Source: an optimization exercise on an open RTL-to-GDS flow (aim: small area and a short achievable clock period). Production flows keep margins and buffers that such runs may drop. Function was checked by simulation only, so behaviour that the tests miss may differ from the original. Some runs may be left out. An edit can pass the tests and still lose a function that they never use. Power is estimated from default activity; no workload was simulated.

===== flow/run.sh =====
#!/bin/bash
# synth_recipe.tcl (not shown) runs the flow's synth.tcl, then flattens the netlist and writes it again
# the make line also repeats each setting of config.mk as NAME=value (left out here)
make -C /OpenROAD-flow-scripts/flow DESIGN_CONFIG=/design/flow/config.mk WORK_HOME=/design/flow/orfs CLKGATE_MAP_FILE= SYNTH_SCRIPT=/design/flow/synth_recipe.tcl finish

===== flow/config.mk =====
export PLATFORM = sky130hd
export DESIGN_NAME = fc_head
export DESIGN_NICKNAME = fc_head
export VERILOG_FILES = /design/flow/design.v
export SDC_FILE = /design/flow/constraint.sdc
export NUM_CORES = 4
export LEC_CHECK = 0
export ABC_CLOCK_PERIOD_IN_PS = 1500
export CAP_MARGIN = 20
export CORE_MARGIN = 2
export CORE_UTILIZATION = 40
export SETUP_SLACK_MARGIN = 4.5
export SLEW_MARGIN = 20

===== flow/constraint.sdc =====
create_clock -name core_clock -period 8.0 [get_ports {clk}]
set_input_delay 1.6000 -clock core_clock [delete_from_list [all_inputs] [get_ports {clk}]]
set_output_delay 1.6000 -clock core_clock [all_outputs]
set_load 0.01 [all_outputs]

===== flow/design.v =====
`timescale 1ns / 1ps
module neuron #(
    parameter signed [15:0] BIAS = 0    
)(
    input clk,
    input [7:0] one,         
    input [7:0] two,         
    input [7:0] neg,         
    input x_nz,              
    input x_sign,            
    input [15:0] weight,     
    input clr,               
    input fin,               
    output reg [15:0] logit
);
    wire [31:0] ts, tc;
    mul_tree tree (.one(one), .two(two), .neg(neg), .w(weight), .ps(ts), .pc(tc));
    reg [31:0] ps, pc;
    reg psg;
    always @(posedge clk) begin
        ps <= ts;
        pc <= tc;
        psg <= x_nz && (|weight) && (x_sign ^ weight[15]);
    end
    reg [31:0] acc;
    reg [17:0] tot;
    wire [31:0] x3 = acc ^ ps ^ pc;
    wire [31:0] c3 = (acc & ps) | (acc & pc) | (ps & pc);
    wire [32:0] s;
    add_pfx #(.W(32)) add (.a(x3), .b({c3[30:0], 1'b0}), .s(s));
    wire ovf = (acc[31] == psg) && (s[31] != acc[31]);
    wire [31:0] r = ovf ? {acc[31], {31{~acc[31]}}} : s[31:0];
    always @(posedge clk) begin
        acc <= clr ? 32'd0 : r;
        tot <= r[31:14];
    end
    wire [18:0] u = {tot[17], tot} + {{3{BIAS[15]}}, BIAS};
    always @(posedge clk)
        if (fin)
            logit <= (u[18:15] == 4'b0000 || u[18:15] == 4'b1111) ? u[15:0] :
                     u[18] ? 16'h8000 : 16'h7FFF;
endmodule
module add_pfx #(
    parameter W = 32
)(
    input [W-1:0] a,
    input [W-1:0] b,
    output [W:0] s
);
    localparam L = $clog2(W);
    wire [W*(L+1)-1:0] G, P;
    assign G[W-1:0] = a & b;
    assign P[W-1:0] = a ^ b;
    genvar l, i;
    generate
        for (l = 0; l < L; l = l + 1) begin : pfx
            for (i = 0; i < W; i = i + 1) begin : bt
                if ((i >> l) & 1) begin : merge
                    localparam integer J = ((i >> l) << l) - 1;
                    assign G[W*(l+1)+i] = G[W*l+i] | (P[W*l+i] & G[W*l+J]);
                    assign P[W*(l+1)+i] = P[W*l+i] & P[W*l+J];
                end else begin : pass
                    assign G[W*(l+1)+i] = G[W*l+i];
                    assign P[W*(l+1)+i] = P[W*l+i];
                end
            end
        end
    endgenerate
    assign s = {G[W*L+W-1], P[W-1:0] ^ {G[W*L+W-2:W*L], 1'b0}};
endmodule
module mul_tree (
    input  [7:0] one,
    input  [7:0] two,
    input  [7:0] neg,
    input  [15:0] w,
    output [31:0] ps,
    output [31:0] pc
);
    wire pp0_0 = ((one[0] & w[0]) | (two[0] & 1'b0)) ^ neg[0];
    wire pp0_1 = ((one[0] & w[1]) | (two[0] & w[0])) ^ neg[0];
    wire pp0_2 = ((one[0] & w[2]) | (two[0] & w[1])) ^ neg[0];
    wire pp0_3 = ((one[0] & w[3]) | (two[0] & w[2])) ^ neg[0];
    wire pp0_4 = ((one[0] & w[4]) | (two[0] & w[3])) ^ neg[0];
    wire pp0_5 = ((one[0] & w[5]) | (two[0] & w[4])) ^ neg[0];
    wire pp0_6 = ((one[0] & w[6]) | (two[0] & w[5])) ^ neg[0];
    wire pp0_7 = ((one[0] & w[7]) | (two[0] & w[6])) ^ neg[0];
    wire pp0_8 = ((one[0] & w[8]) | (two[0] & w[7])) ^ neg[0];
    wire pp0_9 = ((one[0] & w[9]) | (two[0] & w[8])) ^ neg[0];
    wire pp0_10 = ((one[0] & w[10]) | (two[0] & w[9])) ^ neg[0];
    wire pp0_11 = ((one[0] & w[11]) | (two[0] & w[10])) ^ neg[0];
    wire pp0_12 = ((one[0] & w[12]) | (two[0] & w[11])) ^ neg[0];
    wire pp0_13 = ((one[0] & w[13]) | (two[0] & w[12])) ^ neg[0];
    wire pp0_14 = ((one[0] & w[14]) | (two[0] & w[13])) ^ neg[0];
    wire pp0_15 = ((one[0] & w[15]) | (two[0] & w[14])) ^ neg[0];
    wire pp0_16 = ~(((one[0] | two[0]) & w[15]) ^ neg[0]);
    wire pp1_0 = ((one[1] & w[0]) | (two[1] & 1'b0)) ^ neg[1];
    wire pp1_1 = ((one[1] & w[1]) | (two[1] & w[0])) ^ neg[1];
    wire pp1_2 = ((one[1] & w[2]) | (two[1] & w[1])) ^ neg[1];
    wire pp1_3 = ((one[1] & w[3]) | (two[1] & w[2])) ^ neg[1];
    wire pp1_4 = ((one[1] & w[4]) | (two[1] & w[3])) ^ neg[1];
    wire pp1_5 = ((one[1] & w[5]) | (two[1] & w[4])) ^ neg[1];
    wire pp1_6 = ((one[1] & w[6]) | (two[1] & w[5])) ^ neg[1];
    wire pp1_7 = ((one[1] & w[7]) | (two[1] & w[6])) ^ neg[1];
    wire pp1_8 = ((one[1] & w[8]) | (two[1] & w[7])) ^ neg[1];
    wire pp1_9 = ((one[1] & w[9]) | (two[1] & w[8])) ^ neg[1];
    wire pp1_10 = ((one[1] & w[10]) | (two[1] & w[9])) ^ neg[1];
    wire pp1_11 = ((one[1] & w[11]) | (two[1] & w[10])) ^ neg[1];
    wire pp1_12 = ((one[1] & w[12]) | (two[1] & w[11])) ^ neg[1];
    wire pp1_13 = ((one[1] & w[13]) | (two[1] & w[12])) ^ neg[1];
    wire pp1_14 = ((one[1] & w[14]) | (two[1] & w[13])) ^ neg[1];
    wire pp1_15 = ((one[1] & w[15]) | (two[1] & w[14])) ^ neg[1];
    wire pp1_16 = ~(((one[1] | two[1]) & w[15]) ^ neg[1]);
    wire pp2_0 = ((one[2] & w[0]) | (two[2] & 1'b0)) ^ neg[2];
    wire pp2_1 = ((one[2] & w[1]) | (two[2] & w[0])) ^ neg[2];
    wire pp2_2 = ((one[2] & w[2]) | (two[2] & w[1])) ^ neg[2];
    wire pp2_3 = ((one[2] & w[3]) | (two[2] & w[2])) ^ neg[2];
    wire pp2_4 = ((one[2] & w[4]) | (two[2] & w[3])) ^ neg[2];
    wire pp2_5 = ((one[2] & w[5]) | (two[2] & w[4])) ^ neg[2];
    wire pp2_6 = ((one[2] & w[6]) | (two[2] & w[5])) ^ neg[2];
    wire pp2_7 = ((one[2] & w[7]) | (two[2] & w[6])) ^ neg[2];
    wire pp2_8 = ((one[2] & w[8]) | (two[2] & w[7])) ^ neg[2];
    wire pp2_9 = ((one[2] & w[9]) | (two[2] & w[8])) ^ neg[2];
    wire pp2_10 = ((one[2] & w[10]) | (two[2] & w[9])) ^ neg[2];
    wire pp2_11 = ((one[2] & w[11]) | (two[2] & w[10])) ^ neg[2];
    wire pp2_12 = ((one[2] & w[12]) | (two[2] & w[11])) ^ neg[2];
    wire pp2_13 = ((one[2] & w[13]) | (two[2] & w[12])) ^ neg[2];
    wire pp2_14 = ((one[2] & w[14]) | (two[2] & w[13])) ^ neg[2];
    wire pp2_15 = ((one[2] & w[15]) | (two[2] & w[14])) ^ neg[2];
    wire pp2_16 = ~(((one[2] | two[2]) & w[15]) ^ neg[2]);
    wire pp3_0 = ((one[3] & w[0]) | (two[3] & 1'b0)) ^ neg[3];
    wire pp3_1 = ((one[3] & w[1]) | (two[3] & w[0])) ^ neg[3];
    wire pp3_2 = ((one[3] & w[2]) | (two[3] & w[1])) ^ neg[3];
    wire pp3_3 = ((one[3] & w[3]) | (two[3] & w[2])) ^ neg[3];
    wire pp3_4 = ((one[3] & w[4]) | (two[3] & w[3])) ^ neg[3];
    wire pp3_5 = ((one[3] & w[5]) | (two[3] & w[4])) ^ neg[3];
    wire pp3_6 = ((one[3] & w[6]) | (two[3] & w[5])) ^ neg[3];
    wire pp3_7 = ((one[3] & w[7]) | (two[3] & w[6])) ^ neg[3];
    wire pp3_8 = ((one[3] & w[8]) | (two[3] & w[7])) ^ neg[3];
    wire pp3_9 = ((one[3] & w[9]) | (two[3] & w[8])) ^ neg[3];
    wire pp3_10 = ((one[3] & w[10]) | (two[3] & w[9])) ^ neg[3];
    wire pp3_11 = ((one[3] & w[11]) | (two[3] & w[10])) ^ neg[3];
    wire pp3_12 = ((one[3] & w[12]) | (two[3] & w[11])) ^ neg[3];
    wire pp3_13 = ((one[3] & w[13]) | (two[3] & w[12])) ^ neg[3];
    wire pp3_14 = ((one[3] & w[14]) | (two[3] & w[13])) ^ neg[3];
    wire pp3_15 = ((one[3] & w[15]) | (two[3] & w[14])) ^ neg[3];
    wire pp3_16 = ~(((one[3] | two[3]) & w[15]) ^ neg[3]);
    wire pp4_0 = ((one[4] & w[0]) | (two[4] & 1'b0)) ^ neg[4];
    wire pp4_1 = ((one[4] & w[1]) | (two[4] & w[0])) ^ neg[4];
    wire pp4_2 = ((one[4] & w[2]) | (two[4] & w[1])) ^ neg[4];
    wire pp4_3 = ((one[4] & w[3]) | (two[4] & w[2])) ^ neg[4];
    wire pp4_4 = ((one[4] & w[4]) | (two[4] & w[3])) ^ neg[4];
    wire pp4_5 = ((one[4] & w[5]) | (two[4] & w[4])) ^ neg[4];
    wire pp4_6 = ((one[4] & w[6]) | (two[4] & w[5])) ^ neg[4];
    wire pp4_7 = ((one[4] & w[7]) | (two[4] & w[6])) ^ neg[4];
    wire pp4_8 = ((one[4] & w[8]) | (two[4] & w[7])) ^ neg[4];
    wire pp4_9 = ((one[4] & w[9]) | (two[4] & w[8])) ^ neg[4];
    wire pp4_10 = ((one[4] & w[10]) | (two[4] & w[9])) ^ neg[4];
    wire pp4_11 = ((one[4] & w[11]) | (two[4] & w[10])) ^ neg[4];
    wire pp4_12 = ((one[4] & w[12]) | (two[4] & w[11])) ^ neg[4];
    wire pp4_13 = ((one[4] & w[13]) | (two[4] & w[12])) ^ neg[4];
    wire pp4_14 = ((one[4] & w[14]) | (two[4] & w[13])) ^ neg[4];
    wire pp4_15 = ((one[4] & w[15]) | (two[4] & w[14])) ^ neg[4];
    wire pp4_16 = ~(((one[4] | two[4]) & w[15]) ^ neg[4]);
    wire pp5_0 = ((one[5] & w[0]) | (two[5] & 1'b0)) ^ neg[5];
    wire pp5_1 = ((one[5] & w[1]) | (two[5] & w[0])) ^ neg[5];
    wire pp5_2 = ((one[5] & w[2]) | (two[5] & w[1])) ^ neg[5];
    wire pp5_3 = ((one[5] & w[3]) | (two[5] & w[2])) ^ neg[5];
    wire pp5_4 = ((one[5] & w[4]) | (two[5] & w[3])) ^ neg[5];
    wire pp5_5 = ((one[5] & w[5]) | (two[5] & w[4])) ^ neg[5];
    wire pp5_6 = ((one[5] & w[6]) | (two[5] & w[5])) ^ neg[5];
    wire pp5_7 = ((one[5] & w[7]) | (two[5] & w[6])) ^ neg[5];
    wire pp5_8 = ((one[5] & w[8]) | (two[5] & w[7])) ^ neg[5];
    wire pp5_9 = ((one[5] & w[9]) | (two[5] & w[8])) ^ neg[5];
    wire pp5_10 = ((one[5] & w[10]) | (two[5] & w[9])) ^ neg[5];
    wire pp5_11 = ((one[5] & w[11]) | (two[5] & w[10])) ^ neg[5];
    wire pp5_12 = ((one[5] & w[12]) | (two[5] & w[11])) ^ neg[5];
    wire pp5_13 = ((one[5] & w[13]) | (two[5] & w[12])) ^ neg[5];
    wire pp5_14 = ((one[5] & w[14]) | (two[5] & w[13])) ^ neg[5];
    wire pp5_15 = ((one[5] & w[15]) | (two[5] & w[14])) ^ neg[5];
    wire pp5_16 = ~(((one[5] | two[5]) & w[15]) ^ neg[5]);
    wire pp6_0 = ((one[6] & w[0]) | (two[6] & 1'b0)) ^ neg[6];
    wire pp6_1 = ((one[6] & w[1]) | (two[6] & w[0])) ^ neg[6];
    wire pp6_2 = ((one[6] & w[2]) | (two[6] & w[1])) ^ neg[6];
    wire pp6_3 = ((one[6] & w[3]) | (two[6] & w[2])) ^ neg[6];
    wire pp6_4 = ((one[6] & w[4]) | (two[6] & w[3])) ^ neg[6];
    wire pp6_5 = ((one[6] & w[5]) | (two[6] & w[4])) ^ neg[6];
    wire pp6_6 = ((one[6] & w[6]) | (two[6] & w[5])) ^ neg[6];
    wire pp6_7 = ((one[6] & w[7]) | (two[6] & w[6])) ^ neg[6];
    wire pp6_8 = ((one[6] & w[8]) | (two[6] & w[7])) ^ neg[6];
    wire pp6_9 = ((one[6] & w[9]) | (two[6] & w[8])) ^ neg[6];
    wire pp6_10 = ((one[6] & w[10]) | (two[6] & w[9])) ^ neg[6];
    wire pp6_11 = ((one[6] & w[11]) | (two[6] & w[10])) ^ neg[6];
    wire pp6_12 = ((one[6] & w[12]) | (two[6] & w[11])) ^ neg[6];
    wire pp6_13 = ((one[6] & w[13]) | (two[6] & w[12])) ^ neg[6];
    wire pp6_14 = ((one[6] & w[14]) | (two[6] & w[13])) ^ neg[6];
    wire pp6_15 = ((one[6] & w[15]) | (two[6] & w[14])) ^ neg[6];
    wire pp6_16 = ~(((one[6] | two[6]) & w[15]) ^ neg[6]);
    wire pp7_0 = ((one[7] & w[0]) | (two[7] & 1'b0)) ^ neg[7];
    wire pp7_1 = ((one[7] & w[1]) | (two[7] & w[0])) ^ neg[7];
    wire pp7_2 = ((one[7] & w[2]) | (two[7] & w[1])) ^ neg[7];
    wire pp7_3 = ((one[7] & w[3]) | (two[7] & w[2])) ^ neg[7];
    wire pp7_4 = ((one[7] & w[4]) | (two[7] & w[3])) ^ neg[7];
    wire pp7_5 = ((one[7] & w[5]) | (two[7] & w[4])) ^ neg[7];
    wire pp7_6 = ((one[7] & w[6]) | (two[7] & w[5])) ^ neg[7];
    wire pp7_7 = ((one[7] & w[7]) | (two[7] & w[6])) ^ neg[7];
    wire pp7_8 = ((one[7] & w[8]) | (two[7] & w[7])) ^ neg[7];
    wire pp7_9 = ((one[7] & w[9]) | (two[7] & w[8])) ^ neg[7];
    wire pp7_10 = ((one[7] & w[10]) | (two[7] & w[9])) ^ neg[7];
    wire pp7_11 = ((one[7] & w[11]) | (two[7] & w[10])) ^ neg[7];
    wire pp7_12 = ((one[7] & w[12]) | (two[7] & w[11])) ^ neg[7];
    wire pp7_13 = ((one[7] & w[13]) | (two[7] & w[12])) ^ neg[7];
    wire pp7_14 = ((one[7] & w[14]) | (two[7] & w[13])) ^ neg[7];
    wire pp7_15 = ((one[7] & w[15]) | (two[7] & w[14])) ^ neg[7];
    wire pp7_16 = ~(((one[7] | two[7]) & w[15]) ^ neg[7]);
    wire hs0 = neg[5] ^ pp0_10;
    wire hc0 = neg[5] & pp0_10;
    wire hs1 = pp0_11 ^ pp1_9;
    wire hc1 = pp0_11 & pp1_9;
    wire fs0 = neg[6] ^ pp0_12 ^ pp1_10;
    wire fc0 = (neg[6] & pp0_12) | (neg[6] & pp1_10) | (pp0_12 & pp1_10);
    wire hs2 = pp2_8 ^ pp3_6;
    wire hc2 = pp2_8 & pp3_6;
    wire fs1 = pp0_13 ^ pp1_11 ^ pp2_9;
    wire fc1 = (pp0_13 & pp1_11) | (pp0_13 & pp2_9) | (pp1_11 & pp2_9);
    wire hs3 = pp3_7 ^ pp4_5;
    wire hc3 = pp3_7 & pp4_5;
    wire fs2 = neg[7] ^ pp0_14 ^ pp1_12;
    wire fc2 = (neg[7] & pp0_14) | (neg[7] & pp1_12) | (pp0_14 & pp1_12);
    wire fs3 = pp2_10 ^ pp3_8 ^ pp4_6;
    wire fc3 = (pp2_10 & pp3_8) | (pp2_10 & pp4_6) | (pp3_8 & pp4_6);
    wire hs4 = pp5_4 ^ pp6_2;
    wire hc4 = pp5_4 & pp6_2;
    wire fs4 = pp0_15 ^ pp1_13 ^ pp2_11;
    wire fc4 = (pp0_15 & pp1_13) | (pp0_15 & pp2_11) | (pp1_13 & pp2_11);
    wire fs5 = pp3_9 ^ pp4_7 ^ pp5_5;
    wire fc5 = (pp3_9 & pp4_7) | (pp3_9 & pp5_5) | (pp4_7 & pp5_5);
    wire hs5 = pp6_3 ^ pp7_1;
    wire hc5 = pp6_3 & pp7_1;
    wire fs6 = 1'b1 ^ pp0_16 ^ pp1_14;
    wire fc6 = (1'b1 & pp0_16) | (1'b1 & pp1_14) | (pp0_16 & pp1_14);
    wire fs7 = pp2_12 ^ pp3_10 ^ pp4_8;
    wire fc7 = (pp2_12 & pp3_10) | (pp2_12 & pp4_8) | (pp3_10 & pp4_8);
    wire fs8 = pp5_6 ^ pp6_4 ^ pp7_2;
    wire fc8 = (pp5_6 & pp6_4) | (pp5_6 & pp7_2) | (pp6_4 & pp7_2);
    wire fs9 = 1'b1 ^ pp1_15 ^ pp2_13;
    wire fc9 = (1'b1 & pp1_15) | (1'b1 & pp2_13) | (pp1_15 & pp2_13);
    wire fs10 = pp3_11 ^ pp4_9 ^ pp5_7;
    wire fc10 = (pp3_11 & pp4_9) | (pp3_11 & pp5_7) | (pp4_9 & pp5_7);
    wire hs6 = pp6_5 ^ pp7_3;
    wire hc6 = pp6_5 & pp7_3;
    wire fs11 = pp1_16 ^ pp2_14 ^ pp3_12;
    wire fc11 = (pp1_16 & pp2_14) | (pp1_16 & pp3_12) | (pp2_14 & pp3_12);
    wire fs12 = pp4_10 ^ pp5_8 ^ pp6_6;
    wire fc12 = (pp4_10 & pp5_8) | (pp4_10 & pp6_6) | (pp5_8 & pp6_6);
    wire fs13 = 1'b1 ^ pp2_15 ^ pp3_13;
    wire fc13 = (1'b1 & pp2_15) | (1'b1 & pp3_13) | (pp2_15 & pp3_13);
    wire hs7 = pp4_11 ^ pp5_9;
    wire hc7 = pp4_11 & pp5_9;
    wire fs14 = pp2_16 ^ pp3_14 ^ pp4_12;
    wire fc14 = (pp2_16 & pp3_14) | (pp2_16 & pp4_12) | (pp3_14 & pp4_12);
    wire hs8 = 1'b1 ^ pp3_15;
    wire hc8 = 1'b1 & pp3_15;
    wire hs9 = neg[3] ^ pp0_6;
    wire hc9 = neg[3] & pp0_6;
    wire hs10 = pp0_7 ^ pp1_5;
    wire hc10 = pp0_7 & pp1_5;
    wire fs15 = neg[4] ^ pp0_8 ^ pp1_6;
    wire fc15 = (neg[4] & pp0_8) | (neg[4] & pp1_6) | (pp0_8 & pp1_6);
    wire hs11 = pp2_4 ^ pp3_2;
    wire hc11 = pp2_4 & pp3_2;
    wire fs16 = pp0_9 ^ pp1_7 ^ pp2_5;
    wire fc16 = (pp0_9 & pp1_7) | (pp0_9 & pp2_5) | (pp1_7 & pp2_5);
    wire hs12 = pp3_3 ^ pp4_1;
    wire hc12 = pp3_3 & pp4_1;
    wire fs17 = pp1_8 ^ pp2_6 ^ pp3_4;
    wire fc17 = (pp1_8 & pp2_6) | (pp1_8 & pp3_4) | (pp2_6 & pp3_4);
    wire fs18 = pp4_2 ^ pp5_0 ^ hs0;
    wire fc18 = (pp4_2 & pp5_0) | (pp4_2 & hs0) | (pp5_0 & hs0);
    wire fs19 = pp2_7 ^ pp3_5 ^ pp4_3;
    wire fc19 = (pp2_7 & pp3_5) | (pp2_7 & pp4_3) | (pp3_5 & pp4_3);
    wire fs20 = pp5_1 ^ hc0 ^ hs1;
    wire fc20 = (pp5_1 & hc0) | (pp5_1 & hs1) | (hc0 & hs1);
    wire fs21 = pp4_4 ^ pp5_2 ^ pp6_0;
    wire fc21 = (pp4_4 & pp5_2) | (pp4_4 & pp6_0) | (pp5_2 & pp6_0);
    wire fs22 = hc1 ^ hs2 ^ fs0;
    wire fc22 = (hc1 & hs2) | (hc1 & fs0) | (hs2 & fs0);
    wire fs23 = pp5_3 ^ pp6_1 ^ hc2;
    wire fc23 = (pp5_3 & pp6_1) | (pp5_3 & hc2) | (pp6_1 & hc2);
    wire fs24 = hs3 ^ fc0 ^ fs1;
    wire fc24 = (hs3 & fc0) | (hs3 & fs1) | (fc0 & fs1);
    wire fs25 = pp7_0 ^ hc3 ^ hs4;
    wire fc25 = (pp7_0 & hc3) | (pp7_0 & hs4) | (hc3 & hs4);
    wire fs26 = fc1 ^ fs2 ^ fs3;
    wire fc26 = (fc1 & fs2) | (fc1 & fs3) | (fs2 & fs3);
    wire fs27 = hc4 ^ hs5 ^ fc2;
    wire fc27 = (hc4 & hs5) | (hc4 & fc2) | (hs5 & fc2);
    wire fs28 = fc3 ^ fs4 ^ fs5;
    wire fc28 = (fc3 & fs4) | (fc3 & fs5) | (fs4 & fs5);
    wire fs29 = hc5 ^ fc4 ^ fc5;
    wire fc29 = (hc5 & fc4) | (hc5 & fc5) | (fc4 & fc5);
    wire fs30 = fs6 ^ fs7 ^ fs8;
    wire fc30 = (fs6 & fs7) | (fs6 & fs8) | (fs7 & fs8);
    wire fs31 = hs6 ^ fc6 ^ fc7;
    wire fc31 = (hs6 & fc6) | (hs6 & fc7) | (fc6 & fc7);
    wire fs32 = fc8 ^ fs10 ^ fs9;
    wire fc32 = (fc8 & fs10) | (fc8 & fs9) | (fs10 & fs9);
    wire fs33 = pp7_4 ^ hc6 ^ fc10;
    wire fc33 = (pp7_4 & hc6) | (pp7_4 & fc10) | (hc6 & fc10);
    wire fs34 = fc9 ^ fs11 ^ fs12;
    wire fc34 = (fc9 & fs11) | (fc9 & fs12) | (fs11 & fs12);
    wire fs35 = pp6_7 ^ pp7_5 ^ hs7;
    wire fc35 = (pp6_7 & pp7_5) | (pp6_7 & hs7) | (pp7_5 & hs7);
    wire fs36 = fc11 ^ fc12 ^ fs13;
    wire fc36 = (fc11 & fc12) | (fc11 & fs13) | (fc12 & fs13);
    wire fs37 = pp5_10 ^ pp6_8 ^ pp7_6;
    wire fc37 = (pp5_10 & pp6_8) | (pp5_10 & pp7_6) | (pp6_8 & pp7_6);
    wire fs38 = hc7 ^ fc13 ^ fs14;
    wire fc38 = (hc7 & fc13) | (hc7 & fs14) | (fc13 & fs14);
    wire fs39 = pp4_13 ^ pp5_11 ^ pp6_9;
    wire fc39 = (pp4_13 & pp5_11) | (pp4_13 & pp6_9) | (pp5_11 & pp6_9);
    wire fs40 = pp7_7 ^ hs8 ^ fc14;
    wire fc40 = (pp7_7 & hs8) | (pp7_7 & fc14) | (hs8 & fc14);
    wire fs41 = pp3_16 ^ pp4_14 ^ pp5_12;
    wire fc41 = (pp3_16 & pp4_14) | (pp3_16 & pp5_12) | (pp4_14 & pp5_12);
    wire fs42 = pp6_10 ^ pp7_8 ^ hc8;
    wire fc42 = (pp6_10 & pp7_8) | (pp6_10 & hc8) | (pp7_8 & hc8);
    wire fs43 = 1'b1 ^ pp4_15 ^ pp5_13;
    wire fc43 = (1'b1 & pp4_15) | (1'b1 & pp5_13) | (pp4_15 & pp5_13);
    wire hs13 = pp6_11 ^ pp7_9;
    wire hc13 = pp6_11 & pp7_9;
    wire fs44 = pp4_16 ^ pp5_14 ^ pp6_12;
    wire fc44 = (pp4_16 & pp5_14) | (pp4_16 & pp6_12) | (pp5_14 & pp6_12);
    wire hs14 = 1'b1 ^ pp5_15;
    wire hc14 = 1'b1 & pp5_15;
    wire hs15 = neg[2] ^ pp0_4;
    wire hc15 = neg[2] & pp0_4;
    wire hs16 = pp0_5 ^ pp1_3;
    wire hc16 = pp0_5 & pp1_3;
    wire fs45 = pp1_4 ^ pp2_2 ^ pp3_0;
    wire fc45 = (pp1_4 & pp2_2) | (pp1_4 & pp3_0) | (pp2_2 & pp3_0);
    wire fs46 = pp2_3 ^ pp3_1 ^ hc9;
    wire fc46 = (pp2_3 & pp3_1) | (pp2_3 & hc9) | (pp3_1 & hc9);
    wire fs47 = pp4_0 ^ hc10 ^ hs11;
    wire fc47 = (pp4_0 & hc10) | (pp4_0 & hs11) | (hc10 & hs11);
    wire fs48 = hc11 ^ hs12 ^ fc15;
    wire fc48 = (hc11 & hs12) | (hc11 & fc15) | (hs12 & fc15);
    wire fs49 = hc12 ^ fc16 ^ fs17;
    wire fc49 = (hc12 & fc16) | (hc12 & fs17) | (fc16 & fs17);
    wire fs50 = fc17 ^ fs19 ^ fc18;
    wire fc50 = (fc17 & fs19) | (fc17 & fc18) | (fs19 & fc18);
    wire fs51 = fc19 ^ fs21 ^ fc20;
    wire fc51 = (fc19 & fs21) | (fc19 & fc20) | (fs21 & fc20);
    wire fs52 = fc21 ^ fs23 ^ fc22;
    wire fc52 = (fc21 & fs23) | (fc21 & fc22) | (fs23 & fc22);
    wire fs53 = fc23 ^ fs25 ^ fc24;
    wire fc53 = (fc23 & fs25) | (fc23 & fc24) | (fs25 & fc24);
    wire fs54 = fc25 ^ fc26 ^ fs27;
    wire fc54 = (fc25 & fc26) | (fc25 & fs27) | (fc26 & fs27);
    wire fs55 = fc27 ^ fc28 ^ fs29;
    wire fc55 = (fc27 & fc28) | (fc27 & fs29) | (fc28 & fs29);
    wire fs56 = fc29 ^ fc30 ^ fs31;
    wire fc56 = (fc29 & fc30) | (fc29 & fs31) | (fc30 & fs31);
    wire fs57 = fc31 ^ fc32 ^ fs33;
    wire fc57 = (fc31 & fc32) | (fc31 & fs33) | (fc32 & fs33);
    wire fs58 = fs35 ^ fc33 ^ fc34;
    wire fc58 = (fs35 & fc33) | (fs35 & fc34) | (fc33 & fc34);
    wire fs59 = fs37 ^ fc35 ^ fc36;
    wire fc59 = (fs37 & fc35) | (fs37 & fc36) | (fc35 & fc36);
    wire fs60 = fc37 ^ fs39 ^ fc38;
    wire fc60 = (fc37 & fs39) | (fc37 & fc38) | (fs39 & fc38);
    wire fs61 = fc39 ^ fs41 ^ fs42;
    wire fc61 = (fc39 & fs41) | (fc39 & fs42) | (fs41 & fs42);
    wire fs62 = hs13 ^ fc41 ^ fs43;
    wire fc62 = (hs13 & fc41) | (hs13 & fs43) | (fc41 & fs43);
    wire fs63 = pp7_10 ^ hc13 ^ fc43;
    wire fc63 = (pp7_10 & hc13) | (pp7_10 & fc43) | (hc13 & fc43);
    wire fs64 = pp6_13 ^ pp7_11 ^ hs14;
    wire fc64 = (pp6_13 & pp7_11) | (pp6_13 & hs14) | (pp7_11 & hs14);
    wire fs65 = pp5_16 ^ pp6_14 ^ pp7_12;
    wire fc65 = (pp5_16 & pp6_14) | (pp5_16 & pp7_12) | (pp6_14 & pp7_12);
    wire hs17 = 1'b1 ^ pp6_15;
    wire hc17 = 1'b1 & pp6_15;
    wire hs18 = neg[1] ^ pp0_2;
    wire hc18 = neg[1] & pp0_2;
    wire hs19 = pp0_3 ^ pp1_1;
    wire hc19 = pp0_3 & pp1_1;
    wire fs66 = pp1_2 ^ pp2_0 ^ hs15;
    wire fc66 = (pp1_2 & pp2_0) | (pp1_2 & hs15) | (pp2_0 & hs15);
    wire fs67 = pp2_1 ^ hc15 ^ hs16;
    wire fc67 = (pp2_1 & hc15) | (pp2_1 & hs16) | (hc15 & hs16);
    wire fs68 = hc16 ^ hs9 ^ fs45;
    wire fc68 = (hc16 & hs9) | (hc16 & fs45) | (hs9 & fs45);
    wire fs69 = hs10 ^ fc45 ^ fs46;
    wire fc69 = (hs10 & fc45) | (hs10 & fs46) | (fc45 & fs46);
    wire fs70 = fs15 ^ fc46 ^ fs47;
    wire fc70 = (fs15 & fc46) | (fs15 & fs47) | (fc46 & fs47);
    wire fs71 = fs16 ^ fc47 ^ fs48;
    wire fc71 = (fs16 & fc47) | (fs16 & fs48) | (fc47 & fs48);
    wire fs72 = fs18 ^ fc48 ^ fs49;
    wire fc72 = (fs18 & fc48) | (fs18 & fs49) | (fc48 & fs49);
    wire fs73 = fs20 ^ fc49 ^ fs50;
    wire fc73 = (fs20 & fc49) | (fs20 & fs50) | (fc49 & fs50);
    wire fs74 = fs22 ^ fc50 ^ fs51;
    wire fc74 = (fs22 & fc50) | (fs22 & fs51) | (fc50 & fs51);
    wire fs75 = fs24 ^ fc51 ^ fs52;
    wire fc75 = (fs24 & fc51) | (fs24 & fs52) | (fc51 & fs52);
    wire fs76 = fs26 ^ fc52 ^ fs53;
    wire fc76 = (fs26 & fc52) | (fs26 & fs53) | (fc52 & fs53);
    wire fs77 = fs28 ^ fc53 ^ fs54;
    wire fc77 = (fs28 & fc53) | (fs28 & fs54) | (fc53 & fs54);
    wire fs78 = fs30 ^ fc54 ^ fs55;
    wire fc78 = (fs30 & fc54) | (fs30 & fs55) | (fc54 & fs55);
    wire fs79 = fs32 ^ fc55 ^ fs56;
    wire fc79 = (fs32 & fc55) | (fs32 & fs56) | (fc55 & fs56);
    wire fs80 = fs34 ^ fc56 ^ fs57;
    wire fc80 = (fs34 & fc56) | (fs34 & fs57) | (fc56 & fs57);
    wire fs81 = fs36 ^ fc57 ^ fs58;
    wire fc81 = (fs36 & fc57) | (fs36 & fs58) | (fc57 & fs58);
    wire fs82 = fs38 ^ fc58 ^ fs59;
    wire fc82 = (fs38 & fc58) | (fs38 & fs59) | (fc58 & fs59);
    wire fs83 = fs40 ^ fc59 ^ fs60;
    wire fc83 = (fs40 & fc59) | (fs40 & fs60) | (fc59 & fs60);
    wire fs84 = fc40 ^ fs61 ^ fc60;
    wire fc84 = (fc40 & fs61) | (fc40 & fc60) | (fs61 & fc60);
    wire fs85 = fc42 ^ fs62 ^ fc61;
    wire fc85 = (fc42 & fs62) | (fc42 & fc61) | (fs62 & fc61);
    wire fs86 = fs44 ^ fc62 ^ fs63;
    wire fc86 = (fs44 & fc62) | (fs44 & fs63) | (fc62 & fs63);
    wire fs87 = fc44 ^ fs64 ^ fc63;
    wire fc87 = (fc44 & fs64) | (fc44 & fc63) | (fs64 & fc63);
    wire fs88 = hc14 ^ fs65 ^ fc64;
    wire fc88 = (hc14 & fs65) | (hc14 & fc64) | (fs65 & fc64);
    wire fs89 = pp7_13 ^ hs17 ^ fc65;
    wire fc89 = (pp7_13 & hs17) | (pp7_13 & fc65) | (hs17 & fc65);
    wire fs90 = pp6_16 ^ pp7_14 ^ hc17;
    wire fc90 = (pp6_16 & pp7_14) | (pp6_16 & hc17) | (pp7_14 & hc17);
    wire hs20 = 1'b1 ^ pp7_15;
    wire hc20 = 1'b1 & pp7_15;
    assign ps[0] = neg[0];
    assign pc[0] = pp0_0;
    assign ps[1] = pp0_1;
    assign pc[1] = 1'b0;
    assign ps[2] = pp1_0;
    assign pc[2] = hs18;
    assign ps[3] = hc18;
    assign pc[3] = hs19;
    assign ps[4] = hc19;
    assign pc[4] = fs66;
    assign ps[5] = fc66;
    assign pc[5] = fs67;
    assign ps[6] = fc67;
    assign pc[6] = fs68;
    assign ps[7] = fc68;
    assign pc[7] = fs69;
    assign ps[8] = fc69;
    assign pc[8] = fs70;
    assign ps[9] = fc70;
    assign pc[9] = fs71;
    assign ps[10] = fc71;
    assign pc[10] = fs72;
    assign ps[11] = fc72;
    assign pc[11] = fs73;
    assign ps[12] = fc73;
    assign pc[12] = fs74;
    assign ps[13] = fc74;
    assign pc[13] = fs75;
    assign ps[14] = fc75;
    assign pc[14] = fs76;
    assign ps[15] = fc76;
    assign pc[15] = fs77;
    assign ps[16] = fc77;
    assign pc[16] = fs78;
    assign ps[17] = fc78;
    assign pc[17] = fs79;
    assign ps[18] = fc79;
    assign pc[18] = fs80;
    assign ps[19] = fc80;
    assign pc[19] = fs81;
    assign ps[20] = fc81;
    assign pc[20] = fs82;
    assign ps[21] = fc82;
    assign pc[21] = fs83;
    assign ps[22] = fc83;
    assign pc[22] = fs84;
    assign ps[23] = fs85;
    assign pc[23] = fc84;
    assign ps[24] = fs86;
    assign pc[24] = fc85;
    assign ps[25] = fc86;
    assign pc[25] = fs87;
    assign ps[26] = fs88;
    assign pc[26] = fc87;
    assign ps[27] = fs89;
    assign pc[27] = fc88;
    assign ps[28] = fs90;
    assign pc[28] = fc89;
    assign ps[29] = hs20;
    assign pc[29] = fc90;
    assign ps[30] = pp7_16;
    assign pc[30] = hc20;
    assign ps[31] = 1'b1;
    assign pc[31] = 1'b0;
endmodule
`timescale 1ns / 1ps
module Softmax (
    input clk,
    input rst,
    input [63:0] in,           
    input in_valid,            
    output reg [63:0] out,
    output reg valid,
    output [7:0] led_control
);
    function [15:0] exp_lut;
        input [3:0] idx;
        begin
            case (idx)
                4'd0:  exp_lut = 16'h0800;
                4'd1:  exp_lut = 16'h09D0;
                4'd2:  exp_lut = 16'h0C20;
                4'd3:  exp_lut = 16'h0F80;
                4'd4:  exp_lut = 16'h1480;
                4'd5:  exp_lut = 16'h1C80;
                4'd6:  exp_lut = 16'h2A00;
                4'd7:  exp_lut = 16'h4000;
                4'd8:  exp_lut = 16'h6800;
                4'd9:  exp_lut = 16'hAC00;
                4'd10: exp_lut = 16'h1280;
                4'd11: exp_lut = 16'h1F80;
                4'd12: exp_lut = 16'h2C00;
                4'd13: exp_lut = 16'h4C00;
                4'd14: exp_lut = 16'h8000;
                default: exp_lut = 16'hD800;
            endcase
        end
    endfunction
    function [3:0] rank;
        input [3:0] idx;
        begin
            case (idx)
                4'd0:  rank = 4'd0;
                4'd1:  rank = 4'd1;
                4'd2:  rank = 4'd2;
                4'd3:  rank = 4'd3;
                4'd4:  rank = 4'd5;
                4'd5:  rank = 4'd6;
                4'd6:  rank = 4'd8;
                4'd7:  rank = 4'd10;
                4'd8:  rank = 4'd12;
                4'd9:  rank = 4'd14;
                4'd10: rank = 4'd4;
                4'd11: rank = 4'd7;
                4'd12: rank = 4'd9;
                4'd13: rank = 4'd11;
                4'd14: rank = 4'd13;
                default: rank = 4'd15;
            endcase
        end
    endfunction
    wire [3:0] i0 = {~in[15], in[14:12]};
    wire [3:0] i1 = {~in[31], in[30:28]};
    wire [3:0] i2 = {~in[47], in[46:44]};
    wire [3:0] i3 = {~in[63], in[62:60]};
    wire [15:0] e0 = exp_lut(i0);
    wire [15:0] e1 = exp_lut(i1);
    wire [15:0] e2 = exp_lut(i2);
    wire [15:0] e3 = exp_lut(i3);
    reg [12:0] p01, p23;
    wire [12:0] p01_next, p23_next;
    wire [13:0] sum;
    add_pfx #(.W(12)) add01 (.a(e0[15:4]), .b(e1[15:4]), .s(p01_next));
    add_pfx #(.W(12)) add23 (.a(e2[15:4]), .b(e3[15:4]), .s(p23_next));
    add_pfx #(.W(13)) add4 (.a(p01), .b(p23), .s(sum));
    wire [3:0] s = sum[13:10];
    wire [2:0] sh = (s == 4'b0000) ? 3'd4 :
                    (s[3:1] == 3'b001) ? 3'd3 :
                    (s[3:2] == 2'b01) ? 3'd2 :
                    s[3] ? 3'd1 : 3'd0;
    wire [3:0] r0 = rank(i0);
    wire [3:0] r1 = rank(i1);
    wire [3:0] r2 = rank(i2);
    wire [3:0] r3 = rank(i3);
    wire [3:0] m01 = (r1 > r0) ? r1 : r0;
    wire c01 = r1 > r0;
    wire [3:0] m23 = (r3 > r2) ? r3 : r2;
    wire c23 = r3 > r2;
    wire hi = m23 > m01;     
    wire [1:0] cls = hi ? {1'b1, c23} : {1'b0, c01};
    reg [3:0] led;
    assign led_control = {4'b0000, led};
    reg valid_d;
    wire [15:0] n0 = e0 >> sh;
    wire [15:0] n1 = e1 >> sh;
    wire [15:0] n2 = e2 >> sh;
    wire [15:0] n3 = e3 >> sh;
    always @(posedge clk) begin
        p01 <= p01_next;
        p23 <= p23_next;
        valid_d <= !rst && in_valid;
        out <= {1'b0, n3[14:0], 1'b0, n2[14:0], 1'b0, n1[14:0], 1'b0, n0[14:0]};
        led <= 4'b0001 << cls;
        valid <= !rst && valid_d;
    end
endmodule
`timescale 1ns / 1ps
module fc_head #(
    parameter DATA_WIDTH = 16,
    parameter NUM_INPUTS = 1024,
    parameter NUM_OUTPUTS = 4
)(
    input clk,
    input rst,
    input [DATA_WIDTH-1:0] myinput,
    input [DATA_WIDTH*NUM_OUTPUTS-1:0] myweights,
    input myinputValid,
    output [DATA_WIDTH*NUM_OUTPUTS-1:0] softmax_out,
    output softmax_valid,
    output [7:0] led_control,
    output [DATA_WIDTH*NUM_OUTPUTS-1:0] logits
);
    reg [9:0] input_count;
    reg [63:0] weights;
    reg last0, last1, fin, clr, logit_valid;
    reg [7:0] b_one, b_two, b_neg;
    reg x_nz, x_sign;
    wire take = myinputValid && !rst;
    wire [16:0] xe = {myinput, 1'b0};
    wire [7:0] e_one, e_two, e_neg;
    genvar i;
    generate
        for (i = 0; i < 8; i = i + 1) begin : booth
            assign e_one[i] = xe[2*i+1] ^ xe[2*i];
            assign e_two[i] = (xe[2*i+2] & ~xe[2*i+1] & ~xe[2*i]) | (~xe[2*i+2] & xe[2*i+1] & xe[2*i]);
            assign e_neg[i] = xe[2*i+2];
        end
    endgenerate
    always @(posedge clk) begin
        b_one <= take ? e_one : 8'd0;
        b_two <= take ? e_two : 8'd0;
        b_neg <= take ? e_neg : 8'd0;
        x_nz <= take && (|myinput);
        x_sign <= myinput[15];
        weights <= myweights;
        clr <= rst || last0;
        if (rst) begin
            input_count <= 0;
            last0 <= 0;
            last1 <= 0;
            fin <= 0;
            logit_valid <= 0;
        end else begin
            if (myinputValid)
                input_count <= input_count + 1;
            last0 <= myinputValid && (input_count == NUM_INPUTS-1);
            last1 <= last0;
            fin <= last1;
            logit_valid <= fin;
        end
    end
    localparam [63:0] BIASES = {16'h003C, 16'h0001, 16'hFFD1, 16'h0006};
    generate
        for (i = 0; i < NUM_OUTPUTS; i = i + 1) begin : output_layer
            neuron #(
                .BIAS(BIASES[(i+1)*DATA_WIDTH-1 -: DATA_WIDTH])
            ) neuron_output (
                .clk(clk),
                .one(b_one),
                .two(b_two),
                .neg(b_neg),
                .x_nz(x_nz),
                .x_sign(x_sign),
                .weight(weights[(i+1)*DATA_WIDTH-1 -: DATA_WIDTH]),
                .clr(clr),
                .fin(fin),
                .logit(logits[(i+1)*DATA_WIDTH-1 -: DATA_WIDTH])
            );
        end
    endgenerate
    Softmax softmax_inst (
        .clk(clk),
        .rst(rst),
        .in(logits),
        .in_valid(logit_valid),
        .out(softmax_out),
        .valid(softmax_valid),
        .led_control(led_control)
    );
endmodule

==> summary.md, run 1 <==
| Metric | Value |
|---|---|
| FF-to-FF End | `output_layer[2].neuron_output.acc[20]` |
| Number of flops mapped to enable cells by yosys | `64` |
| Max power group | `combinational logic` |
| Antenna violations before repair | `8` |
| Most common cell after layout, fill and taps aside | `dfxtp_1` |
| P_leak | `24.4 nW` |
| Ys Warns | `6` |
| Gr ovfl total | `0` |
| FF-to-FF path depth | `10` |
| Slew HR | `0.367` |
| Commonest non-fill, non-tap cells in the layout | `dfxtp_1, inv_1, fa_1` |
| Setup TNS Final | `0 ps` |
| Critical hold path startpoint | `last1` |
| Gp weighted congestion | `about 0.89` |
| First-pass GRT wire length | `about 230 mm` |
| Status | `timing/DRC/antenna clean` |
| # setup viols final | `0` |
| CTS tree | `built` |
| Input/output buffers | `211` |
| 1st-pass router iterations | `6` |
| Seq cells post-synth | `between 700 and 800` |
| Largest net degree at the start of global routing | `74` |
| Sequential group share of total power | `0.225` |
| Die height | `between 300 and 400 um` |
| Comb pwr | `14.6 mW` |
| Synth async-reset ratio | `0` |
| Cts hold-fix bufs | `0` |
| Starting Density | `0.403` |
| Clk root buf | `clkbuf_16` |
| Die area | `between 100,000 and 150,000 um2` |
| Crit Path Max Fanout | `7` |
| Die X-Extent | `roughly 360 um` |
| DR vias | `between 30,000 and 40,000` |
| Tcrit/Tclk final | `0.440` |
| Core Footprint | `126,000 um2` |
| Reg clk slew, reported paths | `approximately 60 ps` |
| Num ports | `220` |
| Placed Cells | `roughly 6,800` |
| Via density | `around 5.5` |
| Postcts setup bufs | `69` |
| Critical Path RT | `about 8600 ps` |
| WL/cell | `21.4 um` |
| RSZ-0062 raised after global routing | `true` |
| Sequential cell area | `14,900 um2` |
| P&R area growth vs syn | `17.9%` |
| Sequential group power | `around 5.4 mW` |
| Num rows | `between 100 and 150` |
| Synth unique cells | `75` |
| Clock Path Buffers | `3` |
| CTS Buf Count | `86` |
| Psw | `10.6 mW` |
| Finished Layout Cells | `approximately 7,100` |
| Post-route ant nets | `0` |
| Post-synth top area share | `0.254` |
| Worst Hold Class | `register to register` |
| Crit path launch | `output_layer[2].neuron_output.acc[21]` |
| WS Path Type | `register to register` |
| CP endpoint | `output_layer[2].neuron_output.acc[20]` |
| Share of post-route cells with drive strength above 1 | `0.118` |
| Vias in the first global route | `~40,000` |
| Synth top area cells | `dfxtp_1, fa_1, xnor2_1, a22oi_1, ha_1` |
| Clock sink count | `around 710` |
| Dpl hpwl | `a little under 100 mm` |
| Mean Syn Cell Area | `about 9.6 um2` |
| Area of the multi-input gates | `approximately 33,000 um2` |
| Fraction of power spent switching nets | `0.438` |
| Min Clock Period, post-route | `roughly 3500 ps` |
| Worst clock skew | `29.2 ps` |
| Cell taking the most area after synthesis | `dfxtp_1` |
| Filler cells | `between 10,000 and 15,000` |
| P_int | `13.5 mW` |
| Hold EP | `fin` |
| Maximum ir drop on the vdd rail | `about 350 uV` |
| Clk latency of the worst-skew pair | `700 ps` |
| Remaining DRCs | `0` |
| Fin. max-slew vios | `0` |
| Worst setup margin | `roughly 4500 ps` |
| Hold depth | `1` |
| PwrDens | `between 400 and 500 nW/um2` |
| Post-Syn Instances | `between 5,000 and 6,000` |
| CP Launch Type | `register` |
| Final net count | `6,211` |
| Pre-CTS WS | `3830 ps` |
| Reg2reg start | `output_layer[2].neuron_output.acc[21]` |
| Slew @ Worst Pin | `between 900 and 1000 ps` |
| Max Clock Freq | `between 0.2 and 0.3 GHz` |
| Worst reg-to-reg setup slack | `~4500 ps` |
| Final hold violations | `0` |
| Post-CTS sizing | `approximately 170` |
| Htree depth | `3` |
| Initial drt markers | `between 3,000 and 4,000` |
| Comb power frac | `0.604` |
| Final wirelength | `approximately 150 mm` |
| Leading register cell type out of synthesis | `dfxtp_1` |
| GRT Util Overall | `0.226` |
| Cell area after synthesis | `a little over 50,000 um2` |
| Worst path arrival time | `roughly 4100 ps` |
| Max Cap Viol | `0` |
| CP Capture Type | `register` |
| Seq/Total Area, Yosys | `0.292` |
run 1: layer usage:
layer	vias up	wire length, um	GRT usage
met4	6	5540	0.0833
met2	1554	70300	0.369
met1	19200	63400	0.294
li1	17800	-	-
met5	-	39	0
met3	307	12400	0.0463
run 1: flip-flops by register name (all words and copies together) (netlist names), 4 cells and up:
register and flops:
output_layer.neuron_output.acc 128, output_layer.neuron_output.ps 121, output_layer.neuron_output.pc 120, output_layer.neuron_output.tot 72, output_layer.neuron_output.logit 64, weights 64
softmax_inst.out 60, softmax_inst.p01 13, softmax_inst.p23 13, input_count 10, b_neg 8, b_one 8
b_two 8, output_layer.neuron_output.psg 4, softmax_inst.led 4
run 1: critical path, stage by stage, from the launching register on:
cell,delay [ps]
dfxtp_1,340
fa_1,560
ha_2,310
and4_2,280
a221o_1,320
and3_1,230
or4_4,530
and2_4,170
or3_4,420
buf_12,180
a21oi_4,120
run 1: cells in the mapped netlist, types with 22 or more instances:
cell type    n
a211oi_1    23
a21o_1      48
xnor2_1    430
a21oi_1    289
and2_1      26
o21ai_0    203
nor3_1      37
buf_1       53
edfxtp_1    64
clkbuf_1   352
nand2_1    320
nand3_1     53
nor2_1     153
fa_1       492
a22oi_1    486
mux2i_1     41
nor2b_1     22
inv_1      561
dfxtp_1    642
and3_1      25
xor2_1     275
ha_1       286
nor4_1      29
run 1: area by class of cell:
type,instances,area share
Sequential cell,706,0.250
Clock buffer,114,0.0414
Tap cell,1650,0.0346
Clock inverter,42,0.00895
Multi-Input combinational cell,3580,0.553
Timing Repair Buffer,414,0.0762
Inverter,562,0.0355
Antenna cell,4,0.000168
run 1: kinds of logic (layout without fill, tap and decap cells):
logic type	count (synthesis)	in the layout	share of synthesized area
and+or+nand+nor	784	785	0.0729
xor gates and xnor gates	705	705	0.122
adders and majority gates	778	778	0.265
AOI/OAI and AO/OA	1252	1254	0.164
DFF	706	706	0.292
other	1	12	0.0000741
buffers and inverters	985	1132	0.0741
muxes	50	50	0.0101
run 1: through the flow:
stage | power [mW] | util | hold WS, ps | instance area (um2)
floorplan | 14.5 | - | 329 | 50700
global placement | 17.4 | 0.428 | 417 | 53700
detailed placement | 17.6 | 0.428 | 420 | 53700
CTS | 22.8 | 0.463 | 435 | 58200
global route | 26.1 | 0.475 | 453 | 59700
finish | 24.1 | 0.475 | 434 | 59700
Figure 1. Supply network (run 1).
Drawn at 1 px/um. Pins as bars on the die edge. Tap cells in gray.
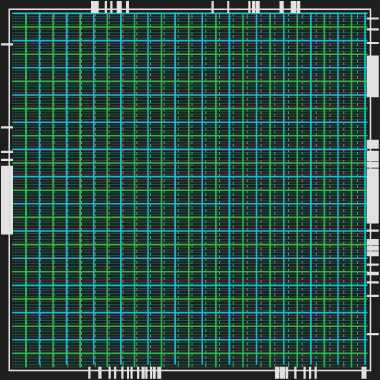
legend:
  green:
    net: VSS
  cyan:
    net: VDD
rows: 130
signal pins: 220
met4 straps: 26

Figure 2. Placed cells, one color a class (run 1).
Drawn at 1 px/um. Fill, decap, tap and diode cells in gray.
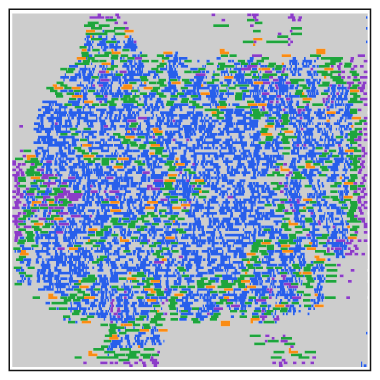
legend:
  orange:
    class: clock drivers and dummy loads
    cells: 156
  blue:
    class: combinational and other logic
    cells: 4,142
  purple:
    class: other buffers and delay cells
    cells: 414
  green:
    class: flops
    cells: 706

Figure 3. Clock distribution (run 1).
Drawn at 2 px/um.
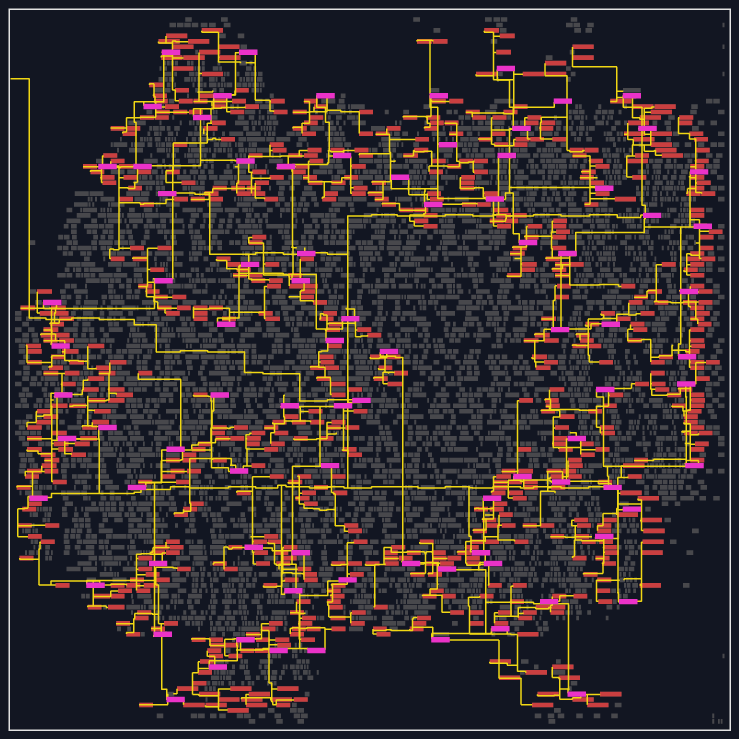
legend:
  magenta:
    item: clock drivers
    count: 86
  yellow:
    item: clock wires
    length: 10,100 um
  red:
    item: flip-flops
    count: 706
flops lie: all over the die
routed clock nets: 87
Clock Power Share: 0.171
P_clk: 4.12 mW

==> run 2: changes to the inputs <==
--- a/flow/config.mk
+++ b/flow/config.mk
@@ -7,3 +7,3 @@
 export LEC_CHECK = 0
-export ABC_CLOCK_PERIOD_IN_PS = 1500
+export ABC_AREA = 1
 export CAP_MARGIN = 20
==> run 2 against run 1 <==
Global-route usage hardly changed; via count up 3.9%; die area about the same; fmax is 0.84% higher; setup slack improved by 29 ps; clock power decreased by 1%; synthesized area about the same; core utilization shrank 1.1 points; critical endpoint is now output_layer[1].neuron_output.acc[24]; worst hold slack worse by 40 ps; register-to-register slack improved by 30 ps; critical path type unchanged.
==> summary.md, run 2 <==
| Metric | Value |
|---|---|
| Status | `timing/DRC/antenna clean` |
| Final hold violations | `0` |
| Mux cell area share after synthesis | `0.000198` |
| Clk latency of the worst-skew pair | `around 690 ps` |
| Reg2reg start | `output_layer[2].neuron_output.ps[0]` |
| P_int | `roughly 12 mW` |
| Antenna violations before repair | `3` |
| Most common cell after layout, fill and taps aside | `nand2_1` |
| Placed Cells | `around 7,400` |
| Comb pwr | `between 10 and 15 mW` |
| Compound-Gate Fraction of Synth Area | `0.106` |
| RSZ-0062 raised after global routing | `true` |
| Synth top area cells | `dfxtp_1, fa_1, xor2_1, ha_1, nand2_1` |
| Setup TNS Final | `0 ps` |
| Adder-cell share of the synthesized area | `0.265` |
| Number of flops mapped to enable cells by yosys | `64` |
| CTS tree | `built` |
| Synth async-reset ratio | `0` |
| Post-Syn Instances | `5,781` |
| WS Path Type | `register to register` |
| Slowest Stage Delay on Critical Path | `410 ps` |
| Critical Path RT | `8530 ps` |
| CP Capture Type | `register` |
| CP most frequent cell | `nand2_1` |
| Cell taking the most area after synthesis | `dfxtp_1` |
| Max Cap Viol | `0` |
| Main combinational cell family by area after synthesis | `adder cells` |
| Tcrit/Tclk final | `0.437` |
| Mean Syn Cell Area | `between 8 and 9 um2` |
| Simple-gate share of the synthesized area | `0.126` |
| Sequential group share of total power | `0.241` |
| Fraction of power spent switching nets | `0.457` |
| Final total power | `about 22 mW` |
| Psw | `10.1 mW` |
| Final net count | `between 6,000 and 7,000` |
| Seq/Total Area, Yosys | `0.292` |
| Vias in the first global route | `roughly 40,000` |
| CTS Buf Count | `87` |
| Critical Path Slowest Stage Cell | `fa_1` |
| Comb power frac | `0.574` |
| Ys Warns | `6` |
| Worst Hold Class | `register to register` |
| Htree depth | `3` |
| Die area | `129,000 um2` |
| P&R area growth vs syn | `15.3%` |
| Biggest regs | `output_layer.neuron_output.acc x128, output_layer.neuron_output.ps x121, output_layer.neuron_output.pc x120` |
| Slew @ Worst Pin | `between 800 and 900 ps` |
| 1st-pass router iterations | `5` |
| Largest net degree at the start of global routing | `between 60 and 70` |
| Sequential group power | `roughly 5.3 mW` |
| Crit Path Max Fanout | `8` |
| Area post-placement | `53,900 um2` |
| Pre-CTS WS | `between 3000 and 4000 ps` |
| Hold EP | `fin` |
| Via density | `between 5 and 6` |
| FF-to-FF path depth | `20` |
| Die height | `360 um` |
| Max FFs per register | `128` |
| Slew HR | `0.433` |
| Cts hold-fix bufs | `0` |
| Initial drt markers | `between 3,000 and 4,000` |
| Synth unique cells | `55` |
| Top reg by flops | `output_layer.neuron_output.acc` |
| P_clk | `4.08 mW` |
| Clk root buf | `clkbuf_16` |
| CP Launch Type | `register` |
| Leading register cell type out of synthesis | `dfxtp_1` |
| Num ports | `220` |
| Worst hold slack | `just under 400 ps` |
| Commonest non-fill, non-tap cells in the layout | `nand2_1, inv_1, xor2_1` |
| Clock Power Share | `0.184` |
| P_leak | `about 28 nW` |
| Maximum ir drop on the vdd rail | `258 uV` |
| Fin. max-slew vios | `0` |
| Worst clock skew | `about 33 ps` |
| FF-to-FF End | `output_layer[1].neuron_output.acc[24]` |
| Input/output buffers | `roughly 210` |
| Cell area after synthesis | `just over 50,000 um2` |
| WL/cell | `roughly 20 um` |
| Gr ovfl total | `0` |
| Reg clk slew, reported paths | `60 ps` |
| Starting Density | `0.403` |
| # setup viols final | `0` |
| Filler cells | `roughly 12,000` |
| Gp weighted congestion | `approximately 0.9` |
| Final wirelength | `152 mm` |
| First-pass GRT wire length | `approximately 230 mm` |
| Count leader, synth | `nand2_1` |
| Dpl hpwl | `102 mm` |
| Die X-Extent | `360 um` |
| Share of post-route cells with drive strength above 1 | `0.0782` |
| PwrDens | `around 380 nW/um2` |
| Clock Path Buffers | `3` |
| Post-synthesis xor/xnor area fraction | `0.120` |
| Hold depth | `2` |
| Max power group | `combinational logic` |
| Worst reg-to-reg setup slack | `4510 ps` |
| Clock sink count | `between 700 and 800` |
| Worst path arrival time | `a little over 4000 ps` |
| Critical hold path startpoint | `last1` |
| GRT Util Overall | `0.226` |
| Remaining DRCs | `0` |
| Commonest cells post-synth | `nand2_1, inv_1, xor2_1, dfxtp_1, fa_1` |
| Max Clock Freq | `around 0.29 GHz` |
| Post-synth top area share | `0.254` |
| Post-route ant nets | `0` |
| DR vias | `40,400` |
| Core Footprint | `~130,000 um2` |
| CP Cell Sequence | `clkinvlp_4 -> buf_12 -> fa_1 -> inv_1 -> ha_2 -> nand3_1 -> o211ai_1 -> nand2_1 -> nand2_2 -> nand2_1 -> nand2_4 -> buf_6 -> nand2_2 -> nand2_2 -> nand2_1 -> nand3b_1 -> nand2_4 -> clkbuf_16 -> nand2_1 -> a21oi_1` |
| Seq cells post-synth | `slightly above 700` |
-- run 2: changes by cell type after synthesis, sizes merged, moves of 38 or more --
cell | previous run | this run
o21ai | 203 | 85
xor2 | 275 | 654
clkinv | 0 | 38
inv | 562 | 825
nand2 | 320 | 919
xnor2 | 430 | 37
a22oi | 486 | 3
clkbuf | 352 | 201
nand3 | 53 | 337
a21o | 48 | 5
mux2i | 41 | 1
o22ai | 17 | 481
buf | 71 | 126
-- run 2: cells by family (layout without fill, tap and decap cells) --
logic type / after synthesis / after routing
AO/OA/AOI/OAI: 911 / 911
XOR/XNOR: 691 / 691
adder cells (fa/ha/maj): 778 / 778
buffers and inverters: 1190 / 1372
flip-flops: 706 / 706
multiplexers: 1 / 1
other: 1 / 10
AND/OR/NAND/NOR: 1503 / 1503
-- run 2: routing by layer --
metal | share of wire | track usage
met4 | 0.045 | 0.0886
met3 | 0.093 | 0.0479
met1 | 0.42 | 0.303
met5 | 0 | 0
met2 | 0.44 | 0.354
-- run 2: what timing repair did --
item	CTS	global route
gates cloned	2	11
endpoints found under the hold margin	0	0
resized for setup	116	114
pin swaps	1	9
endpoints found under the setup margin	347	290
buffers inserted	22	51
-- run 2: how the worst max path moves through the flow --
stage	startpoint	to	slack, ps	cells after the start
2_1_floorplan	b_neg[1]	output_layer[0].neuron_output.pc[19]	4570	9
3_3_place_gp	b_one[7]	output_layer[0].neuron_output.pc[17]	3730	10
3_5_place_dp	b_one[7]	output_layer[0].neuron_output.pc[17]	3630	10
4_1_cts	b_two[7]	output_layer[0].neuron_output.pc[17]	4470	10
5_1_grt	output_layer[2].neuron_output.logit[14]	softmax_inst.led[0]	4360	22
6_report	output_layer[2].neuron_output.ps[0]	output_layer[1].neuron_output.acc[24]	4510	20
-- run 2: layout make-up --
cell class	instances	area (um2)	area share
clock buffer	122	2550	0.0437
antenna	2	5.00	0.0000858
clock inverter	39	442	0.00757
timing repair buffer	346	3600	0.0618
timing repair inverter	2	10.0	0.000172
tap	1650	2060	0.0354
sequential	706	14800	0.254
multi-input combinational	3892	31500	0.539
inverter	863	3380	0.0579
-- run 2: worst max-delay path: cells and delay by family (launching register included) --
family,cells,cell delay (ps)
buffers and inverters,5,730
and+or+nand+nor,11,1280
DFF,1,350
adders and majority gates,2,620
AOI/OAI and AO/OA,2,320
Figure 4. Supply network (run 2).
Drawn at 1 px/um. Pins as bars on the die edge. Tap cells in gray.
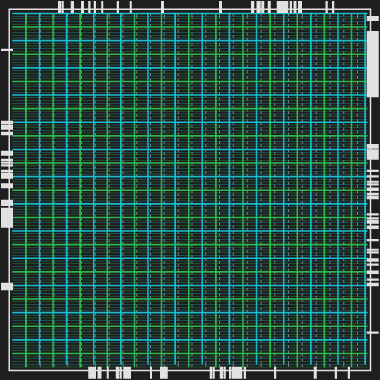
legend:
  cyan:
    net: VDD
  green:
    net: VSS
rows: 130
met1 rails: 131
met5 straps: 26
tap cells: 1,650

Figure 5. Critical path on the layout (run 2).
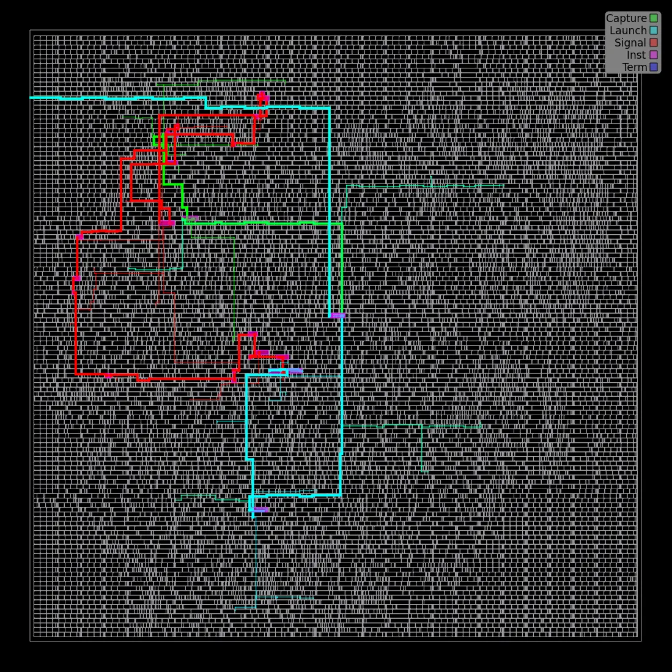
worst setup margin: 4510 ps
Finished Layout Cells: 7,622
Min Clock Period, post-route: 3490 ps

Figure 6. Placed cells, one color a class (run 2).
Drawn at 1 px/um. Fill, decap, tap and diode cells in gray.
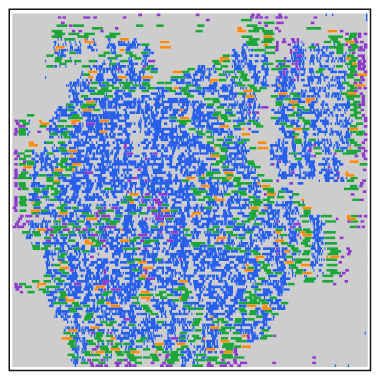
legend:
  purple:
    class: other buffers and delay cells
    cells: 346
  blue:
    class: combinational and other logic
    cells: 4,757
  green:
    class: flops
    cells: 706
  orange:
    class: clock drivers and dummy loads
    cells: 161
Post-Layout Inst Area: 58,400 um2
num rows: 130
sequential cell area share: 0.254
Util after Layout: 0.465

==> run 3: changes to the inputs <==
--- a/flow/design.v
+++ b/flow/design.v
@@ -624,2 +624,3 @@
     reg [7:0] b_one, b_two, b_neg;
+    reg [7:0] b_one_n, b_two_n, b_neg_n;
     reg x_nz, x_sign;
@@ -640,2 +641,5 @@
         b_neg <= take ? e_neg : 8'd0;
+        b_one_n <= ~(take ? e_one : 8'd0);
+        b_two_n <= ~(take ? e_two : 8'd0);
+        b_neg_n <= ~(take ? e_neg : 8'd0);
         x_nz <= take && (|myinput);
@@ -666,5 +670,5 @@
                 .clk(clk),
-                .one(b_one),
-                .two(b_two),
-                .neg(b_neg),
+                .one(i < 2 ? b_one : ~b_one_n),
+                .two(i < 2 ? b_two : ~b_two_n),
+                .neg(i < 2 ? b_neg : ~b_neg_n),
                 .x_nz(x_nz),
--- a/flow/config.mk
+++ b/flow/config.mk
@@ -11,2 +11,4 @@
 export CORE_UTILIZATION = 40
+export CTS_CLUSTER_DIAMETER = 80
+export CTS_CLUSTER_SIZE = 30
 export SETUP_SLACK_MARGIN = 4.5
==> run 3 against run 2 <==
Sequential share of layout area up 1.2 points; still clean; sequential power up 1%; synthesized cell count grew 0.80%.
==> summary.md, run 3 <==
| Metric | Value |
|---|---|
| Dpl hpwl | `roughly 100 mm` |
| Vias in the first global route | `roughly 40,000` |
| Remaining DRCs | `0` |
| Tcrit/Tclk final | `0.433` |
| Initial drt markers | `about 3,300` |
| Cts hold-fix bufs | `0` |
| Commonest cells post-synth | `nand2_1, inv_1, dfxtp_1, xor2_1, fa_1` |
| Reg clk slew, reported paths | `roughly 110 ps` |
| Sequential cell area | `around 15,000 um2` |
| Max FFs per register | `roughly 130` |
| Fin. max-slew vios | `0` |
| Max Clock Freq | `between 0.2 and 0.3 GHz` |
| Largest net degree at the start of global routing | `66` |
| Core Footprint | `127,000 um2` |
| # setup viols final | `0` |
| CTS tree | `built` |
| WL/cell | `18.4 um` |
| Area post-placement | `about 54,000 um2` |
| WS Path Type | `register to register` |
| Mean Syn Cell Area | `8.78 um2` |
| Seq cells post-synth | `731` |
| Num ports | `220` |
| FF-to-FF End | `output_layer[0].neuron_output.pc[17]` |
| Area of the multi-input gates | `31,400 um2` |
| Worst reg-to-reg setup slack | `4540 ps` |
| Final total power | `21.0 mW` |
| CP most frequent cell | `fa_1` |
| PwrDens | `364 nW/um2` |
| Critical hold path startpoint | `last1` |
| CTS Buf Count | `47` |
| Crit Path Max Fanout | `20` |
| Via density | `5.20` |
| Maximum ir drop on the vdd rail | `about 230 uV` |
| Most common cell after layout, fill and taps aside | `nand2_1` |
| Top reg by flops | `output_layer.neuron_output.acc` |
| Share of post-route cells with drive strength above 1 | `0.0684` |
| Leading register cell type out of synthesis | `dfxtp_1` |
| Synth top area cells | `dfxtp_1, fa_1, xor2_1, ha_1, nand2_1` |
| Final net count | `between 6,000 and 7,000` |
| Ys Warns | `6` |
| Htree depth | `2` |
| Biggest regs | `output_layer.neuron_output.acc x128, output_layer.neuron_output.ps x122, output_layer.neuron_output.pc x120` |
| GRT Util Overall | `0.212` |
| Worst Hold Class | `register to register` |
| CP Capture Type | `register` |
| CP Launch Type | `register` |
| Starting Density | `0.402` |
| P&R area growth vs syn | `12.6%` |
| Post-Syn Instances | `between 5,000 and 6,000` |
| CP Cell Sequence | `buf_4 -> inv_4 -> xor2_1 -> fa_1 -> fa_1 -> fa_1 -> inv_1 -> fa_1` |
| Reg2reg start | `b_neg[4]` |
| Status | `timing/DRC/antenna clean` |
| RSZ-0062 raised after global routing | `true` |
| Input/output buffers | `211` |
| Num rows | `roughly 130` |
| Post-Layout Inst Area | `57,600 um2` |
| Clk root buf | `clkbuf_16` |
| Hold depth | `2` |
| Synth unique cells | `between 50 and 60` |
| Die X-Extent | `362 um` |
| P_leak | `27.4 nW` |
| Clock Path Buffers | `3` |
| Die height | `around 360 um` |
| Synth async-reset ratio | `0` |
| Worst hold slack | `~410 ps` |
| Critical Path Slowest Stage Cell | `fa_1` |
| Placed Cells | `7,434` |
| Critical Path RT | `8600 ps` |
| FF-to-FF path depth | `8` |
| Gp weighted congestion | `0.881` |
| Commonest non-fill, non-tap cells in the layout | `nand2_1, inv_1, xor2_1` |
| Slew HR | `0.314` |
| Clock sink count | `roughly 730` |
| Die area | `between 100,000 and 150,000 um2` |
| Post-route ant nets | `0` |
| Slew @ Worst Pin | `1030 ps` |
| Number of flops mapped to enable cells by yosys | `64` |
| Filler cells | `between 10,000 and 15,000` |
| Cell taking the most area after synthesis | `dfxtp_1` |
| Cell area after synthesis | `between 50,000 and 60,000 um2` |
| Gr ovfl total | `0` |
| Final hold violations | `0` |
| Max Cap Viol | `0` |
| Hold EP | `fin` |
| Antenna violations before repair | `3` |
| Pre-CTS WS | `approximately 4000 ps` |
| Slowest Stage Delay on Critical Path | `between 500 and 600 ps` |
| Inserted Diodes | `0` |
| DR vias | `between 30,000 and 40,000` |
| Final wirelength | `140 mm` |
| Seq/Total Area, Yosys | `0.298` |
| 1st-pass router iterations | `5` |
| Post-synth top area share | `0.261` |
| Count leader, synth | `nand2_1` |
| First-pass GRT wire length | `between 200 and 250 mm` |
| Worst path arrival time | `between 4000 and 5000 ps` |
run 3: cell types whose count changed in the layout (fill, tap and decap cells not counted), moves of 14 or more:
cell	change
dfxtp_1	+24
clkbuf_8	-22
clkbuf_16	-49
clkinv_2	-16
a21oi_1	+15
clkinvlp_4	+23
buf_4	+56
o21ai_0	+16
nand2_1	-14
inv_1	+20
run 3: power breakdown:
part,internal (mW),switching (mW)
sequential,4.85,0.574
clock,1.31,1.61
combinational,4.77,7.85
run 3: cell families (layout without fill, tap and decap cells):
group | count (synthesis) | count (layout) | share of synthesized area
DFF | 731 | 731 | 0.298
buffers and inverters | 1220 | 1345 | 0.0927
xor gates and xnor gates | 694 | 694 | 0.119
AOI/OAI and AO/OA | 937 | 937 | 0.107
muxes | 1 | 1 | 0.000196
and+or+nand+nor | 1465 | 1467 | 0.120
adders and majority gates | 778 | 778 | 0.262
other | 1 | 8 | 0.0000733
run 3: critical path: cells and delay by family (launching register included):
kind                     cells  cell delay [ps]
buffers and inverters        3              690
XOR/XNOR                     1              260
flip-flops                   1              330
adder cells (fa/ha/maj)      4             2090
run 3: timing repair:
action                                  CTS  global route
pin swaps                                 0             7
endpoints found under the setup margin  258           259
buffers inserted                         34            65
resized for setup                        53            92
gates cloned                              2             2
run 3: cell type report:
cell class / count / area share
inverters: 891 / 0.0611
clock inverters: 38 / 0.0118
repair inverters: 2 / 0.000261
repair buffers: 366 / 0.0590
well taps: 1662 / 0.0361
clock buffers: 48 / 0.0207
flip-flops and latches: 731 / 0.266
multi-input cells: 3885 / 0.545
run 3: layer usage:
metal	track usage	share of wire
met1	0.287	0.44
met2	0.338	0.45
met3	0.0357	0.071
met4	0.0855	0.041
met5	0	0.00028
run 3: worst max path at each step:
stage,endpoint,slack [ps],start,depth (start not counted)
2_1_floorplan,output_layer[0].neuron_output.pc[19],4530,b_neg[2],9
3_3_place_gp,output_layer[3].neuron_output.acc[5],3990,output_layer[3].neuron_output.acc[3],12
3_5_place_dp,output_layer[2].neuron_output.pc[17],3950,b_neg_n[6],9
4_1_cts,output_layer[3].neuron_output.pc[17],4500,weights[56],8
5_1_grt,softmax_inst.led[0],4450,output_layer[1].neuron_output.logit[13],19
6_report,output_layer[0].neuron_output.pc[17],4540,b_neg[4],8
Figure 7. Supply network (run 3).
Drawn at 1 px/um. Pins as bars on the die edge. Tap cells in gray.
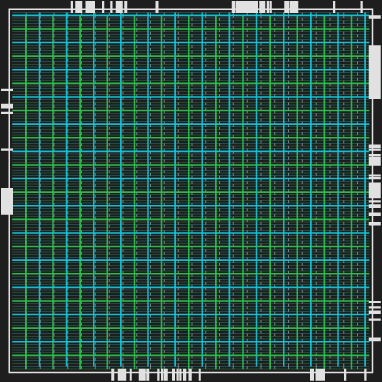
legend:
  cyan:
    net: VDD
  green:
    net: VSS
met1 rails: 132
tap cells: 1,662

Figure 8. Critical path on the layout (run 3).
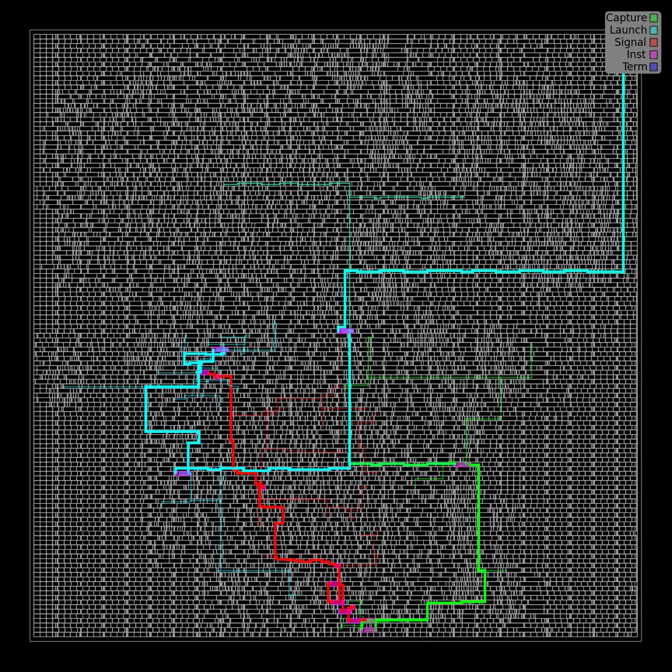
Util after Layout: 0.453
Finished Layout Cells: 7,623
Setup TNS Final: 0 ps
worst setup margin: 4540 ps
Min Clock Period, post-route: 3460 ps

Figure 9. Clock distribution (run 3).
Drawn at 2 px/um.
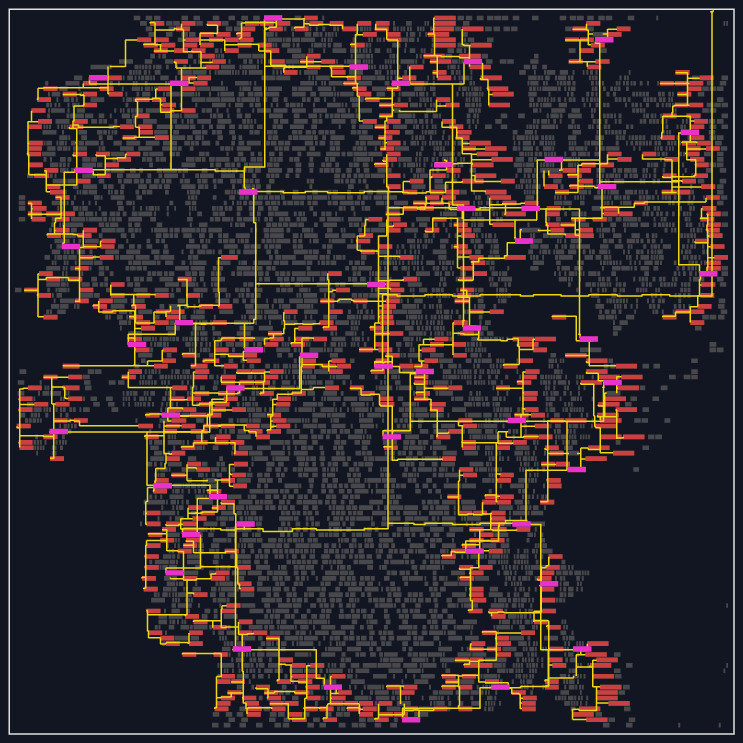
legend:
  red:
    item: flip-flops
    count: 731
  magenta:
    item: clock drivers
    count: 47
  yellow:
    item: clock wires
    length: 9,150 um
flops lie: all over the die
clk latency of the worst-skew pair: 700 ps
worst clock skew: 47.2 ps
Clock Power Share: 0.139

==> run 4: changes to the inputs <==
==> flow/flow/run.sh (new file) <==
#!/bin/bash
export SYNTH_ARGS="-noabc"
bash standard.sh > standard.log 2>&1
==> flow/standard.sh (new file) <==
#!/bin/bash
# synth_recipe.tcl (not shown) runs the flow's synth.tcl, then flattens the netlist and writes it again
# the make line also repeats each setting of config.mk as NAME=value (left out here)
make -C /OpenROAD-flow-scripts/flow DESIGN_CONFIG=/design/flow/config.mk WORK_HOME=/design/flow/orfs CLKGATE_MAP_FILE= SYNTH_SCRIPT=/design/flow/synth_recipe.tcl "${@:-finish}"
removed: flow/run.sh
==> run 4 against run 3 <==
Clock power fell by 3%; synthesized cell count fell by 6.4%; setup slack got worse by 34 ps; largest cell class unchanged; core utilization fell by 0.32 points; worst hold slack barely moved; synthesized area fell by 3.2%; highest routed layer unchanged; sequential share of layout area rose by 1.0 points.
==> summary.md, run 4 <==
| Metric | Value |
|---|---|
| Synth async-reset ratio | `0` |
| Dpl hpwl | `roughly 100 mm` |
| Post-route ant nets | `0` |
| 1st-pass router iterations | `7` |
| Max FFs per register | `about 130` |
| Worst Hold Class | `register to register` |
| Max Cap Viol | `0` |
| PwrDens | `around 360 nW/um2` |
| Crit Path Max Fanout | `7` |
| Reg clk slew, reported paths | `~100 ps` |
| Commonest non-fill, non-tap cells in the layout | `nand2_1, xor2_1, dfxtp_1` |
| Crit path buf inv count | `2` |
| Core Footprint | `123,000 um2` |
| Input/output buffers | `211` |
| Clk root buf | `clkbuf_16` |
| Post-synth top area share | `0.269` |
| Mean Syn Cell Area | `~9 um2` |
| Gr ovfl total | `0` |
| Pre-CTS WS | `between 3000 and 4000 ps` |
| CTS tree | `built` |
| Crit path launch | `output_layer[2].neuron_output.logit[14]` |
| Number of flops mapped to enable cells by yosys | `64` |
| Slew @ Worst Pin | `between 1000 and 1500 ps` |
| Final hold violations | `0` |
| Min Clock Period, post-route | `between 3000 and 4000 ps` |
| Post-Syn Instances | `about 5,500` |
| Fin. max-slew vios | `0` |
| Vias in the first global route | `38,300` |
| Final net count | `around 6,300` |
| Die X-Extent | `roughly 360 um` |
| P&R area growth vs syn | `11.9%` |
| Gp weighted congestion | `0.890` |
| Worst clock skew | `roughly 33 ps` |
| First-pass GRT wire length | `roughly 220 mm` |
| Synth unique cells | `55` |
| Cell area after synthesis | `49,600 um2` |
| # setup viols final | `0` |
| Share of post-route cells with drive strength above 1 | `0.0599` |
| Filler cells | `11,900` |
| Num ports | `220` |
| Tcrit/Tclk final | `0.437` |
| Cts hold-fix bufs | `0` |
| Remaining DRCs | `0` |
| Area of the multi-input gates | `roughly 31,000 um2` |
| Finished Layout Cells | `7,178` |
| Antenna violations before repair | `3` |
| Synth top area cells | `dfxtp_1, fa_1, xor2_1, ha_1, nand2_1` |
| WS Path Type | `register to output pin` |
| P_leak | `~27 nW` |
| Seq cells post-synth | `approximately 730` |
| Critical Path Slowest Stage Cell | `edfxtp_1` |
| Maximum ir drop on the vdd rail | `roughly 250 uV` |
| Ys Warns | `6` |
| Largest net degree at the start of global routing | `between 70 and 80` |
| Starting Density | `0.402` |
| Max Clock Freq | `about 0.29 GHz` |
| CP Launch Type | `register` |
| Top reg by flops | `output_layer.neuron_output.acc` |
| Initial drt markers | `~3,300` |
| RSZ-0062 raised after global routing | `true` |
| Sequential cell area | `between 15,000 and 20,000 um2` |
| Via density | `5.31` |
| Inserted Diodes | `0` |
| Leading register cell type out of synthesis | `dfxtp_1` |
| Critical Path RT | `roughly 6400 ps` |
| Most common cell after layout, fill and taps aside | `nand2_1` |
| Htree depth | `2` |
| Status | `timing/DRC/antenna clean` |
| Slowest Stage Delay on Critical Path | `about 530 ps` |
| Worst setup margin | `around 4500 ps` |
| Die height | `between 300 and 400 um` |
| Num rows | `between 100 and 150` |
| CP Capture Type | `output pin` |
| CTS Buf Count | `45` |
| Clock Path Buffers | `3` |
| Setup TNS Final | `0 ps` |
| Commonest cells post-synth | `nand2_1, xor2_1, dfxtp_1, fa_1, o22ai_1` |
| Worst path top cell family by delay | `buffers and inverters` |
| Cell taking the most area after synthesis | `dfxtp_1` |
| Placed Cells | `7,042` |
| Slew HR | `0.315` |
| CP Cell Sequence | `buf_4 -> clkdlybuf4s50_1` |
| Biggest regs | `output_layer.neuron_output.acc x128, output_layer.neuron_output.ps x122, output_layer.neuron_output.pc x120` |
| Worst path arrival time | `~1900 ps` |
| Reg2reg start | `b_neg[2]` |
| Clock sink count | `731` |
| Die area | `around 130,000 um2` |
| Critical hold path startpoint | `last1` |
| Seq/Total Area, Yosys | `0.308` |
| Count leader, synth | `nand2_1` |
-- run 4: worst min-delay path: stages, from the launching register on --
cell and delay (ps):
dfxtp_1 310, inv_1 40, nor2_1 30
-- run 4: logic make-up after synthesis --
family | synth area share
xor+xnor | 0.126
fa+ha+maj | 0.264
other cells | 0.0000757
compound gates | 0.106
flops | 0.308
simple gates | 0.130
buf+inv | 0.0662
-- run 4: worst paths after layout --
path,to,slack (ps),depth (start not counted)
hold reg to reg,fin,410,2
hold / removal,fin,410,2
setup reg to reg,output_layer[1].neuron_output.pc[19],4550,8
setup / recovery,logits[46],4500,2
-- run 4: layout make-up --
type	instances	share of cell area
clock buffers	49	0.0217
well taps	1637	0.0369
multi-input cells	3886	0.562
clock inverters	35	0.0108
inverters	523	0.0385
repair buffers	317	0.0538
flip-flops and latches	731	0.276
-- run 4: routing by layer --
layer	track usage	wire length, um
met3	0.0387	10700
met1	0.293	60200
met4	0.0769	4320
met5	0	25
met2	0.338	61600
-- run 4: what timing repair did --
item,CTS,global route
gates resized for setup,31,85
setup endpoints to repair,176,303
gates cloned,0,2
pin swaps,0,4
buffers inserted,17,33
-- run 4: power by group --
| part | total [mW] | leakage [nW] | switching, mW | internal (mW) |
|---|---|---|---|---|
| sequential | 5.53 | 6.14 | 0.678 | 4.85 |
| combinational | 11.5 | 19.5 | 7.04 | 4.44 |
| clock | 2.82 | 0.857 | 1.54 | 1.28 |
-- run 4: metrics by stage --
stage	cell area, um2	utilization	power [mW]	hold slack [ps]
after floorplan	49600	-	14.3	329
after global routing	55500	0.450	22.0	436
after detailed placement	52900	0.429	16.9	394
final	55500	0.450	19.8	408
after CTS	54900	0.445	19.9	413
after global placement	52900	0.429	16.7	384
Figure 10. Clock distribution (run 4).
Drawn at 2 px/um.
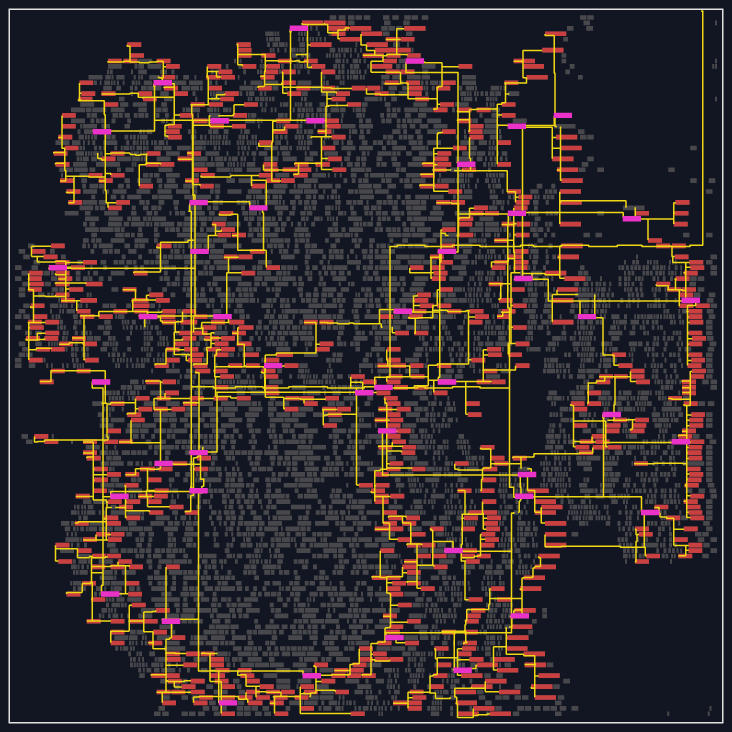
legend:
  yellow:
    item: clock wires
    length: 9,070 um
  magenta:
    item: clock drivers
    count: 45
  red:
    item: flip-flops
    count: 731
routed clock nets: 46
clk latency of the worst-skew pair: 660 ps
Clock Power Share: 0.142
P_clk: 2.82 mW

Figure 11. Placed cells, one color a class (run 4).
Drawn at 1 px/um. Fill, decap, tap and diode cells in gray.
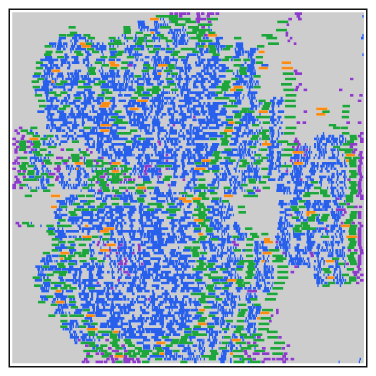
legend:
  orange:
    class: clock drivers and dummy loads
    cells: 84
  purple:
    class: other buffers and delay cells
    cells: 317
  blue:
    class: combinational and other logic
    cells: 4,409
  green:
    class: flops
    cells: 731

Figure 12. Routed metal, one color a layer (run 4).
Drawn at 2 px/um. Only two layers are drawn.
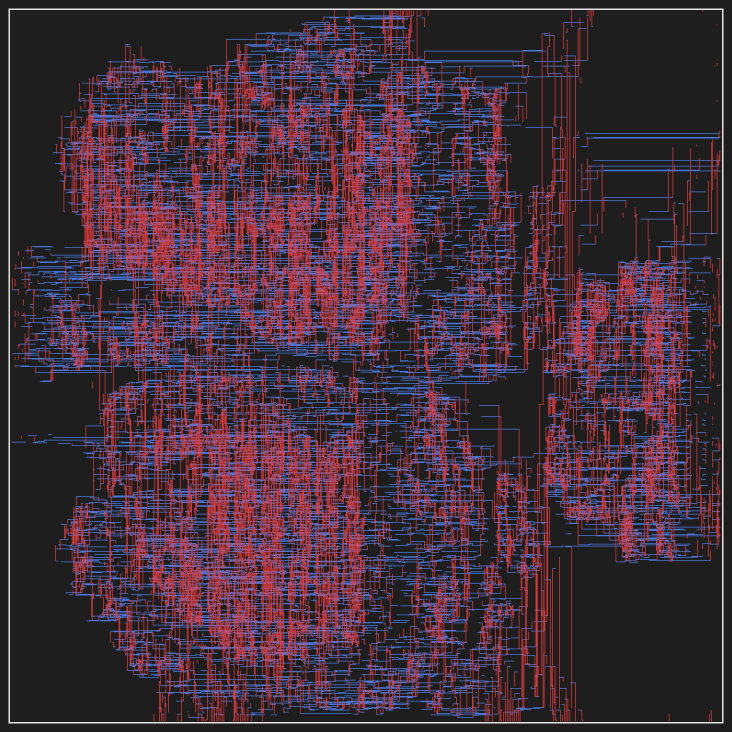
legend:
  blue:
    layer: metal 1
    wire_length: 60.2 mm
  red:
    layer: metal 2
    wire_length: 61.6 mm
WL/cell: 19.1 um
DR vias: 38,200
final wirelength: 137 mm
GRT Util Overall: 0.214

==> run 5: changes to the inputs <==
--- a/flow/config.mk
+++ b/flow/config.mk
@@ -13,3 +13,3 @@
 export CTS_CLUSTER_SIZE = 30
-export SETUP_SLACK_MARGIN = 4.5
+export SETUP_SLACK_MARGIN = 4.65
 export SLEW_MARGIN = 20
==> run 5 against run 4 <==
Cell count up 0.84%; global-route usage is 0.23 points lower; critical path depth increased by 5; design area increased by 1.1%; die area stayed put; first-iteration DRC count is 0.46% lower; via count increased by 0.96%; flip-flop and latch count did not move; clock-buffer cell count fell by 3; clock power decreased by 4%; routed wire length fell by 1.0%; core utilization is 0.49 points higher; still clean.
==> summary.md, run 5 <==
| Metric | Value |
|---|---|
| Simple-gate share of the synthesized area | `0.130` |
| Die X-Extent | `between 300 and 400 um` |
| Starting Density | `0.402` |
| CTS tree | `built` |
| Fin. max-slew vios | `0` |
| Ys Warns | `6` |
| Count leader, synth | `nand2_1` |
| Clk root buf | `clkbuf_16` |
| Multi-input combinational area share | `0.558` |
| Htree depth | `2` |
| Worst clock skew | `approximately 38 ps` |
| Slew @ Worst Pin | `about 1100 ps` |
| Seq_cells | `between 700 and 800` |
| CP most frequent cell | `fa_1` |
| Crit path buf inv count | `1` |
| Synth unique cells | `55` |
| Reg clk slew, reported paths | `approximately 110 ps` |
| Compound-Gate Fraction of Synth Area | `0.106` |
| Clock sink count | `between 700 and 800` |
| Cell taking the most area after synthesis | `dfxtp_1` |
| Worst Hold Class | `register to register` |
| Gp weighted congestion | `around 0.87` |
| Max-area cell class | `multi-input gates` |
| CTS Buf Count | `45` |
| Number of flops mapped to enable cells by yosys | `64` |
| P_leak | `around 27 nW` |
| Status | `timing/DRC/antenna clean` |
| Die area | `~130,000 um2` |
| Mux cell area share after synthesis | `0` |
| Core Footprint | `123,000 um2` |
| Area of the multi-input gates | `about 31,000 um2` |
| Non-clock buffer share | `0.0631` |
| Clock Path Buffers | `3` |
| Die height | `approximately 360 um` |
| Num rows | `between 100 and 150` |
| RSZ-0062 raised after global routing | `true` |
| Worst path arrival time | `3820 ps` |
| Leading register cell type out of synthesis | `dfxtp_1` |
| CP Capture Type | `register` |
| Mean Syn Cell Area | `roughly 9.1 um2` |
| Plain + repair buffers | `roughly 370` |
| Critical Path Slowest Stage Cell | `fa_1` |
| Non-clock inverters | `about 530` |
| Via density | `roughly 5.3` |
| CP Cell Sequence | `inv_1 -> o22ai_1 -> xor2_1 -> fa_1 -> fa_1 -> fa_1 -> fa_1` |
| Slew HR | `0.280` |
| Antenna violations before repair | `4` |
| Slowest Stage Delay on Critical Path | `590 ps` |
| Input/output buffers | `about 210` |
| Tcrit/Tclk final | `0.414` |
| Share of post-route cells with drive strength above 1 | `0.0795` |
| Dpl hpwl | `around 97 mm` |
| FF-to-FF path depth | `7` |
| Post-synth top area share | `0.269` |
| FF-to-FF End | `output_layer[1].neuron_output.pc[17]` |
| Largest net degree at the start of global routing | `73` |
| Seq cells post-synth | `around 730` |
| Synth async-reset ratio | `0` |
| Top reg by flops | `output_layer.neuron_output.acc` |
| Maximum ir drop on the vdd rail | `around 330 uV` |
| Post-route ant nets | `0` |
| Post-Syn Instances | `roughly 5,500` |
| Final total power | `20.3 mW` |
| Synth top area cells | `dfxtp_1, fa_1, xor2_1, ha_1, nand2_1` |
| Seq/Total Area, Yosys | `0.308` |
| Biggest regs | `output_layer.neuron_output.acc x128, output_layer.neuron_output.ps x122, output_layer.neuron_output.pc x120` |
| Max Cap Viol | `0` |
| CP endpoint | `output_layer[1].neuron_output.pc[17]` |
| Clk latency of the worst-skew pair | `between 600 and 700 ps` |
| Inserted Diodes | `1` |
| Remaining DRCs | `0` |
| Gr ovfl total | `0` |
| Commonest non-fill, non-tap cells in the layout | `nand2_1, xor2_1, dfxtp_1` |
| CP Launch Type | `register` |
| Main combinational cell family by area after synthesis | `adder cells` |
| Final hold violations | `0` |
| Clock buf count | `46` |
| Worst path top cell family by delay | `adder cells` |
| WS Path Type | `register to register` |
| Final net count | `roughly 6,400` |
| # setup viols final | `0` |
| Adder-cell share of the synthesized area | `0.264` |
| Max FFs per register | `~130` |
| WP depth | `7` |
| Crit path launch | `weights[31]` |
| PwrDens | `around 360 nW/um2` |
| 1st-pass router iterations | `7` |
| First-pass GRT wire length | `215 mm` |
| Comb_multi_in | `just under 4,000` |
| Filler cells | `about 12,000` |
| Worst reg-to-reg setup slack | `4690 ps` |
| Sequential cell area | `between 15,000 and 20,000 um2` |
| Commonest cells post-synth | `nand2_1, xor2_1, dfxtp_1, fa_1, o22ai_1` |
| Vias in the first global route | `38,600` |
| Cell area after synthesis | `between 40,000 and 50,000 um2` |
| Clock-cell share | `0.0302` |
| Setup TNS Final | `0 ps` |
| Sequential cell area share | `0.273` |
| Reg2reg start | `weights[31]` |
| Post-synthesis xor/xnor area fraction | `0.126` |
| P&R area growth vs syn | `13.2%` |
| Most common cell after layout, fill and taps aside | `nand2_1` |
| TAP cells | `around 1,600` |
| Critical Path RT | `around 8500 ps` |
| Max Clock Freq | `a little over 0.3 GHz` |
| Initial drt markers | `approximately 3,300` |
| Crit Path Max Fanout | `11` |
| Num ports | `220` |
==> run 5: changes by cell type in the layout (fill, tap and decap cells not counted), sizes merged <==
cell and delta:
clkdlybuf4s50 -7, clkbuf -3, bufinv -1, clkinvlp +5, inv -3, a21oi -1
nand3 +2, diode +1, clkinv +4, dlygate4sd2 +7, buf +56
==> run 5: metrics by stage <==
stage          worst slack (ps)  utilization  cell area (um2)  hold WS (ps)  std cells
2_1_floorplan              4660            -            49600           329       5460
3_3_place_gp               3910        0.429            52900           382       7040
3_5_place_dp               3980        0.429            52900           391       7042
4_1_cts                    4650        0.447            55200           407       7162
5_1_grt                    4610        0.455            56100           440       7237
6_report                   4690        0.455            56100           402       7238
==> run 5: metal layers <==
metal | vias to the layer above | routed length [um] | global-route usage
li1 | 18100 | - | -
met1 | 18600 | 60100 | 0.295
met2 | 1569 | 60500 | 0.330
met3 | 273 | 9860 | 0.0326
met4 | 4 | 4950 | 0.0812
met5 | - | 26 | 0
==> run 5: tightest hold or removal path, cell delays in order (launching register included) <==
cell and delay [ps]:
dfxtp_1 310, inv_1 40, nor2_1 30
==> run 5: worst min path at each step <==
| stage | cells after the start | from | endpoint | slack [ps] |
|---|---|---|---|---|
| after floorplan | 0 | b_neg[0] | output_layer[1].neuron_output.ps[0] | 330 |
| after global placement | 2 | last1 | fin | 380 |
| after detailed placement | 2 | last1 | fin | 390 |
| after CTS | 2 | last1 | fin | 410 |
| after global routing | 2 | last1 | fin | 440 |
| final | 2 | last1 | fin | 400 |
==> run 5: kinds of logic after synthesis <==
family | count (synthesis)
simple gates | 1520
compound gates | 895
buf+inv | 845
fa+ha+maj | 750
flops | 731
xor+xnor | 711
other cells | 1
==> run 5: report_power, final <==
| part | leakage [nW] | internal (mW) | total, mW | switching, mW |
|---|---|---|---|---|
| combinational | 19.9 | 4.68 | 12.1 | 7.38 |
| clock | 0.811 | 1.20 | 2.72 | 1.52 |
| sequential | 6.15 | 4.85 | 5.48 | 0.626 |
| total | 26.9 | 10.7 | 20.3 | 9.53 |
==> run 5: repair_timing <==
action | CTS | global route
pin swaps | 1 | 11
hold buffers | 0 | 0
cloned | 4 | 5
setup endpoints to repair | 270 | 347
gates resized for setup | 102 | 113
endpoints found under the hold margin | 0 | 0
buffers inserted | 36 | 70
Figure 13. Critical path on the layout (run 5).
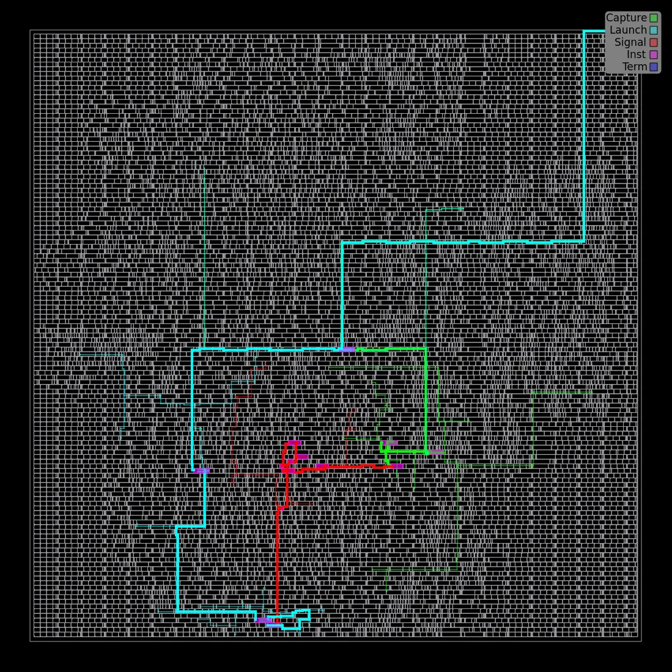
Min Clock Period, post-route: 3310 ps
worst setup margin: 4690 ps
Util after Layout: 0.455
Finished Layout Cells: 7,238

Figure 14. Supply network (run 5).
Drawn at 1 px/um. Pins as bars on the die edge. Tap cells in gray.
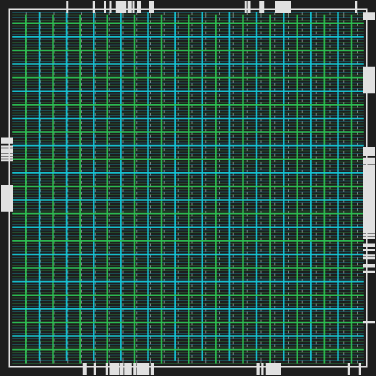
legend:
  cyan:
    net: VDD
  green:
    net: VSS
met1 rails: 130
met5 straps: 25
met4 straps: 25
rows: 129

Figure 15. Routed metal, one color a layer (run 5).
Drawn at 2 px/um. Only two layers are drawn.
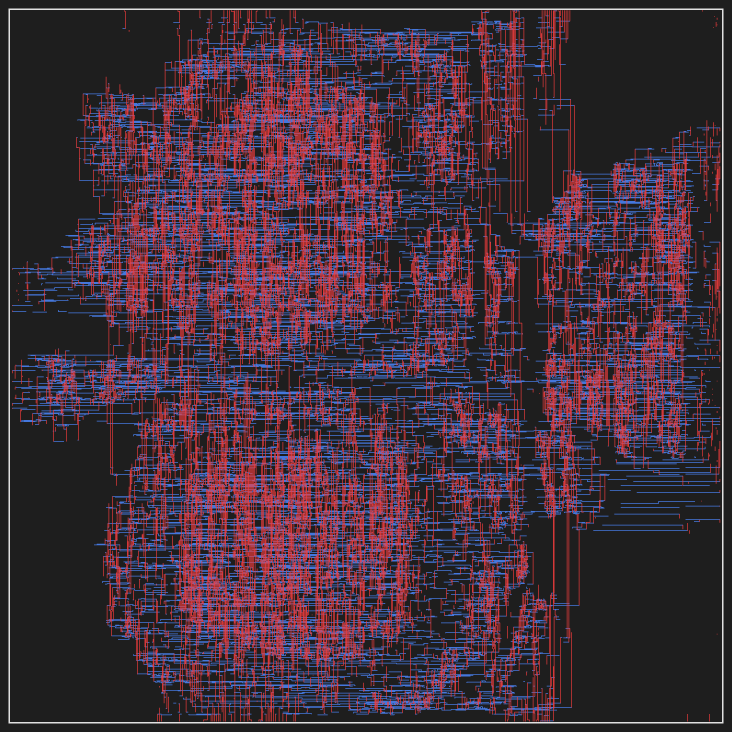
legend:
  blue:
    layer: metal 1
    wire_length: 60.1 mm
  red:
    layer: metal 2
    wire_length: 60.5 mm
GRT Util Overall: 0.211
DR vias: 38,500
final wirelength: 135 mm
WL/cell: 18.7 um

==> run 6: changes to the inputs <==
--- a/flow/config.mk
+++ b/flow/config.mk
@@ -13,3 +13,3 @@
 export CTS_CLUSTER_SIZE = 30
-export SETUP_SLACK_MARGIN = 4.65
+export SETUP_SLACK_MARGIN = 4.75
 export SLEW_MARGIN = 20
==> run 6 against run 5 <==
Synthesized area unchanged; worst hold slack better by 5.0 ps; largest power group unchanged; still clean; non-clock buffer count grew 23; highest routed layer is now met4.
==> summary.md, run 6 <==
| Metric | Value |
|---|---|
| Cts hold-fix bufs | `0` |
| Critical Path RT | `8530 ps` |
| Mean Syn Cell Area | `roughly 9 um2` |
| Compound-Gate Fraction of Synth Area | `0.106` |
| FF-to-FF path depth | `7` |
| Starting Density | `0.402` |
| Biggest regs | `output_layer.neuron_output.acc x128, output_layer.neuron_output.ps x122, output_layer.neuron_output.pc x120` |
| Remaining DRCs | `0` |
| Critical hold path startpoint | `last1` |
| Largest net degree at the start of global routing | `72` |
| Fin. max-slew vios | `0` |
| Post-Layout Inst Area | `around 56,000 um2` |
| Met1 Usage GRT | `0.296` |
| Slowest Stage Delay on Critical Path | `540 ps` |
| P_leak | `between 20 and 30 nW` |
| Reg clk slew, reported paths | `between 100 and 150 ps` |
| First-pass GRT wire length | `215 mm` |
| CP Launch Type | `register` |
| Gr ovfl total | `0` |
| Crit Path Max Fanout | `5` |
| CP Cell Sequence | `clkinvlp_2 -> o22ai_1 -> xor2_1 -> fa_1 -> fa_1 -> fa_1 -> fa_1` |
| Filler cells | `approximately 12,000` |
| Hold EP | `fin` |
| Synth async-reset ratio | `0` |
| Area post-placement | `about 53,000 um2` |
| Post-route ant nets | `0` |
| Fraction of power spent switching nets | `0.471` |
| Seq cells post-synth | `around 730` |
| Most used routing layer in global routing | `met2` |
| Post-Syn Instances | `approximately 5,500` |
| Max Cap Viol | `0` |
| # setup viols final | `0` |
| Synth top area cells | `dfxtp_1, fa_1, xor2_1, ha_1, nand2_1` |
| Commonest cells post-synth | `nand2_1, xor2_1, dfxtp_1, fa_1, o22ai_1` |
| WL/cell | `19.0 um` |
| Initial drt markers | `approximately 3,200` |
| Worst hold slack | `around 410 ps` |
| Final net count | `6,421` |
| Num rows | `between 100 and 150` |
| Post-synth top area share | `0.269` |
| Clock sink count | `~730` |
| Worst path arrival time | `approximately 3700 ps` |
| Leading register cell type out of synthesis | `dfxtp_1` |
| Clock Path Buffers | `3` |
| Adder-cell share of the synthesized area | `0.264` |
| Count leader, synth | `nand2_1` |
| WS Path Type | `register to register` |
| CTS tree | `built` |
| Clock Power Share | `0.128` |
| Slew HR | `0.251` |
| Inserted Diodes | `0` |
| Top routing layer in use | `met4` |
| Seq/Total Area, Yosys | `0.308` |
| Max FFs per register | `about 130` |
| GR Layer Usage met2 | `0.330` |
| Cell taking the most area after synthesis | `dfxtp_1` |
| PwrDens | `around 370 nW/um2` |
| Pre-CTS WS | `4250 ps` |
| Commonest non-fill, non-tap cells in the layout | `nand2_1, xor2_1, dfxtp_1` |
| Ys Warns | `6` |
| CP Capture Type | `register` |
| Input/output buffers | `approximately 210` |
| Top reg by flops | `output_layer.neuron_output.acc` |
| Vias in the first global route | `38,400` |
| Post-synthesis xor/xnor area fraction | `0.126` |
| Slew @ Worst Pin | `~1100 ps` |
| Die area | `roughly 130,000 um2` |
| P&R area growth vs syn | `13.9%` |
| CTS Buf Count | `43` |
| Detail Route met2 WL | `about 61 mm` |
| Critical Path Slowest Stage Cell | `fa_1` |
| Dpl hpwl | `slightly below 100 mm` |
| Main combinational cell family by area after synthesis | `adder cells` |
| Reg2reg start | `weights[28]` |
| 1st-pass router iterations | `6` |
| Most common cell after layout, fill and taps aside | `nand2_1` |
| Met3 Use GR | `0.0327` |
| P_int | `11.0 mW` |
| Share of post-route cells with drive strength above 1 | `0.0897` |
| Gp weighted congestion | `0.885` |
| Htree depth | `2` |
| Hold depth | `2` |
| Clk root buf | `clkbuf_16` |
| Final wirelength | `~140 mm` |
| Synth unique cells | `55` |
| Number of flops mapped to enable cells by yosys | `between 60 and 70` |
| Via density | `approximately 5.4` |
| Psw | `9.76 mW` |
| Simple-gate share of the synthesized area | `0.130` |
| Status | `timing/DRC/antenna clean` |
| Antenna violations before repair | `3` |
| Max Clock Freq | `0.312 GHz` |
| Post-CTS sizing | `171` |
| Mux cell area share after synthesis | `0` |
| Worst Hold Class | `register to register` |
| Sequential group share of total power | `0.264` |
| Postcts setup bufs | `between 40 and 50` |
| Met3 wire len | `roughly 10 mm` |
| CP most frequent cell | `fa_1` |
| GRT Util Overall | `0.212` |
| Num ports | `220` |
| Met1 WL | `just over 60 mm` |
| Comb power frac | `0.608` |
| Tcrit/Tclk final | `0.401` |
| Final hold violations | `0` |
| Worst reg-to-reg setup slack | `approximately 4800 ps` |
| FF-to-FF End | `output_layer[1].neuron_output.pc[15]` |
| RSZ-0062 raised after global routing | `true` |
| DR vias | `approximately 39,000` |
| Cell area after synthesis | `49,600 um2` |
| Setup TNS Final | `0 ps` |
## run 6: cell count changes in the layout (fill, tap and decap cells not counted), sizes merged
| cell | previous run | this run |
|---|---|---|
| clkbuf | 46 | 53 |
| clkdlybuf4s50 | 204 | 180 |
| dlymetal6s2s | 0 | 4 |
| nand3 | 354 | 353 |
| buf | 162 | 179 |
| clkdlybuf4s15 | 0 | 1 |
| clkinv | 42 | 47 |
| dlygate4sd2 | 7 | 26 |
| bufinv | 1 | 0 |
| diode | 1 | 0 |
| o21ai | 90 | 89 |
| clkinvlp | 44 | 39 |
## run 6: power by group through the flow
stage          registers [mW]  logic, mW  clock network, mW
6_report                 5.48       12.6               2.65
5_1_grt                  5.61       14.3               2.87
4_1_cts                  5.49       11.7               2.75
3_5_place_dp             5.57       11.5                  0
3_3_place_gp             5.56       11.3                  0
2_1_floorplan            5.39       8.87                  0
## run 6: worst max-delay path by stage
stage	slack, ps	from	cells past startpoint	endpoint
after detailed placement	4250	rst	8	b_two_n[2]
after global placement	3970	output_layer[2].neuron_output.acc[2]	14	output_layer[2].neuron_output.acc[0]
after global routing	4580	output_layer[2].neuron_output.logit[14]	22	softmax_inst.led[0]
after CTS	4750	output_layer[3].neuron_output.logit[12]	1	logits[60]
final	4790	weights[28]	7	output_layer[1].neuron_output.pc[15]
after floorplan	4750	b_neg_n[2]	8	output_layer[2].neuron_output.pc[14]
## run 6: through the flow
step	instances	util	total power [mW]
2_1_floorplan	5460	-	14.3
3_3_place_gp	7045	0.429	16.8
3_5_place_dp	7046	0.429	17.0
4_1_cts	7174	0.448	20.0
6_report	7258	0.458	20.7
5_1_grt	7258	0.458	22.8
## run 6: worst max-delay path: cells and delay by family (launching register included)
| kind | cells | cell delay [ps] |
|---|---|---|
| adders and majority gates | 4 | 1850 |
| DFF | 1 | 450 |
| buffers and inverters | 1 | 310 |
| AOI/OAI and AO/OA | 1 | 260 |
| xor gates and xnor gates | 1 | 200 |
## run 6: final cells by class
| cell class | instances | area, um2 | area share |
|---|---|---|---|
| Inverter | 523 | 2180 | 0.0385 |
| Clock inverter | 31 | 480 | 0.00851 |
| Sequential cell | 731 | 15400 | 0.272 |
| Timing Repair inverter | 8 | 42.5 | 0.000753 |
| Tap cell | 1637 | 2050 | 0.0363 |
| Timing Repair Buffer | 396 | 3790 | 0.0671 |
| Clock buffer | 47 | 1130 | 0.0201 |
| Multi-Input combinational cell | 3885 | 31400 | 0.556 |
Figure 16. Clock distribution (run 6).
Drawn at 2 px/um.
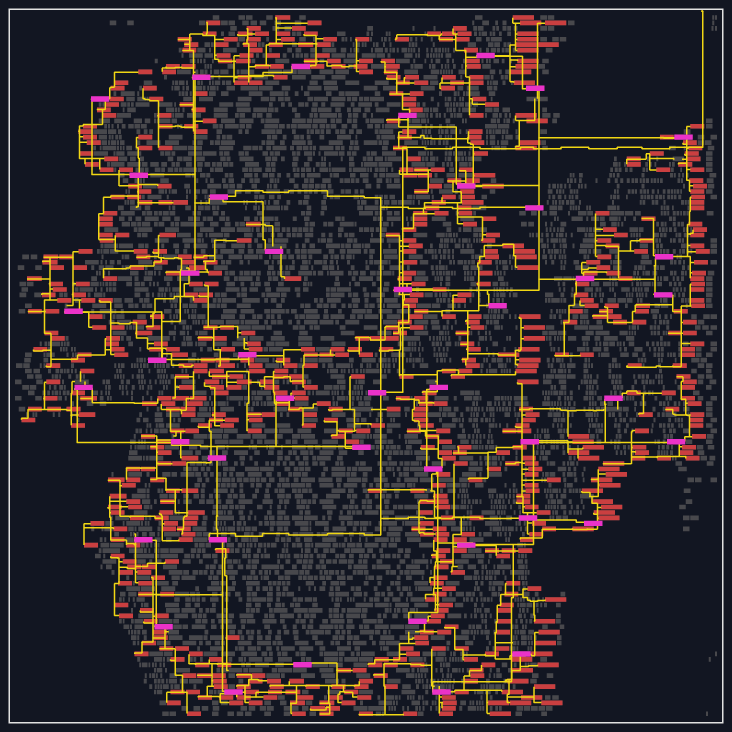
legend:
  red:
    item: flip-flops
    count: 731
  yellow:
    item: clock wires
    length: 8,940 um
  magenta:
    item: clock drivers
    count: 43
flops lie: all over the die
worst clock skew: 33.7 ps
P_clk: 2.65 mW
clk latency of the worst-skew pair: 670 ps

Figure 17. Supply network (run 6).
Drawn at 1 px/um. Pins as bars on the die edge. Tap cells in gray.
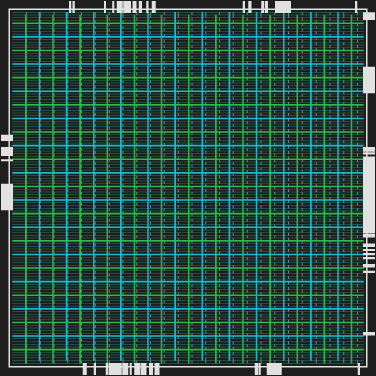
legend:
  cyan:
    net: VDD
  green:
    net: VSS
tap cells: 1,637
met4 straps: 25
met1 rails: 130
rows: 129
Die X-Extent: 356 um
die height: 356 um
maximum ir drop on the vdd rail: 223 uV
Core Footprint: 123,000 um2

Figure 18. Critical path on the layout (run 6).
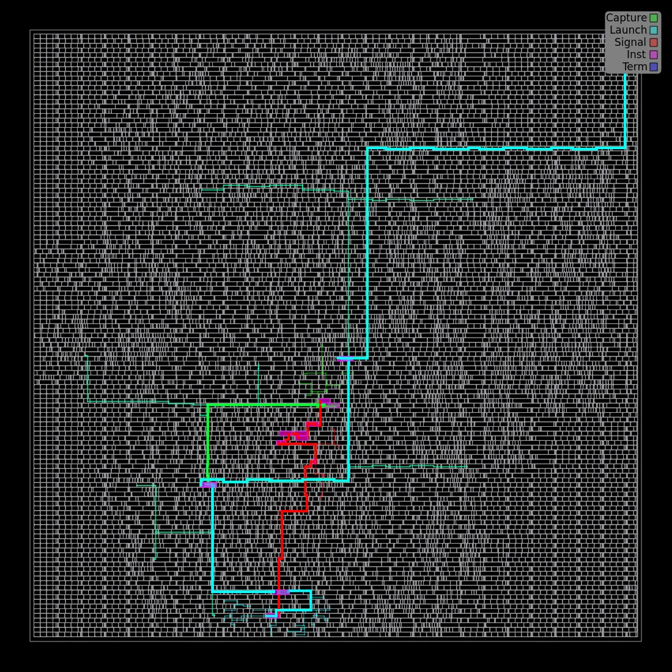
Finished Layout Cells: 7,258
Min Clock Period, post-route: 3210 ps
worst setup margin: 4790 ps
Util after Layout: 0.458

==> run 7: changes to the inputs <==
--- a/flow/config.mk
+++ b/flow/config.mk
@@ -13,3 +13,3 @@
 export CTS_CLUSTER_SIZE = 30
-export SETUP_SLACK_MARGIN = 4.75
+export SETUP_SLACK_MARGIN = 4.95
 export SLEW_MARGIN = 20
==> run 7 against run 6 <==
Total power grew 7.9%; clock skew is 5.5 ps higher; sequential power barely moved; flip-flop and latch count unchanged; register-to-register slack gained 50 ps; critical path depth increased by 1; critical path type unchanged.
==> summary.md, run 7 <==
| Metric | Value |
|---|---|
| CP Launch Type | `register` |
| Vias in the first global route | `between 30,000 and 40,000` |
| Core Footprint | `between 100,000 and 150,000 um2` |
| Main combinational cell family by area after synthesis | `adder cells` |
| Met3 Use GR | `0.0433` |
| Synth unique cells | `55` |
| Biggest regs | `output_layer.neuron_output.acc x128, output_layer.neuron_output.ps x122, output_layer.neuron_output.pc x120` |
| GR Layer Usage met2 | `0.339` |
| Most used routing layer in global routing | `met2` |
| Number of flops mapped to enable cells by yosys | `64` |
| Reg2reg start | `weights[28]` |
| Synth async-reset ratio | `0` |
| Max Clock Freq | `0.316 GHz` |
| Seq cells post-synth | `approximately 730` |
| Mean Syn Cell Area | `around 9.1 um2` |
| Most common cell after layout, fill and taps aside | `nand2_1` |
| CP Cell Sequence | `clkinvlp_4 -> buf_4 -> o22ai_2 -> xor2_2 -> fa_2 -> fa_2 -> fa_2 -> fa_2` |
| DR vias | `roughly 40,000` |
| Simple-gate share of the synthesized area | `0.130` |
| Setup TNS Final | `0 ps` |
| P_leak | `approximately 28 nW` |
| Status | `timing/DRC/antenna clean` |
| Worst Hold Class | `register to register` |
| Post-synthesis xor/xnor area fraction | `0.126` |
| Adder-cell share of the synthesized area | `0.264` |
| Largest net degree at the start of global routing | `74` |
| Max FFs per register | `between 100 and 150` |
| Ys Warns | `6` |
| Num rows | `around 130` |
| Leading register cell type out of synthesis | `dfxtp_1` |
| Slew HR | `0.281` |
| GRT Util Overall | `0.220` |
| Cell taking the most area after synthesis | `dfxtp_1` |
| CTS Buf Count | `between 40 and 50` |
| Top routing layer in use | `met4` |
| Crit path launch | `weights[28]` |
| Clock sink count | `roughly 730` |
| Reg clk slew, reported paths | `roughly 100 ps` |
| Critical Path Slowest Stage Cell | `fa_2` |
| Seq/Total Area, Yosys | `0.308` |
| Die area | `between 100,000 and 150,000 um2` |
| Worst reg-to-reg setup slack | `roughly 4800 ps` |
| Final net count | `~6,500` |
| Initial drt markers | `3,472` |
| Met3 wire len | `about 13 mm` |
| Commonest non-fill, non-tap cells in the layout | `nand2_1, xor2_1, dfxtp_1` |
| Cell area after synthesis | `between 40,000 and 50,000 um2` |
| Via density | `between 5 and 6` |
| FF-to-FF path depth | `8` |
| Clock Path Buffers | `3` |
| Compound-Gate Fraction of Synth Area | `0.106` |
| Clk root buf | `clkbuf_16` |
| Final total power | `22.4 mW` |
| Synth top area cells | `dfxtp_1, fa_1, xor2_1, ha_1, nand2_1` |
| Cts hold-fix bufs | `0` |
| Met1 WL | `about 63 mm` |
| WS Path Type | `register to register` |
| Starting Density | `0.402` |
| Worst path arrival time | `roughly 3700 ps` |
| Gr ovfl total | `0` |
| CP most frequent cell | `fa_2` |
| Maximum ir drop on the vdd rail | `approximately 250 uV` |
| Die height | `around 360 um` |
| CP Capture Type | `register` |
| Dpl hpwl | `95.6 mm` |
| Tcrit/Tclk final | `0.395` |
| Final hold violations | `0` |
| CP endpoint | `output_layer[1].neuron_output.pc[17]` |
| Final wirelength | `between 100 and 150 mm` |
| Htree depth | `2` |
| 1st-pass router iterations | `6` |
| Remaining DRCs | `0` |
| Inserted Diodes | `0` |
| Slowest Stage Delay on Critical Path | `550 ps` |
| Detail Route met2 WL | `roughly 64 mm` |
| Post-synth top area share | `0.269` |
| Clk latency of the worst-skew pair | `approximately 670 ps` |
| Post-route ant nets | `0` |
| Worst clock skew | `between 30 and 40 ps` |
| Antenna violations before repair | `1` |
| Die X-Extent | `approximately 360 um` |
| RSZ-0062 raised after global routing | `true` |
| Crit Path Max Fanout | `6` |
| # setup viols final | `0` |
| WL/cell | `19.8 um` |
| Fin. max-slew vios | `0` |
| Num ports | `220` |
| Met1 Usage GRT | `0.300` |
| Slew @ Worst Pin | `~1100 ps` |
| Top reg by flops | `output_layer.neuron_output.acc` |
| Count leader, synth | `nand2_1` |
| PwrDens | `between 300 and 400 nW/um2` |
| Gp weighted congestion | `0.870` |
| Min Clock Period, post-route | `~3200 ps` |
| Post-Syn Instances | `5,453` |
| Commonest cells post-synth | `nand2_1, xor2_1, dfxtp_1, fa_1, o22ai_1` |
| Share of post-route cells with drive strength above 1 | `0.157` |
| Mux cell area share after synthesis | `0` |
| Input/output buffers | `about 210` |
| P&R area growth vs syn | `20.5%` |
| First-pass GRT wire length | `~220 mm` |
| Critical Path RT | `8520 ps` |
| Max Cap Viol | `0` |
| FF-to-FF End | `output_layer[1].neuron_output.pc[17]` |
| CTS tree | `built` |
run 7: cell types whose count changed in the layout (fill, tap and decap cells not counted), moves of 25 or more:
cell | previous run | this run
buf_12 | 11 | 38
dlygate4sd2_1 | 26 | 106
o22ai_1 | 475 | 424
o22ai_2 | 5 | 53
nand2_1 | 833 | 798
fa_1 | 486 | 440
fa_2 | 6 | 52
clkinv_4 | 1 | 26
clkdlybuf4s50_1 | 180 | 82
dfxtp_1 | 624 | 594
buf_4 | 151 | 205
run 7: how the worst min path moves through the flow:
stage,slack [ps],cells past startpoint,startpoint,end
after floorplan,330,0,b_neg[0],output_layer[1].neuron_output.ps[0]
after global placement,400,2,last1,fin
after detailed placement,390,2,logit_valid,softmax_inst.valid_d
after CTS,400,2,last1,fin
after global routing,400,2,last1,fin
final,390,2,last1,fin
run 7: cell families (layout without fill, tap and decap cells):
kind of cell             count (synthesis)  in the layout
adder cells (fa/ha/maj)                750            750
XOR/XNOR                               711            711
AO/OA/AOI/OAI                          895            895
flip-flops                             731            731
other                                    1              8
buffers and inverters                  845           1122
AND/OR/NAND/NOR                       1520           1522
run 7: per-stage QoR:
step / instance area (um2) / std cells / hold WS (ps) / setup slack [ps] / utilization
CTS: 57300 / 7287 / 398 / 4920 / 0.465
floorplan: 49700 / 5460 / 329 / 4950 / -
global placement: 52900 / 7045 / 399 / 4030 / 0.429
finish: 59700 / 7376 / 390 / 4840 / 0.484
detailed placement: 52900 / 7046 / 395 / 3960 / 0.429
global route: 59700 / 7376 / 404 / 4740 / 0.484
run 7: worst max-delay path: cells and delay by family (launching register included):
family | cells | cell delay [ps]
adders and majority gates | 4 | 1880
DFF | 1 | 390
buffers and inverters | 2 | 380
AOI/OAI and AO/OA | 1 | 190
xor gates and xnor gates | 1 | 190
run 7: what timing repair did:
item	CTS	global route
resized for setup	585	358
hold endpoints to repair	0	0
pin swaps	39	96
gates cloned	26	15
endpoints found under the setup margin	501	357
setup buffers	133	74
run 7: cell type report:
cell class,instances,area [um2]
repair inverters,8,60.1
clock buffers,51,1210
multi-input cells,3886,32700
inverters,523,2300
well taps,1637,2050
clock inverters,31,552
repair buffers,509,5390
flip-flops and latches,731,15500
fillers,11400,63600
run 7: where the power goes:
| part | internal, mW | switching (mW) |
|---|---|---|
| clock | 1.26 | 1.54 |
| sequential | 4.85 | 0.633 |
| combinational | 5.75 | 8.34 |
| total | 11.9 | 10.5 |
Figure 19. Clock distribution (run 7).
Drawn at 2 px/um.
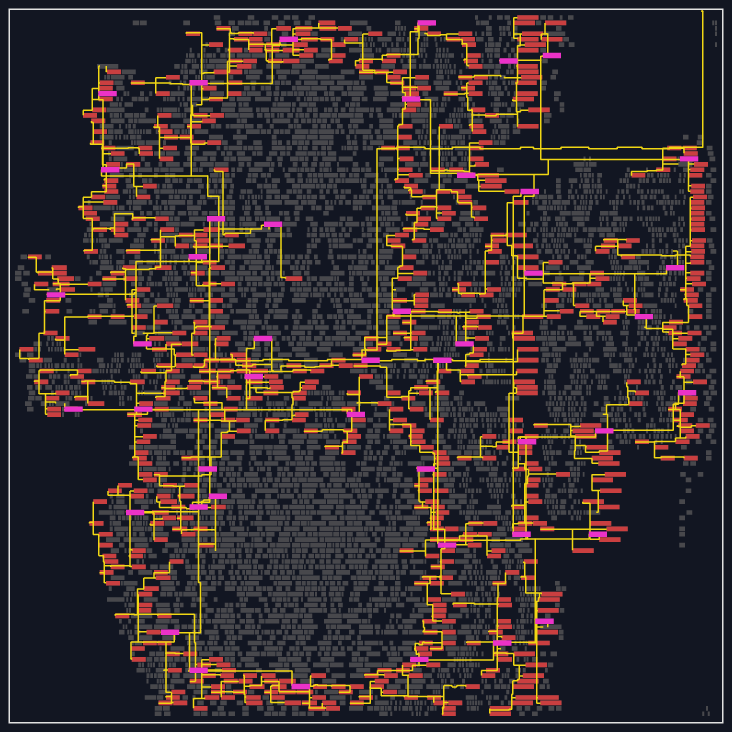
legend:
  red:
    item: flip-flops
    count: 731
  yellow:
    item: clock wires
    length: 8,900 um
  magenta:
    item: clock drivers
    count: 45
flops lie: all over the die

Figure 20. Supply network (run 7).
Drawn at 1 px/um. Pins as bars on the die edge. Tap cells in gray.
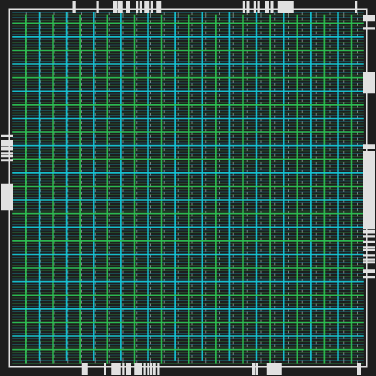
legend:
  green:
    net: VSS
  cyan:
    net: VDD
met5 straps: 25
signal pins: 220
tap cells: 1,637
met1 rails: 130

Figure 21. Routed metal, one color a layer (run 7).
Drawn at 2 px/um. Only two layers are drawn.
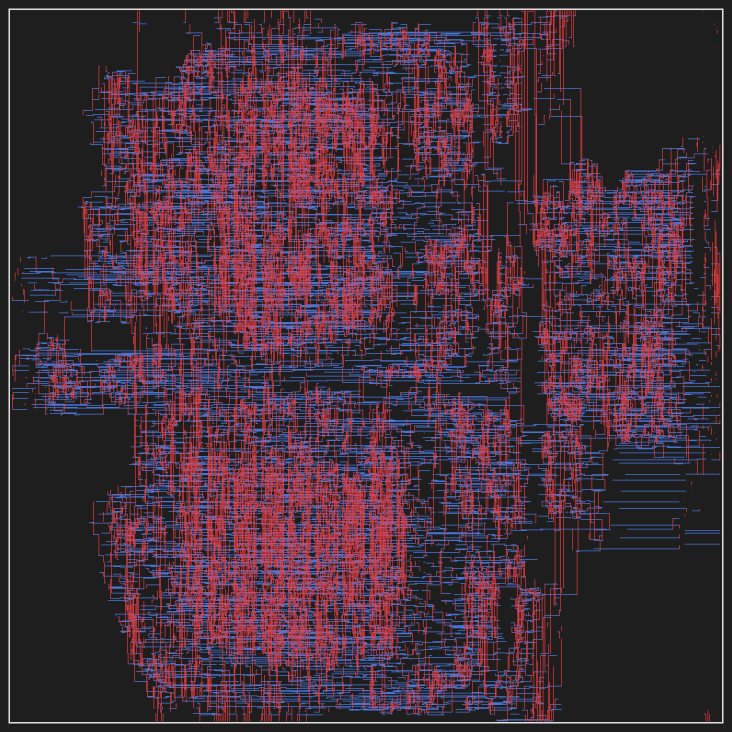
legend:
  blue:
    layer: metal 1
    wire_length: 62.8 mm
  red:
    layer: metal 2
    wire_length: 64.0 mm

==> run 8: changes to the inputs <==
--- a/flow/config.mk
+++ b/flow/config.mk
@@ -13,3 +13,3 @@
 export CTS_CLUSTER_SIZE = 30
-export SETUP_SLACK_MARGIN = 4.95
+export SETUP_SLACK_MARGIN = 4.85
 export SLEW_MARGIN = 20
==> run 8 against run 7 <==
Clock skew up 2.7 ps; worst hold slack improved by 17 ps; clock power is essentially flat.
==> summary.md, run 8 <==
| Metric | Value |
|---|---|
| Status | `timing/DRC/antenna clean` |
| Largest net degree at the start of global routing | `66` |
| First-pass GRT wire length | `approximately 220 mm` |
| Vias in the first global route | `between 30,000 and 40,000` |
| WL/cell | `about 19 um` |
| Post-Syn Instances | `around 5,500` |
| Post-synthesis xor/xnor area fraction | `0.126` |
| CP Launch Type | `register` |
| CTS tree | `built` |
| Sequential group share of total power | `0.257` |
| CP most frequent cell | `fa_1` |
| Num rows | `approximately 130` |
| Clock Path Buffers | `3` |
| Crit Path Max Fanout | `11` |
| Met3 wire len | `10.5 mm` |
| Slew HR | `0.340` |
| GRT Util Overall | `0.213` |
| Critical Path Slowest Stage Cell | `dfxtp_2` |
| Ys Warns | `6` |
| Top reg by flops | `output_layer.neuron_output.acc` |
| Remaining DRCs | `0` |
| Simple-gate share of the synthesized area | `0.130` |
| Die X-Extent | `356 um` |
| Synth top area cells | `dfxtp_1, fa_1, xor2_1, ha_1, nand2_1` |
| Gr ovfl total | `0` |
| Final hold violations | `0` |
| Tcrit/Tclk final | `0.393` |
| Critical Path RT | `approximately 8500 ps` |
| Main combinational cell family by area after synthesis | `adder cells` |
| Most common cell after layout, fill and taps aside | `nand2_1` |
| RSZ-0062 raised after global routing | `true` |
| Clk root buf | `clkbuf_16` |
| Psw | `around 10 mW` |
| Fraction of power spent switching nets | `0.469` |
| Biggest regs | `output_layer.neuron_output.acc x128, output_layer.neuron_output.ps x122, output_layer.neuron_output.pc x120` |
| Share of post-route cells with drive strength above 1 | `0.116` |
| Post-Layout Inst Area | `57,600 um2` |
| Top routing layer in use | `met4` |
| Dpl hpwl | `96.2 mm` |
| Gp weighted congestion | `between 0.8 and 0.9` |
| Worst Hold Class | `register to register` |
| Max Clock Freq | `0.318 GHz` |
| Seq/Total Area, Yosys | `0.308` |
| Clock sink count | `approximately 730` |
| Htree depth | `2` |
| CP Capture Type | `register` |
| Cts hold-fix bufs | `0` |
| P_int | `between 10 and 15 mW` |
| Seq cells post-synth | `about 730` |
| PwrDens | `between 300 and 400 nW/um2` |
| Met1 WL | `roughly 62 mm` |
| Cell taking the most area after synthesis | `dfxtp_1` |
| Slew @ Worst Pin | `roughly 990 ps` |
| Antenna violations before repair | `1` |
| Synth unique cells | `55` |
| FF-to-FF path depth | `9` |
| Compound-Gate Fraction of Synth Area | `0.106` |
| DR vias | `39,000` |
| Worst path arrival time | `around 3700 ps` |
| Core Footprint | `123,000 um2` |
| Die height | `around 360 um` |
| Starting Density | `0.402` |
| Post-synth top area share | `0.269` |
| Area post-placement | `around 53,000 um2` |
| # setup viols final | `0` |
| Detail Route met2 WL | `61.6 mm` |
| Synth async-reset ratio | `0` |
| Mux cell area share after synthesis | `0` |
| Max FFs per register | `about 130` |
| Min Clock Period, post-route | `between 3000 and 4000 ps` |
| Slowest Stage Delay on Critical Path | `around 560 ps` |
| Final total power | `21.4 mW` |
==> run 8: cell counts after synthesis <==
No cell type changed its count.
==> run 8: worst paths after layout <==
check | startpoint | to | slack [ps]
worst max-delay path | weights[31] | output_layer[1].neuron_output.pc[19] | 4860
worst min register to register | last1 | fin | 410
worst min-delay path | last1 | fin | 410
worst max register to register | weights[31] | output_layer[1].neuron_output.pc[19] | 4860
==> run 8: metal layers <==
layer	track usage	vias up
met5	0	-
met4	0.0841	0
met1	0.296	18800
met2	0.329	1680
met3	0.0369	356
li1	-	18200
==> run 8: power by group through the flow <==
stage	registers (mW)	clock network (mW)	logic, mW
after global placement	5.56	0	11.2
final	5.49	2.82	13.1
after global routing	5.61	3.05	14.8
after detailed placement	5.57	0	11.5
after CTS	5.50	2.92	11.8
after floorplan	5.39	0	8.88
==> run 8: what timing repair did <==
| item | in CTS | in global routing |
|---|---|---|
| gates cloned | 9 | 13 |
| gates resized for setup | 352 | 287 |
| setup buffers | 92 | 48 |
| endpoints found under the setup margin | 473 | 346 |
| pin swaps | 4 | 62 |
==> run 8: critical path: cells and delay by family (launching register included) <==
| kind | cells | cell delay (ps) |
|---|---|---|
| buffers and inverters | 3 | 440 |
| AO/OA/AOI/OAI | 1 | 220 |
| flip-flops | 1 | 560 |
| XOR/XNOR | 1 | 250 |
| adder cells (fa/ha/maj) | 4 | 1540 |
==> run 8: kinds of logic after synthesis <==
kind of cell	Yosys count
flip-flops	731
AND/OR/NAND/NOR	1520
buffers and inverters	845
other	1
AO/OA/AOI/OAI	895
XOR/XNOR	711
adder cells (fa/ha/maj)	750
==> run 8: layout make-up <==
cell class,count,area [um2]
Clock inverter,36,547
Timing Repair inverter,11,77.6
Sequential cell,731,15400
Clock buffer,54,1240
Tap cell,1637,2050
Fill cell,11700,65700
Timing Repair Buffer,422,4130
Multi-Input combinational cell,3885,31900
Inverter,523,2240
Antenna cell,1,2.50
==> run 8: through the flow <==
step / util / hold WS (ps) / cells / setup slack (ps)
floorplan: - / 329 / 5460 / 4860
global placement: 0.429 / 384 / 7046 / 3900
detailed placement: 0.429 / 393 / 7047 / 4290
CTS: 0.454 / 409 / 7238 / 4850
global route: 0.467 / 424 / 7299 / 4770
finish: 0.467 / 406 / 7300 / 4860
Figure 22. Routed metal, one color a layer (run 8).
Drawn at 2 px/um. Only two layers are drawn.
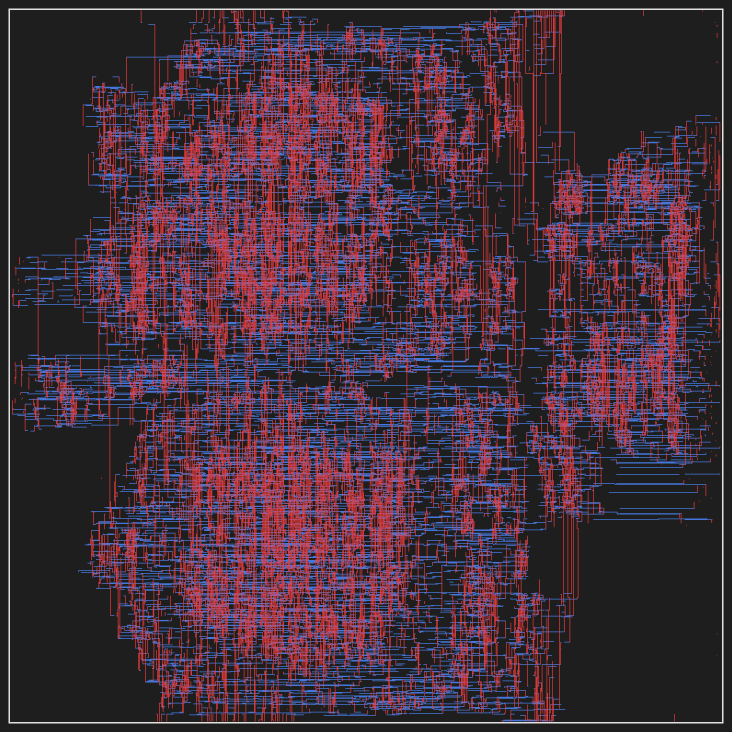
legend:
  blue:
    layer: metal 1
    wire_length: 62.4 mm
  red:
    layer: metal 2
    wire_length: 61.6 mm

Figure 23. Clock distribution (run 8).
Drawn at 2 px/um.
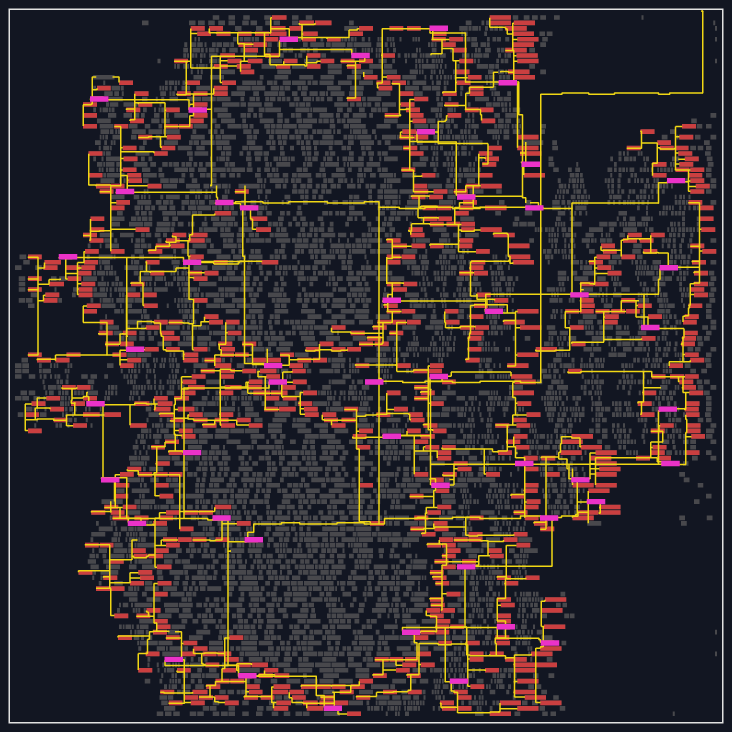
legend:
  red:
    item: flip-flops
    count: 731
  yellow:
    item: clock wires
    length: 9,040 um
  magenta:
    item: clock drivers
    count: 48
flops lie: all over the die
clk latency of the worst-skew pair: 690 ps
P_clk: 2.82 mW
worst clock skew: 41.9 ps
Clock Power Share: 0.132

Figure 24. Supply network (run 8).
Drawn at 1 px/um. Pins as bars on the die edge. Tap cells in gray.
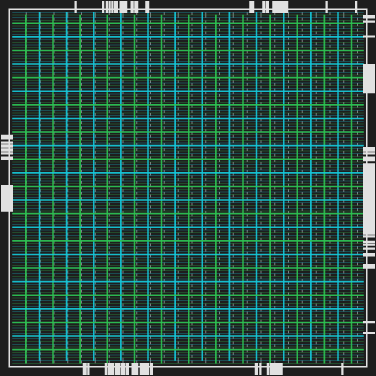
legend:
  green:
    net: VSS
  cyan:
    net: VDD
met5 straps: 25
signal pins: 220
rows: 129
maximum ir drop on the vdd rail: 236 uV

==> run 9: changes to the inputs <==
--- a/flow/config.mk
+++ b/flow/config.mk
@@ -13,2 +13,3 @@
 export CTS_CLUSTER_SIZE = 30
+export PLACE_DENSITY = 0.75
 export SETUP_SLACK_MARGIN = 4.85
==> run 9 against run 8 <==
Still clean; synthesized cell count is the same; flip-flop and latch count is the same; total power shrank 0.37%; setup slack lost 40 ps; synthesized area is the same; critical endpoint is now output_layer[1].neuron_output.pc[18]; highest routed layer unchanged.
==> summary.md, run 9 <==
| Metric | Value |
|---|---|
| Status | `timing/DRC/antenna clean` |
| Antenna violations before repair | `0` |
| Clock sink count | `roughly 730` |
| WL/cell | `19.8 um` |
| Initial drt markers | `~4,300` |
| Crit Path Max Fanout | `17` |
| Top reg by flops | `output_layer.neuron_output.acc` |
| GRT Util Overall | `0.216` |
| Max FFs per register | `between 100 and 150` |
| Dpl hpwl | `between 90 and 100 mm` |
| Count leader, synth | `nand2_1` |
| Gr ovfl total | `0` |
| Input/output buffers | `211` |
| Die height | `around 360 um` |
| Slew HR | `0.356` |
| Area of the multi-input gates | `~32,000 um2` |
| Number of flops mapped to enable cells by yosys | `between 60 and 70` |
| Synth async-reset ratio | `0` |
| Met1 WL | `roughly 57 mm` |
| Top routing layer in use | `met4` |
| Gp weighted congestion | `approximately 0.91` |
| Share of post-route cells with drive strength above 1 | `0.118` |
| Via density | `5.58` |
| Final total power | `around 21 mW` |
| Met3 wire len | `approximately 15 mm` |
| Num rows | `between 100 and 150` |
| Cell taking the most area after synthesis | `dfxtp_1` |
| Seq/Total Area, Yosys | `0.308` |
| # setup viols final | `0` |
| Setup TNS Final | `0 ps` |
| Detail Route met2 WL | `between 60 and 70 mm` |
| Most used routing layer in global routing | `met2` |
| Slew @ Worst Pin | `between 900 and 1000 ps` |
| PwrDens | `around 370 nW/um2` |
| Tcrit/Tclk final | `0.398` |
| Max Cap Viol | `0` |
| Ys Warns | `6` |
| Sequential group share of total power | `0.258` |
| Cell area after synthesis | `between 40,000 and 50,000 um2` |
| Synth top area cells | `dfxtp_1, fa_1, xor2_1, ha_1, nand2_1` |
| Die area | `127,000 um2` |
| Post-synth top area share | `0.269` |
| First-pass GRT wire length | `~220 mm` |
| Worst setup margin | `about 4800 ps` |
| Starting Density | `0.402` |
| Htree depth | `2` |
| Num ports | `between 200 and 250` |
| Post-route ant nets | `0` |
| Core Footprint | `123,000 um2` |
| Leading register cell type out of synthesis | `dfxtp_1` |
| Most common cell after layout, fill and taps aside | `nand2_1` |
| Die X-Extent | `about 360 um` |
| Met1 Usage GRT | `0.278` |
| Biggest regs | `output_layer.neuron_output.acc x128, output_layer.neuron_output.ps x122, output_layer.neuron_output.pc x120` |
| Finished Layout Cells | `between 7,000 and 8,000` |
| Remaining DRCs | `0` |
| Worst path arrival time | `approximately 3700 ps` |
| Max Clock Freq | `~0.31 GHz` |
| Commonest cells post-synth | `nand2_1, xor2_1, dfxtp_1, fa_1, o22ai_1` |
| CTS Buf Count | `43` |
| Placed Cells | `approximately 7,000` |
| Post-Syn Instances | `5,453` |
| Psw | `~10 mW` |
| Fin. max-slew vios | `0` |
| Clock Path Buffers | `3` |
| Clk latency of the worst-skew pair | `between 600 and 700 ps` |
| Comb power frac | `0.613` |
| Min Clock Period, post-route | `approximately 3200 ps` |
| Seq cells post-synth | `731` |
| Final net count | `between 6,000 and 7,000` |
| P_int | `roughly 11 mW` |
| Worst clock skew | `between 30 and 40 ps` |
| Clk root buf | `clkbuf_16` |
| 1st-pass router iterations | `9` |
| Reg clk slew, reported paths | `100 ps` |
| GR Layer Usage met2 | `0.339` |
| P_leak | `27.7 nW` |
| P&R area growth vs syn | `16.4%` |
| Maximum ir drop on the vdd rail | `about 290 uV` |
| WS Path Type | `register to register` |
| Fraction of power spent switching nets | `0.470` |
| CP Launch Type | `register` |
| Final wirelength | `between 100 and 150 mm` |
| RSZ-0062 raised after global routing | `true` |
| CTS tree | `built` |
| Final hold violations | `0` |
| Pre-CTS WS | `~4100 ps` |
| Commonest non-fill, non-tap cells in the layout | `nand2_1, xor2_1, dfxtp_1` |
| DR vias | `slightly above 40,000` |
| Sequential cell area | `around 15,000 um2` |
| Worst Hold Class | `register to register` |
| CP Capture Type | `register` |
| Met3 Use GR | `0.0462` |
| Vias in the first global route | `~40,000` |
| Synth unique cells | `55` |
| Filler cells | `approximately 11,000` |
| Clock Power Share | `0.130` |
| Mean Syn Cell Area | `about 9.1 um2` |
| Critical Path RT | `~8500 ps` |
| Largest net degree at the start of global routing | `72` |
## run 9: cell count changes in the layout (fill, tap and decap cells not counted), sizes merged, moves of 2 or more
cell,previous run,this run
clkinvlp,46,51
clkdlybuf4s50,83,90
buf,201,217
clkbuf,63,61
clkinv,38,30
dlymetal6s2s,1,5
a21oi,272,274
dlygate4sd2,124,110
clkdlybuf4s15,3,6
## run 9: power groups by stage
stage | Combinational, mW | Clock, mW | Sequential, mW
2_1_floorplan | 8.88 | 0 | 5.39
3_3_place_gp | 11.0 | 0 | 5.55
3_5_place_dp | 11.4 | 0 | 5.57
4_1_cts | 11.9 | 2.83 | 5.49
5_1_grt | 14.6 | 2.96 | 5.61
6_report | 13.0 | 2.76 | 5.49
## run 9: timing repair
action                                 CTS  global route
hold buffers                             0             0
gates resized for setup                344           286
setup endpoints to repair              477           341
endpoints found under the hold margin    0             0
buffers inserted                       109            57
cloned                                  13            14
pin swaps                                7            42
## run 9: cell families (layout without fill, tap and decap cells)
group,after synthesis,count (layout),synth area share
and+or+nand+nor,1520,1520,0.130
xor gates and xnor gates,711,711,0.126
buffers and inverters,845,1057,0.0662
AOI/OAI and AO/OA,895,897,0.106
other,1,10,0.0000757
adders and majority gates,750,750,0.264
DFF,731,731,0.308
## run 9: area by class of cell
class / count / share of cell area
multi-input combinational: 3886 / 0.554
timing repair inverter: 15 / 0.00178
timing repair buffer: 441 / 0.0732
tap: 1637 / 0.0355
sequential: 731 / 0.267
clock buffer: 48 / 0.0195
clock inverter: 30 / 0.00995
inverter: 523 / 0.0388
antenna: 2 / 0.0000868
## run 9: through the flow
stage	util	hold WS (ps)	instance area (um2)
CTS	0.454	407	56000
global placement	0.429	381	52800
global route	0.468	429	57700
floorplan	-	329	49600
finish	0.468	405	57700
detailed placement	0.429	391	52800
## run 9: worst paths after layout
check / from / end / slack, ps / depth (start not counted)
worst max-delay path: weights[17] / output_layer[1].neuron_output.pc[18] / 4820 / 7
worst min-delay path: last1 / fin / 410 / 2
worst max register to register: weights[17] / output_layer[1].neuron_output.pc[18] / 4820 / 7
worst min register to register: last1 / fin / 410 / 2
## run 9: worst max-delay path: stages (launching register included)
cell and delay (ps):
dfxtp_1 440, clkinv_2 320, o22ai_1 240, xor2_1 240, fa_1 490, fa_2 370, fa_1 450, fa_1 490
Figure 25. Supply network (run 9).
Drawn at 1 px/um. Pins as bars on the die edge. Tap cells in gray.
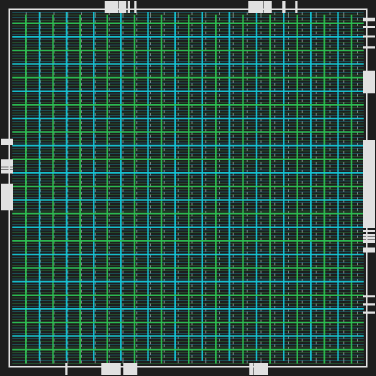
legend:
  green:
    net: VSS
  cyan:
    net: VDD
met5 straps: 25
met1 rails: 130
tap cells: 1,637

Figure 26. Placed cells, one color a class (run 9).
Drawn at 1 px/um. Fill, decap, tap and diode cells in gray.
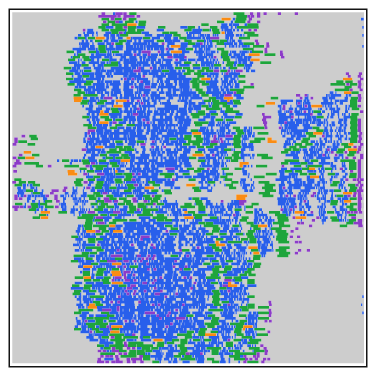
legend:
  purple:
    class: other buffers and delay cells
    cells: 441
  blue:
    class: combinational and other logic
    cells: 4,424
  green:
    class: flops
    cells: 731
  orange:
    class: clock drivers and dummy loads
    cells: 78

Figure 27. Clock distribution (run 9).
Drawn at 2 px/um.
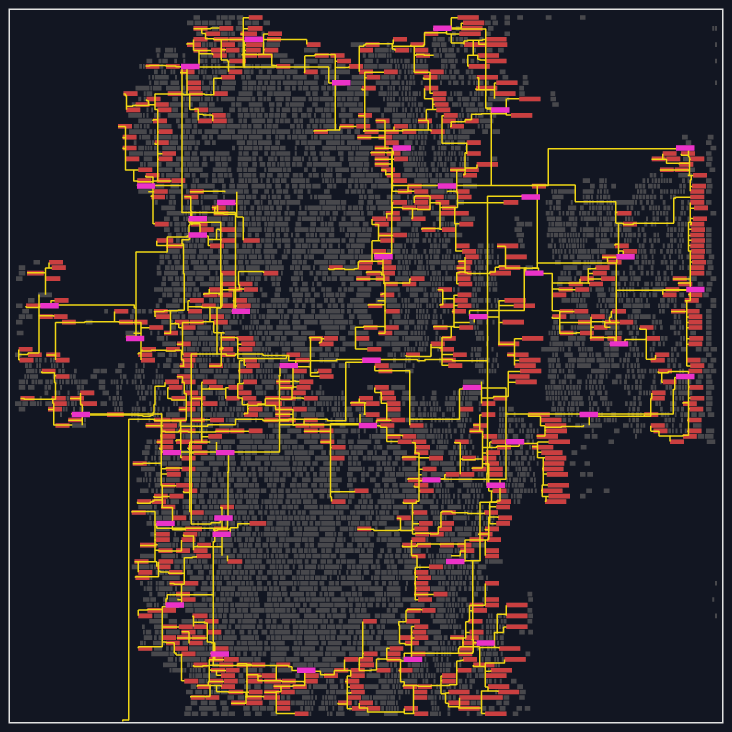
legend:
  magenta:
    item: clock drivers
    count: 43
  red:
    item: flip-flops
    count: 731
  yellow:
    item: clock wires
    length: 8,690 um
flops lie: all over the die
routed clock nets: 44

==> run 10: changes to the inputs <==
--- a/flow/config.mk
+++ b/flow/config.mk
@@ -13,4 +13,4 @@
 export CTS_CLUSTER_SIZE = 30
-export PLACE_DENSITY = 0.75
 export SETUP_SLACK_MARGIN = 4.85
 export SLEW_MARGIN = 20
+export TNS_END_PERCENT = 20
==> run 10 against run 9 <==
Cell count is 0.94% lower; setup slack got worse by 110 ps; global-route usage hardly changed; critical path depth unchanged; critical path type unchanged; largest cell class unchanged; highest routed layer is now met5.
==> summary.md, run 10 <==
| Metric | Value |
|---|---|
| Slew @ Worst Pin | `~1000 ps` |
| Max Cap Viol | `0` |
| Area of the multi-input gates | `roughly 31,000 um2` |
| Die area | `about 130,000 um2` |
| Count leader, synth | `nand2_1` |
| Largest net degree at the start of global routing | `just under 70` |
| Cell taking the most area after synthesis | `dfxtp_1` |
| Max FFs per register | `about 130` |
| Seq cells post-synth | `around 730` |
| # setup viols final | `0` |
| Post-route ant nets | `0` |
| Clk latency of the worst-skew pair | `approximately 670 ps` |
| Input/output buffers | `211` |
| Share of post-route cells with drive strength above 1 | `0.0851` |
| Setup TNS Final | `0 ps` |
| Filler cells | `~12,000` |
| Final net count | `about 6,400` |
| Critical Path Slowest Stage Cell | `dfxtp_1` |
| P_leak | `between 20 and 30 nW` |
| GRT Util Overall | `0.215` |
| Leading register cell type out of synthesis | `dfxtp_1` |
| Final wirelength | `around 140 mm` |
| Worst Hold Class | `register to register` |
| Reg2reg start | `weights[0]` |
| FF-to-FF path depth | `7` |
| Tcrit/Tclk final | `0.412` |
| Mean Syn Cell Area | `between 9 and 10 um2` |
| Status | `timing/DRC/antenna clean` |
| Gp weighted congestion | `0.872` |
| Crit Path Max Fanout | `9` |
| Remaining DRCs | `0` |
| P&R area growth vs syn | `13.7%` |
| Final hold violations | `0` |
| Via density | `approximately 5.3` |
| Dpl hpwl | `96.7 mm` |
| Top reg by flops | `output_layer.neuron_output.acc` |
| Worst hold slack | `between 300 and 400 ps` |
| DR vias | `about 39,000` |
| Critical Path RT | `between 8000 and 9000 ps` |
| PwrDens | `roughly 360 nW/um2` |
| Slew HR | `0.328` |
| Post-Syn Instances | `between 5,000 and 6,000` |
| Hold depth | `2` |
| CP Capture Type | `register` |
| Die X-Extent | `356 um` |
| Initial drt markers | `just over 3,000` |
| WL/cell | `19.0 um` |
| Clock Path Buffers | `3` |
| Worst path top cell family by delay | `adder cells` |
| Core Footprint | `roughly 120,000 um2` |
| CP Launch Type | `register` |
| Cell area after synthesis | `just under 50,000 um2` |
| Post-synth top area share | `0.269` |
| Biggest regs | `output_layer.neuron_output.acc x128, output_layer.neuron_output.ps x122, output_layer.neuron_output.pc x120` |
| Vias in the first global route | `38,900` |
| Post-Layout Inst Area | `56,300 um2` |
| Htree depth | `2` |
| Commonest non-fill, non-tap cells in the layout | `nand2_1, xor2_1, dfxtp_1` |
| Hold EP | `fin` |
| CTS Buf Count | `between 40 and 50` |
| Sequential cell area | `15,400 um2` |
| Crit path buf inv count | `1` |
| Die height | `around 360 um` |
| Inserted Diodes | `0` |
| Ys Warns | `6` |
| Antenna violations before repair | `4` |
| RSZ-0062 raised after global routing | `true` |
| Seq/Total Area, Yosys | `0.308` |
| Gr ovfl total | `0` |
| Clock sink count | `between 700 and 800` |
| Synth async-reset ratio | `0` |
| Cts hold-fix bufs | `0` |
| Reg clk slew, reported paths | `~100 ps` |
run 10: what timing repair did:
item | CTS | global route
endpoints found under the setup margin | 468 | 478
resized for setup | 204 | 80
hold endpoints to repair | 0 | 0
pin swaps | 3 | 13
cloned | 10 | 2
setup buffers | 83 | 24
run 10: worst max path at each step:
stage,start,endpoint,slack [ps],cells past startpoint
6_report,weights[0],output_layer[0].neuron_output.pc[16],4700,7
5_1_grt,b_neg[4],output_layer[0].neuron_output.pc[21],4660,8
2_1_floorplan,b_neg[4],output_layer[0].neuron_output.pc[17],4730,7
4_1_cts,output_layer[1].neuron_output.logit[14],logits[30],4660,1
3_5_place_dp,output_layer[1].neuron_output.acc[2],output_layer[1].neuron_output.acc[0],3910,15
3_3_place_gp,output_layer[1].neuron_output.acc[3],output_layer[1].neuron_output.acc[2],4020,15
run 10: power breakdown:
| group | total (mW) | switching [mW] | internal, mW |
|---|---|---|---|
| combinational | 12.1 | 7.39 | 4.72 |
| clock | 2.81 | 1.54 | 1.27 |
| sequential | 5.49 | 0.642 | 4.85 |
run 10: area by class of cell:
class,count,share of cell area
repair buffers,376,0.0635
clock inverters,30,0.00957
multi-input cells,3885,0.556
well taps,1637,0.0364
repair inverters,9,0.000844
flip-flops and latches,731,0.273
inverters,523,0.0388
clock buffers,53,0.0218
run 10: cells by family (layout without fill, tap and decap cells):
kind of cell / count (synthesis) / after routing / share of synthesized area
AO/OA/AOI/OAI: 895 / 895 / 0.106
XOR/XNOR: 711 / 711 / 0.126
adder cells (fa/ha/maj): 750 / 750 / 0.264
buffers and inverters: 845 / 991 / 0.0662
flip-flops: 731 / 731 / 0.308
other: 1 / 8 / 0.0000757
AND/OR/NAND/NOR: 1520 / 1521 / 0.130
run 10: routing by layer:
metal	part of all wire	GRT usage
met4	0.044	0.0925
met5	0.00030	0
met1	0.44	0.295
met3	0.077	0.0398
met2	0.44	0.333
run 10: per-stage QoR:
stage               instances  utilization  worst slack, ps
finish                   7244        0.457             4700
global route             7244        0.457             4660
CTS                      7218        0.453             4660
detailed placement       7042        0.429             3910
global placement         7042        0.429             4020
floorplan                5460            -             4730
run 10: worst min-delay path: cells and delay by family (launching register included):
family / cells / cell delay, ps
flops: 1 / 310
buf+inv: 1 / 40
simple gates: 1 / 30
Figure 28. Clock distribution (run 10).
Drawn at 2 px/um.
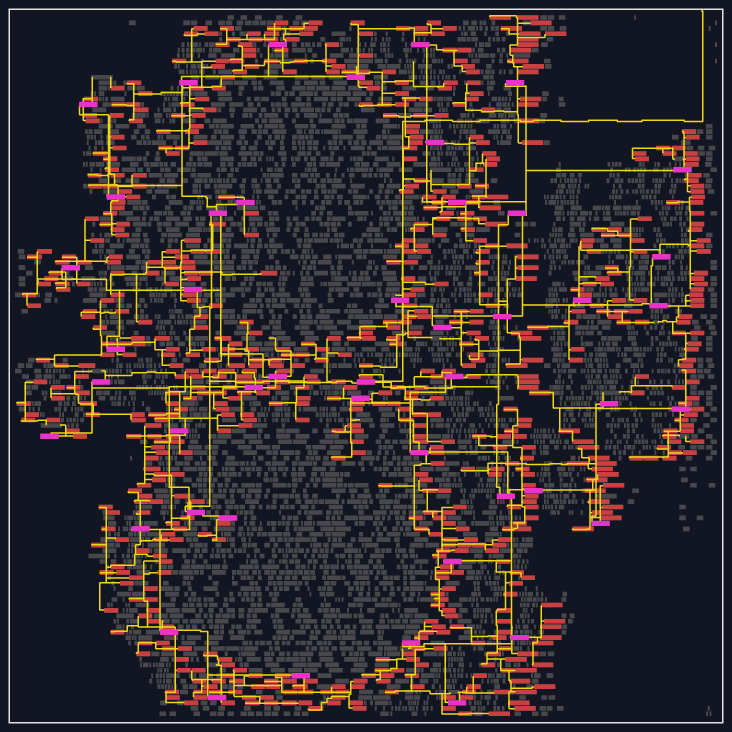
legend:
  red:
    item: flip-flops
    count: 731
  magenta:
    item: clock drivers
    count: 46
  yellow:
    item: clock wires
    length: 9,120 um
routed clock nets: 47
flops lie: all over the die
Clock Power Share: 0.138
worst clock skew: 52.4 ps

Figure 29. Critical path on the layout (run 10).
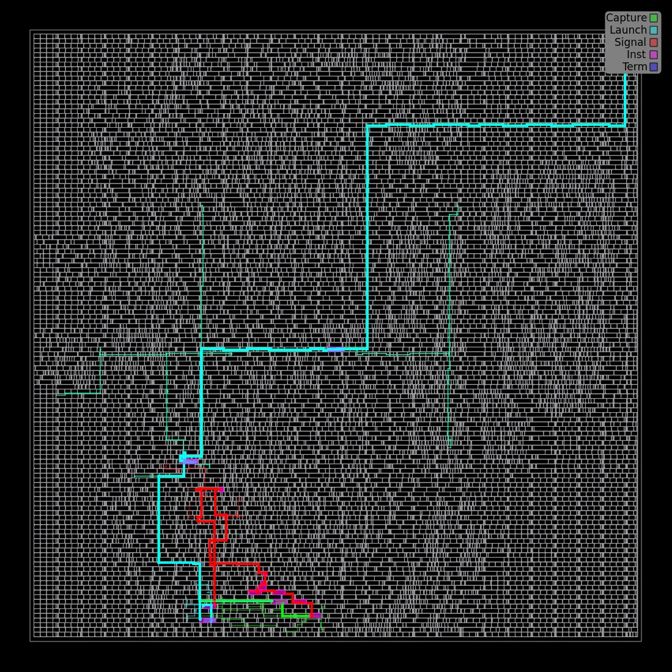
Finished Layout Cells: 7,244
Min Clock Period, post-route: 3300 ps

Figure 30. Supply network (run 10).
Drawn at 1 px/um. Pins as bars on the die edge. Tap cells in gray.
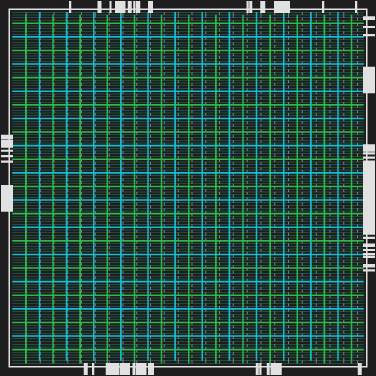
legend:
  green:
    net: VSS
  cyan:
    net: VDD
signal pins: 220
met1 rails: 130
maximum ir drop on the vdd rail: 225 uV

==> run 11: changes to the inputs <==
--- a/flow/config.mk
+++ b/flow/config.mk
@@ -13,4 +13,4 @@
 export CTS_CLUSTER_SIZE = 30
+export GPL_ROUTABILITY_DRIVEN = 0
 export SETUP_SLACK_MARGIN = 4.85
 export SLEW_MARGIN = 20
-export TNS_END_PERCENT = 20
==> run 11 against run 10 <==
Sequential power about the same; clock skew fell by 13 ps; combinational power is 12% higher; non-clock buffer count grew 62; highest routed layer unchanged; still clean; synthesized cell count did not move; setup slack improved by 100 ps; flip-flop and latch count is the same; clock power decreased by 1%.
==> summary.md, run 11 <==
| Metric | Value |
|---|---|
| Status | `timing/DRC/antenna clean` |
| CP Launch Type | `register` |
| WP depth | `8` |
| Starting Density | `0.402` |
| Met1 WL | `between 60 and 70 mm` |
| Final hold violations | `0` |
| Worst setup margin | `between 4000 and 5000 ps` |
| Max Cap Viol | `0` |
| First-pass GRT wire length | `216 mm` |
| Post-route ant nets | `0` |
| Tcrit/Tclk final | `0.399` |
| Initial drt markers | `about 3,500` |
| CP Cell Sequence | `clkinvlp_4 -> buf_4 -> o22ai_1 -> xor2_1 -> fa_1 -> fa_1 -> fa_2 -> fa_1` |
| DR vias | `between 30,000 and 40,000` |
| Seq cells post-synth | `731` |
| WL/cell | `approximately 20 um` |
| Biggest regs | `output_layer.neuron_output.acc x128, output_layer.neuron_output.ps x122, output_layer.neuron_output.pc x120` |
| CP most frequent cell | `fa_1` |
| Critical Path Slowest Stage Cell | `fa_2` |
| Remaining DRCs | `0` |
| Hold depth | `2` |
| Largest net degree at the start of global routing | `67` |
| Clock Path Buffers | `3` |
| Met3 Use GR | `0.0338` |
| 1st-pass router iterations | `6` |
| Final total power | `21.8 mW` |
| Worst path top cell family by delay | `adder cells` |
| Commonest cells post-synth | `nand2_1, xor2_1, dfxtp_1, fa_1, o22ai_1` |
| Via density | `between 5 and 6` |
| Reg clk slew, reported paths | `100 ps` |
| CTS tree | `built` |
| GRT Util Overall | `0.214` |
| # setup viols final | `0` |
| PwrDens | `around 380 nW/um2` |
| Synth async-reset ratio | `0` |
| Worst Hold Class | `register to register` |
| Slew HR | `0.326` |
| Input/output buffers | `approximately 210` |
| Fin. max-slew vios | `0` |
| Die X-Extent | `356 um` |
| Pre-CTS WS | `between 3000 and 4000 ps` |
| Sequential cell area | `roughly 15,000 um2` |
| Maximum ir drop on the vdd rail | `around 260 uV` |
| Leading register cell type out of synthesis | `dfxtp_1` |
| Die area | `127,000 um2` |
| Max FFs per register | `128` |
| Core Footprint | `between 100,000 and 150,000 um2` |
| Cell area after synthesis | `slightly below 50,000 um2` |
| Share of post-route cells with drive strength above 1 | `0.124` |
| Detail Route met2 WL | `around 64 mm` |
| Crit path buf inv count | `2` |
| Post-synth top area share | `0.269` |
| Slew @ Worst Pin | `1010 ps` |
| Critical hold path startpoint | `last1` |
| Worst path arrival time | `approximately 3700 ps` |
| Filler cells | `between 10,000 and 15,000` |
| Cell taking the most area after synthesis | `dfxtp_1` |
| Crit Path Max Fanout | `5` |
| Commonest non-fill, non-tap cells in the layout | `nand2_1, xor2_1, dfxtp_1` |
| Synth unique cells | `55` |
| Met1 Usage GRT | `0.292` |
| Hold EP | `fin` |
| Clock sink count | `~730` |
| Setup TNS Final | `0 ps` |
| Post-Syn Instances | `around 5,500` |
| Top routing layer in use | `met5` |
| Top reg by flops | `output_layer.neuron_output.acc` |
| Ys Warns | `6` |
| CP Capture Type | `register` |
| Worst reg-to-reg setup slack | `slightly below 5000 ps` |
| FF-to-FF End | `output_layer[1].neuron_output.pc[18]` |
| Slowest Stage Delay on Critical Path | `600 ps` |
| Gr ovfl total | `0` |
| Seq/Total Area, Yosys | `0.308` |
| Htree depth | `2` |
| Most common cell after layout, fill and taps aside | `nand2_1` |
| WS Path Type | `register to register` |
==> run 11: cell counts after synthesis <==
No cell type changed its count.
==> run 11: worst min-delay path: stages (launching register included) <==
cell and delay (ps):
dfxtp_1 320, inv_1 40, nor2_1 30
==> run 11: cell type report <==
type / instances / area share
multi-input combinational: 3888 / 0.554
sequential: 731 / 0.266
timing repair buffer: 438 / 0.0751
inverter: 523 / 0.0387
tap: 1637 / 0.0353
clock buffer: 49 / 0.0204
clock inverter: 35 / 0.00967
timing repair inverter: 12 / 0.00129
antenna: 1 / 0.0000432
==> run 11: logic make-up (layout without fill, tap and decap cells) <==
kind of cell | after synthesis | after routing | share of synthesized area
DFF | 731 | 731 | 0.308
buffers and inverters | 845 | 1057 | 0.0662
other | 1 | 9 | 0.0000757
AOI/OAI and AO/OA | 895 | 896 | 0.106
and+or+nand+nor | 1520 | 1523 | 0.130
xor gates and xnor gates | 711 | 711 | 0.126
adders and majority gates | 750 | 750 | 0.264
==> run 11: worst max path at each step <==
| stage | slack, ps | startpoint | endpoint |
|---|---|---|---|
| 2_1_floorplan | 4860 | b_neg[1] | output_layer[0].neuron_output.pc[14] |
| 3_3_place_gp | 3890 | output_layer[3].neuron_output.acc[3] | output_layer[3].neuron_output.acc[2] |
| 3_5_place_dp | 3990 | rst | b_two_n[2] |
| 4_1_cts | 4840 | output_layer[1].neuron_output.acc[3] | output_layer[1].neuron_output.acc[28] |
| 5_1_grt | 4740 | output_layer[1].neuron_output.acc[14] | output_layer[1].neuron_output.acc[27] |
| 6_report | 4800 | weights[26] | output_layer[1].neuron_output.pc[18] |
==> run 11: where the power goes <==
part           leakage, nW  switching (mW)  total, mW  internal (mW)
registers             6.16           0.625       5.48           4.85
logic                 20.8            8.12       13.5           5.40
clock network        0.836            1.51       2.77           1.26
==> run 11: per-stage QoR <==
step / hold WS (ps) / utilization / cells / area, um2
global route: 436 / 0.470 / 7313 / 58000
global placement: 396 / 0.429 / 7045 / 52900
CTS: 417 / 0.453 / 7219 / 55900
detailed placement: 401 / 0.429 / 7046 / 52900
floorplan: 329 / - / 5460 / 49600
finish: 413 / 0.470 / 7314 / 58000
==> run 11: timing repair <==
action | CTS | global route
pin swaps | 8 | 64
buffers inserted | 80 | 69
gates cloned | 9 | 25
setup endpoints to repair | 424 | 351
resized for setup | 353 | 314
Figure 31. Placed cells, one color a class (run 11).
Drawn at 1 px/um. Fill, decap, tap and diode cells in gray.
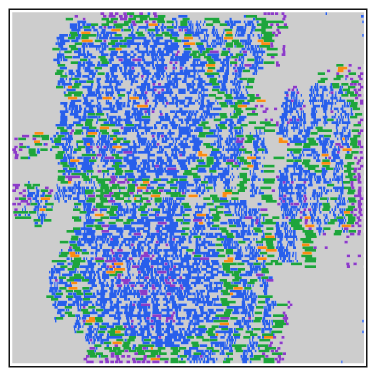
legend:
  green:
    class: flops
    cells: 731
  orange:
    class: clock drivers and dummy loads
    cells: 84
  purple:
    class: other buffers and delay cells
    cells: 438
  blue:
    class: combinational and other logic
    cells: 4,423
num rows: 129
Post-Layout Inst Area: 58,000 um2

Figure 32. Critical path on the layout (run 11).
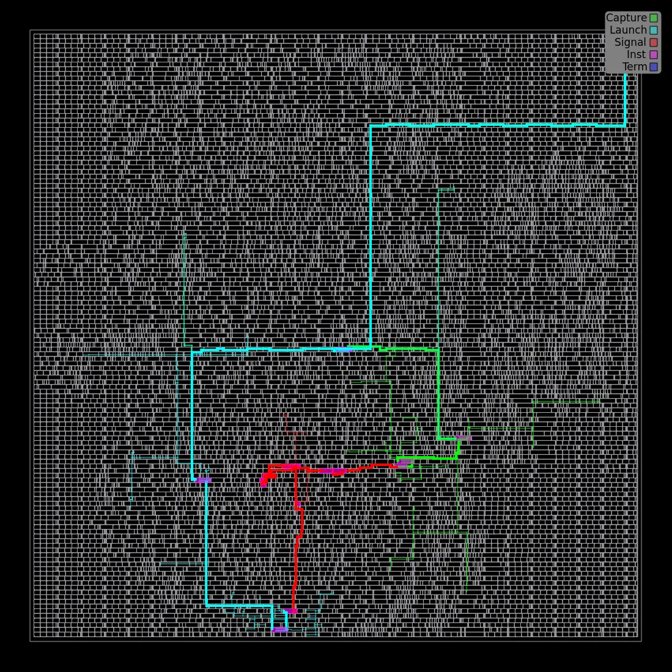
Util after Layout: 0.470
Finished Layout Cells: 7,314
Min Clock Period, post-route: 3200 ps

Figure 33. Clock distribution (run 11).
Drawn at 2 px/um.
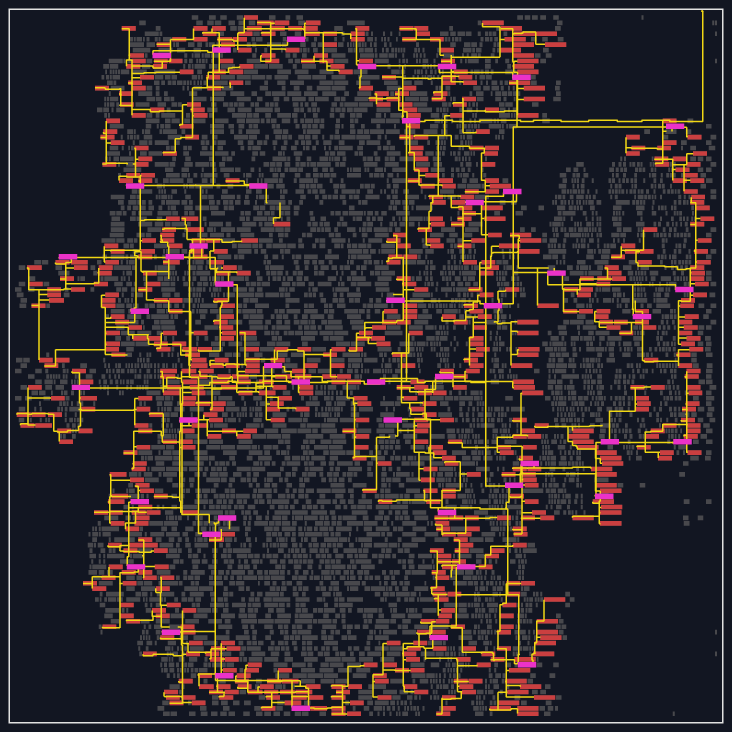
legend:
  magenta:
    item: clock drivers
    count: 45
  yellow:
    item: clock wires
    length: 8,740 um
  red:
    item: flip-flops
    count: 731
routed clock nets: 46
P_clk: 2.77 mW
clk latency of the worst-skew pair: 660 ps
worst clock skew: 39.4 ps

==> run 12: changes to the inputs <==
--- a/flow/config.mk
+++ b/flow/config.mk
@@ -10,6 +10,5 @@
 export CORE_MARGIN = 2
-export CORE_UTILIZATION = 40
+export CORE_UTILIZATION = 55
 export CTS_CLUSTER_DIAMETER = 80
 export CTS_CLUSTER_SIZE = 30
-export GPL_ROUTABILITY_DRIVEN = 0
 export SETUP_SLACK_MARGIN = 4.85
==> run 12 against run 11 <==
Clock skew about the same; first-iteration DRC count up 1.1%; clock power down 7%; total power down 1.3%; critical path depth unchanged; design area down 0.28%; fmax down 3.0%; critical path type unchanged; critical endpoint is now output_layer[1].neuron_output.pc[17]; largest cell class unchanged.
==> summary.md, run 12 <==
| Metric | Value |
|---|---|
| Status | `timing/DRC/antenna clean` |
| Die height | `between 300 and 400 um` |
| Hold EP | `fin` |
| Max Cap Viol | `0` |
| Htree depth | `2` |
| PwrDens | `~370 nW/um2` |
| Count leader, synth | `nand2_1` |
| Commonest cells post-synth | `nand2_1, xor2_1, dfxtp_1, fa_1, o22ai_1` |
| Synth async-reset ratio | `0` |
| Synth unique cells | `55` |
| Num rows | `between 100 and 150` |
| Mean Syn Cell Area | `roughly 9.1 um2` |
| Input/output buffers | `about 210` |
| Cell taking the most area after synthesis | `dfxtp_1` |
| Slew HR | `0.262` |
| Crit path launch | `b_one[5]` |
| Final net count | `approximately 6,500` |
| Synth top area cells | `dfxtp_1, fa_1, xor2_1, ha_1, nand2_1` |
| Final hold violations | `0` |
| Slew @ Worst Pin | `approximately 1100 ps` |
| Cell area after synthesis | `roughly 50,000 um2` |
| Post-synth top area share | `0.269` |
| Top reg by flops | `output_layer.neuron_output.acc` |
| Die area | `92,500 um2` |
| Die X-Extent | `about 300 um` |
| Clock Power Share | `0.120` |
| Comb power frac | `0.623` |
| Max Clock Freq | `a little over 0.3 GHz` |
| WL/cell | `~21 um` |
| Hold depth | `2` |
| Worst clock skew | `around 39 ps` |
| Post-route ant nets | `0` |
| Gp weighted congestion | `0.893` |
| Worst path arrival time | `roughly 3800 ps` |
| # setup viols final | `0` |
| Vias in the first global route | `~38,000` |
| Clk latency of the worst-skew pair | `approximately 640 ps` |
| P_leak | `roughly 28 nW` |
| Area post-placement | `~52,000 um2` |
| Worst reg-to-reg setup slack | `about 4700 ps` |
| FF-to-FF End | `output_layer[1].neuron_output.pc[17]` |
| P&R area growth vs syn | `16.7%` |
| Clock sink count | `about 730` |
| Reg clk slew, reported paths | `roughly 100 ps` |
| CP most frequent cell | `fa_1` |
| Fraction of power spent switching nets | `0.473` |
| Remaining DRCs | `0` |
| Slowest Stage Delay on Critical Path | `~550 ps` |
| CTS Buf Count | `between 40 and 50` |
| Share of post-route cells with drive strength above 1 | `0.135` |
| Clk root buf | `clkbuf_16` |
| Post-Syn Instances | `around 5,500` |
| Placed Cells | `around 6,600` |
| Critical Path RT | `8490 ps` |
| Starting Density | `0.553` |
| Largest net degree at the start of global routing | `74` |
| FF-to-FF path depth | `8` |
| CP Launch Type | `register` |
| Max FFs per register | `~130` |
| Psw | `approximately 10 mW` |
| Via density | `roughly 5.7` |
| Cts hold-fix bufs | `0` |
| Tcrit/Tclk final | `0.412` |
| Final wirelength | `~140 mm` |
| Inserted Diodes | `0` |
| Ys Warns | `6` |
| Dpl hpwl | `approximately 95 mm` |
| Worst hold slack | `approximately 400 ps` |
| CP Capture Type | `register` |
| RSZ-0062 raised after global routing | `true` |
| GRT Util Overall | `0.293` |
| Fin. max-slew vios | `0` |
| 1st-pass router iterations | `6` |
| Sequential group share of total power | `0.257` |
| Post-Layout Inst Area | `a little under 60,000 um2` |
| Critical hold path startpoint | `last1` |
| Critical Path Slowest Stage Cell | `fa_1` |
| Seq/Total Area, Yosys | `0.308` |
| Reg2reg start | `b_one[5]` |
| Setup TNS Final | `0 ps` |
| Seq cells post-synth | `~730` |
| Biggest regs | `output_layer.neuron_output.acc x128, output_layer.neuron_output.ps x122, output_layer.neuron_output.pc x120` |
| Commonest non-fill, non-tap cells in the layout | `nand2_1, xor2_1, dfxtp_1` |
| Most common cell after layout, fill and taps aside | `nand2_1` |
| Worst Hold Class | `register to register` |
| Antenna violations before repair | `5` |
| Pre-CTS WS | `about 4200 ps` |
| First-pass GRT wire length | `216 mm` |
| Maximum ir drop on the vdd rail | `around 400 uV` |
| Crit Path Max Fanout | `6` |
| Initial drt markers | `around 3,500` |
| DR vias | `39,400` |
| Num ports | `between 200 and 250` |
| Number of flops mapped to enable cells by yosys | `64` |
| Gr ovfl total | `0` |
| CP Cell Sequence | `clkinvlp_4 -> buf_12 -> o22ai_1 -> xor2_1 -> fa_1 -> fa_1 -> fa_1 -> fa_1` |
| WS Path Type | `register to register` |
| CTS tree | `built` |
| P_int | `11.3 mW` |
| Leading register cell type out of synthesis | `dfxtp_1` |
| Clock Path Buffers | `3` |
[run 12: cell counts after synthesis]
Identical to the previous run, type by type.
[run 12: cell type report]
type	count	area, um2
Tap cell	1176	1470
Clock inverter	31	419
Sequential cell	731	15400
Clock buffer	47	1130
Timing Repair inverter	10	72.6
Timing Repair Buffer	463	4680
Inverter	523	2240
Multi-Input combinational cell	3889	32400
Fill cell	7538	31800
[run 12: per-layer routing]
metal  GRT usage  up-vias  routed length (um)
met5     0.00568        -                  54
met4      0.0833        8                3980
met3      0.0571      318               13100
met2       0.440     1859               61300
met1       0.429    18900               63900
li1            -    18300                   -
[run 12: worst max-delay path, delay by kind of cell (launching register included)]
kind	cells	cell delay (ps)
adder cells (fa/ha/maj)	4	1830
flip-flops	1	410
buffers and inverters	2	400
AO/OA/AOI/OAI	1	210
XOR/XNOR	1	300
[run 12: power groups by stage]
stage / logic [mW] / registers, mW / clock network (mW)
2_1_floorplan: 8.88 / 5.39 / 0
3_5_place_dp: 11.4 / 5.60 / 0
3_3_place_gp: 11.2 / 5.60 / 0
5_1_grt: 15.1 / 5.64 / 2.79
4_1_cts: 11.7 / 5.53 / 2.65
6_report: 13.4 / 5.52 / 2.58
[run 12: logic make-up after synthesis]
kind of cell,share of synthesized area
adder cells (fa/ha/maj),0.264
other,0.0000757
buffers and inverters,0.0662
AO/OA/AOI/OAI,0.106
flip-flops,0.308
XOR/XNOR,0.126
AND/OR/NAND/NOR,0.130
[run 12: metrics by stage]
stage	utilization	power (mW)
2_1_floorplan	-	14.3
3_3_place_gp	0.584	16.8
3_5_place_dp	0.584	17.0
4_1_cts	0.616	19.9
5_1_grt	0.645	23.5
6_report	0.645	21.5
[run 12: repair_timing]
item / CTS / global route
resized for setup: 252 / 407
gates cloned: 8 / 20
setup endpoints to repair: 402 / 408
pin swaps: 6 / 67
setup buffers: 96 / 84
[run 12: worst max path at each step]
stage | end | slack [ps] | cells past startpoint
final | output_layer[1].neuron_output.pc[17] | 4710 | 8
after global placement | output_layer[3].neuron_output.acc[23] | 4080 | 16
after detailed placement | softmax_inst.out[9] | 4180 | 11
after global routing | output_layer[1].neuron_output.pc[17] | 4700 | 8
after floorplan | output_layer[0].neuron_output.pc[14] | 4860 | 7
after CTS | output_layer[1].neuron_output.pc[16] | 4840 | 7
Figure 34. Supply network (run 12).
Drawn at 1 px/um. Pins as bars on the die edge. Tap cells in gray.
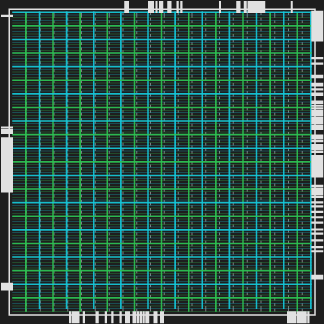
legend:
  cyan:
    net: VDD
  green:
    net: VSS
rows: 110
met4 straps: 22
met1 rails: 111
signal pins: 220
met5 straps: 22

Figure 35. Critical path on the layout (run 12).
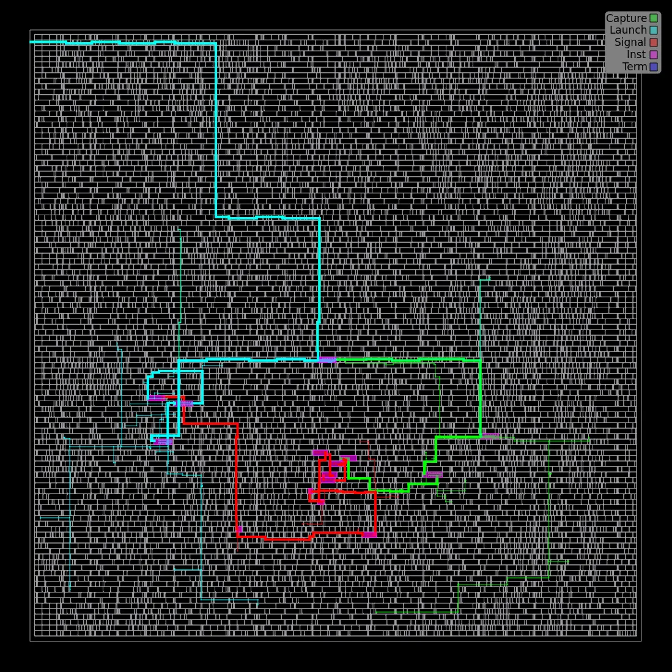
Finished Layout Cells: 6,870
Min Clock Period, post-route: 3290 ps
Util after Layout: 0.645
worst setup margin: 4710 ps

Figure 36. Placed cells, one color a class (run 12).
Drawn at 1 px/um. Fill, decap, tap and diode cells in gray.
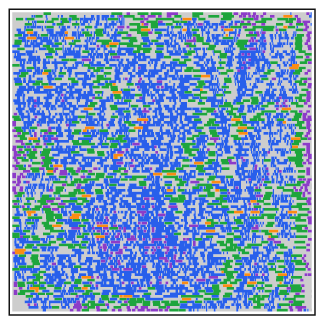
legend:
  orange:
    class: clock drivers and dummy loads
    cells: 78
  purple:
    class: other buffers and delay cells
    cells: 463
  blue:
    class: combinational and other logic
    cells: 4,422
  green:
    class: flops
    cells: 731
sequential cell area share: 0.267
Core Footprint: 89,600 um2

==> run 13: changes to the inputs <==
==> flow/flow/run.sh (replaced) <==
#!/bin/bash
export SYNTH_ARGS="-noabc"
export BUFFER_PORTS_ARGS="-buffer_cell sky130_fd_sc_hd__buf_1"
bash standard.sh > standard.log 2>&1
--- a/flow/config.mk
+++ b/flow/config.mk
@@ -10,3 +10,3 @@
 export CORE_MARGIN = 2
-export CORE_UTILIZATION = 55
+export CORE_UTILIZATION = 40
 export CTS_CLUSTER_DIAMETER = 80
==> run 13 against run 12 <==
First-iteration DRC count fell by 9.6%; largest power group unchanged; critical path depth did not move; highest routed layer unchanged; design area fell by 1.4%; worst hold slack improved by 3.4 ps; largest cell class unchanged; via count fell by 0.36%; flip-flop and latch count did not move; critical endpoint is now output_layer[0].neuron_output.pc[17]; cell count rose by 6.7%; critical path type unchanged; global-route usage fell by 8.0 points; die area rose by 37%; register-to-register slack improved by 140 ps.
==> summary.md, run 13 <==
| Metric | Value |
|---|---|
| Commonest non-fill, non-tap cells in the layout | `nand2_1, xor2_1, dfxtp_1` |
| Post-synth top area share | `0.269` |
| Min Clock Period, post-route | `3150 ps` |
| Critical hold path startpoint | `last1` |
| Area post-placement | `51,600 um2` |
| Max FFs per register | `around 130` |
| Largest net degree at the start of global routing | `79` |
| Number of flops mapped to enable cells by yosys | `64` |
| Fin. max-slew vios | `0` |
| Remaining DRCs | `0` |
| Via density | `5.36` |
| Biggest regs | `output_layer.neuron_output.acc x128, output_layer.neuron_output.ps x122, output_layer.neuron_output.pc x120` |
| Filler cells | `approximately 12,000` |
| Seq/Total Area, Yosys | `0.308` |
| Ys Warns | `6` |
| Worst Hold Class | `register to register` |
| Clk latency of the worst-skew pair | `between 600 and 700 ps` |
| Synth top area cells | `dfxtp_1, fa_1, xor2_1, ha_1, nand2_1` |
| Input/output buffers | `between 200 and 250` |
| GRT Util Overall | `0.213` |
| 1st-pass router iterations | `5` |
| Die X-Extent | `roughly 360 um` |
| Reg clk slew, reported paths | `110 ps` |
| Clk root buf | `clkbuf_16` |
| CTS Buf Count | `47` |
| Pre-CTS WS | `roughly 4000 ps` |
| Cell area after synthesis | `49,600 um2` |
| DR vias | `39,300` |
| Clock Path Buffers | `3` |
| CP Capture Type | `register` |
| Num ports | `220` |
| Clock sink count | `between 700 and 800` |
| Post-Syn Instances | `around 5,500` |
| Antenna violations before repair | `3` |
| Seq cells post-synth | `about 730` |
| P_leak | `27.0 nW` |
| Share of post-route cells with drive strength above 1 | `0.126` |
| Crit path launch | `b_two[7]` |
| Status | `timing/DRC/antenna clean` |
| Worst hold slack | `slightly above 400 ps` |
| Sequential cell area | `15,400 um2` |
| Leading register cell type out of synthesis | `dfxtp_1` |
| Worst path arrival time | `approximately 3700 ps` |
| Num rows | `roughly 130` |
| Starting Density | `0.402` |
| Synth unique cells | `between 50 and 60` |
| Mean Syn Cell Area | `~9.1 um2` |
| Final net count | `around 6,500` |
| Post-route ant nets | `0` |
| RSZ-0062 raised after global routing | `true` |
| Maximum ir drop on the vdd rail | `235 uV` |
| CTS tree | `built` |
| Critical Path RT | `approximately 8600 ps` |
| Core Footprint | `~120,000 um2` |
| Max Cap Viol | `0` |
| Count leader, synth | `nand2_1` |
| Setup TNS Final | `0 ps` |
| Max Clock Freq | `0.317 GHz` |
| Commonest cells post-synth | `nand2_1, xor2_1, dfxtp_1, fa_1, o22ai_1` |
| Synth async-reset ratio | `0` |
| Most common cell after layout, fill and taps aside | `nand2_1` |
| Initial drt markers | `3,187` |
| Die height | `around 360 um` |
| Final hold violations | `0` |
| Dpl hpwl | `between 90 and 100 mm` |
| Worst clock skew | `between 40 and 50 ps` |
| CP Launch Type | `register` |
| Vias in the first global route | `around 39,000` |
| Htree depth | `2` |
| WL/cell | `between 15 and 20 um` |
| Post-Layout Inst Area | `around 57,000 um2` |
| Tcrit/Tclk final | `0.394` |
| Final wirelength | `approximately 140 mm` |
| Slew HR | `0.330` |
| Die area | `roughly 130,000 um2` |
| Cell taking the most area after synthesis | `dfxtp_1` |
| First-pass GRT wire length | `between 200 and 250 mm` |
| Inserted Diodes | `0` |
| Gp weighted congestion | `approximately 0.9` |
| # setup viols final | `0` |
| Top reg by flops | `output_layer.neuron_output.acc` |
[run 13: worst paths after layout]
check	to	slack, ps	cells past startpoint
setup / recovery	output_layer[0].neuron_output.pc[17]	4850	8
setup reg to reg	output_layer[0].neuron_output.pc[17]	4850	8
hold / removal	fin	400	2
hold reg to reg	fin	400	2
[run 13: cell type report]
class,count,area share
timing repair buffer,457,0.0573
clock buffer,48,0.0209
tap,1637,0.0359
timing repair inverter,13,0.00158
sequential,731,0.271
multi-input combinational,3886,0.563
inverter,523,0.0396
clock inverter,37,0.0111
[run 13: kinds of logic (layout without fill, tap and decap cells)]
logic type,count (synthesis),count (layout),synth area share
simple gates,1520,1521,0.130
flops,731,731,0.308
buf+inv,845,1078,0.0662
fa+ha+maj,750,750,0.264
xor+xnor,711,711,0.126
other cells,1,8,0.0000757
compound gates,895,896,0.106
[run 13: per-layer routing]
| layer | global-route usage | vias up | wire length, um |
|---|---|---|---|
| li1 | - | 18300 | - |
| met2 | 0.333 | 1657 | 62900 |
| met5 | 0 | - | 42 |
| met1 | 0.292 | 19000 | 61800 |
| met3 | 0.0393 | 333 | 11100 |
| met4 | 0.0841 | 6 | 5890 |
[run 13: worst max-delay path: stages, from the launching register on]
cell,delay (ps)
dfxtp_1,430
inv_1,120
buf_6,210
o22ai_1,200
xor2_1,250
fa_1,470
fa_1,400
fa_1,530
fa_1,400
[run 13: per-stage QoR]
stage,utilization,instances
after floorplan,-,5460
after global placement,0.418,7042
after detailed placement,0.418,7043
after CTS,0.444,7221
after global routing,0.462,7332
final,0.462,7332
[run 13: report_power, final]
part	total [mW]	internal, mW	switching, mW
Combinational	13.1	5.23	7.91
Clock	2.85	1.27	1.58
Sequential	5.48	4.85	0.632
Total	21.5	11.4	10.1
[run 13: timing repair]
item / in CTS / in global routing
buffers inserted: 82 / 94
gates resized for setup: 233 / 315
hold buffers: 0 / 0
setup endpoints to repair: 371 / 341
cloned: 11 / 16
pin swaps: 5 / 52
Figure 37. Clock distribution (run 13).
Drawn at 2 px/um.
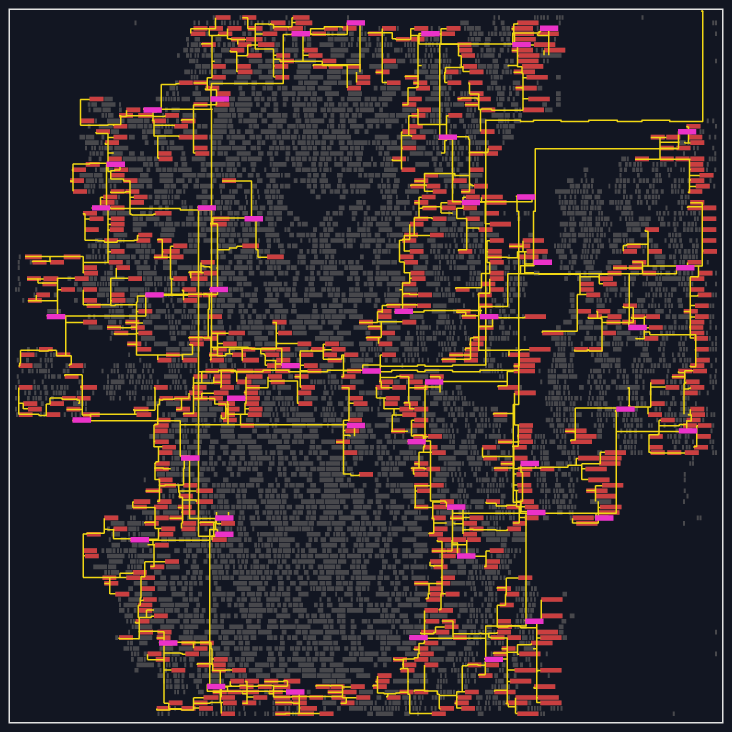
legend:
  red:
    item: flip-flops
    count: 731
  yellow:
    item: clock wires
    length: 8,920 um
  magenta:
    item: clock drivers
    count: 47
flops lie: all over the die

Figure 38. Routed metal, one color a layer (run 13).
Drawn at 2 px/um. Only two layers are drawn.
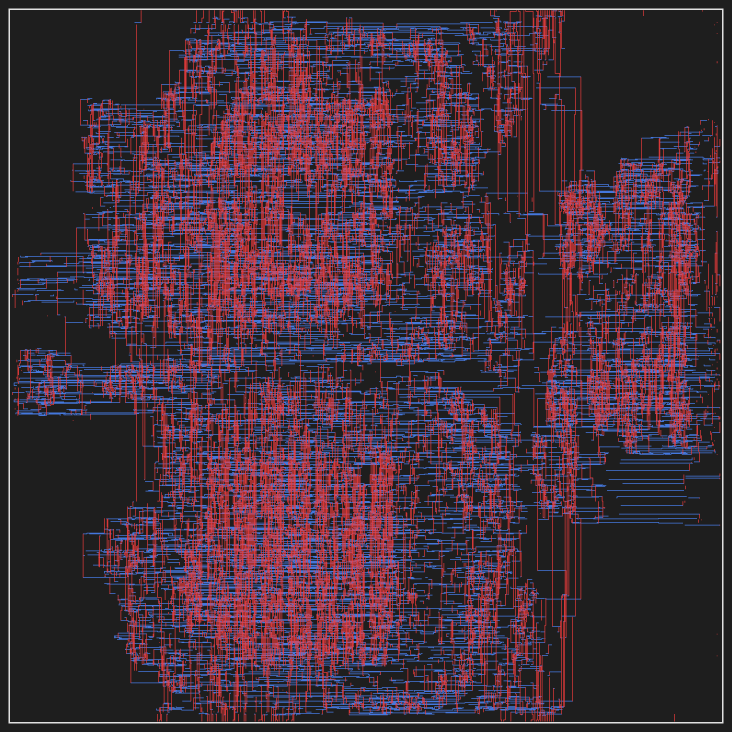
legend:
  red:
    layer: metal 2
    wire_length: 62.9 mm
  blue:
    layer: metal 1
    wire_length: 61.8 mm

Figure 39. Critical path on the layout (run 13).
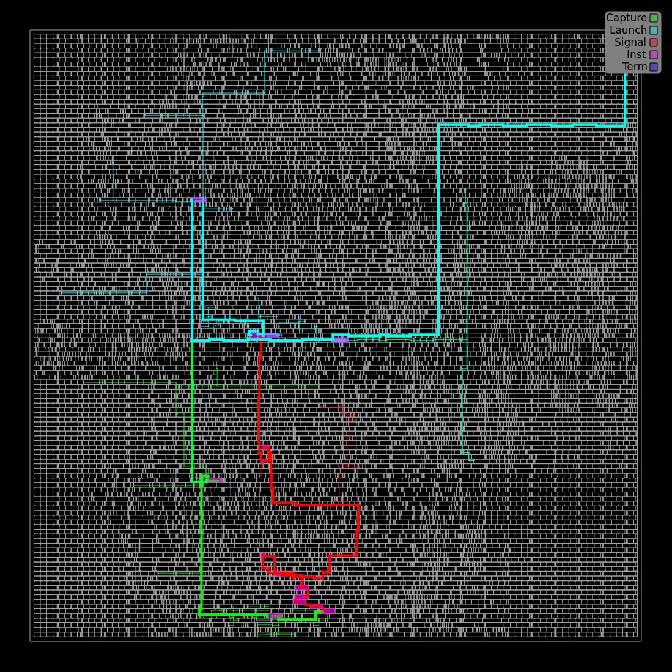
Util after Layout: 0.462
worst setup margin: 4850 ps

==> run 14: changes to the inputs <==
--- a/flow/config.mk
+++ b/flow/config.mk
@@ -8,3 +8,3 @@
 export ABC_AREA = 1
-export CAP_MARGIN = 20
+export CAP_MARGIN = 5
 export CORE_MARGIN = 2
@@ -14,2 +14,2 @@
 export SETUP_SLACK_MARGIN = 4.85
-export SLEW_MARGIN = 20
+export SLEW_MARGIN = 5
==> run 14 against run 13 <==
Still clean on timing, DRC and antenna; cell count decreased by 0.16%; flip-flop and latch count unchanged; clock-buffer cell count increased by 1; non-clock buffer count decreased by 13; clock skew increased by 14 ps; critical path depth decreased by 6; sequential share of layout area about the same; design area about the same; register-to-register slack about the same; global-route usage about the same; first-iteration DRC count increased by 7.2%; routed wire length increased by 0.31%; critical path type is now register to output pin.
==> summary.md, run 14 <==
| Metric | Value |
|---|---|
| Worst clock skew | `around 57 ps` |
| Clock Power Share | `0.130` |
| Post-synth top area share | `0.269` |
| Crit path launch | `output_layer[3].neuron_output.logit[14]` |
| Worst path arrival time | `1590 ps` |
| CTS Buf Count | `46` |
| Cell taking the most area after synthesis | `dfxtp_1` |
| Count leader, synth | `nand2_1` |
| Initial drt markers | `between 3,000 and 4,000` |
| Starting Density | `0.402` |
| Input/output buffers | `between 200 and 250` |
| Clk root buf | `clkbuf_16` |
| Sequential group share of total power | `0.253` |
| Synth top area cells | `dfxtp_1, fa_1, xor2_1, ha_1, nand2_1` |
| WS Path Type | `register to output pin` |
| Seq cells post-synth | `731` |
| Hold EP | `fin` |
| FF-to-FF path depth | `8` |
| Gp weighted congestion | `approximately 0.9` |
| Worst Hold Class | `register to register` |
| Area of the multi-input gates | `around 32,000 um2` |
| Slew HR | `0.239` |
| Tcrit/Tclk final | `0.398` |
| Biggest regs | `output_layer.neuron_output.acc x128, output_layer.neuron_output.ps x122, output_layer.neuron_output.pc x120` |
| Clock Path Buffers | `3` |
| Synth unique cells | `55` |
| Setup TNS Final | `0 ps` |
| Clock sink count | `between 700 and 800` |
| Post-Syn Instances | `between 5,000 and 6,000` |
| Largest net degree at the start of global routing | `roughly 80` |
| Htree depth | `2` |
| Status | `timing/DRC/antenna clean` |
| First-pass GRT wire length | `around 220 mm` |
| Remaining DRCs | `0` |
| P&R area growth vs syn | `15.0%` |
| Filler cells | `around 12,000` |
| CP Capture Type | `output pin` |
| Max Cap Viol | `0` |
| Share of post-route cells with drive strength above 1 | `0.129` |
| Maximum ir drop on the vdd rail | `~260 uV` |
| Max FFs per register | `between 100 and 150` |
| Antenna violations before repair | `7` |
| Cts hold-fix bufs | `0` |
| Fin. max-slew vios | `0` |
| CP Launch Type | `register` |
| Sequential cell area | `15,400 um2` |
| RSZ-0062 raised after global routing | `true` |
| Max Clock Freq | `0.314 GHz` |
| Critical hold path startpoint | `last1` |
| Final wirelength | `between 100 and 150 mm` |
| Cell area after synthesis | `49,600 um2` |
| Commonest cells post-synth | `nand2_1, xor2_1, dfxtp_1, fa_1, o22ai_1` |
| FF-to-FF End | `output_layer[1].neuron_output.pc[17]` |
| Reg2reg start | `b_two[4]` |
| Worst hold slack | `between 400 and 500 ps` |
| Reg clk slew, reported paths | `approximately 90 ps` |
| Die X-Extent | `356 um` |
| CTS tree | `built` |
| Seq/Total Area, Yosys | `0.308` |
| Vias in the first global route | `38,700` |
| Gr ovfl total | `0` |
| P_leak | `26.9 nW` |
| PwrDens | `381 nW/um2` |
| Dpl hpwl | `95.6 mm` |
| Placed Cells | `about 7,000` |
| WL/cell | `between 15 and 20 um` |
| Fraction of power spent switching nets | `0.471` |
| Top reg by flops | `output_layer.neuron_output.acc` |
| Critical Path RT | `about 6400 ps` |
| P_int | `11.5 mW` |
| Num rows | `roughly 130` |
| Comb power frac | `0.618` |
| 1st-pass router iterations | `6` |
| Slew @ Worst Pin | `1140 ps` |
| DR vias | `between 30,000 and 40,000` |
| Final net count | `~6,500` |
| Via density | `approximately 5.4` |
| # setup viols final | `0` |
| Die height | `approximately 360 um` |
| Final hold violations | `0` |
| Mean Syn Cell Area | `a little over 9 um2` |
| Number of flops mapped to enable cells by yosys | `64` |
| Psw | `10.2 mW` |
| Commonest non-fill, non-tap cells in the layout | `nand2_1, xor2_1, dfxtp_1` |
| Die area | `127,000 um2` |
| Synth async-reset ratio | `0` |
| Worst reg-to-reg setup slack | `between 4000 and 5000 ps` |
| Post-route ant nets | `0` |
| Hold depth | `2` |
| Leading register cell type out of synthesis | `dfxtp_1` |
| Crit Path Max Fanout | `7` |
| Clk latency of the worst-skew pair | `between 600 and 700 ps` |
| GRT Util Overall | `0.214` |
| Num ports | `220` |
| Ys Warns | `6` |
| Final total power | `~22 mW` |
| Most common cell after layout, fill and taps aside | `nand2_1` |
[run 14: changes by cell type in the layout (fill, tap and decap cells not counted), sizes merged]
cell and delta:
buf -14, clkinvlp -4, clkbuf +2, a21oi +1, inv +1, nand3 +1, diode +1
[run 14: logic make-up after synthesis]
logic type | Yosys count | synth area share
buffers and inverters | 845 | 0.0662
AOI/OAI and AO/OA | 895 | 0.106
and+or+nand+nor | 1520 | 0.130
xor gates and xnor gates | 711 | 0.126
adders and majority gates | 750 | 0.264
other | 1 | 0.0000757
DFF | 731 | 0.308
[run 14: how the worst max path moves through the flow]
stage,endpoint,slack (ps)
after global routing,logits[62],4740
after CTS,output_layer[2].neuron_output.pc[17],4850
after floorplan,output_layer[0].neuron_output.pc[14],4860
after detailed placement,output_layer[1].neuron_output.acc[4],3980
final,logits[62],4810
after global placement,output_layer[1].neuron_output.acc[4],4040
[run 14: area by class of cell]
type / count / share of cell area
Antenna cell: 1 / 0.0000439
Tap cell: 1637 / 0.0359
Timing Repair Buffer: 444 / 0.0546
Inverter: 523 / 0.0395
Sequential cell: 731 / 0.271
Clock inverter: 35 / 0.0104
Timing Repair inverter: 12 / 0.00141
Multi-Input combinational cell: 3888 / 0.567
Clock buffer: 49 / 0.0208
[run 14: metrics by stage]
step                cell area (um2)  utilization  worst slack [ps]
floorplan                     49600            -              4860
global placement              51600        0.418              4040
detailed placement            51600        0.418              3980
CTS                           54600        0.443              4850
global route                  57000        0.462              4740
finish                        57000        0.462              4810
[run 14: power groups by stage]
stage | Combinational, mW | Sequential [mW] | Clock, mW
2_1_floorplan | 8.88 | 5.39 | 0
3_3_place_gp | 11.3 | 5.55 | 0
3_5_place_dp | 11.4 | 5.57 | 0
4_1_cts | 11.7 | 5.50 | 2.90
5_1_grt | 15.1 | 5.62 | 3.03
6_report | 13.4 | 5.49 | 2.81
[run 14: per-layer routing]
metal	share of wire	global-route usage	wire length, um	vias to the layer above
met4	0.041	0.0871	5800	8
met1	0.43	0.293	61700	19000
met2	0.44	0.334	62900	1790
met3	0.083	0.0375	11800	399
met5	0.00042	0	60	-
li1	-	-	-	18300
[run 14: repair_timing]
action / CTS / global route
gates resized for setup: 220 / 373
endpoints found under the setup margin: 378 / 333
setup buffers: 82 / 83
pin swaps: 2 / 72
cloned: 12 / 16
[run 14: worst max-delay path, stage by stage, from the launching register on]
cell and delay [ps]:
edfxtp_1 560, buf_4 210, buf_2 150
Figure 40. Critical path on the layout (run 14).
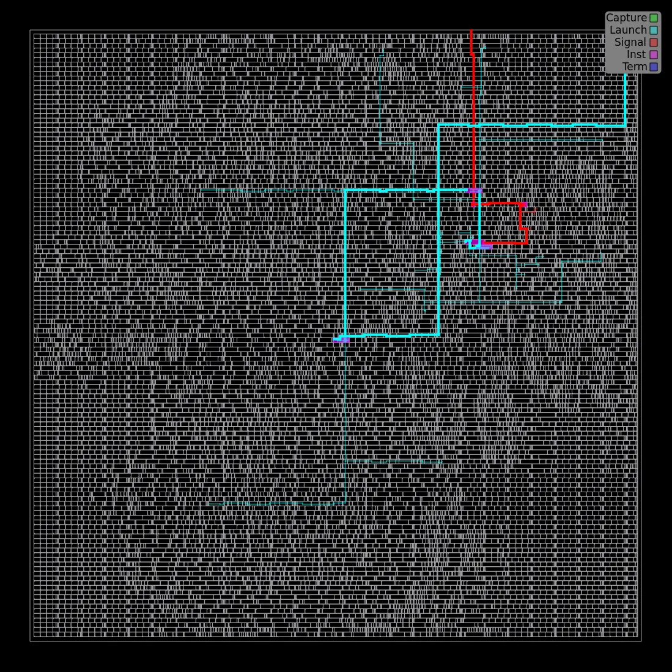
Min Clock Period, post-route: 3190 ps
Finished Layout Cells: 7,320
Util after Layout: 0.462

Figure 41. Routed metal, one color a layer (run 14).
Drawn at 2 px/um. Only two layers are drawn.
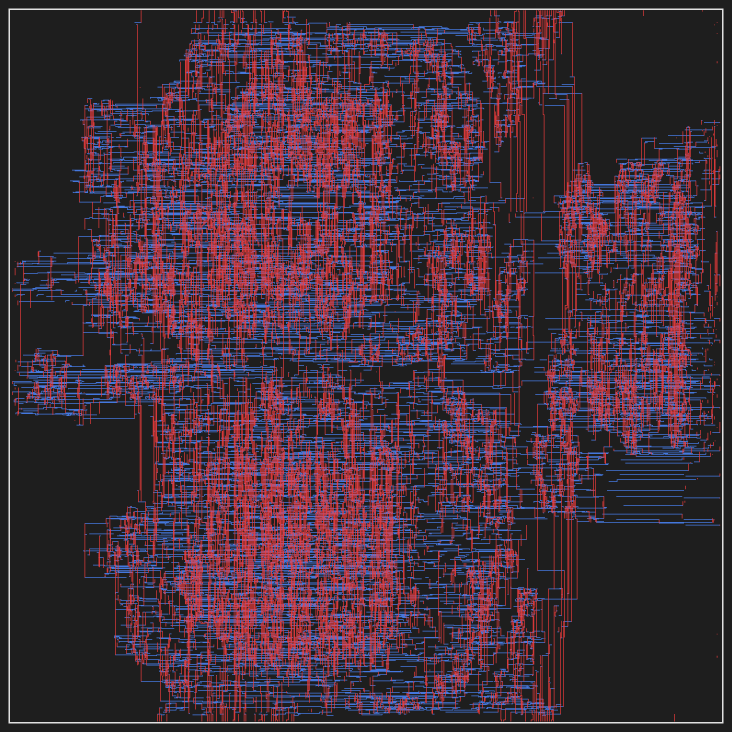
legend:
  blue:
    layer: metal 1
    wire_length: 61.7 mm
  red:
    layer: metal 2
    wire_length: 62.9 mm

Figure 42. Placed cells, one color a class (run 14).
Drawn at 1 px/um. Fill, decap, tap and diode cells in gray.
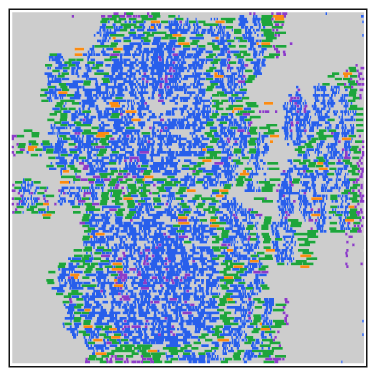
legend:
  blue:
    class: combinational and other logic
    cells: 4,423
  orange:
    class: clock drivers and dummy loads
    cells: 84
  purple:
    class: other buffers and delay cells
    cells: 444
  green:
    class: flops
    cells: 731
Post-Layout Inst Area: 57,000 um2
sequential cell area share: 0.271
Core Footprint: 123,000 um2

==> run 15: changes to the inputs <==
==> flow/flow/run.sh (replaced) <==
#!/bin/bash
export SYNTH_ARGS="-noabc"
bash standard.sh > standard.log 2>&1
--- a/flow/config.mk
+++ b/flow/config.mk
@@ -7,4 +7,4 @@
 export LEC_CHECK = 0
-export ABC_AREA = 1
-export CAP_MARGIN = 5
+export ABC_CLOCK_PERIOD_IN_PS = 1500
+export CAP_MARGIN = 20
 export CORE_MARGIN = 2
@@ -13,3 +13,3 @@
 export CTS_CLUSTER_SIZE = 30
-export SETUP_SLACK_MARGIN = 4.85
-export SLEW_MARGIN = 5
+export SETUP_SLACK_MARGIN = 4.6
+export SLEW_MARGIN = 20
==> run 15 against run 14 <==
Global-route usage increased by 1.5 points; setup slack worse by 450 ps; flip-flop and latch count unchanged; synthesized cell count decreased by 7.8%; clock-buffer cell count stayed put; critical endpoint is now output_layer[2].neuron_output.acc[23]; synthesized area increased by 1.2%; clock power up 6%; total power grew 6.3%.
==> summary.md, run 15 <==
| Metric | Value |
|---|---|
| Status | `timing/DRC/antenna clean` |
| Antenna violations before repair | `7` |
| Worst path top cell family by delay | `compound AO/OA/AOI/OAI gates` |
| Max power group | `combinational logic` |
| Die X-Extent | `358 um` |
| WS Path Type | `register to register` |
| Die area | `roughly 130,000 um2` |
| Final hold violations | `0` |
| CP Launch Type | `register` |
| Num rows | `about 130` |
| Via density | `about 5.7` |
| Count leader, synth | `dfxtp_1` |
| Top reg by flops | `output_layer.neuron_output.acc` |
| Synth top area cells | `dfxtp_1, fa_1, xnor2_1, ha_1, edfxtp_1` |
| RSZ-0062 raised after global routing | `true` |
| P&R area growth vs syn | `17.9%` |
| Gr ovfl total | `0` |
| # setup viols final | `0` |
| P_leak | `~24 nW` |
| CTS Buf Count | `48` |
| Mean Syn Cell Area | `between 9 and 10 um2` |
| Clock sink count | `731` |
| Die height | `about 360 um` |
| Psw | `9.87 mW` |
| CP most frequent cell | `a21o_1` |
| Seq/Total Area, Yosys | `0.305` |
| Max FFs per register | `128` |
| Sequential group power | `roughly 5.6 mW` |
| Clk root buf | `clkbuf_16` |
| WL/cell | `22.2 um` |
| Slew HR | `0.266` |
| CP Capture Type | `register` |
| Reg clk slew, reported paths | `around 110 ps` |
| Crit path buf inv count | `3` |
| Leading register cell type out of synthesis | `dfxtp_1` |
| GRT Util Overall | `0.228` |
| Seq cells post-synth | `~730` |
| Worst Hold Class | `register to register` |
| Critical Path Slowest Stage Cell | `fa_2` |
| Starting Density | `0.404` |
| Comb power frac | `0.627` |
| Synth unique cells | `88` |
| Max Cap Viol | `0` |
| Ys Warns | `6` |
| Sequential group share of total power | `0.244` |
| Remaining DRCs | `0` |
| Input/output buffers | `approximately 210` |
| Fraction of power spent switching nets | `0.428` |
| Slew @ Worst Pin | `1090 ps` |
| Fin. max-slew vios | `0` |
| Post-route ant nets | `0` |
| Setup TNS Final | `0 ps` |
| DR vias | `slightly below 40,000` |
| Cell area after synthesis | `roughly 50,000 um2` |
| Commonest cells post-synth | `dfxtp_1, xnor2_1, fa_1, clkbuf_1, nor2_1` |
| Vias in the first global route | `38,300` |
| Num ports | `220` |
| Htree depth | `2` |
| Biggest regs | `output_layer.neuron_output.acc x128, output_layer.neuron_output.ps x122, output_layer.neuron_output.pc x120` |
| Slowest Stage Delay on Critical Path | `600 ps` |
| Number of flops mapped to enable cells by yosys | `64` |
| Cell taking the most area after synthesis | `dfxtp_1` |
| Initial drt markers | `about 3,600` |
| Final net count | `about 6,000` |
| Max Clock Freq | `0.275 GHz` |
| Share of post-route cells with drive strength above 1 | `0.138` |
| CTS tree | `built` |
| Final wirelength | `~150 mm` |
| Largest net degree at the start of global routing | `70` |
| Filler cells | `about 11,000` |
| Post-Syn Instances | `5,030` |
| Clock Path Buffers | `3` |
| PwrDens | `390 nW/um2` |
| Synth async-reset ratio | `0` |
| CP Cell Sequence | `fa_2 -> ha_4 -> a21o_1 -> a21oi_2 -> a31oi_4 -> a2111oi_4 -> inv_2 -> a21oi_4 -> o31a_1 -> buf_6 -> nand3_4 -> buf_16 -> a21o_1 -> nor2b_1` |
| P_int | `13.2 mW` |
| First-pass GRT wire length | `229 mm` |
| Most common cell after layout, fill and taps aside | `dfxtp_1` |
| Maximum ir drop on the vdd rail | `approximately 330 uV` |
| Tcrit/Tclk final | `0.455` |
| Comb pwr | `14.5 mW` |
| Worst path arrival time | `4160 ps` |
| Gp weighted congestion | `0.902` |
| Dpl hpwl | `102 mm` |
| 1st-pass router iterations | `7` |
| Commonest non-fill, non-tap cells in the layout | `dfxtp_1, xnor2_1, fa_1` |
| Post-synth top area share | `0.266` |
| Critical Path RT | `8520 ps` |
| Crit Path Max Fanout | `9` |
[run 15: metrics by stage]
| stage | hold WS, ps | std cells | total power, mW | setup WS [ps] | area, um2 |
|---|---|---|---|---|---|
| floorplan | 329 | 5037 | 14.2 | 4590 | 50200 |
| global placement | 415 | 6555 | 17.0 | 3670 | 53400 |
| detailed placement | 421 | 6555 | 17.1 | 3500 | 53400 |
| CTS | 445 | 6751 | 21.4 | 4480 | 56900 |
| global route | 466 | 6873 | 24.8 | 4210 | 59100 |
| finish | 444 | 6874 | 23.1 | 4360 | 59100 |
[run 15: cell families after synthesis]
group / after synthesis / synth area share
AND/OR/NAND/NOR: 875 / 0.0833
other: 1 / 0.0000748
buffers and inverters: 645 / 0.0497
XOR/XNOR: 719 / 0.126
adder cells (fa/ha/maj): 751 / 0.261
flip-flops: 731 / 0.305
AO/OA/AOI/OAI: 1263 / 0.166
multiplexers: 45 / 0.00931
[run 15: cell type report]
class	instances	area, um2	share of cell area
Tap cell	1637	2050	0.0347
Timing Repair inverter	1	5.00	0.0000847
Clock inverter	39	702	0.0119
Multi-Input combinational cell	3663	33700	0.570
Timing Repair Buffer	512	5070	0.0858
Sequential cell	731	15400	0.260
Antenna cell	7	17.5	0.000296
Clock buffer	49	1230	0.0207
Inverter	235	1010	0.0170
[run 15: final timing paths]
kind / start / end / slack (ps) / depth (start not counted)
max reg2reg: output_layer[2].neuron_output.acc[4] / output_layer[2].neuron_output.acc[23] / 4360 / 14
min reg2reg: last1 / fin / 440 / 1
min: last1 / fin / 440 / 1
max: output_layer[2].neuron_output.acc[4] / output_layer[2].neuron_output.acc[23] / 4360 / 14
[run 15: routing by layer]
layer / vias to the layer above / share of wire / global-route usage
met5: - / 0.000085 / 0
met3: 317 / 0.085 / 0.0444
met2: 1862 / 0.45 / 0.357
met1: 19300 / 0.43 / 0.315
met4: 2 / 0.034 / 0.0807
li1: 17700 / - / -
[run 15: worst reg2reg max path: stages (launching register included)]
cell and delay (ps):
dfxtp_2 340, fa_2 600, ha_4 210, a21o_1 160, a21oi_2 200, a31oi_4 130
a2111oi_4 480, inv_2 120, a21oi_4 170, o31a_1 220, buf_6 130, nand3_4 200
buf_16 240, a21o_1 160, nor2b_1 120
[run 15: timing repair]
action | CTS | global route
hold buffers | 0 | 0
endpoints found under the setup margin | 327 | 310
gates resized for setup | 204 | 253
pin swaps | 43 | 97
cloned | 8 | 13
buffers inserted | 100 | 103
Figure 43. Placed cells, one color a class (run 15).
Drawn at 1 px/um. Fill, decap, tap and diode cells in gray.
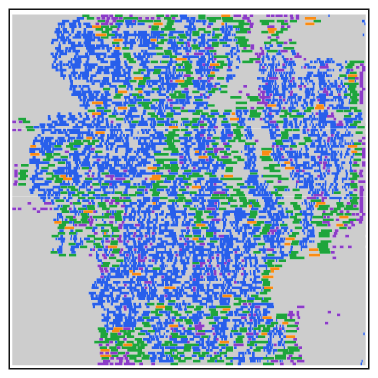
legend:
  blue:
    class: combinational and other logic
    cells: 3,899
  green:
    class: flops
    cells: 731
  purple:
    class: other buffers and delay cells
    cells: 512
  orange:
    class: clock drivers and dummy loads
    cells: 88
Core Footprint: 124,000 um2
Post-Layout Inst Area: 59,100 um2
Util after Layout: 0.477
sequential cell area share: 0.260

Figure 44. Clock distribution (run 15).
Drawn at 2 px/um.
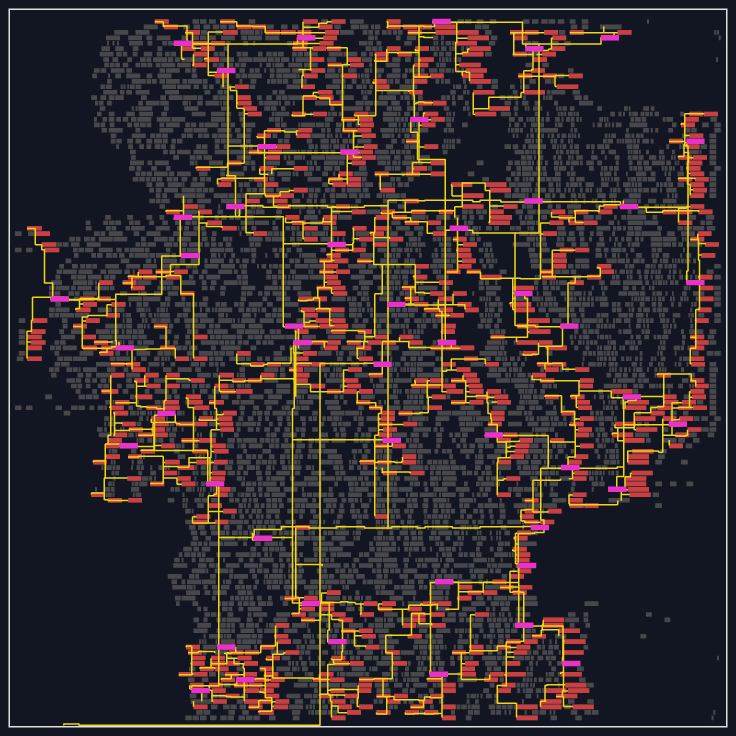
legend:
  magenta:
    item: clock drivers
    count: 48
  red:
    item: flip-flops
    count: 731
  yellow:
    item: clock wires
    length: 8,940 um
routed clock nets: 49
flops lie: all over the die
Clock Power Share: 0.129
worst clock skew: 68.7 ps
P_clk: 2.98 mW
clk latency of the worst-skew pair: 690 ps

Figure 45. Critical path on the layout (run 15).
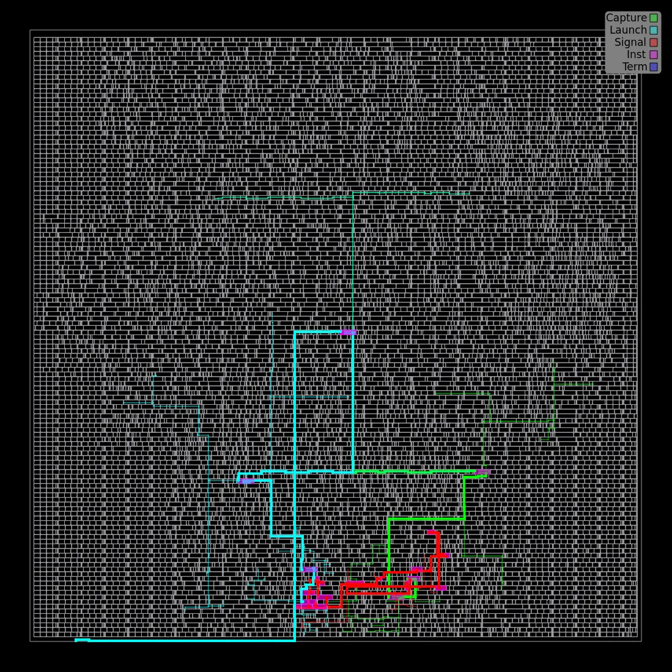
Min Clock Period, post-route: 3640 ps
Finished Layout Cells: 6,874
worst setup margin: 4360 ps

==> run 16: changes to the inputs <==
==> flow/run.sh (new file) <==
#!/bin/bash
# synth_recipe.tcl (not shown) runs the flow's synth.tcl, then flattens the netlist and writes it again
# the make line also repeats each setting of config.mk as NAME=value (left out here)
make -C /OpenROAD-flow-scripts/flow DESIGN_CONFIG=/design/flow/config.mk WORK_HOME=/design/flow/orfs CLKGATE_MAP_FILE= SYNTH_SCRIPT=/design/flow/synth_recipe.tcl finish
--- a/flow/config.mk
+++ b/flow/config.mk
@@ -13,3 +13,3 @@
 export CTS_CLUSTER_SIZE = 30
-export SETUP_SLACK_MARGIN = 4.6
+export SETUP_SLACK_MARGIN = 4.7
 export SLEW_MARGIN = 20
removed: flow/flow/run.sh
removed: flow/standard.sh
==> run 16 against run 15 <==
Critical endpoint is now output_layer[0].neuron_output.acc[16]; core utilization grew 0.93 points; die area grew 0.19%; fmax grew 1.6%; cell count grew 3.9%; flip-flop and latch count is the same; sequential share of layout area shrank 0.58 points; critical path depth grew 2; via count shrank 0.18%.
==> summary.md, run 16 <==
| Metric | Value |
|---|---|
| Status | `timing/DRC/antenna clean` |
| Commonest non-fill, non-tap cells in the layout | `dfxtp_1, inv_1, xnor2_1` |
| Num ports | `220` |
| P&R area growth vs syn | `21.1%` |
| Biggest regs | `output_layer.neuron_output.acc x128, output_layer.neuron_output.ps x122, output_layer.neuron_output.pc x120` |
| Crit Path Max Fanout | `7` |
| Inserted Diodes | `0` |
| PwrDens | `402 nW/um2` |
| Final total power | `~24 mW` |
| Clock sink count | `~730` |
| Reg2reg start | `output_layer[0].neuron_output.ps[15]` |
| Largest net degree at the start of global routing | `66` |
| Vias in the first global route | `38,700` |
| Htree depth | `2` |
| Clk root buf | `clkbuf_16` |
| Hold EP | `clr` |
| Top reg by flops | `output_layer.neuron_output.acc` |
| Ys Warns | `6` |
| Maximum ir drop on the vdd rail | `308 uV` |
| Clock Path Buffers | `3` |
| Hold depth | `1` |
| Max Cap Viol | `0` |
| Post-Syn Instances | `~5,200` |
| Synth async-reset ratio | `0` |
| GRT Util Overall | `0.223` |
| Input/output buffers | `around 210` |
| Fin. max-slew vios | `0` |
| CTS Buf Count | `about 50` |
| Reg clk slew, reported paths | `110 ps` |
| Final net count | `6,313` |
| Crit path buf inv count | `5` |
| Worst Hold Class | `register to register` |
| Number of flops mapped to enable cells by yosys | `64` |
| Leading register cell type out of synthesis | `dfxtp_1` |
| Cts hold-fix bufs | `0` |
| Die area | `128,000 um2` |
| Via density | `about 5.5` |
| Slew @ Worst Pin | `~1000 ps` |
| WL/cell | `about 21 um` |
| Core Footprint | `roughly 130,000 um2` |
| RSZ-0062 raised after global routing | `true` |
| Critical Path RT | `8600 ps` |
| Setup TNS Final | `0 ps` |
| Max Clock Freq | `between 0.2 and 0.3 GHz` |
| Placed Cells | `around 6,800` |
| Worst path arrival time | `roughly 4200 ps` |
| Die X-Extent | `around 360 um` |
| First-pass GRT wire length | `roughly 230 mm` |
| Antenna violations before repair | `5` |
| Tcrit/Tclk final | `0.448` |
| Comb power frac | `0.650` |
| Mean Syn Cell Area | `9.64 um2` |
| Post-synth top area share | `0.266` |
| Starting Density | `0.402` |
| Gr ovfl total | `0` |
| P_leak | `approximately 25 nW` |
| WS Path Type | `register to register` |
| Worst reg-to-reg setup slack | `around 4400 ps` |
| Commonest cells post-synth | `dfxtp_1, inv_1, xnor2_1, fa_1, nand2_1` |
| Psw | `between 10 and 15 mW` |
| WP depth | `16` |
| Worst clock skew | `82.0 ps` |
| Gp weighted congestion | `about 0.87` |
| DR vias | `about 39,000` |
| Critical hold path startpoint | `last0` |
| Initial drt markers | `approximately 3,600` |
| Dpl hpwl | `roughly 98 mm` |
| Max FFs per register | `128` |
| Share of post-route cells with drive strength above 1 | `0.163` |
| Slowest Stage Delay on Critical Path | `540 ps` |
| Count leader, synth | `dfxtp_1` |
| Die height | `358 um` |
| Most common cell after layout, fill and taps aside | `dfxtp_1` |
| 1st-pass router iterations | `6` |
| P_int | `~13 mW` |
| Slew HR | `0.298` |
| FF-to-FF End | `output_layer[0].neuron_output.acc[16]` |
| Cell area after synthesis | `between 50,000 and 60,000 um2` |
| Remaining DRCs | `0` |
| Cell taking the most area after synthesis | `dfxtp_1` |
| Seq/Total Area, Yosys | `0.304` |
| CP Capture Type | `register` |
| Worst path top cell family by delay | `simple AND/OR/NAND/NOR gates` |
| Critical Path Slowest Stage Cell | `fa_1` |
| Final hold violations | `0` |
| Synth top area cells | `dfxtp_1, fa_1, xnor2_1, ha_1, inv_1` |
| FF-to-FF path depth | `16` |
| Fraction of power spent switching nets | `0.456` |
| Pre-CTS WS | `approximately 3900 ps` |
| Area post-placement | `between 50,000 and 60,000 um2` |
| Synth unique cells | `a little under 80` |
| Sequential group share of total power | `0.227` |
| CTS tree | `built` |
| Post-route ant nets | `0` |
| Final wirelength | `151 mm` |
| CP Cell Sequence | `inv_2 -> fa_1 -> inv_2 -> ha_4 -> nand3_2 -> or2_1 -> or3_4 -> a21oi_4 -> o211ai_1 -> o21ai_2 -> buf_6 -> mux2i_4 -> or2_4 -> buf_6 -> buf_16 -> o21ai_1` |
| Worst hold slack | `between 400 and 500 ps` |
| CP Launch Type | `register` |
| # setup viols final | `0` |
| Seq cells post-synth | `~730` |
run 16: cell count changes after synthesis, sizes merged, moves of 30 or more:
cell / delta
a21oi: +30
xnor2: -39
nor2: -70
clkbuf: -42
inv: +372
a21o: -58
nand2: +89
nor2b: -43
run 16: cell type report:
| class | instances | area, um2 |
|---|---|---|
| flip-flops and latches | 731 | 15500 |
| clock inverters | 42 | 741 |
| fillers | 11300 | 64300 |
| repair inverters | 7 | 45.0 |
| multi-input cells | 3521 | 33200 |
| inverters | 604 | 2410 |
| well taps | 1650 | 2060 |
| clock buffers | 49 | 1230 |
| repair buffers | 538 | 5690 |
run 16: power by group through the flow:
stage / sequential (mW) / clock, mW / combinational (mW)
CTS: 5.53 / 3.10 / 13.2
finish: 5.54 / 3.01 / 15.9
global placement: 5.59 / 0 / 11.3
global route: 5.66 / 3.23 / 17.4
floorplan: 5.33 / 0 / 8.82
detailed placement: 5.61 / 0 / 11.5
run 16: cells by family after synthesis:
| group | count (synthesis) | synth area share |
|---|---|---|
| adders and majority gates | 778 | 0.267 |
| AOI/OAI and AO/OA | 1182 | 0.151 |
| buffers and inverters | 973 | 0.0749 |
| DFF | 731 | 0.304 |
| xor gates and xnor gates | 707 | 0.123 |
| and+or+nand+nor | 808 | 0.0732 |
| muxes | 30 | 0.00613 |
| other | 1 | 0.0000747 |
run 16: routing by layer:
layer	up-vias	track usage	wire [um]
met5	-	0	13
li1	17800	-	-
met3	346	0.0406	13900
met4	2	0.0730	5280
met1	19100	0.321	66200
met2	1856	0.338	65500
run 16: worst max-delay path by stage:
stage	startpoint	slack (ps)	to
after detailed placement	output_layer[0].neuron_output.ps[4]	3900	output_layer[0].neuron_output.acc[5]
after global placement	output_layer[1].neuron_output.acc[4]	3760	output_layer[1].neuron_output.acc[15]
final	output_layer[0].neuron_output.ps[15]	4420	output_layer[0].neuron_output.acc[16]
after global routing	output_layer[0].neuron_output.ps[15]	4330	output_layer[0].neuron_output.acc[9]
after CTS	output_layer[0].neuron_output.acc[4]	4530	output_layer[0].neuron_output.acc[22]
after floorplan	output_layer[0].neuron_output.ps[4]	4660	output_layer[0].neuron_output.acc[10]
run 16: repair_timing:
item,4_1_cts,5_1_grt
setup buffers,151,103
setup endpoints to repair,351,284
pin swaps,53,104
gates cloned,11,25
resized for setup,342,373
Figure 46. Placed cells, one color a class (run 16).
Drawn at 1 px/um. Fill, decap, tap and diode cells in gray.
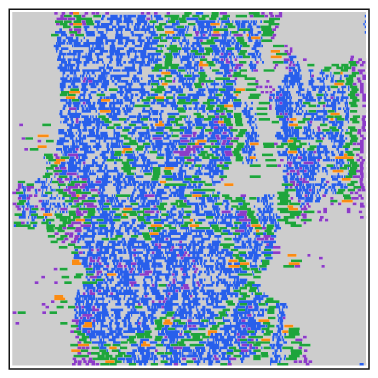
legend:
  orange:
    class: clock drivers and dummy loads
    cells: 91
  green:
    class: flops
    cells: 731
  purple:
    class: other buffers and delay cells
    cells: 538
  blue:
    class: combinational and other logic
    cells: 4,132
sequential cell area share: 0.254
Util after Layout: 0.486
num rows: 130
Post-Layout Inst Area: 60,800 um2

Figure 47. Clock distribution (run 16).
Drawn at 2 px/um.
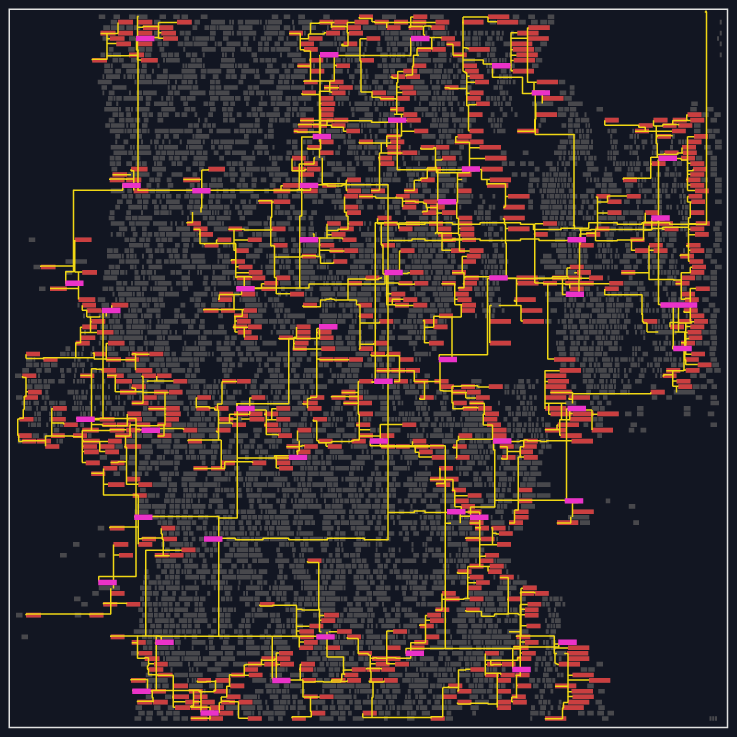
legend:
  red:
    item: flip-flops
    count: 731
  magenta:
    item: clock drivers
    count: 49
  yellow:
    item: clock wires
    length: 9,300 um
routed clock nets: 50
flops lie: all over the die
clk latency of the worst-skew pair: 710 ps
Clock Power Share: 0.123

Figure 48. Critical path on the layout (run 16).
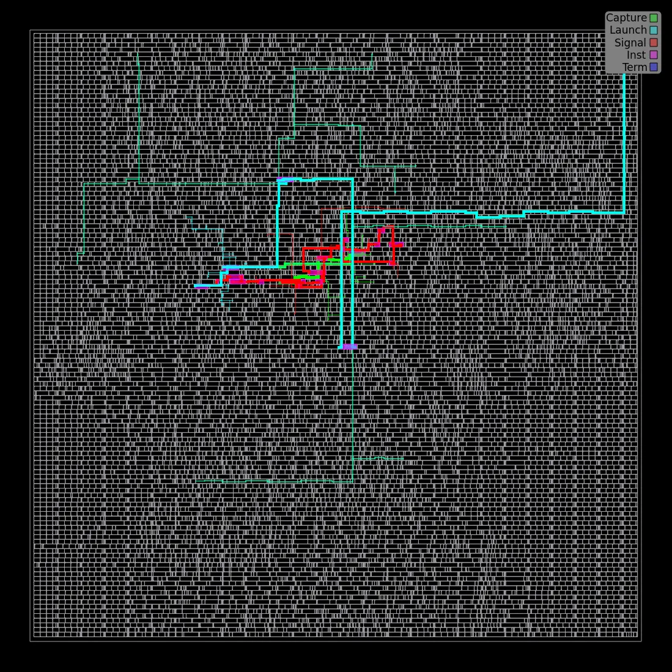
Min Clock Period, post-route: 3580 ps
worst setup margin: 4420 ps
Finished Layout Cells: 7,142

==> run 17: changes to the inputs <==
--- a/flow/config.mk
+++ b/flow/config.mk
@@ -13,3 +13,3 @@
 export CTS_CLUSTER_SIZE = 30
-export SETUP_SLACK_MARGIN = 4.7
+export SETUP_SLACK_MARGIN = 4.55
 export SLEW_MARGIN = 20
==> run 17 against run 16 <==
Synthesized cell count unchanged; first-iteration DRC count decreased by 9.3%; fmax increased by 0.41%; non-clock buffer count decreased by 92; clock-buffer cell count decreased by 1; clock skew decreased by 42 ps; die area unchanged; core utilization decreased by 1.8 points; combinational power decreased by 9%; clock power decreased by 6%; routed wire length decreased by 4.5%; sequential power about the same; highest routed layer unchanged.
==> summary.md, run 17 <==
| Metric | Value |
|---|---|
| Critical Path Slowest Stage Cell | `fa_1` |
| Input/output buffers | `211` |
| Reg clk slew, reported paths | `around 110 ps` |
| Crit path launch | `output_layer[0].neuron_output.acc[15]` |
| Most common cell after layout, fill and taps aside | `dfxtp_1` |
| FF-to-FF End | `output_layer[0].neuron_output.acc[25]` |
| Crit Path Max Fanout | `6` |
| CP Launch Type | `register` |
| Ys Warns | `6` |
| Critical hold path startpoint | `last0` |
| Clk root buf | `clkbuf_16` |
| Synth async-reset ratio | `0` |
| Cts hold-fix bufs | `0` |
| Final hold violations | `0` |
| Slowest Stage Delay on Critical Path | `roughly 570 ps` |
| Seq/Total Area, Yosys | `0.304` |
| Synth unique cells | `just under 80` |
| WS Path Type | `register to register` |
| Post-synth top area share | `0.266` |
| Num ports | `between 200 and 250` |
| Clk latency of the worst-skew pair | `~670 ps` |
| Commonest cells post-synth | `dfxtp_1, inv_1, xnor2_1, fa_1, nand2_1` |
| Synth top area cells | `dfxtp_1, fa_1, xnor2_1, ha_1, inv_1` |
| CP Capture Type | `register` |
| Cell taking the most area after synthesis | `dfxtp_1` |
| Initial drt markers | `around 3,300` |
| Status | `timing/DRC/antenna clean` |
| Die X-Extent | `between 300 and 400 um` |
| Number of flops mapped to enable cells by yosys | `64` |
| FF-to-FF path depth | `16` |
| Mean Syn Cell Area | `~9.6 um2` |
| Antenna violations before repair | `1` |
| GRT Util Overall | `0.218` |
| P&R area growth vs syn | `16.5%` |
| Dpl hpwl | `around 100 mm` |
| Reg2reg start | `output_layer[0].neuron_output.acc[15]` |
| CTS Buf Count | `44` |
| First-pass GRT wire length | `around 220 mm` |
| Worst clock skew | `roughly 40 ps` |
| CP endpoint | `output_layer[0].neuron_output.acc[25]` |
| Vias in the first global route | `between 30,000 and 40,000` |
| Die area | `128,000 um2` |
| Post-route ant nets | `0` |
| Final wirelength | `approximately 140 mm` |
| 1st-pass router iterations | `6` |
| Post-Layout Inst Area | `58,500 um2` |
| Post-Syn Instances | `between 5,000 and 6,000` |
| Area post-placement | `53,400 um2` |
| Hold EP | `clr` |
| Worst reg-to-reg setup slack | `4430 ps` |
| Placed Cells | `around 6,800` |
| Share of post-route cells with drive strength above 1 | `0.118` |
| Cell area after synthesis | `around 50,000 um2` |
| Fin. max-slew vios | `0` |
| Worst path arrival time | `between 4000 and 5000 ps` |
| Final total power | `between 20 and 25 mW` |
| Max Clock Freq | `between 0.2 and 0.3 GHz` |
| Clock Path Buffers | `3` |
| PwrDens | `between 300 and 400 nW/um2` |
| WL/cell | `20.5 um` |
| Top reg by flops | `output_layer.neuron_output.acc` |
| Slew HR | `0.320` |
| Via density | `around 5.4` |
| DR vias | `roughly 38,000` |
| Count leader, synth | `dfxtp_1` |
| Tcrit/Tclk final | `0.446` |
| CP Cell Sequence | `inv_1 -> fa_1 -> inv_2 -> ha_4 -> nand3_2 -> or2_1 -> or3_4 -> a21oi_4 -> o211ai_1 -> o21ai_2 -> buf_6 -> mux2i_4 -> or2_4 -> buf_12 -> clkbuf_16 -> o21ai_2` |
| Hold depth | `1` |
| Max Cap Viol | `0` |
| Biggest regs | `output_layer.neuron_output.acc x128, output_layer.neuron_output.ps x122, output_layer.neuron_output.pc x120` |
| Max FFs per register | `128` |
| Leading register cell type out of synthesis | `dfxtp_1` |
| Clock sink count | `between 700 and 800` |
| Starting Density | `0.402` |
| Remaining DRCs | `0` |
| Final net count | `6,204` |
| CP most frequent cell | `o21ai_2` |
| Filler cells | `between 10,000 and 15,000` |
| Commonest non-fill, non-tap cells in the layout | `dfxtp_1, inv_1, xnor2_1` |
| Seq cells post-synth | `~730` |
| RSZ-0062 raised after global routing | `true` |
| Gp weighted congestion | `between 0.8 and 0.9` |
| Gr ovfl total | `0` |
| Finished Layout Cells | `approximately 7,000` |
| P_leak | `~24 nW` |
| Inserted Diodes | `0` |
| Slew @ Worst Pin | `1020 ps` |
| # setup viols final | `0` |
| Worst Hold Class | `register to register` |
| Num rows | `130` |
| Largest net degree at the start of global routing | `66` |
| Htree depth | `2` |
| Critical Path RT | `8570 ps` |
| CTS tree | `built` |
| Setup TNS Final | `0 ps` |
run 17: changes by cell type in the layout (fill, tap and decap cells not counted), moves of 14 or more:
cell	before	now
buf_6	54	30
ha_1	259	278
buf_4	196	160
dfxtp_2	59	44
dfxtp_1	580	606
clkinvlp_4	34	19
nand2_2	25	11
clkdlybuf4s50_1	188	203
a21oi_1	205	227
run 17: timing repair:
item | CTS | global route
endpoints found under the setup margin | 290 | 271
setup buffers | 76 | 89
resized for setup | 169 | 254
gates cloned | 10 | 7
pin swaps | 32 | 46
run 17: worst max-delay path, delay by kind of cell (launching register included):
kind,cells,cell delay [ps]
buf+inv,5,550
fa+ha+maj,2,860
simple gates,4,930
compound gates,4,510
mux,1,280
flops,1,330
run 17: kinds of logic after synthesis:
kind of cell	Yosys count	synth area share
and+or+nand+nor	808	0.0732
adders and majority gates	778	0.267
muxes	30	0.00613
buffers and inverters	973	0.0749
other	1	0.0000747
xor gates and xnor gates	707	0.123
DFF	731	0.304
AOI/OAI and AO/OA	1182	0.151
run 17: metrics by stage:
stage | util | worst slack, ps | hold slack, ps
2_1_floorplan | - | 4560 | 329
3_3_place_gp | 0.427 | 3930 | 423
3_5_place_dp | 0.427 | 3750 | 416
4_1_cts | 0.453 | 4420 | 437
5_1_grt | 0.468 | 4280 | 477
6_report | 0.468 | 4430 | 438
run 17: routing by layer:
layer,global-route usage,vias to the layer above,part of all wire
met2,0.326,1640,0.43
li1,-,17600,-
met4,0.0728,2,0.036
met5,0,-,0.00011
met3,0.0477,271,0.085
met1,0.311,18600,0.45
run 17: cell type report:
class	count	area, um2	area share
Clock buffer	48	1180	0.0202
Clock inverter	33	622	0.0106
Inverter	604	2350	0.0402
Multi-Input combinational cell	3516	32300	0.552
Sequential cell	731	15400	0.263
Tap cell	1650	2060	0.0353
Timing Repair Buffer	446	4600	0.0786
run 17: power breakdown:
| part | internal [mW] | switching [mW] |
|---|---|---|
| registers | 4.83 | 0.687 |
| logic | 6.36 | 8.02 |
| clock network | 1.30 | 1.54 |
Figure 49. Clock distribution (run 17).
Drawn at 2 px/um.
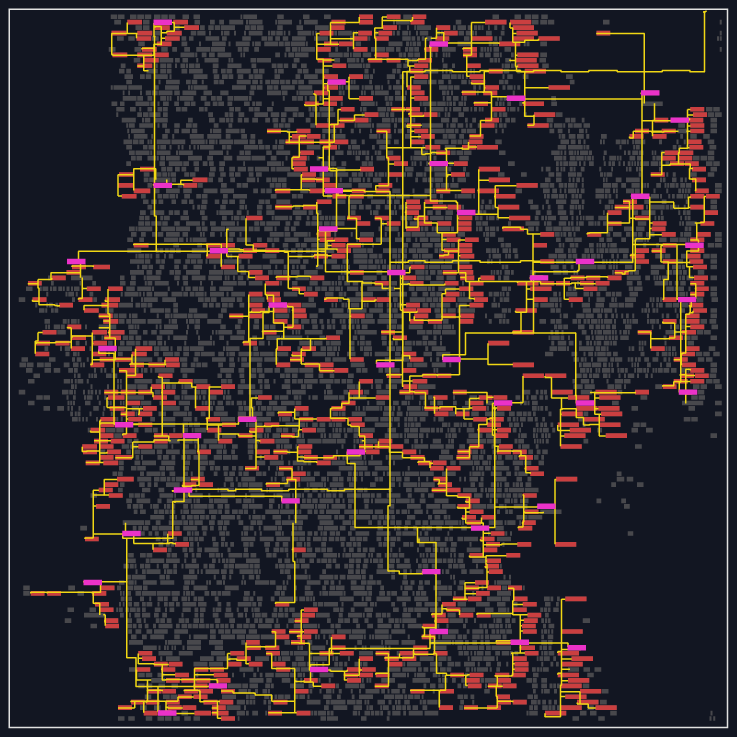
legend:
  red:
    item: flip-flops
    count: 731
  magenta:
    item: clock drivers
    count: 44
  yellow:
    item: clock wires
    length: 8,970 um
flops lie: all over the die
routed clock nets: 45

Figure 50. Critical path on the layout (run 17).
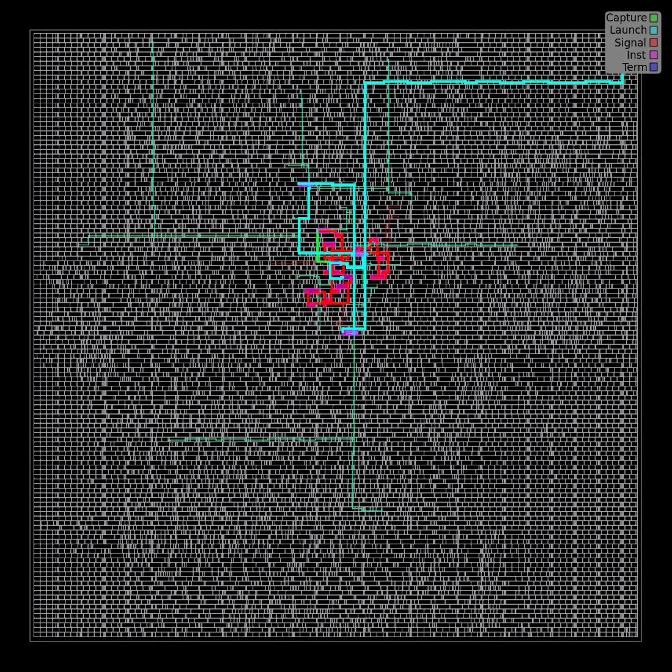
worst setup margin: 4430 ps
Min Clock Period, post-route: 3570 ps
Util after Layout: 0.468

Figure 51. Supply network (run 17).
Drawn at 1 px/um. Pins as bars on the die edge. Tap cells in gray.
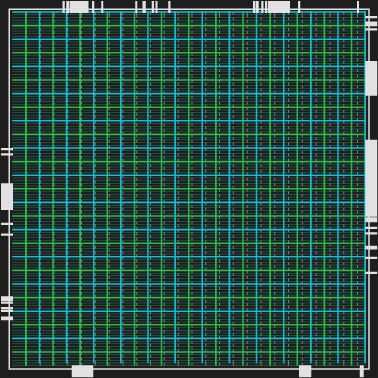
legend:
  green:
    net: VSS
  cyan:
    net: VDD
tap cells: 1,650
met5 straps: 26
rows: 130
met4 straps: 26
signal pins: 220
Core Footprint: 125,000 um2
die height: 358 um
maximum ir drop on the vdd rail: 261 uV

==> run 18: changes to the inputs <==
--- a/flow/design.v
+++ b/flow/design.v
@@ -8,7 +8,4 @@
     input [7:0] neg,         
-    input x_nz,              
-    input x_sign,            
     input [15:0] weight,     
     input clr,               
-    input fin,               
     output reg [15:0] logit
@@ -17,4 +14,5 @@
     mul_tree tree (.one(one), .two(two), .neg(neg), .w(weight), .ps(ts), .pc(tc));
-    reg [31:0] ps, pc;
-    reg psg;
+    reg [31:0] ps, pc, p;
+    wire [32:0] p_next;
+    add_pfx #(.W(32)) padd (.a(ps), .b(pc), .s(p_next));
     always @(posedge clk) begin
@@ -22,3 +20,3 @@
         pc <= tc;
-        psg <= x_nz && (|weight) && (x_sign ^ weight[15]);
+        p <= p_next[31:0];
     end
@@ -26,7 +24,5 @@
     reg [17:0] tot;
-    wire [31:0] x3 = acc ^ ps ^ pc;
-    wire [31:0] c3 = (acc & ps) | (acc & pc) | (ps & pc);
     wire [32:0] s;
-    add_pfx #(.W(32)) add (.a(x3), .b({c3[30:0], 1'b0}), .s(s));
-    wire ovf = (acc[31] == psg) && (s[31] != acc[31]);
+    add_pfx #(.W(32)) add (.a(acc), .b(p), .s(s));
+    wire ovf = (acc[31] == p[31]) && (s[31] != acc[31]);
     wire [31:0] r = ovf ? {acc[31], {31{~acc[31]}}} : s[31:0];
@@ -34,3 +30,4 @@
         acc <= clr ? 32'd0 : r;
-        tot <= r[31:14];
+        if (clr)
+            tot <= r[31:14];
     end
@@ -38,5 +35,4 @@
     always @(posedge clk)
-        if (fin)
-            logit <= (u[18:15] == 4'b0000 || u[18:15] == 4'b1111) ? u[15:0] :
-                     u[18] ? 16'h8000 : 16'h7FFF;
+        logit <= (u[18:15] == 4'b0000 || u[18:15] == 4'b1111) ? u[15:0] :
+                 u[18] ? 16'h8000 : 16'h7FFF;
 endmodule
@@ -582,8 +578,6 @@
     wire [3:0] r3 = rank(i3);
-    wire [3:0] m01 = (r1 > r0) ? r1 : r0;
-    wire c01 = r1 > r0;
-    wire [3:0] m23 = (r3 > r2) ? r3 : r2;
-    wire c23 = r3 > r2;
-    wire hi = m23 > m01;     
-    wire [1:0] cls = hi ? {1'b1, c23} : {1'b0, c01};
+    reg g10, g20, g30, g21, g31, g32;
+    wire [1:0] cls = (g30 && g31 && g32) ? 2'd3 :
+                     (g20 && g21) ? 2'd2 :
+                     g10 ? 2'd1 : 2'd0;
     reg [3:0] led;
@@ -597,2 +591,8 @@
         p01 <= p01_next;
+        g10 <= r1 > r0;
+        g20 <= r2 > r0;
+        g30 <= r3 > r0;
+        g21 <= r2 > r1;
+        g31 <= r3 > r1;
+        g32 <= r3 > r2;
         p23 <= p23_next;
@@ -622,6 +622,4 @@
     reg [63:0] weights;
-    reg last0, last1, fin, clr, logit_valid;
+    reg last0, last1, last2, last3, logit_valid, rst_d, clr;
     reg [7:0] b_one, b_two, b_neg;
-    reg [7:0] b_one_n, b_two_n, b_neg_n;
-    reg x_nz, x_sign;
     wire take = myinputValid && !rst;
@@ -641,9 +639,5 @@
         b_neg <= take ? e_neg : 8'd0;
-        b_one_n <= ~(take ? e_one : 8'd0);
-        b_two_n <= ~(take ? e_two : 8'd0);
-        b_neg_n <= ~(take ? e_neg : 8'd0);
-        x_nz <= take && (|myinput);
-        x_sign <= myinput[15];
         weights <= myweights;
-        clr <= rst || last0;
+        rst_d <= rst;
+        clr <= rst_d || last1;
         if (rst) begin
@@ -652,3 +646,4 @@
             last1 <= 0;
-            fin <= 0;
+            last2 <= 0;
+            last3 <= 0;
             logit_valid <= 0;
@@ -659,4 +654,5 @@
             last1 <= last0;
-            fin <= last1;
-            logit_valid <= fin;
+            last2 <= last1;
+            last3 <= last2;
+            logit_valid <= last3;
         end
@@ -670,10 +666,7 @@
                 .clk(clk),
-                .one(i < 2 ? b_one : ~b_one_n),
-                .two(i < 2 ? b_two : ~b_two_n),
-                .neg(i < 2 ? b_neg : ~b_neg_n),
-                .x_nz(x_nz),
-                .x_sign(x_sign),
+                .one(b_one),
+                .two(b_two),
+                .neg(b_neg),
                 .weight(weights[(i+1)*DATA_WIDTH-1 -: DATA_WIDTH]),
                 .clr(clr),
-                .fin(fin),
                 .logit(logits[(i+1)*DATA_WIDTH-1 -: DATA_WIDTH])
--- a/flow/config.mk
+++ b/flow/config.mk
@@ -11,5 +11,3 @@
 export CORE_UTILIZATION = 40
-export CTS_CLUSTER_DIAMETER = 80
-export CTS_CLUSTER_SIZE = 30
-export SETUP_SLACK_MARGIN = 4.55
+export SETUP_SLACK_MARGIN = 4.8
 export SLEW_MARGIN = 20
==> run 18 against run 17 <==
Setup slack improved by 380 ps; highest routed layer unchanged; largest cell class unchanged; synthesized area increased by 8.3%; first-iteration DRC count increased by 25%; synthesized cell count increased by 6.6%; design area increased by 9.6%; still clean.
==> summary.md, run 18 <==
| Metric | Value |
|---|---|
| PwrDens | `roughly 400 nW/um2` |
| RSZ-0062 raised after global routing | `true` |
| Adder-cell share of the synthesized area | `0.240` |
| Clk root buf | `clkbuf_16` |
| GRT Util Overall | `0.218` |
| Input/output buffers | `between 200 and 250` |
| P_leak | `between 20 and 30 nW` |
| Num rows | `about 140` |
| Fin. max-slew vios | `0` |
| Sequential group power | `~7.3 mW` |
| Max Cap Viol | `0` |
| Status | `timing/DRC/antenna clean` |
| Seq cells post-synth | `836` |
| Filler cells | `12,500` |
| Post-route ant nets | `0` |
| Worst path arrival time | `3780 ps` |
| Hold EP | `clr` |
| Fraction of power spent switching nets | `0.428` |
| Die area | `139,000 um2` |
| Synth async-reset ratio | `0` |
| Commonest cells post-synth | `dfxtp_1, xnor2_1, inv_1, a22oi_1, ha_1` |
| CP Cell Sequence | `buf_12 -> o21ai_0 -> xor2_1 -> fa_1 -> inv_1 -> fa_1 -> fa_1 -> inv_1 -> fa_1` |
| Worst reg-to-reg setup slack | `~4800 ps` |
| Mean Syn Cell Area | `roughly 9.8 um2` |
| Slew @ Worst Pin | `1080 ps` |
| CTS Buf Count | `between 90 and 100` |
| Psw | `~11 mW` |
| Top routing layer in use | `met5` |
| Final hold violations | `0` |
| Reg clk slew, reported paths | `60 ps` |
| Post-Layout Inst Area | `64,100 um2` |
| CTS tree | `built` |
| Clock Path Buffers | `3` |
| FF-to-FF End | `output_layer[3].neuron_output.pc[19]` |
| Dpl hpwl | `98.6 mm` |
| Remaining DRCs | `0` |
| Cell taking the most area after synthesis | `dfxtp_1` |
| Num ports | `220` |
| Gr ovfl total | `0` |
| Post-synth top area share | `0.281` |
| Biggest regs | `output_layer.neuron_output.acc x128, output_layer.neuron_output.p x128, output_layer.neuron_output.ps x121` |
| Reg2reg start | `b_one[1]` |
| Max power group | `combinational logic` |
| First-pass GRT wire length | `~240 mm` |
| Main combinational cell family by area after synthesis | `adder cells` |
| Synth top area cells | `dfxtp_1, fa_1, ha_1, xnor2_1, a22oi_1` |
| Comb power frac | `0.545` |
| Hold depth | `1` |
| Area post-placement | `57,600 um2` |
| Synth unique cells | `slightly below 90` |
| Share of post-route cells with drive strength above 1 | `0.111` |
| Setup TNS Final | `0 ps` |
| Slew HR | `0.280` |
| Met3 wire len | `roughly 16 mm` |
| Tcrit/Tclk final | `0.399` |
| Worst clock skew | `about 50 ps` |
| Largest net degree at the start of global routing | `69` |
| Final wirelength | `around 160 mm` |
| Crit Path Max Fanout | `16` |
| Ys Warns | `6` |
| 1st-pass router iterations | `6` |
| Htree depth | `3` |
| FF-to-FF path depth | `9` |
| Placed Cells | `between 7,000 and 8,000` |
| Final net count | `~6,500` |
| Mux cell area share after synthesis | `0.00775` |
| Starting Density | `0.402` |
| Sequential group share of total power | `0.277` |
| Post-synthesis xor/xnor area fraction | `0.126` |
| Slowest Stage Delay on Critical Path | `about 550 ps` |
| DR vias | `between 40,000 and 50,000` |
| Clock Power Share | `0.178` |
| Crit path buf inv count | `3` |
| Initial drt markers | `about 4,100` |
| Worst Hold Class | `register to register` |
| Clk latency of the worst-skew pair | `750 ps` |
| Die X-Extent | `around 370 um` |
| Comb pwr | `14.3 mW` |
| Critical hold path startpoint | `rst_d` |
| Critical Path Slowest Stage Cell | `fa_1` |
| Leading register cell type out of synthesis | `dfxtp_1` |
| Most common cell after layout, fill and taps aside | `dfxtp_1` |
| WS Path Type | `register to register` |
| Compound-Gate Fraction of Synth Area | `0.171` |
| Cell area after synthesis | `roughly 54,000 um2` |
| P&R area growth vs syn | `17.9%` |
| P_int | `roughly 15 mW` |
| CP Capture Type | `register` |
| Seq/Total Area, Yosys | `0.321` |
| WL/cell | `21.3 um` |
| Simple-gate share of the synthesized area | `0.0682` |
| Met1 WL | `~67 mm` |
| Detail Route met2 WL | `slightly above 70 mm` |
| Number of flops mapped to enable cells by yosys | `72` |
| CP Launch Type | `register` |
| Critical Path RT | `roughly 8600 ps` |
| Maximum ir drop on the vdd rail | `297 uV` |
| Clock sink count | `836` |
| Count leader, synth | `dfxtp_1` |
| Commonest non-fill, non-tap cells in the layout | `dfxtp_1, xnor2_1, inv_1` |
| CP most frequent cell | `fa_1` |
| Worst path top cell family by delay | `adder cells` |
| Via density | `about 5.6` |
| # setup viols final | `0` |
| Vias in the first global route | `between 40,000 and 50,000` |
| Post-Syn Instances | `5,552` |
| Antenna violations before repair | `6` |
| Max Clock Freq | `around 0.31 GHz` |
| P_clk | `4.66 mW` |
| Gp weighted congestion | `~0.9` |
-- run 18: cell count changes after synthesis, moves of 74 or more --
cell | before | now
a22oi_1 | 250 | 480
dfxtp_1 | 667 | 764
fa_1 | 492 | 392
ha_1 | 286 | 415
inv_1 | 596 | 522
nand2_1 | 316 | 164
o21ai_0 | 148 | 227
o22ai_1 | 264 | 29
-- run 18: logic make-up after synthesis --
family,after synthesis
AOI/OAI and AO/OA,1390
buffers and inverters,922
DFF,836
adders and majority gates,811
xor gates and xnor gates,785
and+or+nand+nor,766
muxes,41
other,1
-- run 18: cell type report --
cell class | instances | area (um2) | area share
multi-input cells | 3809 | 34200 | 0.533
flip-flops and latches | 836 | 17700 | 0.276
repair buffers | 388 | 4650 | 0.0725
clock buffers | 122 | 2680 | 0.0417
well taps | 1781 | 2230 | 0.0347
inverters | 525 | 1970 | 0.0308
clock inverters | 58 | 692 | 0.0108
diodes | 5 | 12.5 | 0.000195
-- run 18: routing by layer --
layer / vias to the layer above / track usage
met2: 1977 / 0.345
met4: 8 / 0.0831
met3: 468 / 0.0532
met5: - / 0
li1: 19200 / -
met1: 20200 / 0.288
-- run 18: worst max-delay path by stage --
| stage | from | endpoint | slack [ps] | cells past startpoint |
|---|---|---|---|---|
| final | b_one[1] | output_layer[3].neuron_output.pc[19] | 4810 | 9 |
| after global routing | output_layer[2].neuron_output.acc[0] | output_layer[2].neuron_output.tot[12] | 4770 | 12 |
| after global placement | b_neg[6] | output_layer[0].neuron_output.pc[13] | 4010 | 7 |
| after floorplan | b_neg[3] | output_layer[0].neuron_output.pc[15] | 4770 | 10 |
| after detailed placement | b_neg[6] | output_layer[0].neuron_output.pc[13] | 3960 | 7 |
| after CTS | output_layer[0].neuron_output.p[0] | output_layer[0].neuron_output.acc[9] | 4710 | 11 |
-- run 18: metrics by stage --
step | total power [mW] | setup slack, ps | hold slack (ps)
after CTS | 25.8 | 4710 | 422
after detailed placement | 20.7 | 3960 | 406
after floorplan | 16.7 | 4770 | 329
final | 26.2 | 4810 | 417
after global placement | 20.5 | 4010 | 406
after global routing | 28.3 | 4770 | 434
-- run 18: repair_timing --
item,CTS,global route
hold buffers,0,0
buffers inserted,57,48
cloned,18,19
gates resized for setup,370,156
pin swaps,14,45
setup endpoints to repair,498,273
Figure 52. Critical path on the layout (run 18).
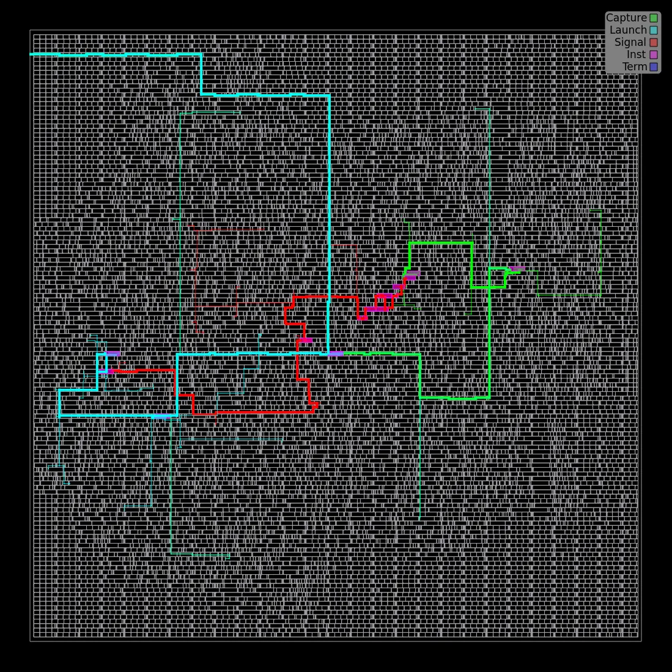
Min Clock Period, post-route: 3190 ps
worst setup margin: 4810 ps
Finished Layout Cells: 7,524
Util after Layout: 0.474

Figure 53. Supply network (run 18).
Drawn at 1 px/um. Pins as bars on the die edge. Tap cells in gray.
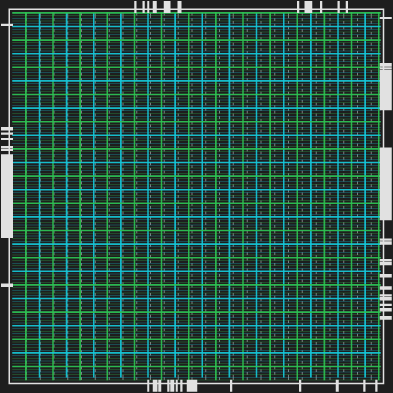
legend:
  green:
    net: VSS
  cyan:
    net: VDD
rows: 135
tap cells: 1,781
met4 straps: 27
met5 straps: 27
die height: 373 um
Core Footprint: 135,000 um2

Figure 54. Routed metal, one color a layer (run 18).
Drawn at 2 px/um. Only two layers are drawn.
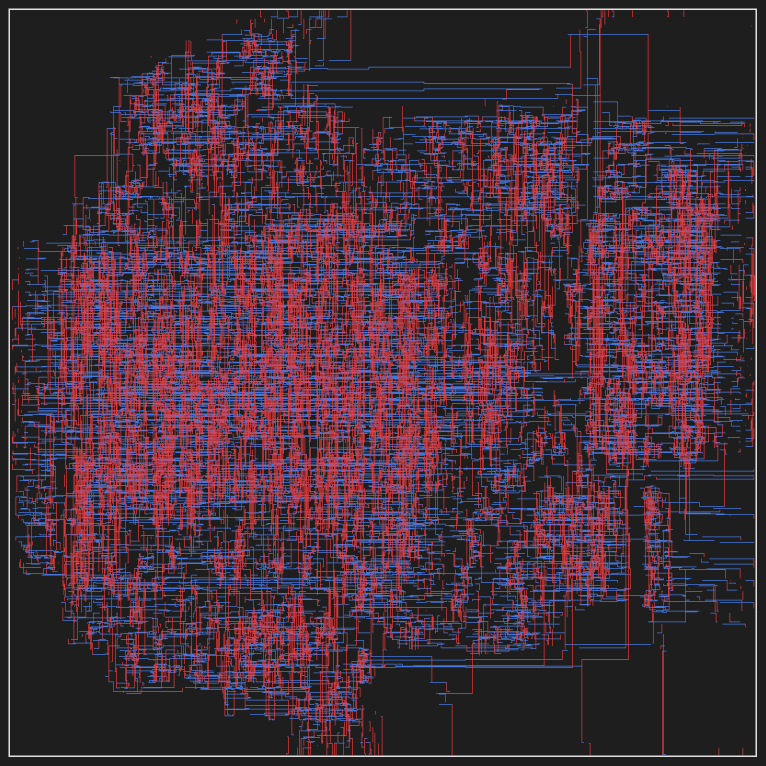
legend:
  red:
    layer: metal 2
    wire_length: 70.6 mm
  blue:
    layer: metal 1
    wire_length: 66.9 mm

==> run 19: changes to the inputs <==
--- a/flow/config.mk
+++ b/flow/config.mk
@@ -7,3 +7,3 @@
 export LEC_CHECK = 0
-export ABC_CLOCK_PERIOD_IN_PS = 1500
+export ABC_AREA = 1
 export CAP_MARGIN = 20
==> run 19 against run 18 <==
Global-route usage grew 1.1 points; via count up 13%; largest cell class unchanged; still clean; clock power hardly changed; clock-buffer cell count up 1; critical path depth up 1; highest routed layer unchanged; worst hold slack lost 15 ps; core utilization increased by 1.0 points; critical endpoint unchanged; fmax shrank 1.9%; non-clock buffer count is 142 higher.
==> summary.md, run 19 <==
| Metric | Value |
|---|---|
| Status | `timing/DRC/antenna clean` |
| Ys Warns | `6` |
| Cell taking the most area after synthesis | `dfxtp_1` |
| Number of flops mapped to enable cells by yosys | `72` |
| FF-to-FF path depth | `10` |
| Input/output buffers | `about 210` |
| Count leader, synth | `nand2_1` |
| Die height | `roughly 380 um` |
| RSZ-0062 raised after global routing | `true` |
| FF-to-FF End | `output_layer[3].neuron_output.pc[19]` |
| Htree depth | `3` |
| Mean Syn Cell Area | `approximately 8.6 um2` |
| Final net count | `just under 8,000` |
| Seq cells post-synth | `around 840` |
| CTS Buf Count | `95` |
| Worst Hold Class | `register to register` |
| Initial drt markers | `between 4,000 and 5,000` |
| Max Clock Freq | `0.307 GHz` |
| Setup TNS Final | `0 ps` |
| Met1 WL | `between 60 and 70 mm` |
| Post-route ant nets | `0` |
| Commonest cells post-synth | `nand2_1, inv_1, dfxtp_1, xor2_1, o22ai_1` |
| Met3 wire len | `roughly 22 mm` |
| Area post-placement | `~59,000 um2` |
| Final hold violations | `0` |
| Synth top area cells | `dfxtp_1, fa_1, xor2_1, ha_1, nand2_1` |
| Placed Cells | `8,279` |
| Core Footprint | `around 140,000 um2` |
| CP Capture Type | `register` |
| P_leak | `~33 nW` |
| Antenna violations before repair | `7` |
| Die area | `approximately 140,000 um2` |
| Most common cell after layout, fill and taps aside | `nand2_1` |
| Critical hold path startpoint | `last3` |
| Via density | `5.41` |
| 1st-pass router iterations | `9` |
| CTS tree | `built` |
| P&R area growth vs syn | `20.6%` |
| Crit Path Max Fanout | `27` |
| Fin. max-slew vios | `0` |
| Remaining DRCs | `0` |
| Critical Path RT | `8620 ps` |
| Die X-Extent | `roughly 380 um` |
| Dpl hpwl | `roughly 110 mm` |
| Maximum ir drop on the vdd rail | `~480 uV` |
| Clk root buf | `clkbuf_16` |
| PwrDens | `roughly 400 nW/um2` |
| Filler cells | `about 13,000` |
| Clk latency of the worst-skew pair | `roughly 750 ps` |
| Detail Route met2 WL | `around 72 mm` |
| Biggest regs | `output_layer.neuron_output.acc x128, output_layer.neuron_output.p x128, output_layer.neuron_output.ps x121` |
| Reg clk slew, reported paths | `~60 ps` |
| Cell area after synthesis | `around 56,000 um2` |
| Final total power | `26.4 mW` |
| Worst clock skew | `~46 ps` |
| Share of post-route cells with drive strength above 1 | `0.122` |
| Post-Layout Inst Area | `67,400 um2` |
| Reg2reg start | `b_one[4]` |
| Starting Density | `0.402` |
| Gp weighted congestion | `0.870` |
| Slew HR | `0.360` |
| Hold EP | `logit_valid` |
| Clock sink count | `approximately 840` |
| Largest net degree at the start of global routing | `63` |
| Post-synth top area share | `0.274` |
==> run 19: changes by cell type after synthesis, sizes merged, moves of 395 or more <==
cell,previous run,this run
nand3,46,441
o22ai,29,490
xnor2,533,84
nand2,164,1001
xor2,252,650
a22oi,481,4
==> run 19: cell families (layout without fill, tap and decap cells) <==
logic type,after synthesis,after routing,share of synthesized area
and+or+nand+nor,1847,1847,0.145
other,1,14,0.0000672
buffers and inverters,1208,1613,0.0843
adders and majority gates,807,807,0.234
xor gates and xnor gates,734,734,0.115
AOI/OAI and AO/OA,1031,1031,0.109
DFF,836,836,0.313
==> run 19: layer usage <==
metal  global-route usage  vias up
li1                     -    21800
met1                0.295    22200
met2                0.354     2644
met3               0.0715      754
met4               0.0977        8
met5                    0        -
==> run 19: how the worst max path moves through the flow <==
stage,from,endpoint,cells past startpoint
after global placement,b_neg[4],output_layer[3].neuron_output.pc[18],9
after detailed placement,b_neg[4],output_layer[3].neuron_output.pc[18],9
after CTS,b_one[4],output_layer[3].neuron_output.pc[18],9
after global routing,weights[57],output_layer[3].neuron_output.pc[19],11
final,b_one[4],output_layer[3].neuron_output.pc[19],10
after floorplan,b_neg[7],output_layer[0].neuron_output.pc[17],9
==> run 19: critical path, cell delays in order (launching register included) <==
cell and delay [ps]:
dfxtp_4 390, clkinv_8 100, buf_16 200, o22ai_1 300, xor2_1 150, fa_1 550
inv_1 50, fa_1 400, fa_1 500, inv_1 50, fa_1 430
==> run 19: power by group <==
group	leakage [nW]	internal (mW)	switching (mW)
logic	24.6	5.49	9.09
clock network	1.62	2.72	1.91
registers	7.12	6.22	0.951
total	33.3	14.4	12.0
==> run 19: area by class of cell <==
type,count,area (um2),area share
diodes,6,15.0,0.000223
clock buffers,123,2670,0.0396
clock inverters,55,682,0.0101
inverters,893,3740,0.0556
multi-input cells,4427,34300,0.509
flip-flops and latches,836,17700,0.262
well taps,1876,2350,0.0348
repair buffers,530,5870,0.0871
repair inverters,12,83.8,0.00124
==> run 19: stage by stage <==
step,hold WS [ps],setup WS [ps]
floorplan,330,4730
global placement,390,3370
detailed placement,396,3300
CTS,408,4760
global route,420,4750
finish,402,4740
==> run 19: what timing repair did <==
item / CTS / global route
setup buffers: 149 / 99
pin swaps: 11 / 26
cloned: 25 / 22
gates resized for setup: 406 / 170
endpoints found under the setup margin: 403 / 209
Figure 55. Routed metal, one color a layer (run 19).
Drawn at 2 px/um. Only two layers are drawn.
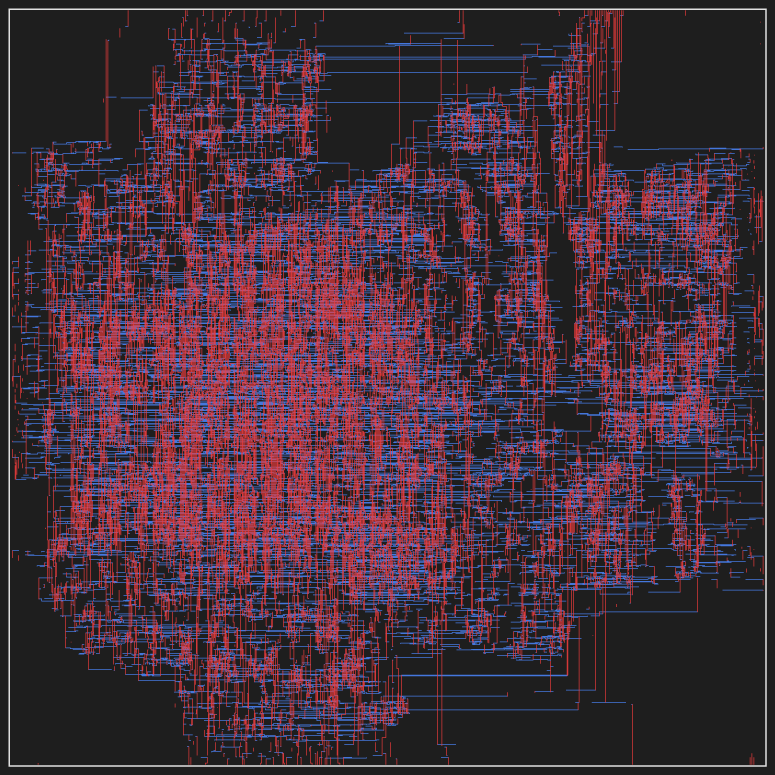
legend:
  blue:
    layer: metal 1
    wire_length: 68.8 mm
  red:
    layer: metal 2
    wire_length: 72.5 mm
DR vias: 47,400
WL/cell: 19.8 um
GRT Util Overall: 0.229
final wirelength: 173 mm

Figure 56. Supply network (run 19).
Drawn at 1 px/um. Pins as bars on the die edge. Tap cells in gray.
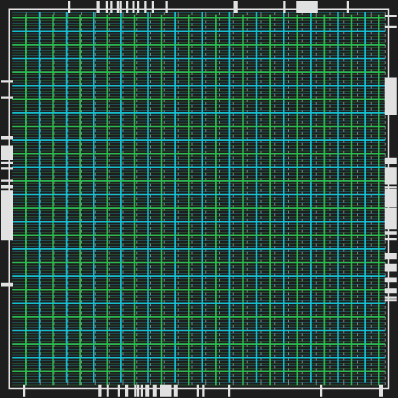
legend:
  cyan:
    net: VDD
  green:
    net: VSS
met1 rails: 138
signal pins: 220
tap cells: 1,876
met4 straps: 27

Figure 57. Critical path on the layout (run 19).
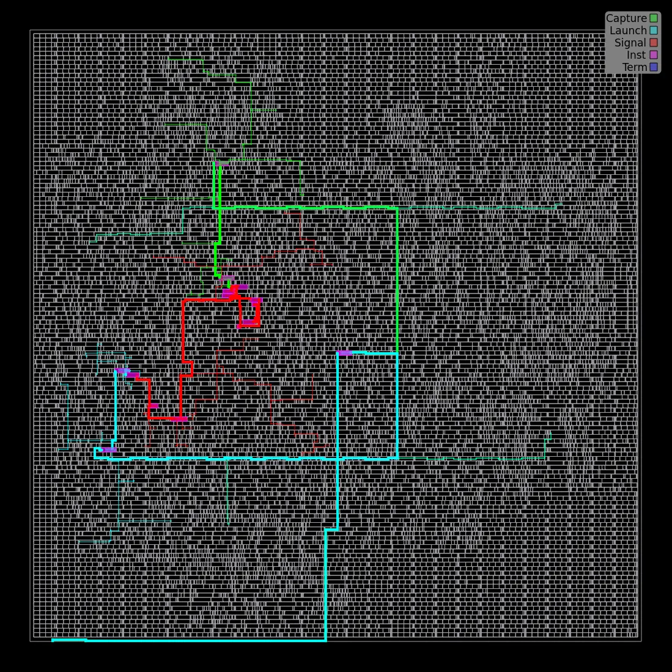
Util after Layout: 0.485
worst setup margin: 4740 ps
Min Clock Period, post-route: 3260 ps
Finished Layout Cells: 8,758

==> run 20: changes to the inputs <==
--- a/flow/design.v
+++ b/flow/design.v
@@ -16,3 +16,3 @@
     wire [32:0] p_next;
-    add_pfx #(.W(32)) padd (.a(ps), .b(pc), .s(p_next));
+    add_bk #(.W(32)) padd (.a(ps), .b(pc), .s(p_next));
     always @(posedge clk) begin
@@ -66,2 +66,34 @@
 endmodule
+module add_bk #(
+    parameter W = 32
+)(
+    input [W-1:0] a,
+    input [W-1:0] b,
+    output [W:0] s
+);
+    localparam L = $clog2(W);
+    localparam NS = 2 * L - 1;
+    wire [W*(NS+1)-1:0] G, P;
+    assign G[W-1:0] = a & b;
+    assign P[W-1:0] = a ^ b;
+    genvar st, i;
+    generate
+        for (st = 0; st < NS; st = st + 1) begin : pfx
+            localparam integer LV = (st < L) ? st : (2 * L - 2 - st);
+            localparam integer D = 1 << LV;
+            for (i = 0; i < W; i = i + 1) begin : bt
+                localparam integer NODE = (st < L) ? (((i + 1) % (2 * D)) == 0) :
+                                          ((((i + 1) % (2 * D)) == D) && (i >= 2 * D));
+                if (NODE) begin : merge
+                    assign G[W*(st+1)+i] = G[W*st+i] | (P[W*st+i] & G[W*st+i-D]);
+                    assign P[W*(st+1)+i] = P[W*st+i] & P[W*st+i-D];
+                end else begin : pass
+                    assign G[W*(st+1)+i] = G[W*st+i];
+                    assign P[W*(st+1)+i] = P[W*st+i];
+                end
+            end
+        end
+    endgenerate
+    assign s = {G[W*NS+W-1], P[W-1:0] ^ {G[W*NS+W-2:W*NS], 1'b0}};
+endmodule
 module mul_tree (
@@ -624,2 +656,3 @@
     reg [7:0] b_one, b_two, b_neg;
+    reg [7:0] b_one_n, b_two_n, b_neg_n;
     wire take = myinputValid && !rst;
@@ -639,2 +672,5 @@
         b_neg <= take ? e_neg : 8'd0;
+        b_one_n <= ~(take ? e_one : 8'd0);
+        b_two_n <= ~(take ? e_two : 8'd0);
+        b_neg_n <= ~(take ? e_neg : 8'd0);
         weights <= myweights;
@@ -666,5 +702,5 @@
                 .clk(clk),
-                .one(b_one),
-                .two(b_two),
-                .neg(b_neg),
+                .one(i < 2 ? b_one : ~b_one_n),
+                .two(i < 2 ? b_two : ~b_two_n),
+                .neg(i < 2 ? b_neg : ~b_neg_n),
                 .weight(weights[(i+1)*DATA_WIDTH-1 -: DATA_WIDTH]),
--- a/flow/config.mk
+++ b/flow/config.mk
@@ -7,3 +7,3 @@
 export LEC_CHECK = 0
-export ABC_AREA = 1
+export ABC_CLOCK_PERIOD_IN_PS = 1500
 export CAP_MARGIN = 20
@@ -11,3 +11,3 @@
 export CORE_UTILIZATION = 40
-export SETUP_SLACK_MARGIN = 4.8
+export SETUP_SLACK_MARGIN = 5.0
 export SLEW_MARGIN = 20
==> run 20 against run 19 <==
Still clean on timing, DRC and antenna; synthesized cell count down 12%; global-route usage down 1.0 points; non-clock buffer count up 86; design area up 4.0%; cell count down 9.2%; setup slack better by 82 ps; critical path depth unchanged; clock skew down 16 ps; register-to-register slack better by 80 ps; highest routed layer is now met4.
==> summary.md, run 20 <==
| Metric | Value |
|---|---|
| Antenna violations before repair | `5` |
| Gr ovfl total | `0` |
| Seq cells post-synth | `between 800 and 900` |
| Worst path arrival time | `3830 ps` |
| Worst Hold Class | `register to register` |
| Mux cell area share after synthesis | `0.00938` |
| Clock Path Buffers | `3` |
| Most common cell after layout, fill and taps aside | `dfxtp_1` |
| Clk latency of the worst-skew pair | `about 720 ps` |
| Max Clock Freq | `about 0.32 GHz` |
| Setup TNS Final | `0 ps` |
| Crit Path Max Fanout | `4` |
| WS Path Type | `register to register` |
| Worst path top cell family by delay | `adder cells` |
| Starting Density | `0.403` |
| GRT Util Overall | `0.219` |
| Max Cap Viol | `0` |
| CP Launch Type | `register` |
| P_leak | `roughly 30 nW` |
| Vias in the first global route | `approximately 43,000` |
| Leading register cell type out of synthesis | `dfxtp_1` |
| Slew HR | `0.299` |
| Cell area after synthesis | `between 50,000 and 60,000 um2` |
| Cell taking the most area after synthesis | `dfxtp_1` |
| P&R area growth vs syn | `26.5%` |
| Mean Syn Cell Area | `9.73 um2` |
| Input/output buffers | `roughly 210` |
| Final net count | `roughly 7,000` |
| Die X-Extent | `about 380 um` |
| Synth unique cells | `85` |
| Critical Path RT | `a little under 9000 ps` |
| Maximum ir drop on the vdd rail | `444 uV` |
| Final wirelength | `approximately 170 mm` |
| Area post-placement | `~59,000 um2` |
| First-pass GRT wire length | `between 200 and 250 mm` |
| Commonest cells post-synth | `dfxtp_1, inv_1, xnor2_1, fa_1, ha_1` |
| Post-Syn Instances | `5,692` |
| Number of flops mapped to enable cells by yosys | `72` |
| Num rows | `about 140` |
| Die height | `between 300 and 400 um` |
| CP most frequent cell | `fa_2` |
| Ys Warns | `6` |
| Share of post-route cells with drive strength above 1 | `0.207` |
| CP Cell Sequence | `clkinvlp_4 -> buf_6 -> o22ai_4 -> xnor2_2 -> fa_2 -> inv_1 -> fa_2 -> fa_2 -> inv_1 -> fa_2` |
| Remaining DRCs | `0` |
| Cts hold-fix bufs | `0` |
| Clock sink count | `about 860` |
| Crit path buf inv count | `4` |
| Gp weighted congestion | `around 0.86` |
| Count leader, synth | `dfxtp_1` |
| Fin. max-slew vios | `0` |
| Filler cells | `approximately 12,000` |
| CP Capture Type | `register` |
| Biggest regs | `output_layer.neuron_output.acc x128, output_layer.neuron_output.p x128, output_layer.neuron_output.ps x122` |
| Placed Cells | `around 7,400` |
| Via density | `5.47` |
| Dpl hpwl | `103 mm` |
| # setup viols final | `0` |
| Compound-Gate Fraction of Synth Area | `0.152` |
| Largest net degree at the start of global routing | `around 70` |
| Post-synthesis xor/xnor area fraction | `0.122` |
| Initial drt markers | `~4,200` |
| Post-route ant nets | `0` |
| WL/cell | `about 21 um` |
| Final hold violations | `0` |
| Htree depth | `3` |
| Die area | `~140,000 um2` |
| Num ports | `220` |
| Main combinational cell family by area after synthesis | `adder cells` |
| Reg clk slew, reported paths | `about 60 ps` |
| DR vias | `~44,000` |
| Clk root buf | `clkbuf_16` |
| PwrDens | `approximately 400 nW/um2` |
| Synth top area cells | `dfxtp_1, fa_1, ha_1, xnor2_1, inv_1` |
| Synth async-reset ratio | `0` |
| 1st-pass router iterations | `6` |
| Slew @ Worst Pin | `1050 ps` |
| Commonest non-fill, non-tap cells in the layout | `dfxtp_1, inv_1, xnor2_1` |
| Status | `timing/DRC/antenna clean` |
| Simple-gate share of the synthesized area | `0.0724` |
| Adder-cell share of the synthesized area | `0.251` |
| Core Footprint | `~140,000 um2` |
| Post-Layout Inst Area | `70,000 um2` |
| Tcrit/Tclk final | `0.397` |
| Worst clock skew | `slightly below 30 ps` |
| CTS tree | `built` |
| Critical Path Slowest Stage Cell | `fa_2` |
| CTS Buf Count | `98` |
| Slowest Stage Delay on Critical Path | `roughly 570 ps` |
| Post-synth top area share | `0.285` |
| RSZ-0062 raised after global routing | `true` |
| Seq/Total Area, Yosys | `0.324` |
| Min Clock Period, post-route | `3170 ps` |
## run 20: cell count changes after synthesis, sizes merged, moves of 56 or more
cell / previous run / this run
inv: 877 / 630
clkbuf: 217 / 294
a21o: 31 / 87
xnor2: 84 / 585
a22oi: 4 / 256
a21oi: 305 / 243
xor2: 650 / 185
o21ai: 108 / 222
nand2: 1001 / 254
nor2b: 0 / 67
o22ai: 490 / 257
nand3: 441 / 57
## run 20: repair_timing
item                                    CTS  global route
resized for setup                       751           444
buffers inserted                        177           138
pin swaps                               107           179
endpoints found under the setup margin  567           319
cloned                                   30            22
## run 20: path summary, 6_finish.rpt
| kind | from | endpoint | slack (ps) | cells past startpoint |
|---|---|---|---|---|
| max | weights[57] | output_layer[3].neuron_output.pc[19] | 4830 | 10 |
| min | softmax_inst.g10 | softmax_inst.led[0] | 430 | 1 |
| max reg2reg | weights[57] | output_layer[3].neuron_output.pc[19] | 4830 | 10 |
| min reg2reg | softmax_inst.g10 | softmax_inst.led[0] | 430 | 1 |
## run 20: through the flow
step / hold WS [ps] / setup WS, ps / power [mW]
after detailed placement: 405 / 4130 / 21.1
final: 427 / 4830 / 28.1
after global routing: 461 / 4760 / 30.3
after global placement: 421 / 4180 / 20.8
after CTS: 431 / 4870 / 27.0
after floorplan: 330 / 4970 / 16.9
## run 20: cells by family after synthesis
group / Yosys count
adder cells (fa/ha/maj): 849
multiplexers: 51
XOR/XNOR: 770
AND/OR/NAND/NOR: 871
AO/OA/AOI/OAI: 1296
flip-flops: 861
other: 1
buffers and inverters: 993
## run 20: cell type report
type | instances | area (um2) | area share
Tap cell | 1794 | 2240 | 0.0321
Antenna cell | 2 | 5.00 | 0.0000715
Inverter | 632 | 2550 | 0.0364
Sequential cell | 861 | 18400 | 0.262
Timing Repair Buffer | 616 | 6750 | 0.0965
Timing Repair inverter | 6 | 45.0 | 0.000643
Clock buffer | 126 | 2770 | 0.0396
Clock inverter | 59 | 841 | 0.0120
Multi-Input combinational cell | 3855 | 36500 | 0.521
## run 20: where the power goes
group	switching, mW	internal (mW)	total (mW)	leakage (nW)
Combinational	8.91	6.77	15.7	20.7
Clock	1.98	3.00	4.98	1.77
Sequential	1.12	6.35	7.47	7.34
## run 20: metal layers
metal,GRT usage,up-vias,share of wire
met5,0,-,0
li1,-,19900,-
met3,0.0400,558,0.087
met1,0.303,21000,0.43
met2,0.338,2101,0.44
met4,0.0907,0,0.047
Figure 58. Supply network (run 20).
Drawn at 1 px/um. Pins as bars on the die edge. Tap cells in gray.
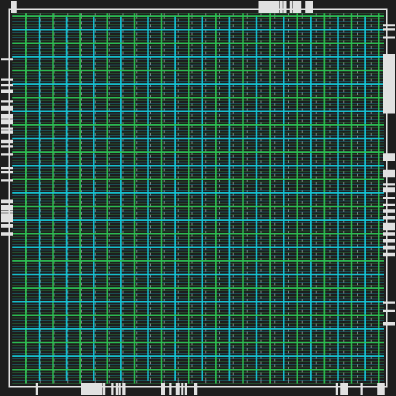
legend:
  cyan:
    net: VDD
  green:
    net: VSS
met1 rails: 137
met5 straps: 27
met4 straps: 27
tap cells: 1,794

Figure 59. Routed metal, one color a layer (run 20).
Drawn at 2 px/um. Only two layers are drawn.
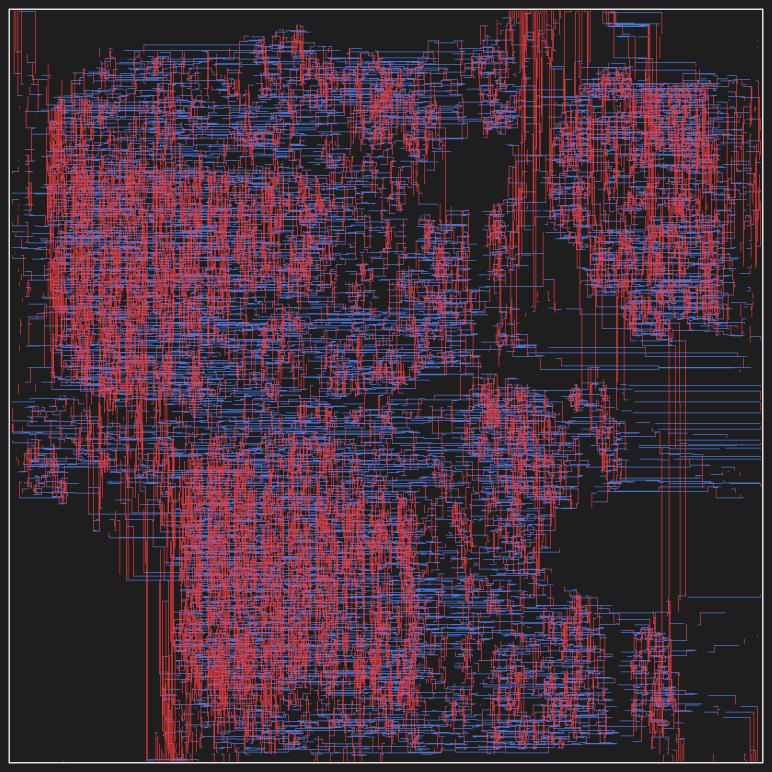
legend:
  red:
    layer: metal 2
    wire_length: 72.7 mm
  blue:
    layer: metal 1
    wire_length: 71.4 mm

Figure 60. Critical path on the layout (run 20).
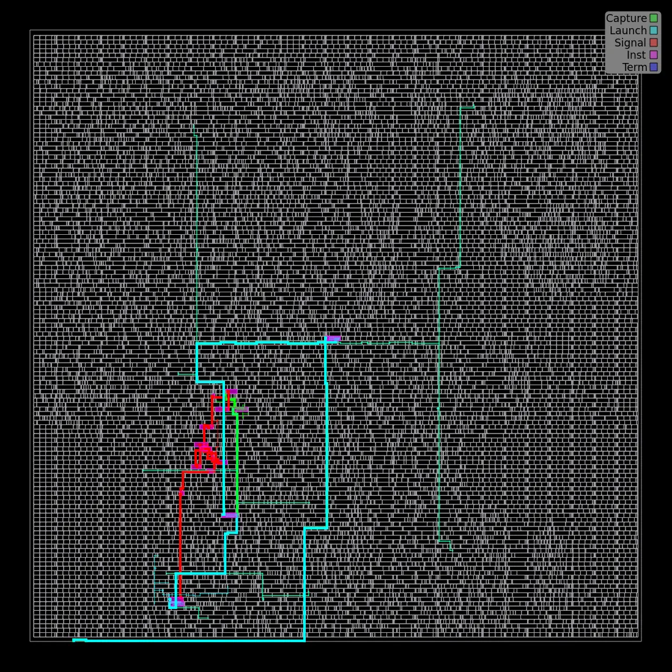
Util after Layout: 0.509
Finished Layout Cells: 7,951

[re-timing with driven ports]
In the flow no input, the clock included, has a driving cell. The finished layouts below were timed again as built, in two steps. Step 1, drivers: a clkbuf_16 drives clk and a buf_2 each remaining input, both assumed. Step 2, shift: input delay + t, output delay - t, t = (earliest + latest rising clock arrival at the registers) / 2. This alone moves slack from input paths to output paths. Slacks: ideal / step 1 / step 2; pairs: ideal / step 1.
run	t, ns	setup slack, ns	worst register clock-pin slew, ns	pins driven straight from the clock port
run 1	0.763	4.478 / 4.420 / 4.277	0.06 / 0.06	1
run 2	0.746	4.508 / 4.498 / 4.508	0.07 / 0.07	1
run 3	0.748	4.536 / 4.492 / 3.966	0.11 / 0.11	1
run 4	0.720	4.501 / 4.427 / 4.506	0.11 / 0.11	1
run 5	0.714	4.690 / 4.627 / 4.283	0.11 / 0.11	1
run 6	0.728	4.790 / 4.738 / 4.217	0.11 / 0.11	1
run 7	0.728	4.839 / 4.839 / 4.430	0.12 / 0.12	1
run 8	0.742	4.855 / 4.839 / 4.364	0.11 / 0.11	1
run 9	0.725	4.815 / 4.815 / 4.484	0.12 / 0.12	1
run 10	0.726	4.703 / 4.649 / 4.425	0.12 / 0.12	1
run 11	0.718	4.804 / 4.804 / 4.528	0.11 / 0.11	1
run 12	0.693	4.705 / 4.705 / 4.553	0.11 / 0.11	1
run 13	0.722	4.846 / 4.776 / 4.763	0.11 / 0.11	1
run 14	0.736	4.813 / 4.739 / 4.781	0.11 / 0.11	1
run 15	0.732	4.360 / 4.360 / 4.360	0.11 / 0.11	1
run 16	0.748	4.417 / 4.417 / 4.417	0.11 / 0.11	1
run 17	0.728	4.431 / 4.431 / 4.431	0.11 / 0.11	1
run 18	0.805	4.808 / 4.767 / 4.626	0.07 / 0.07	1
run 19	0.799	4.745 / 4.745 / 4.412	0.07 / 0.07	1
run 20	0.778	4.827 / 4.827 / 4.600	0.07 / 0.07	1
After both steps setup and hold are still met in every run listed. The setup slack of run 6, which loses most, moves by -0.052 ns with the drivers and by -0.573 ns with both steps.
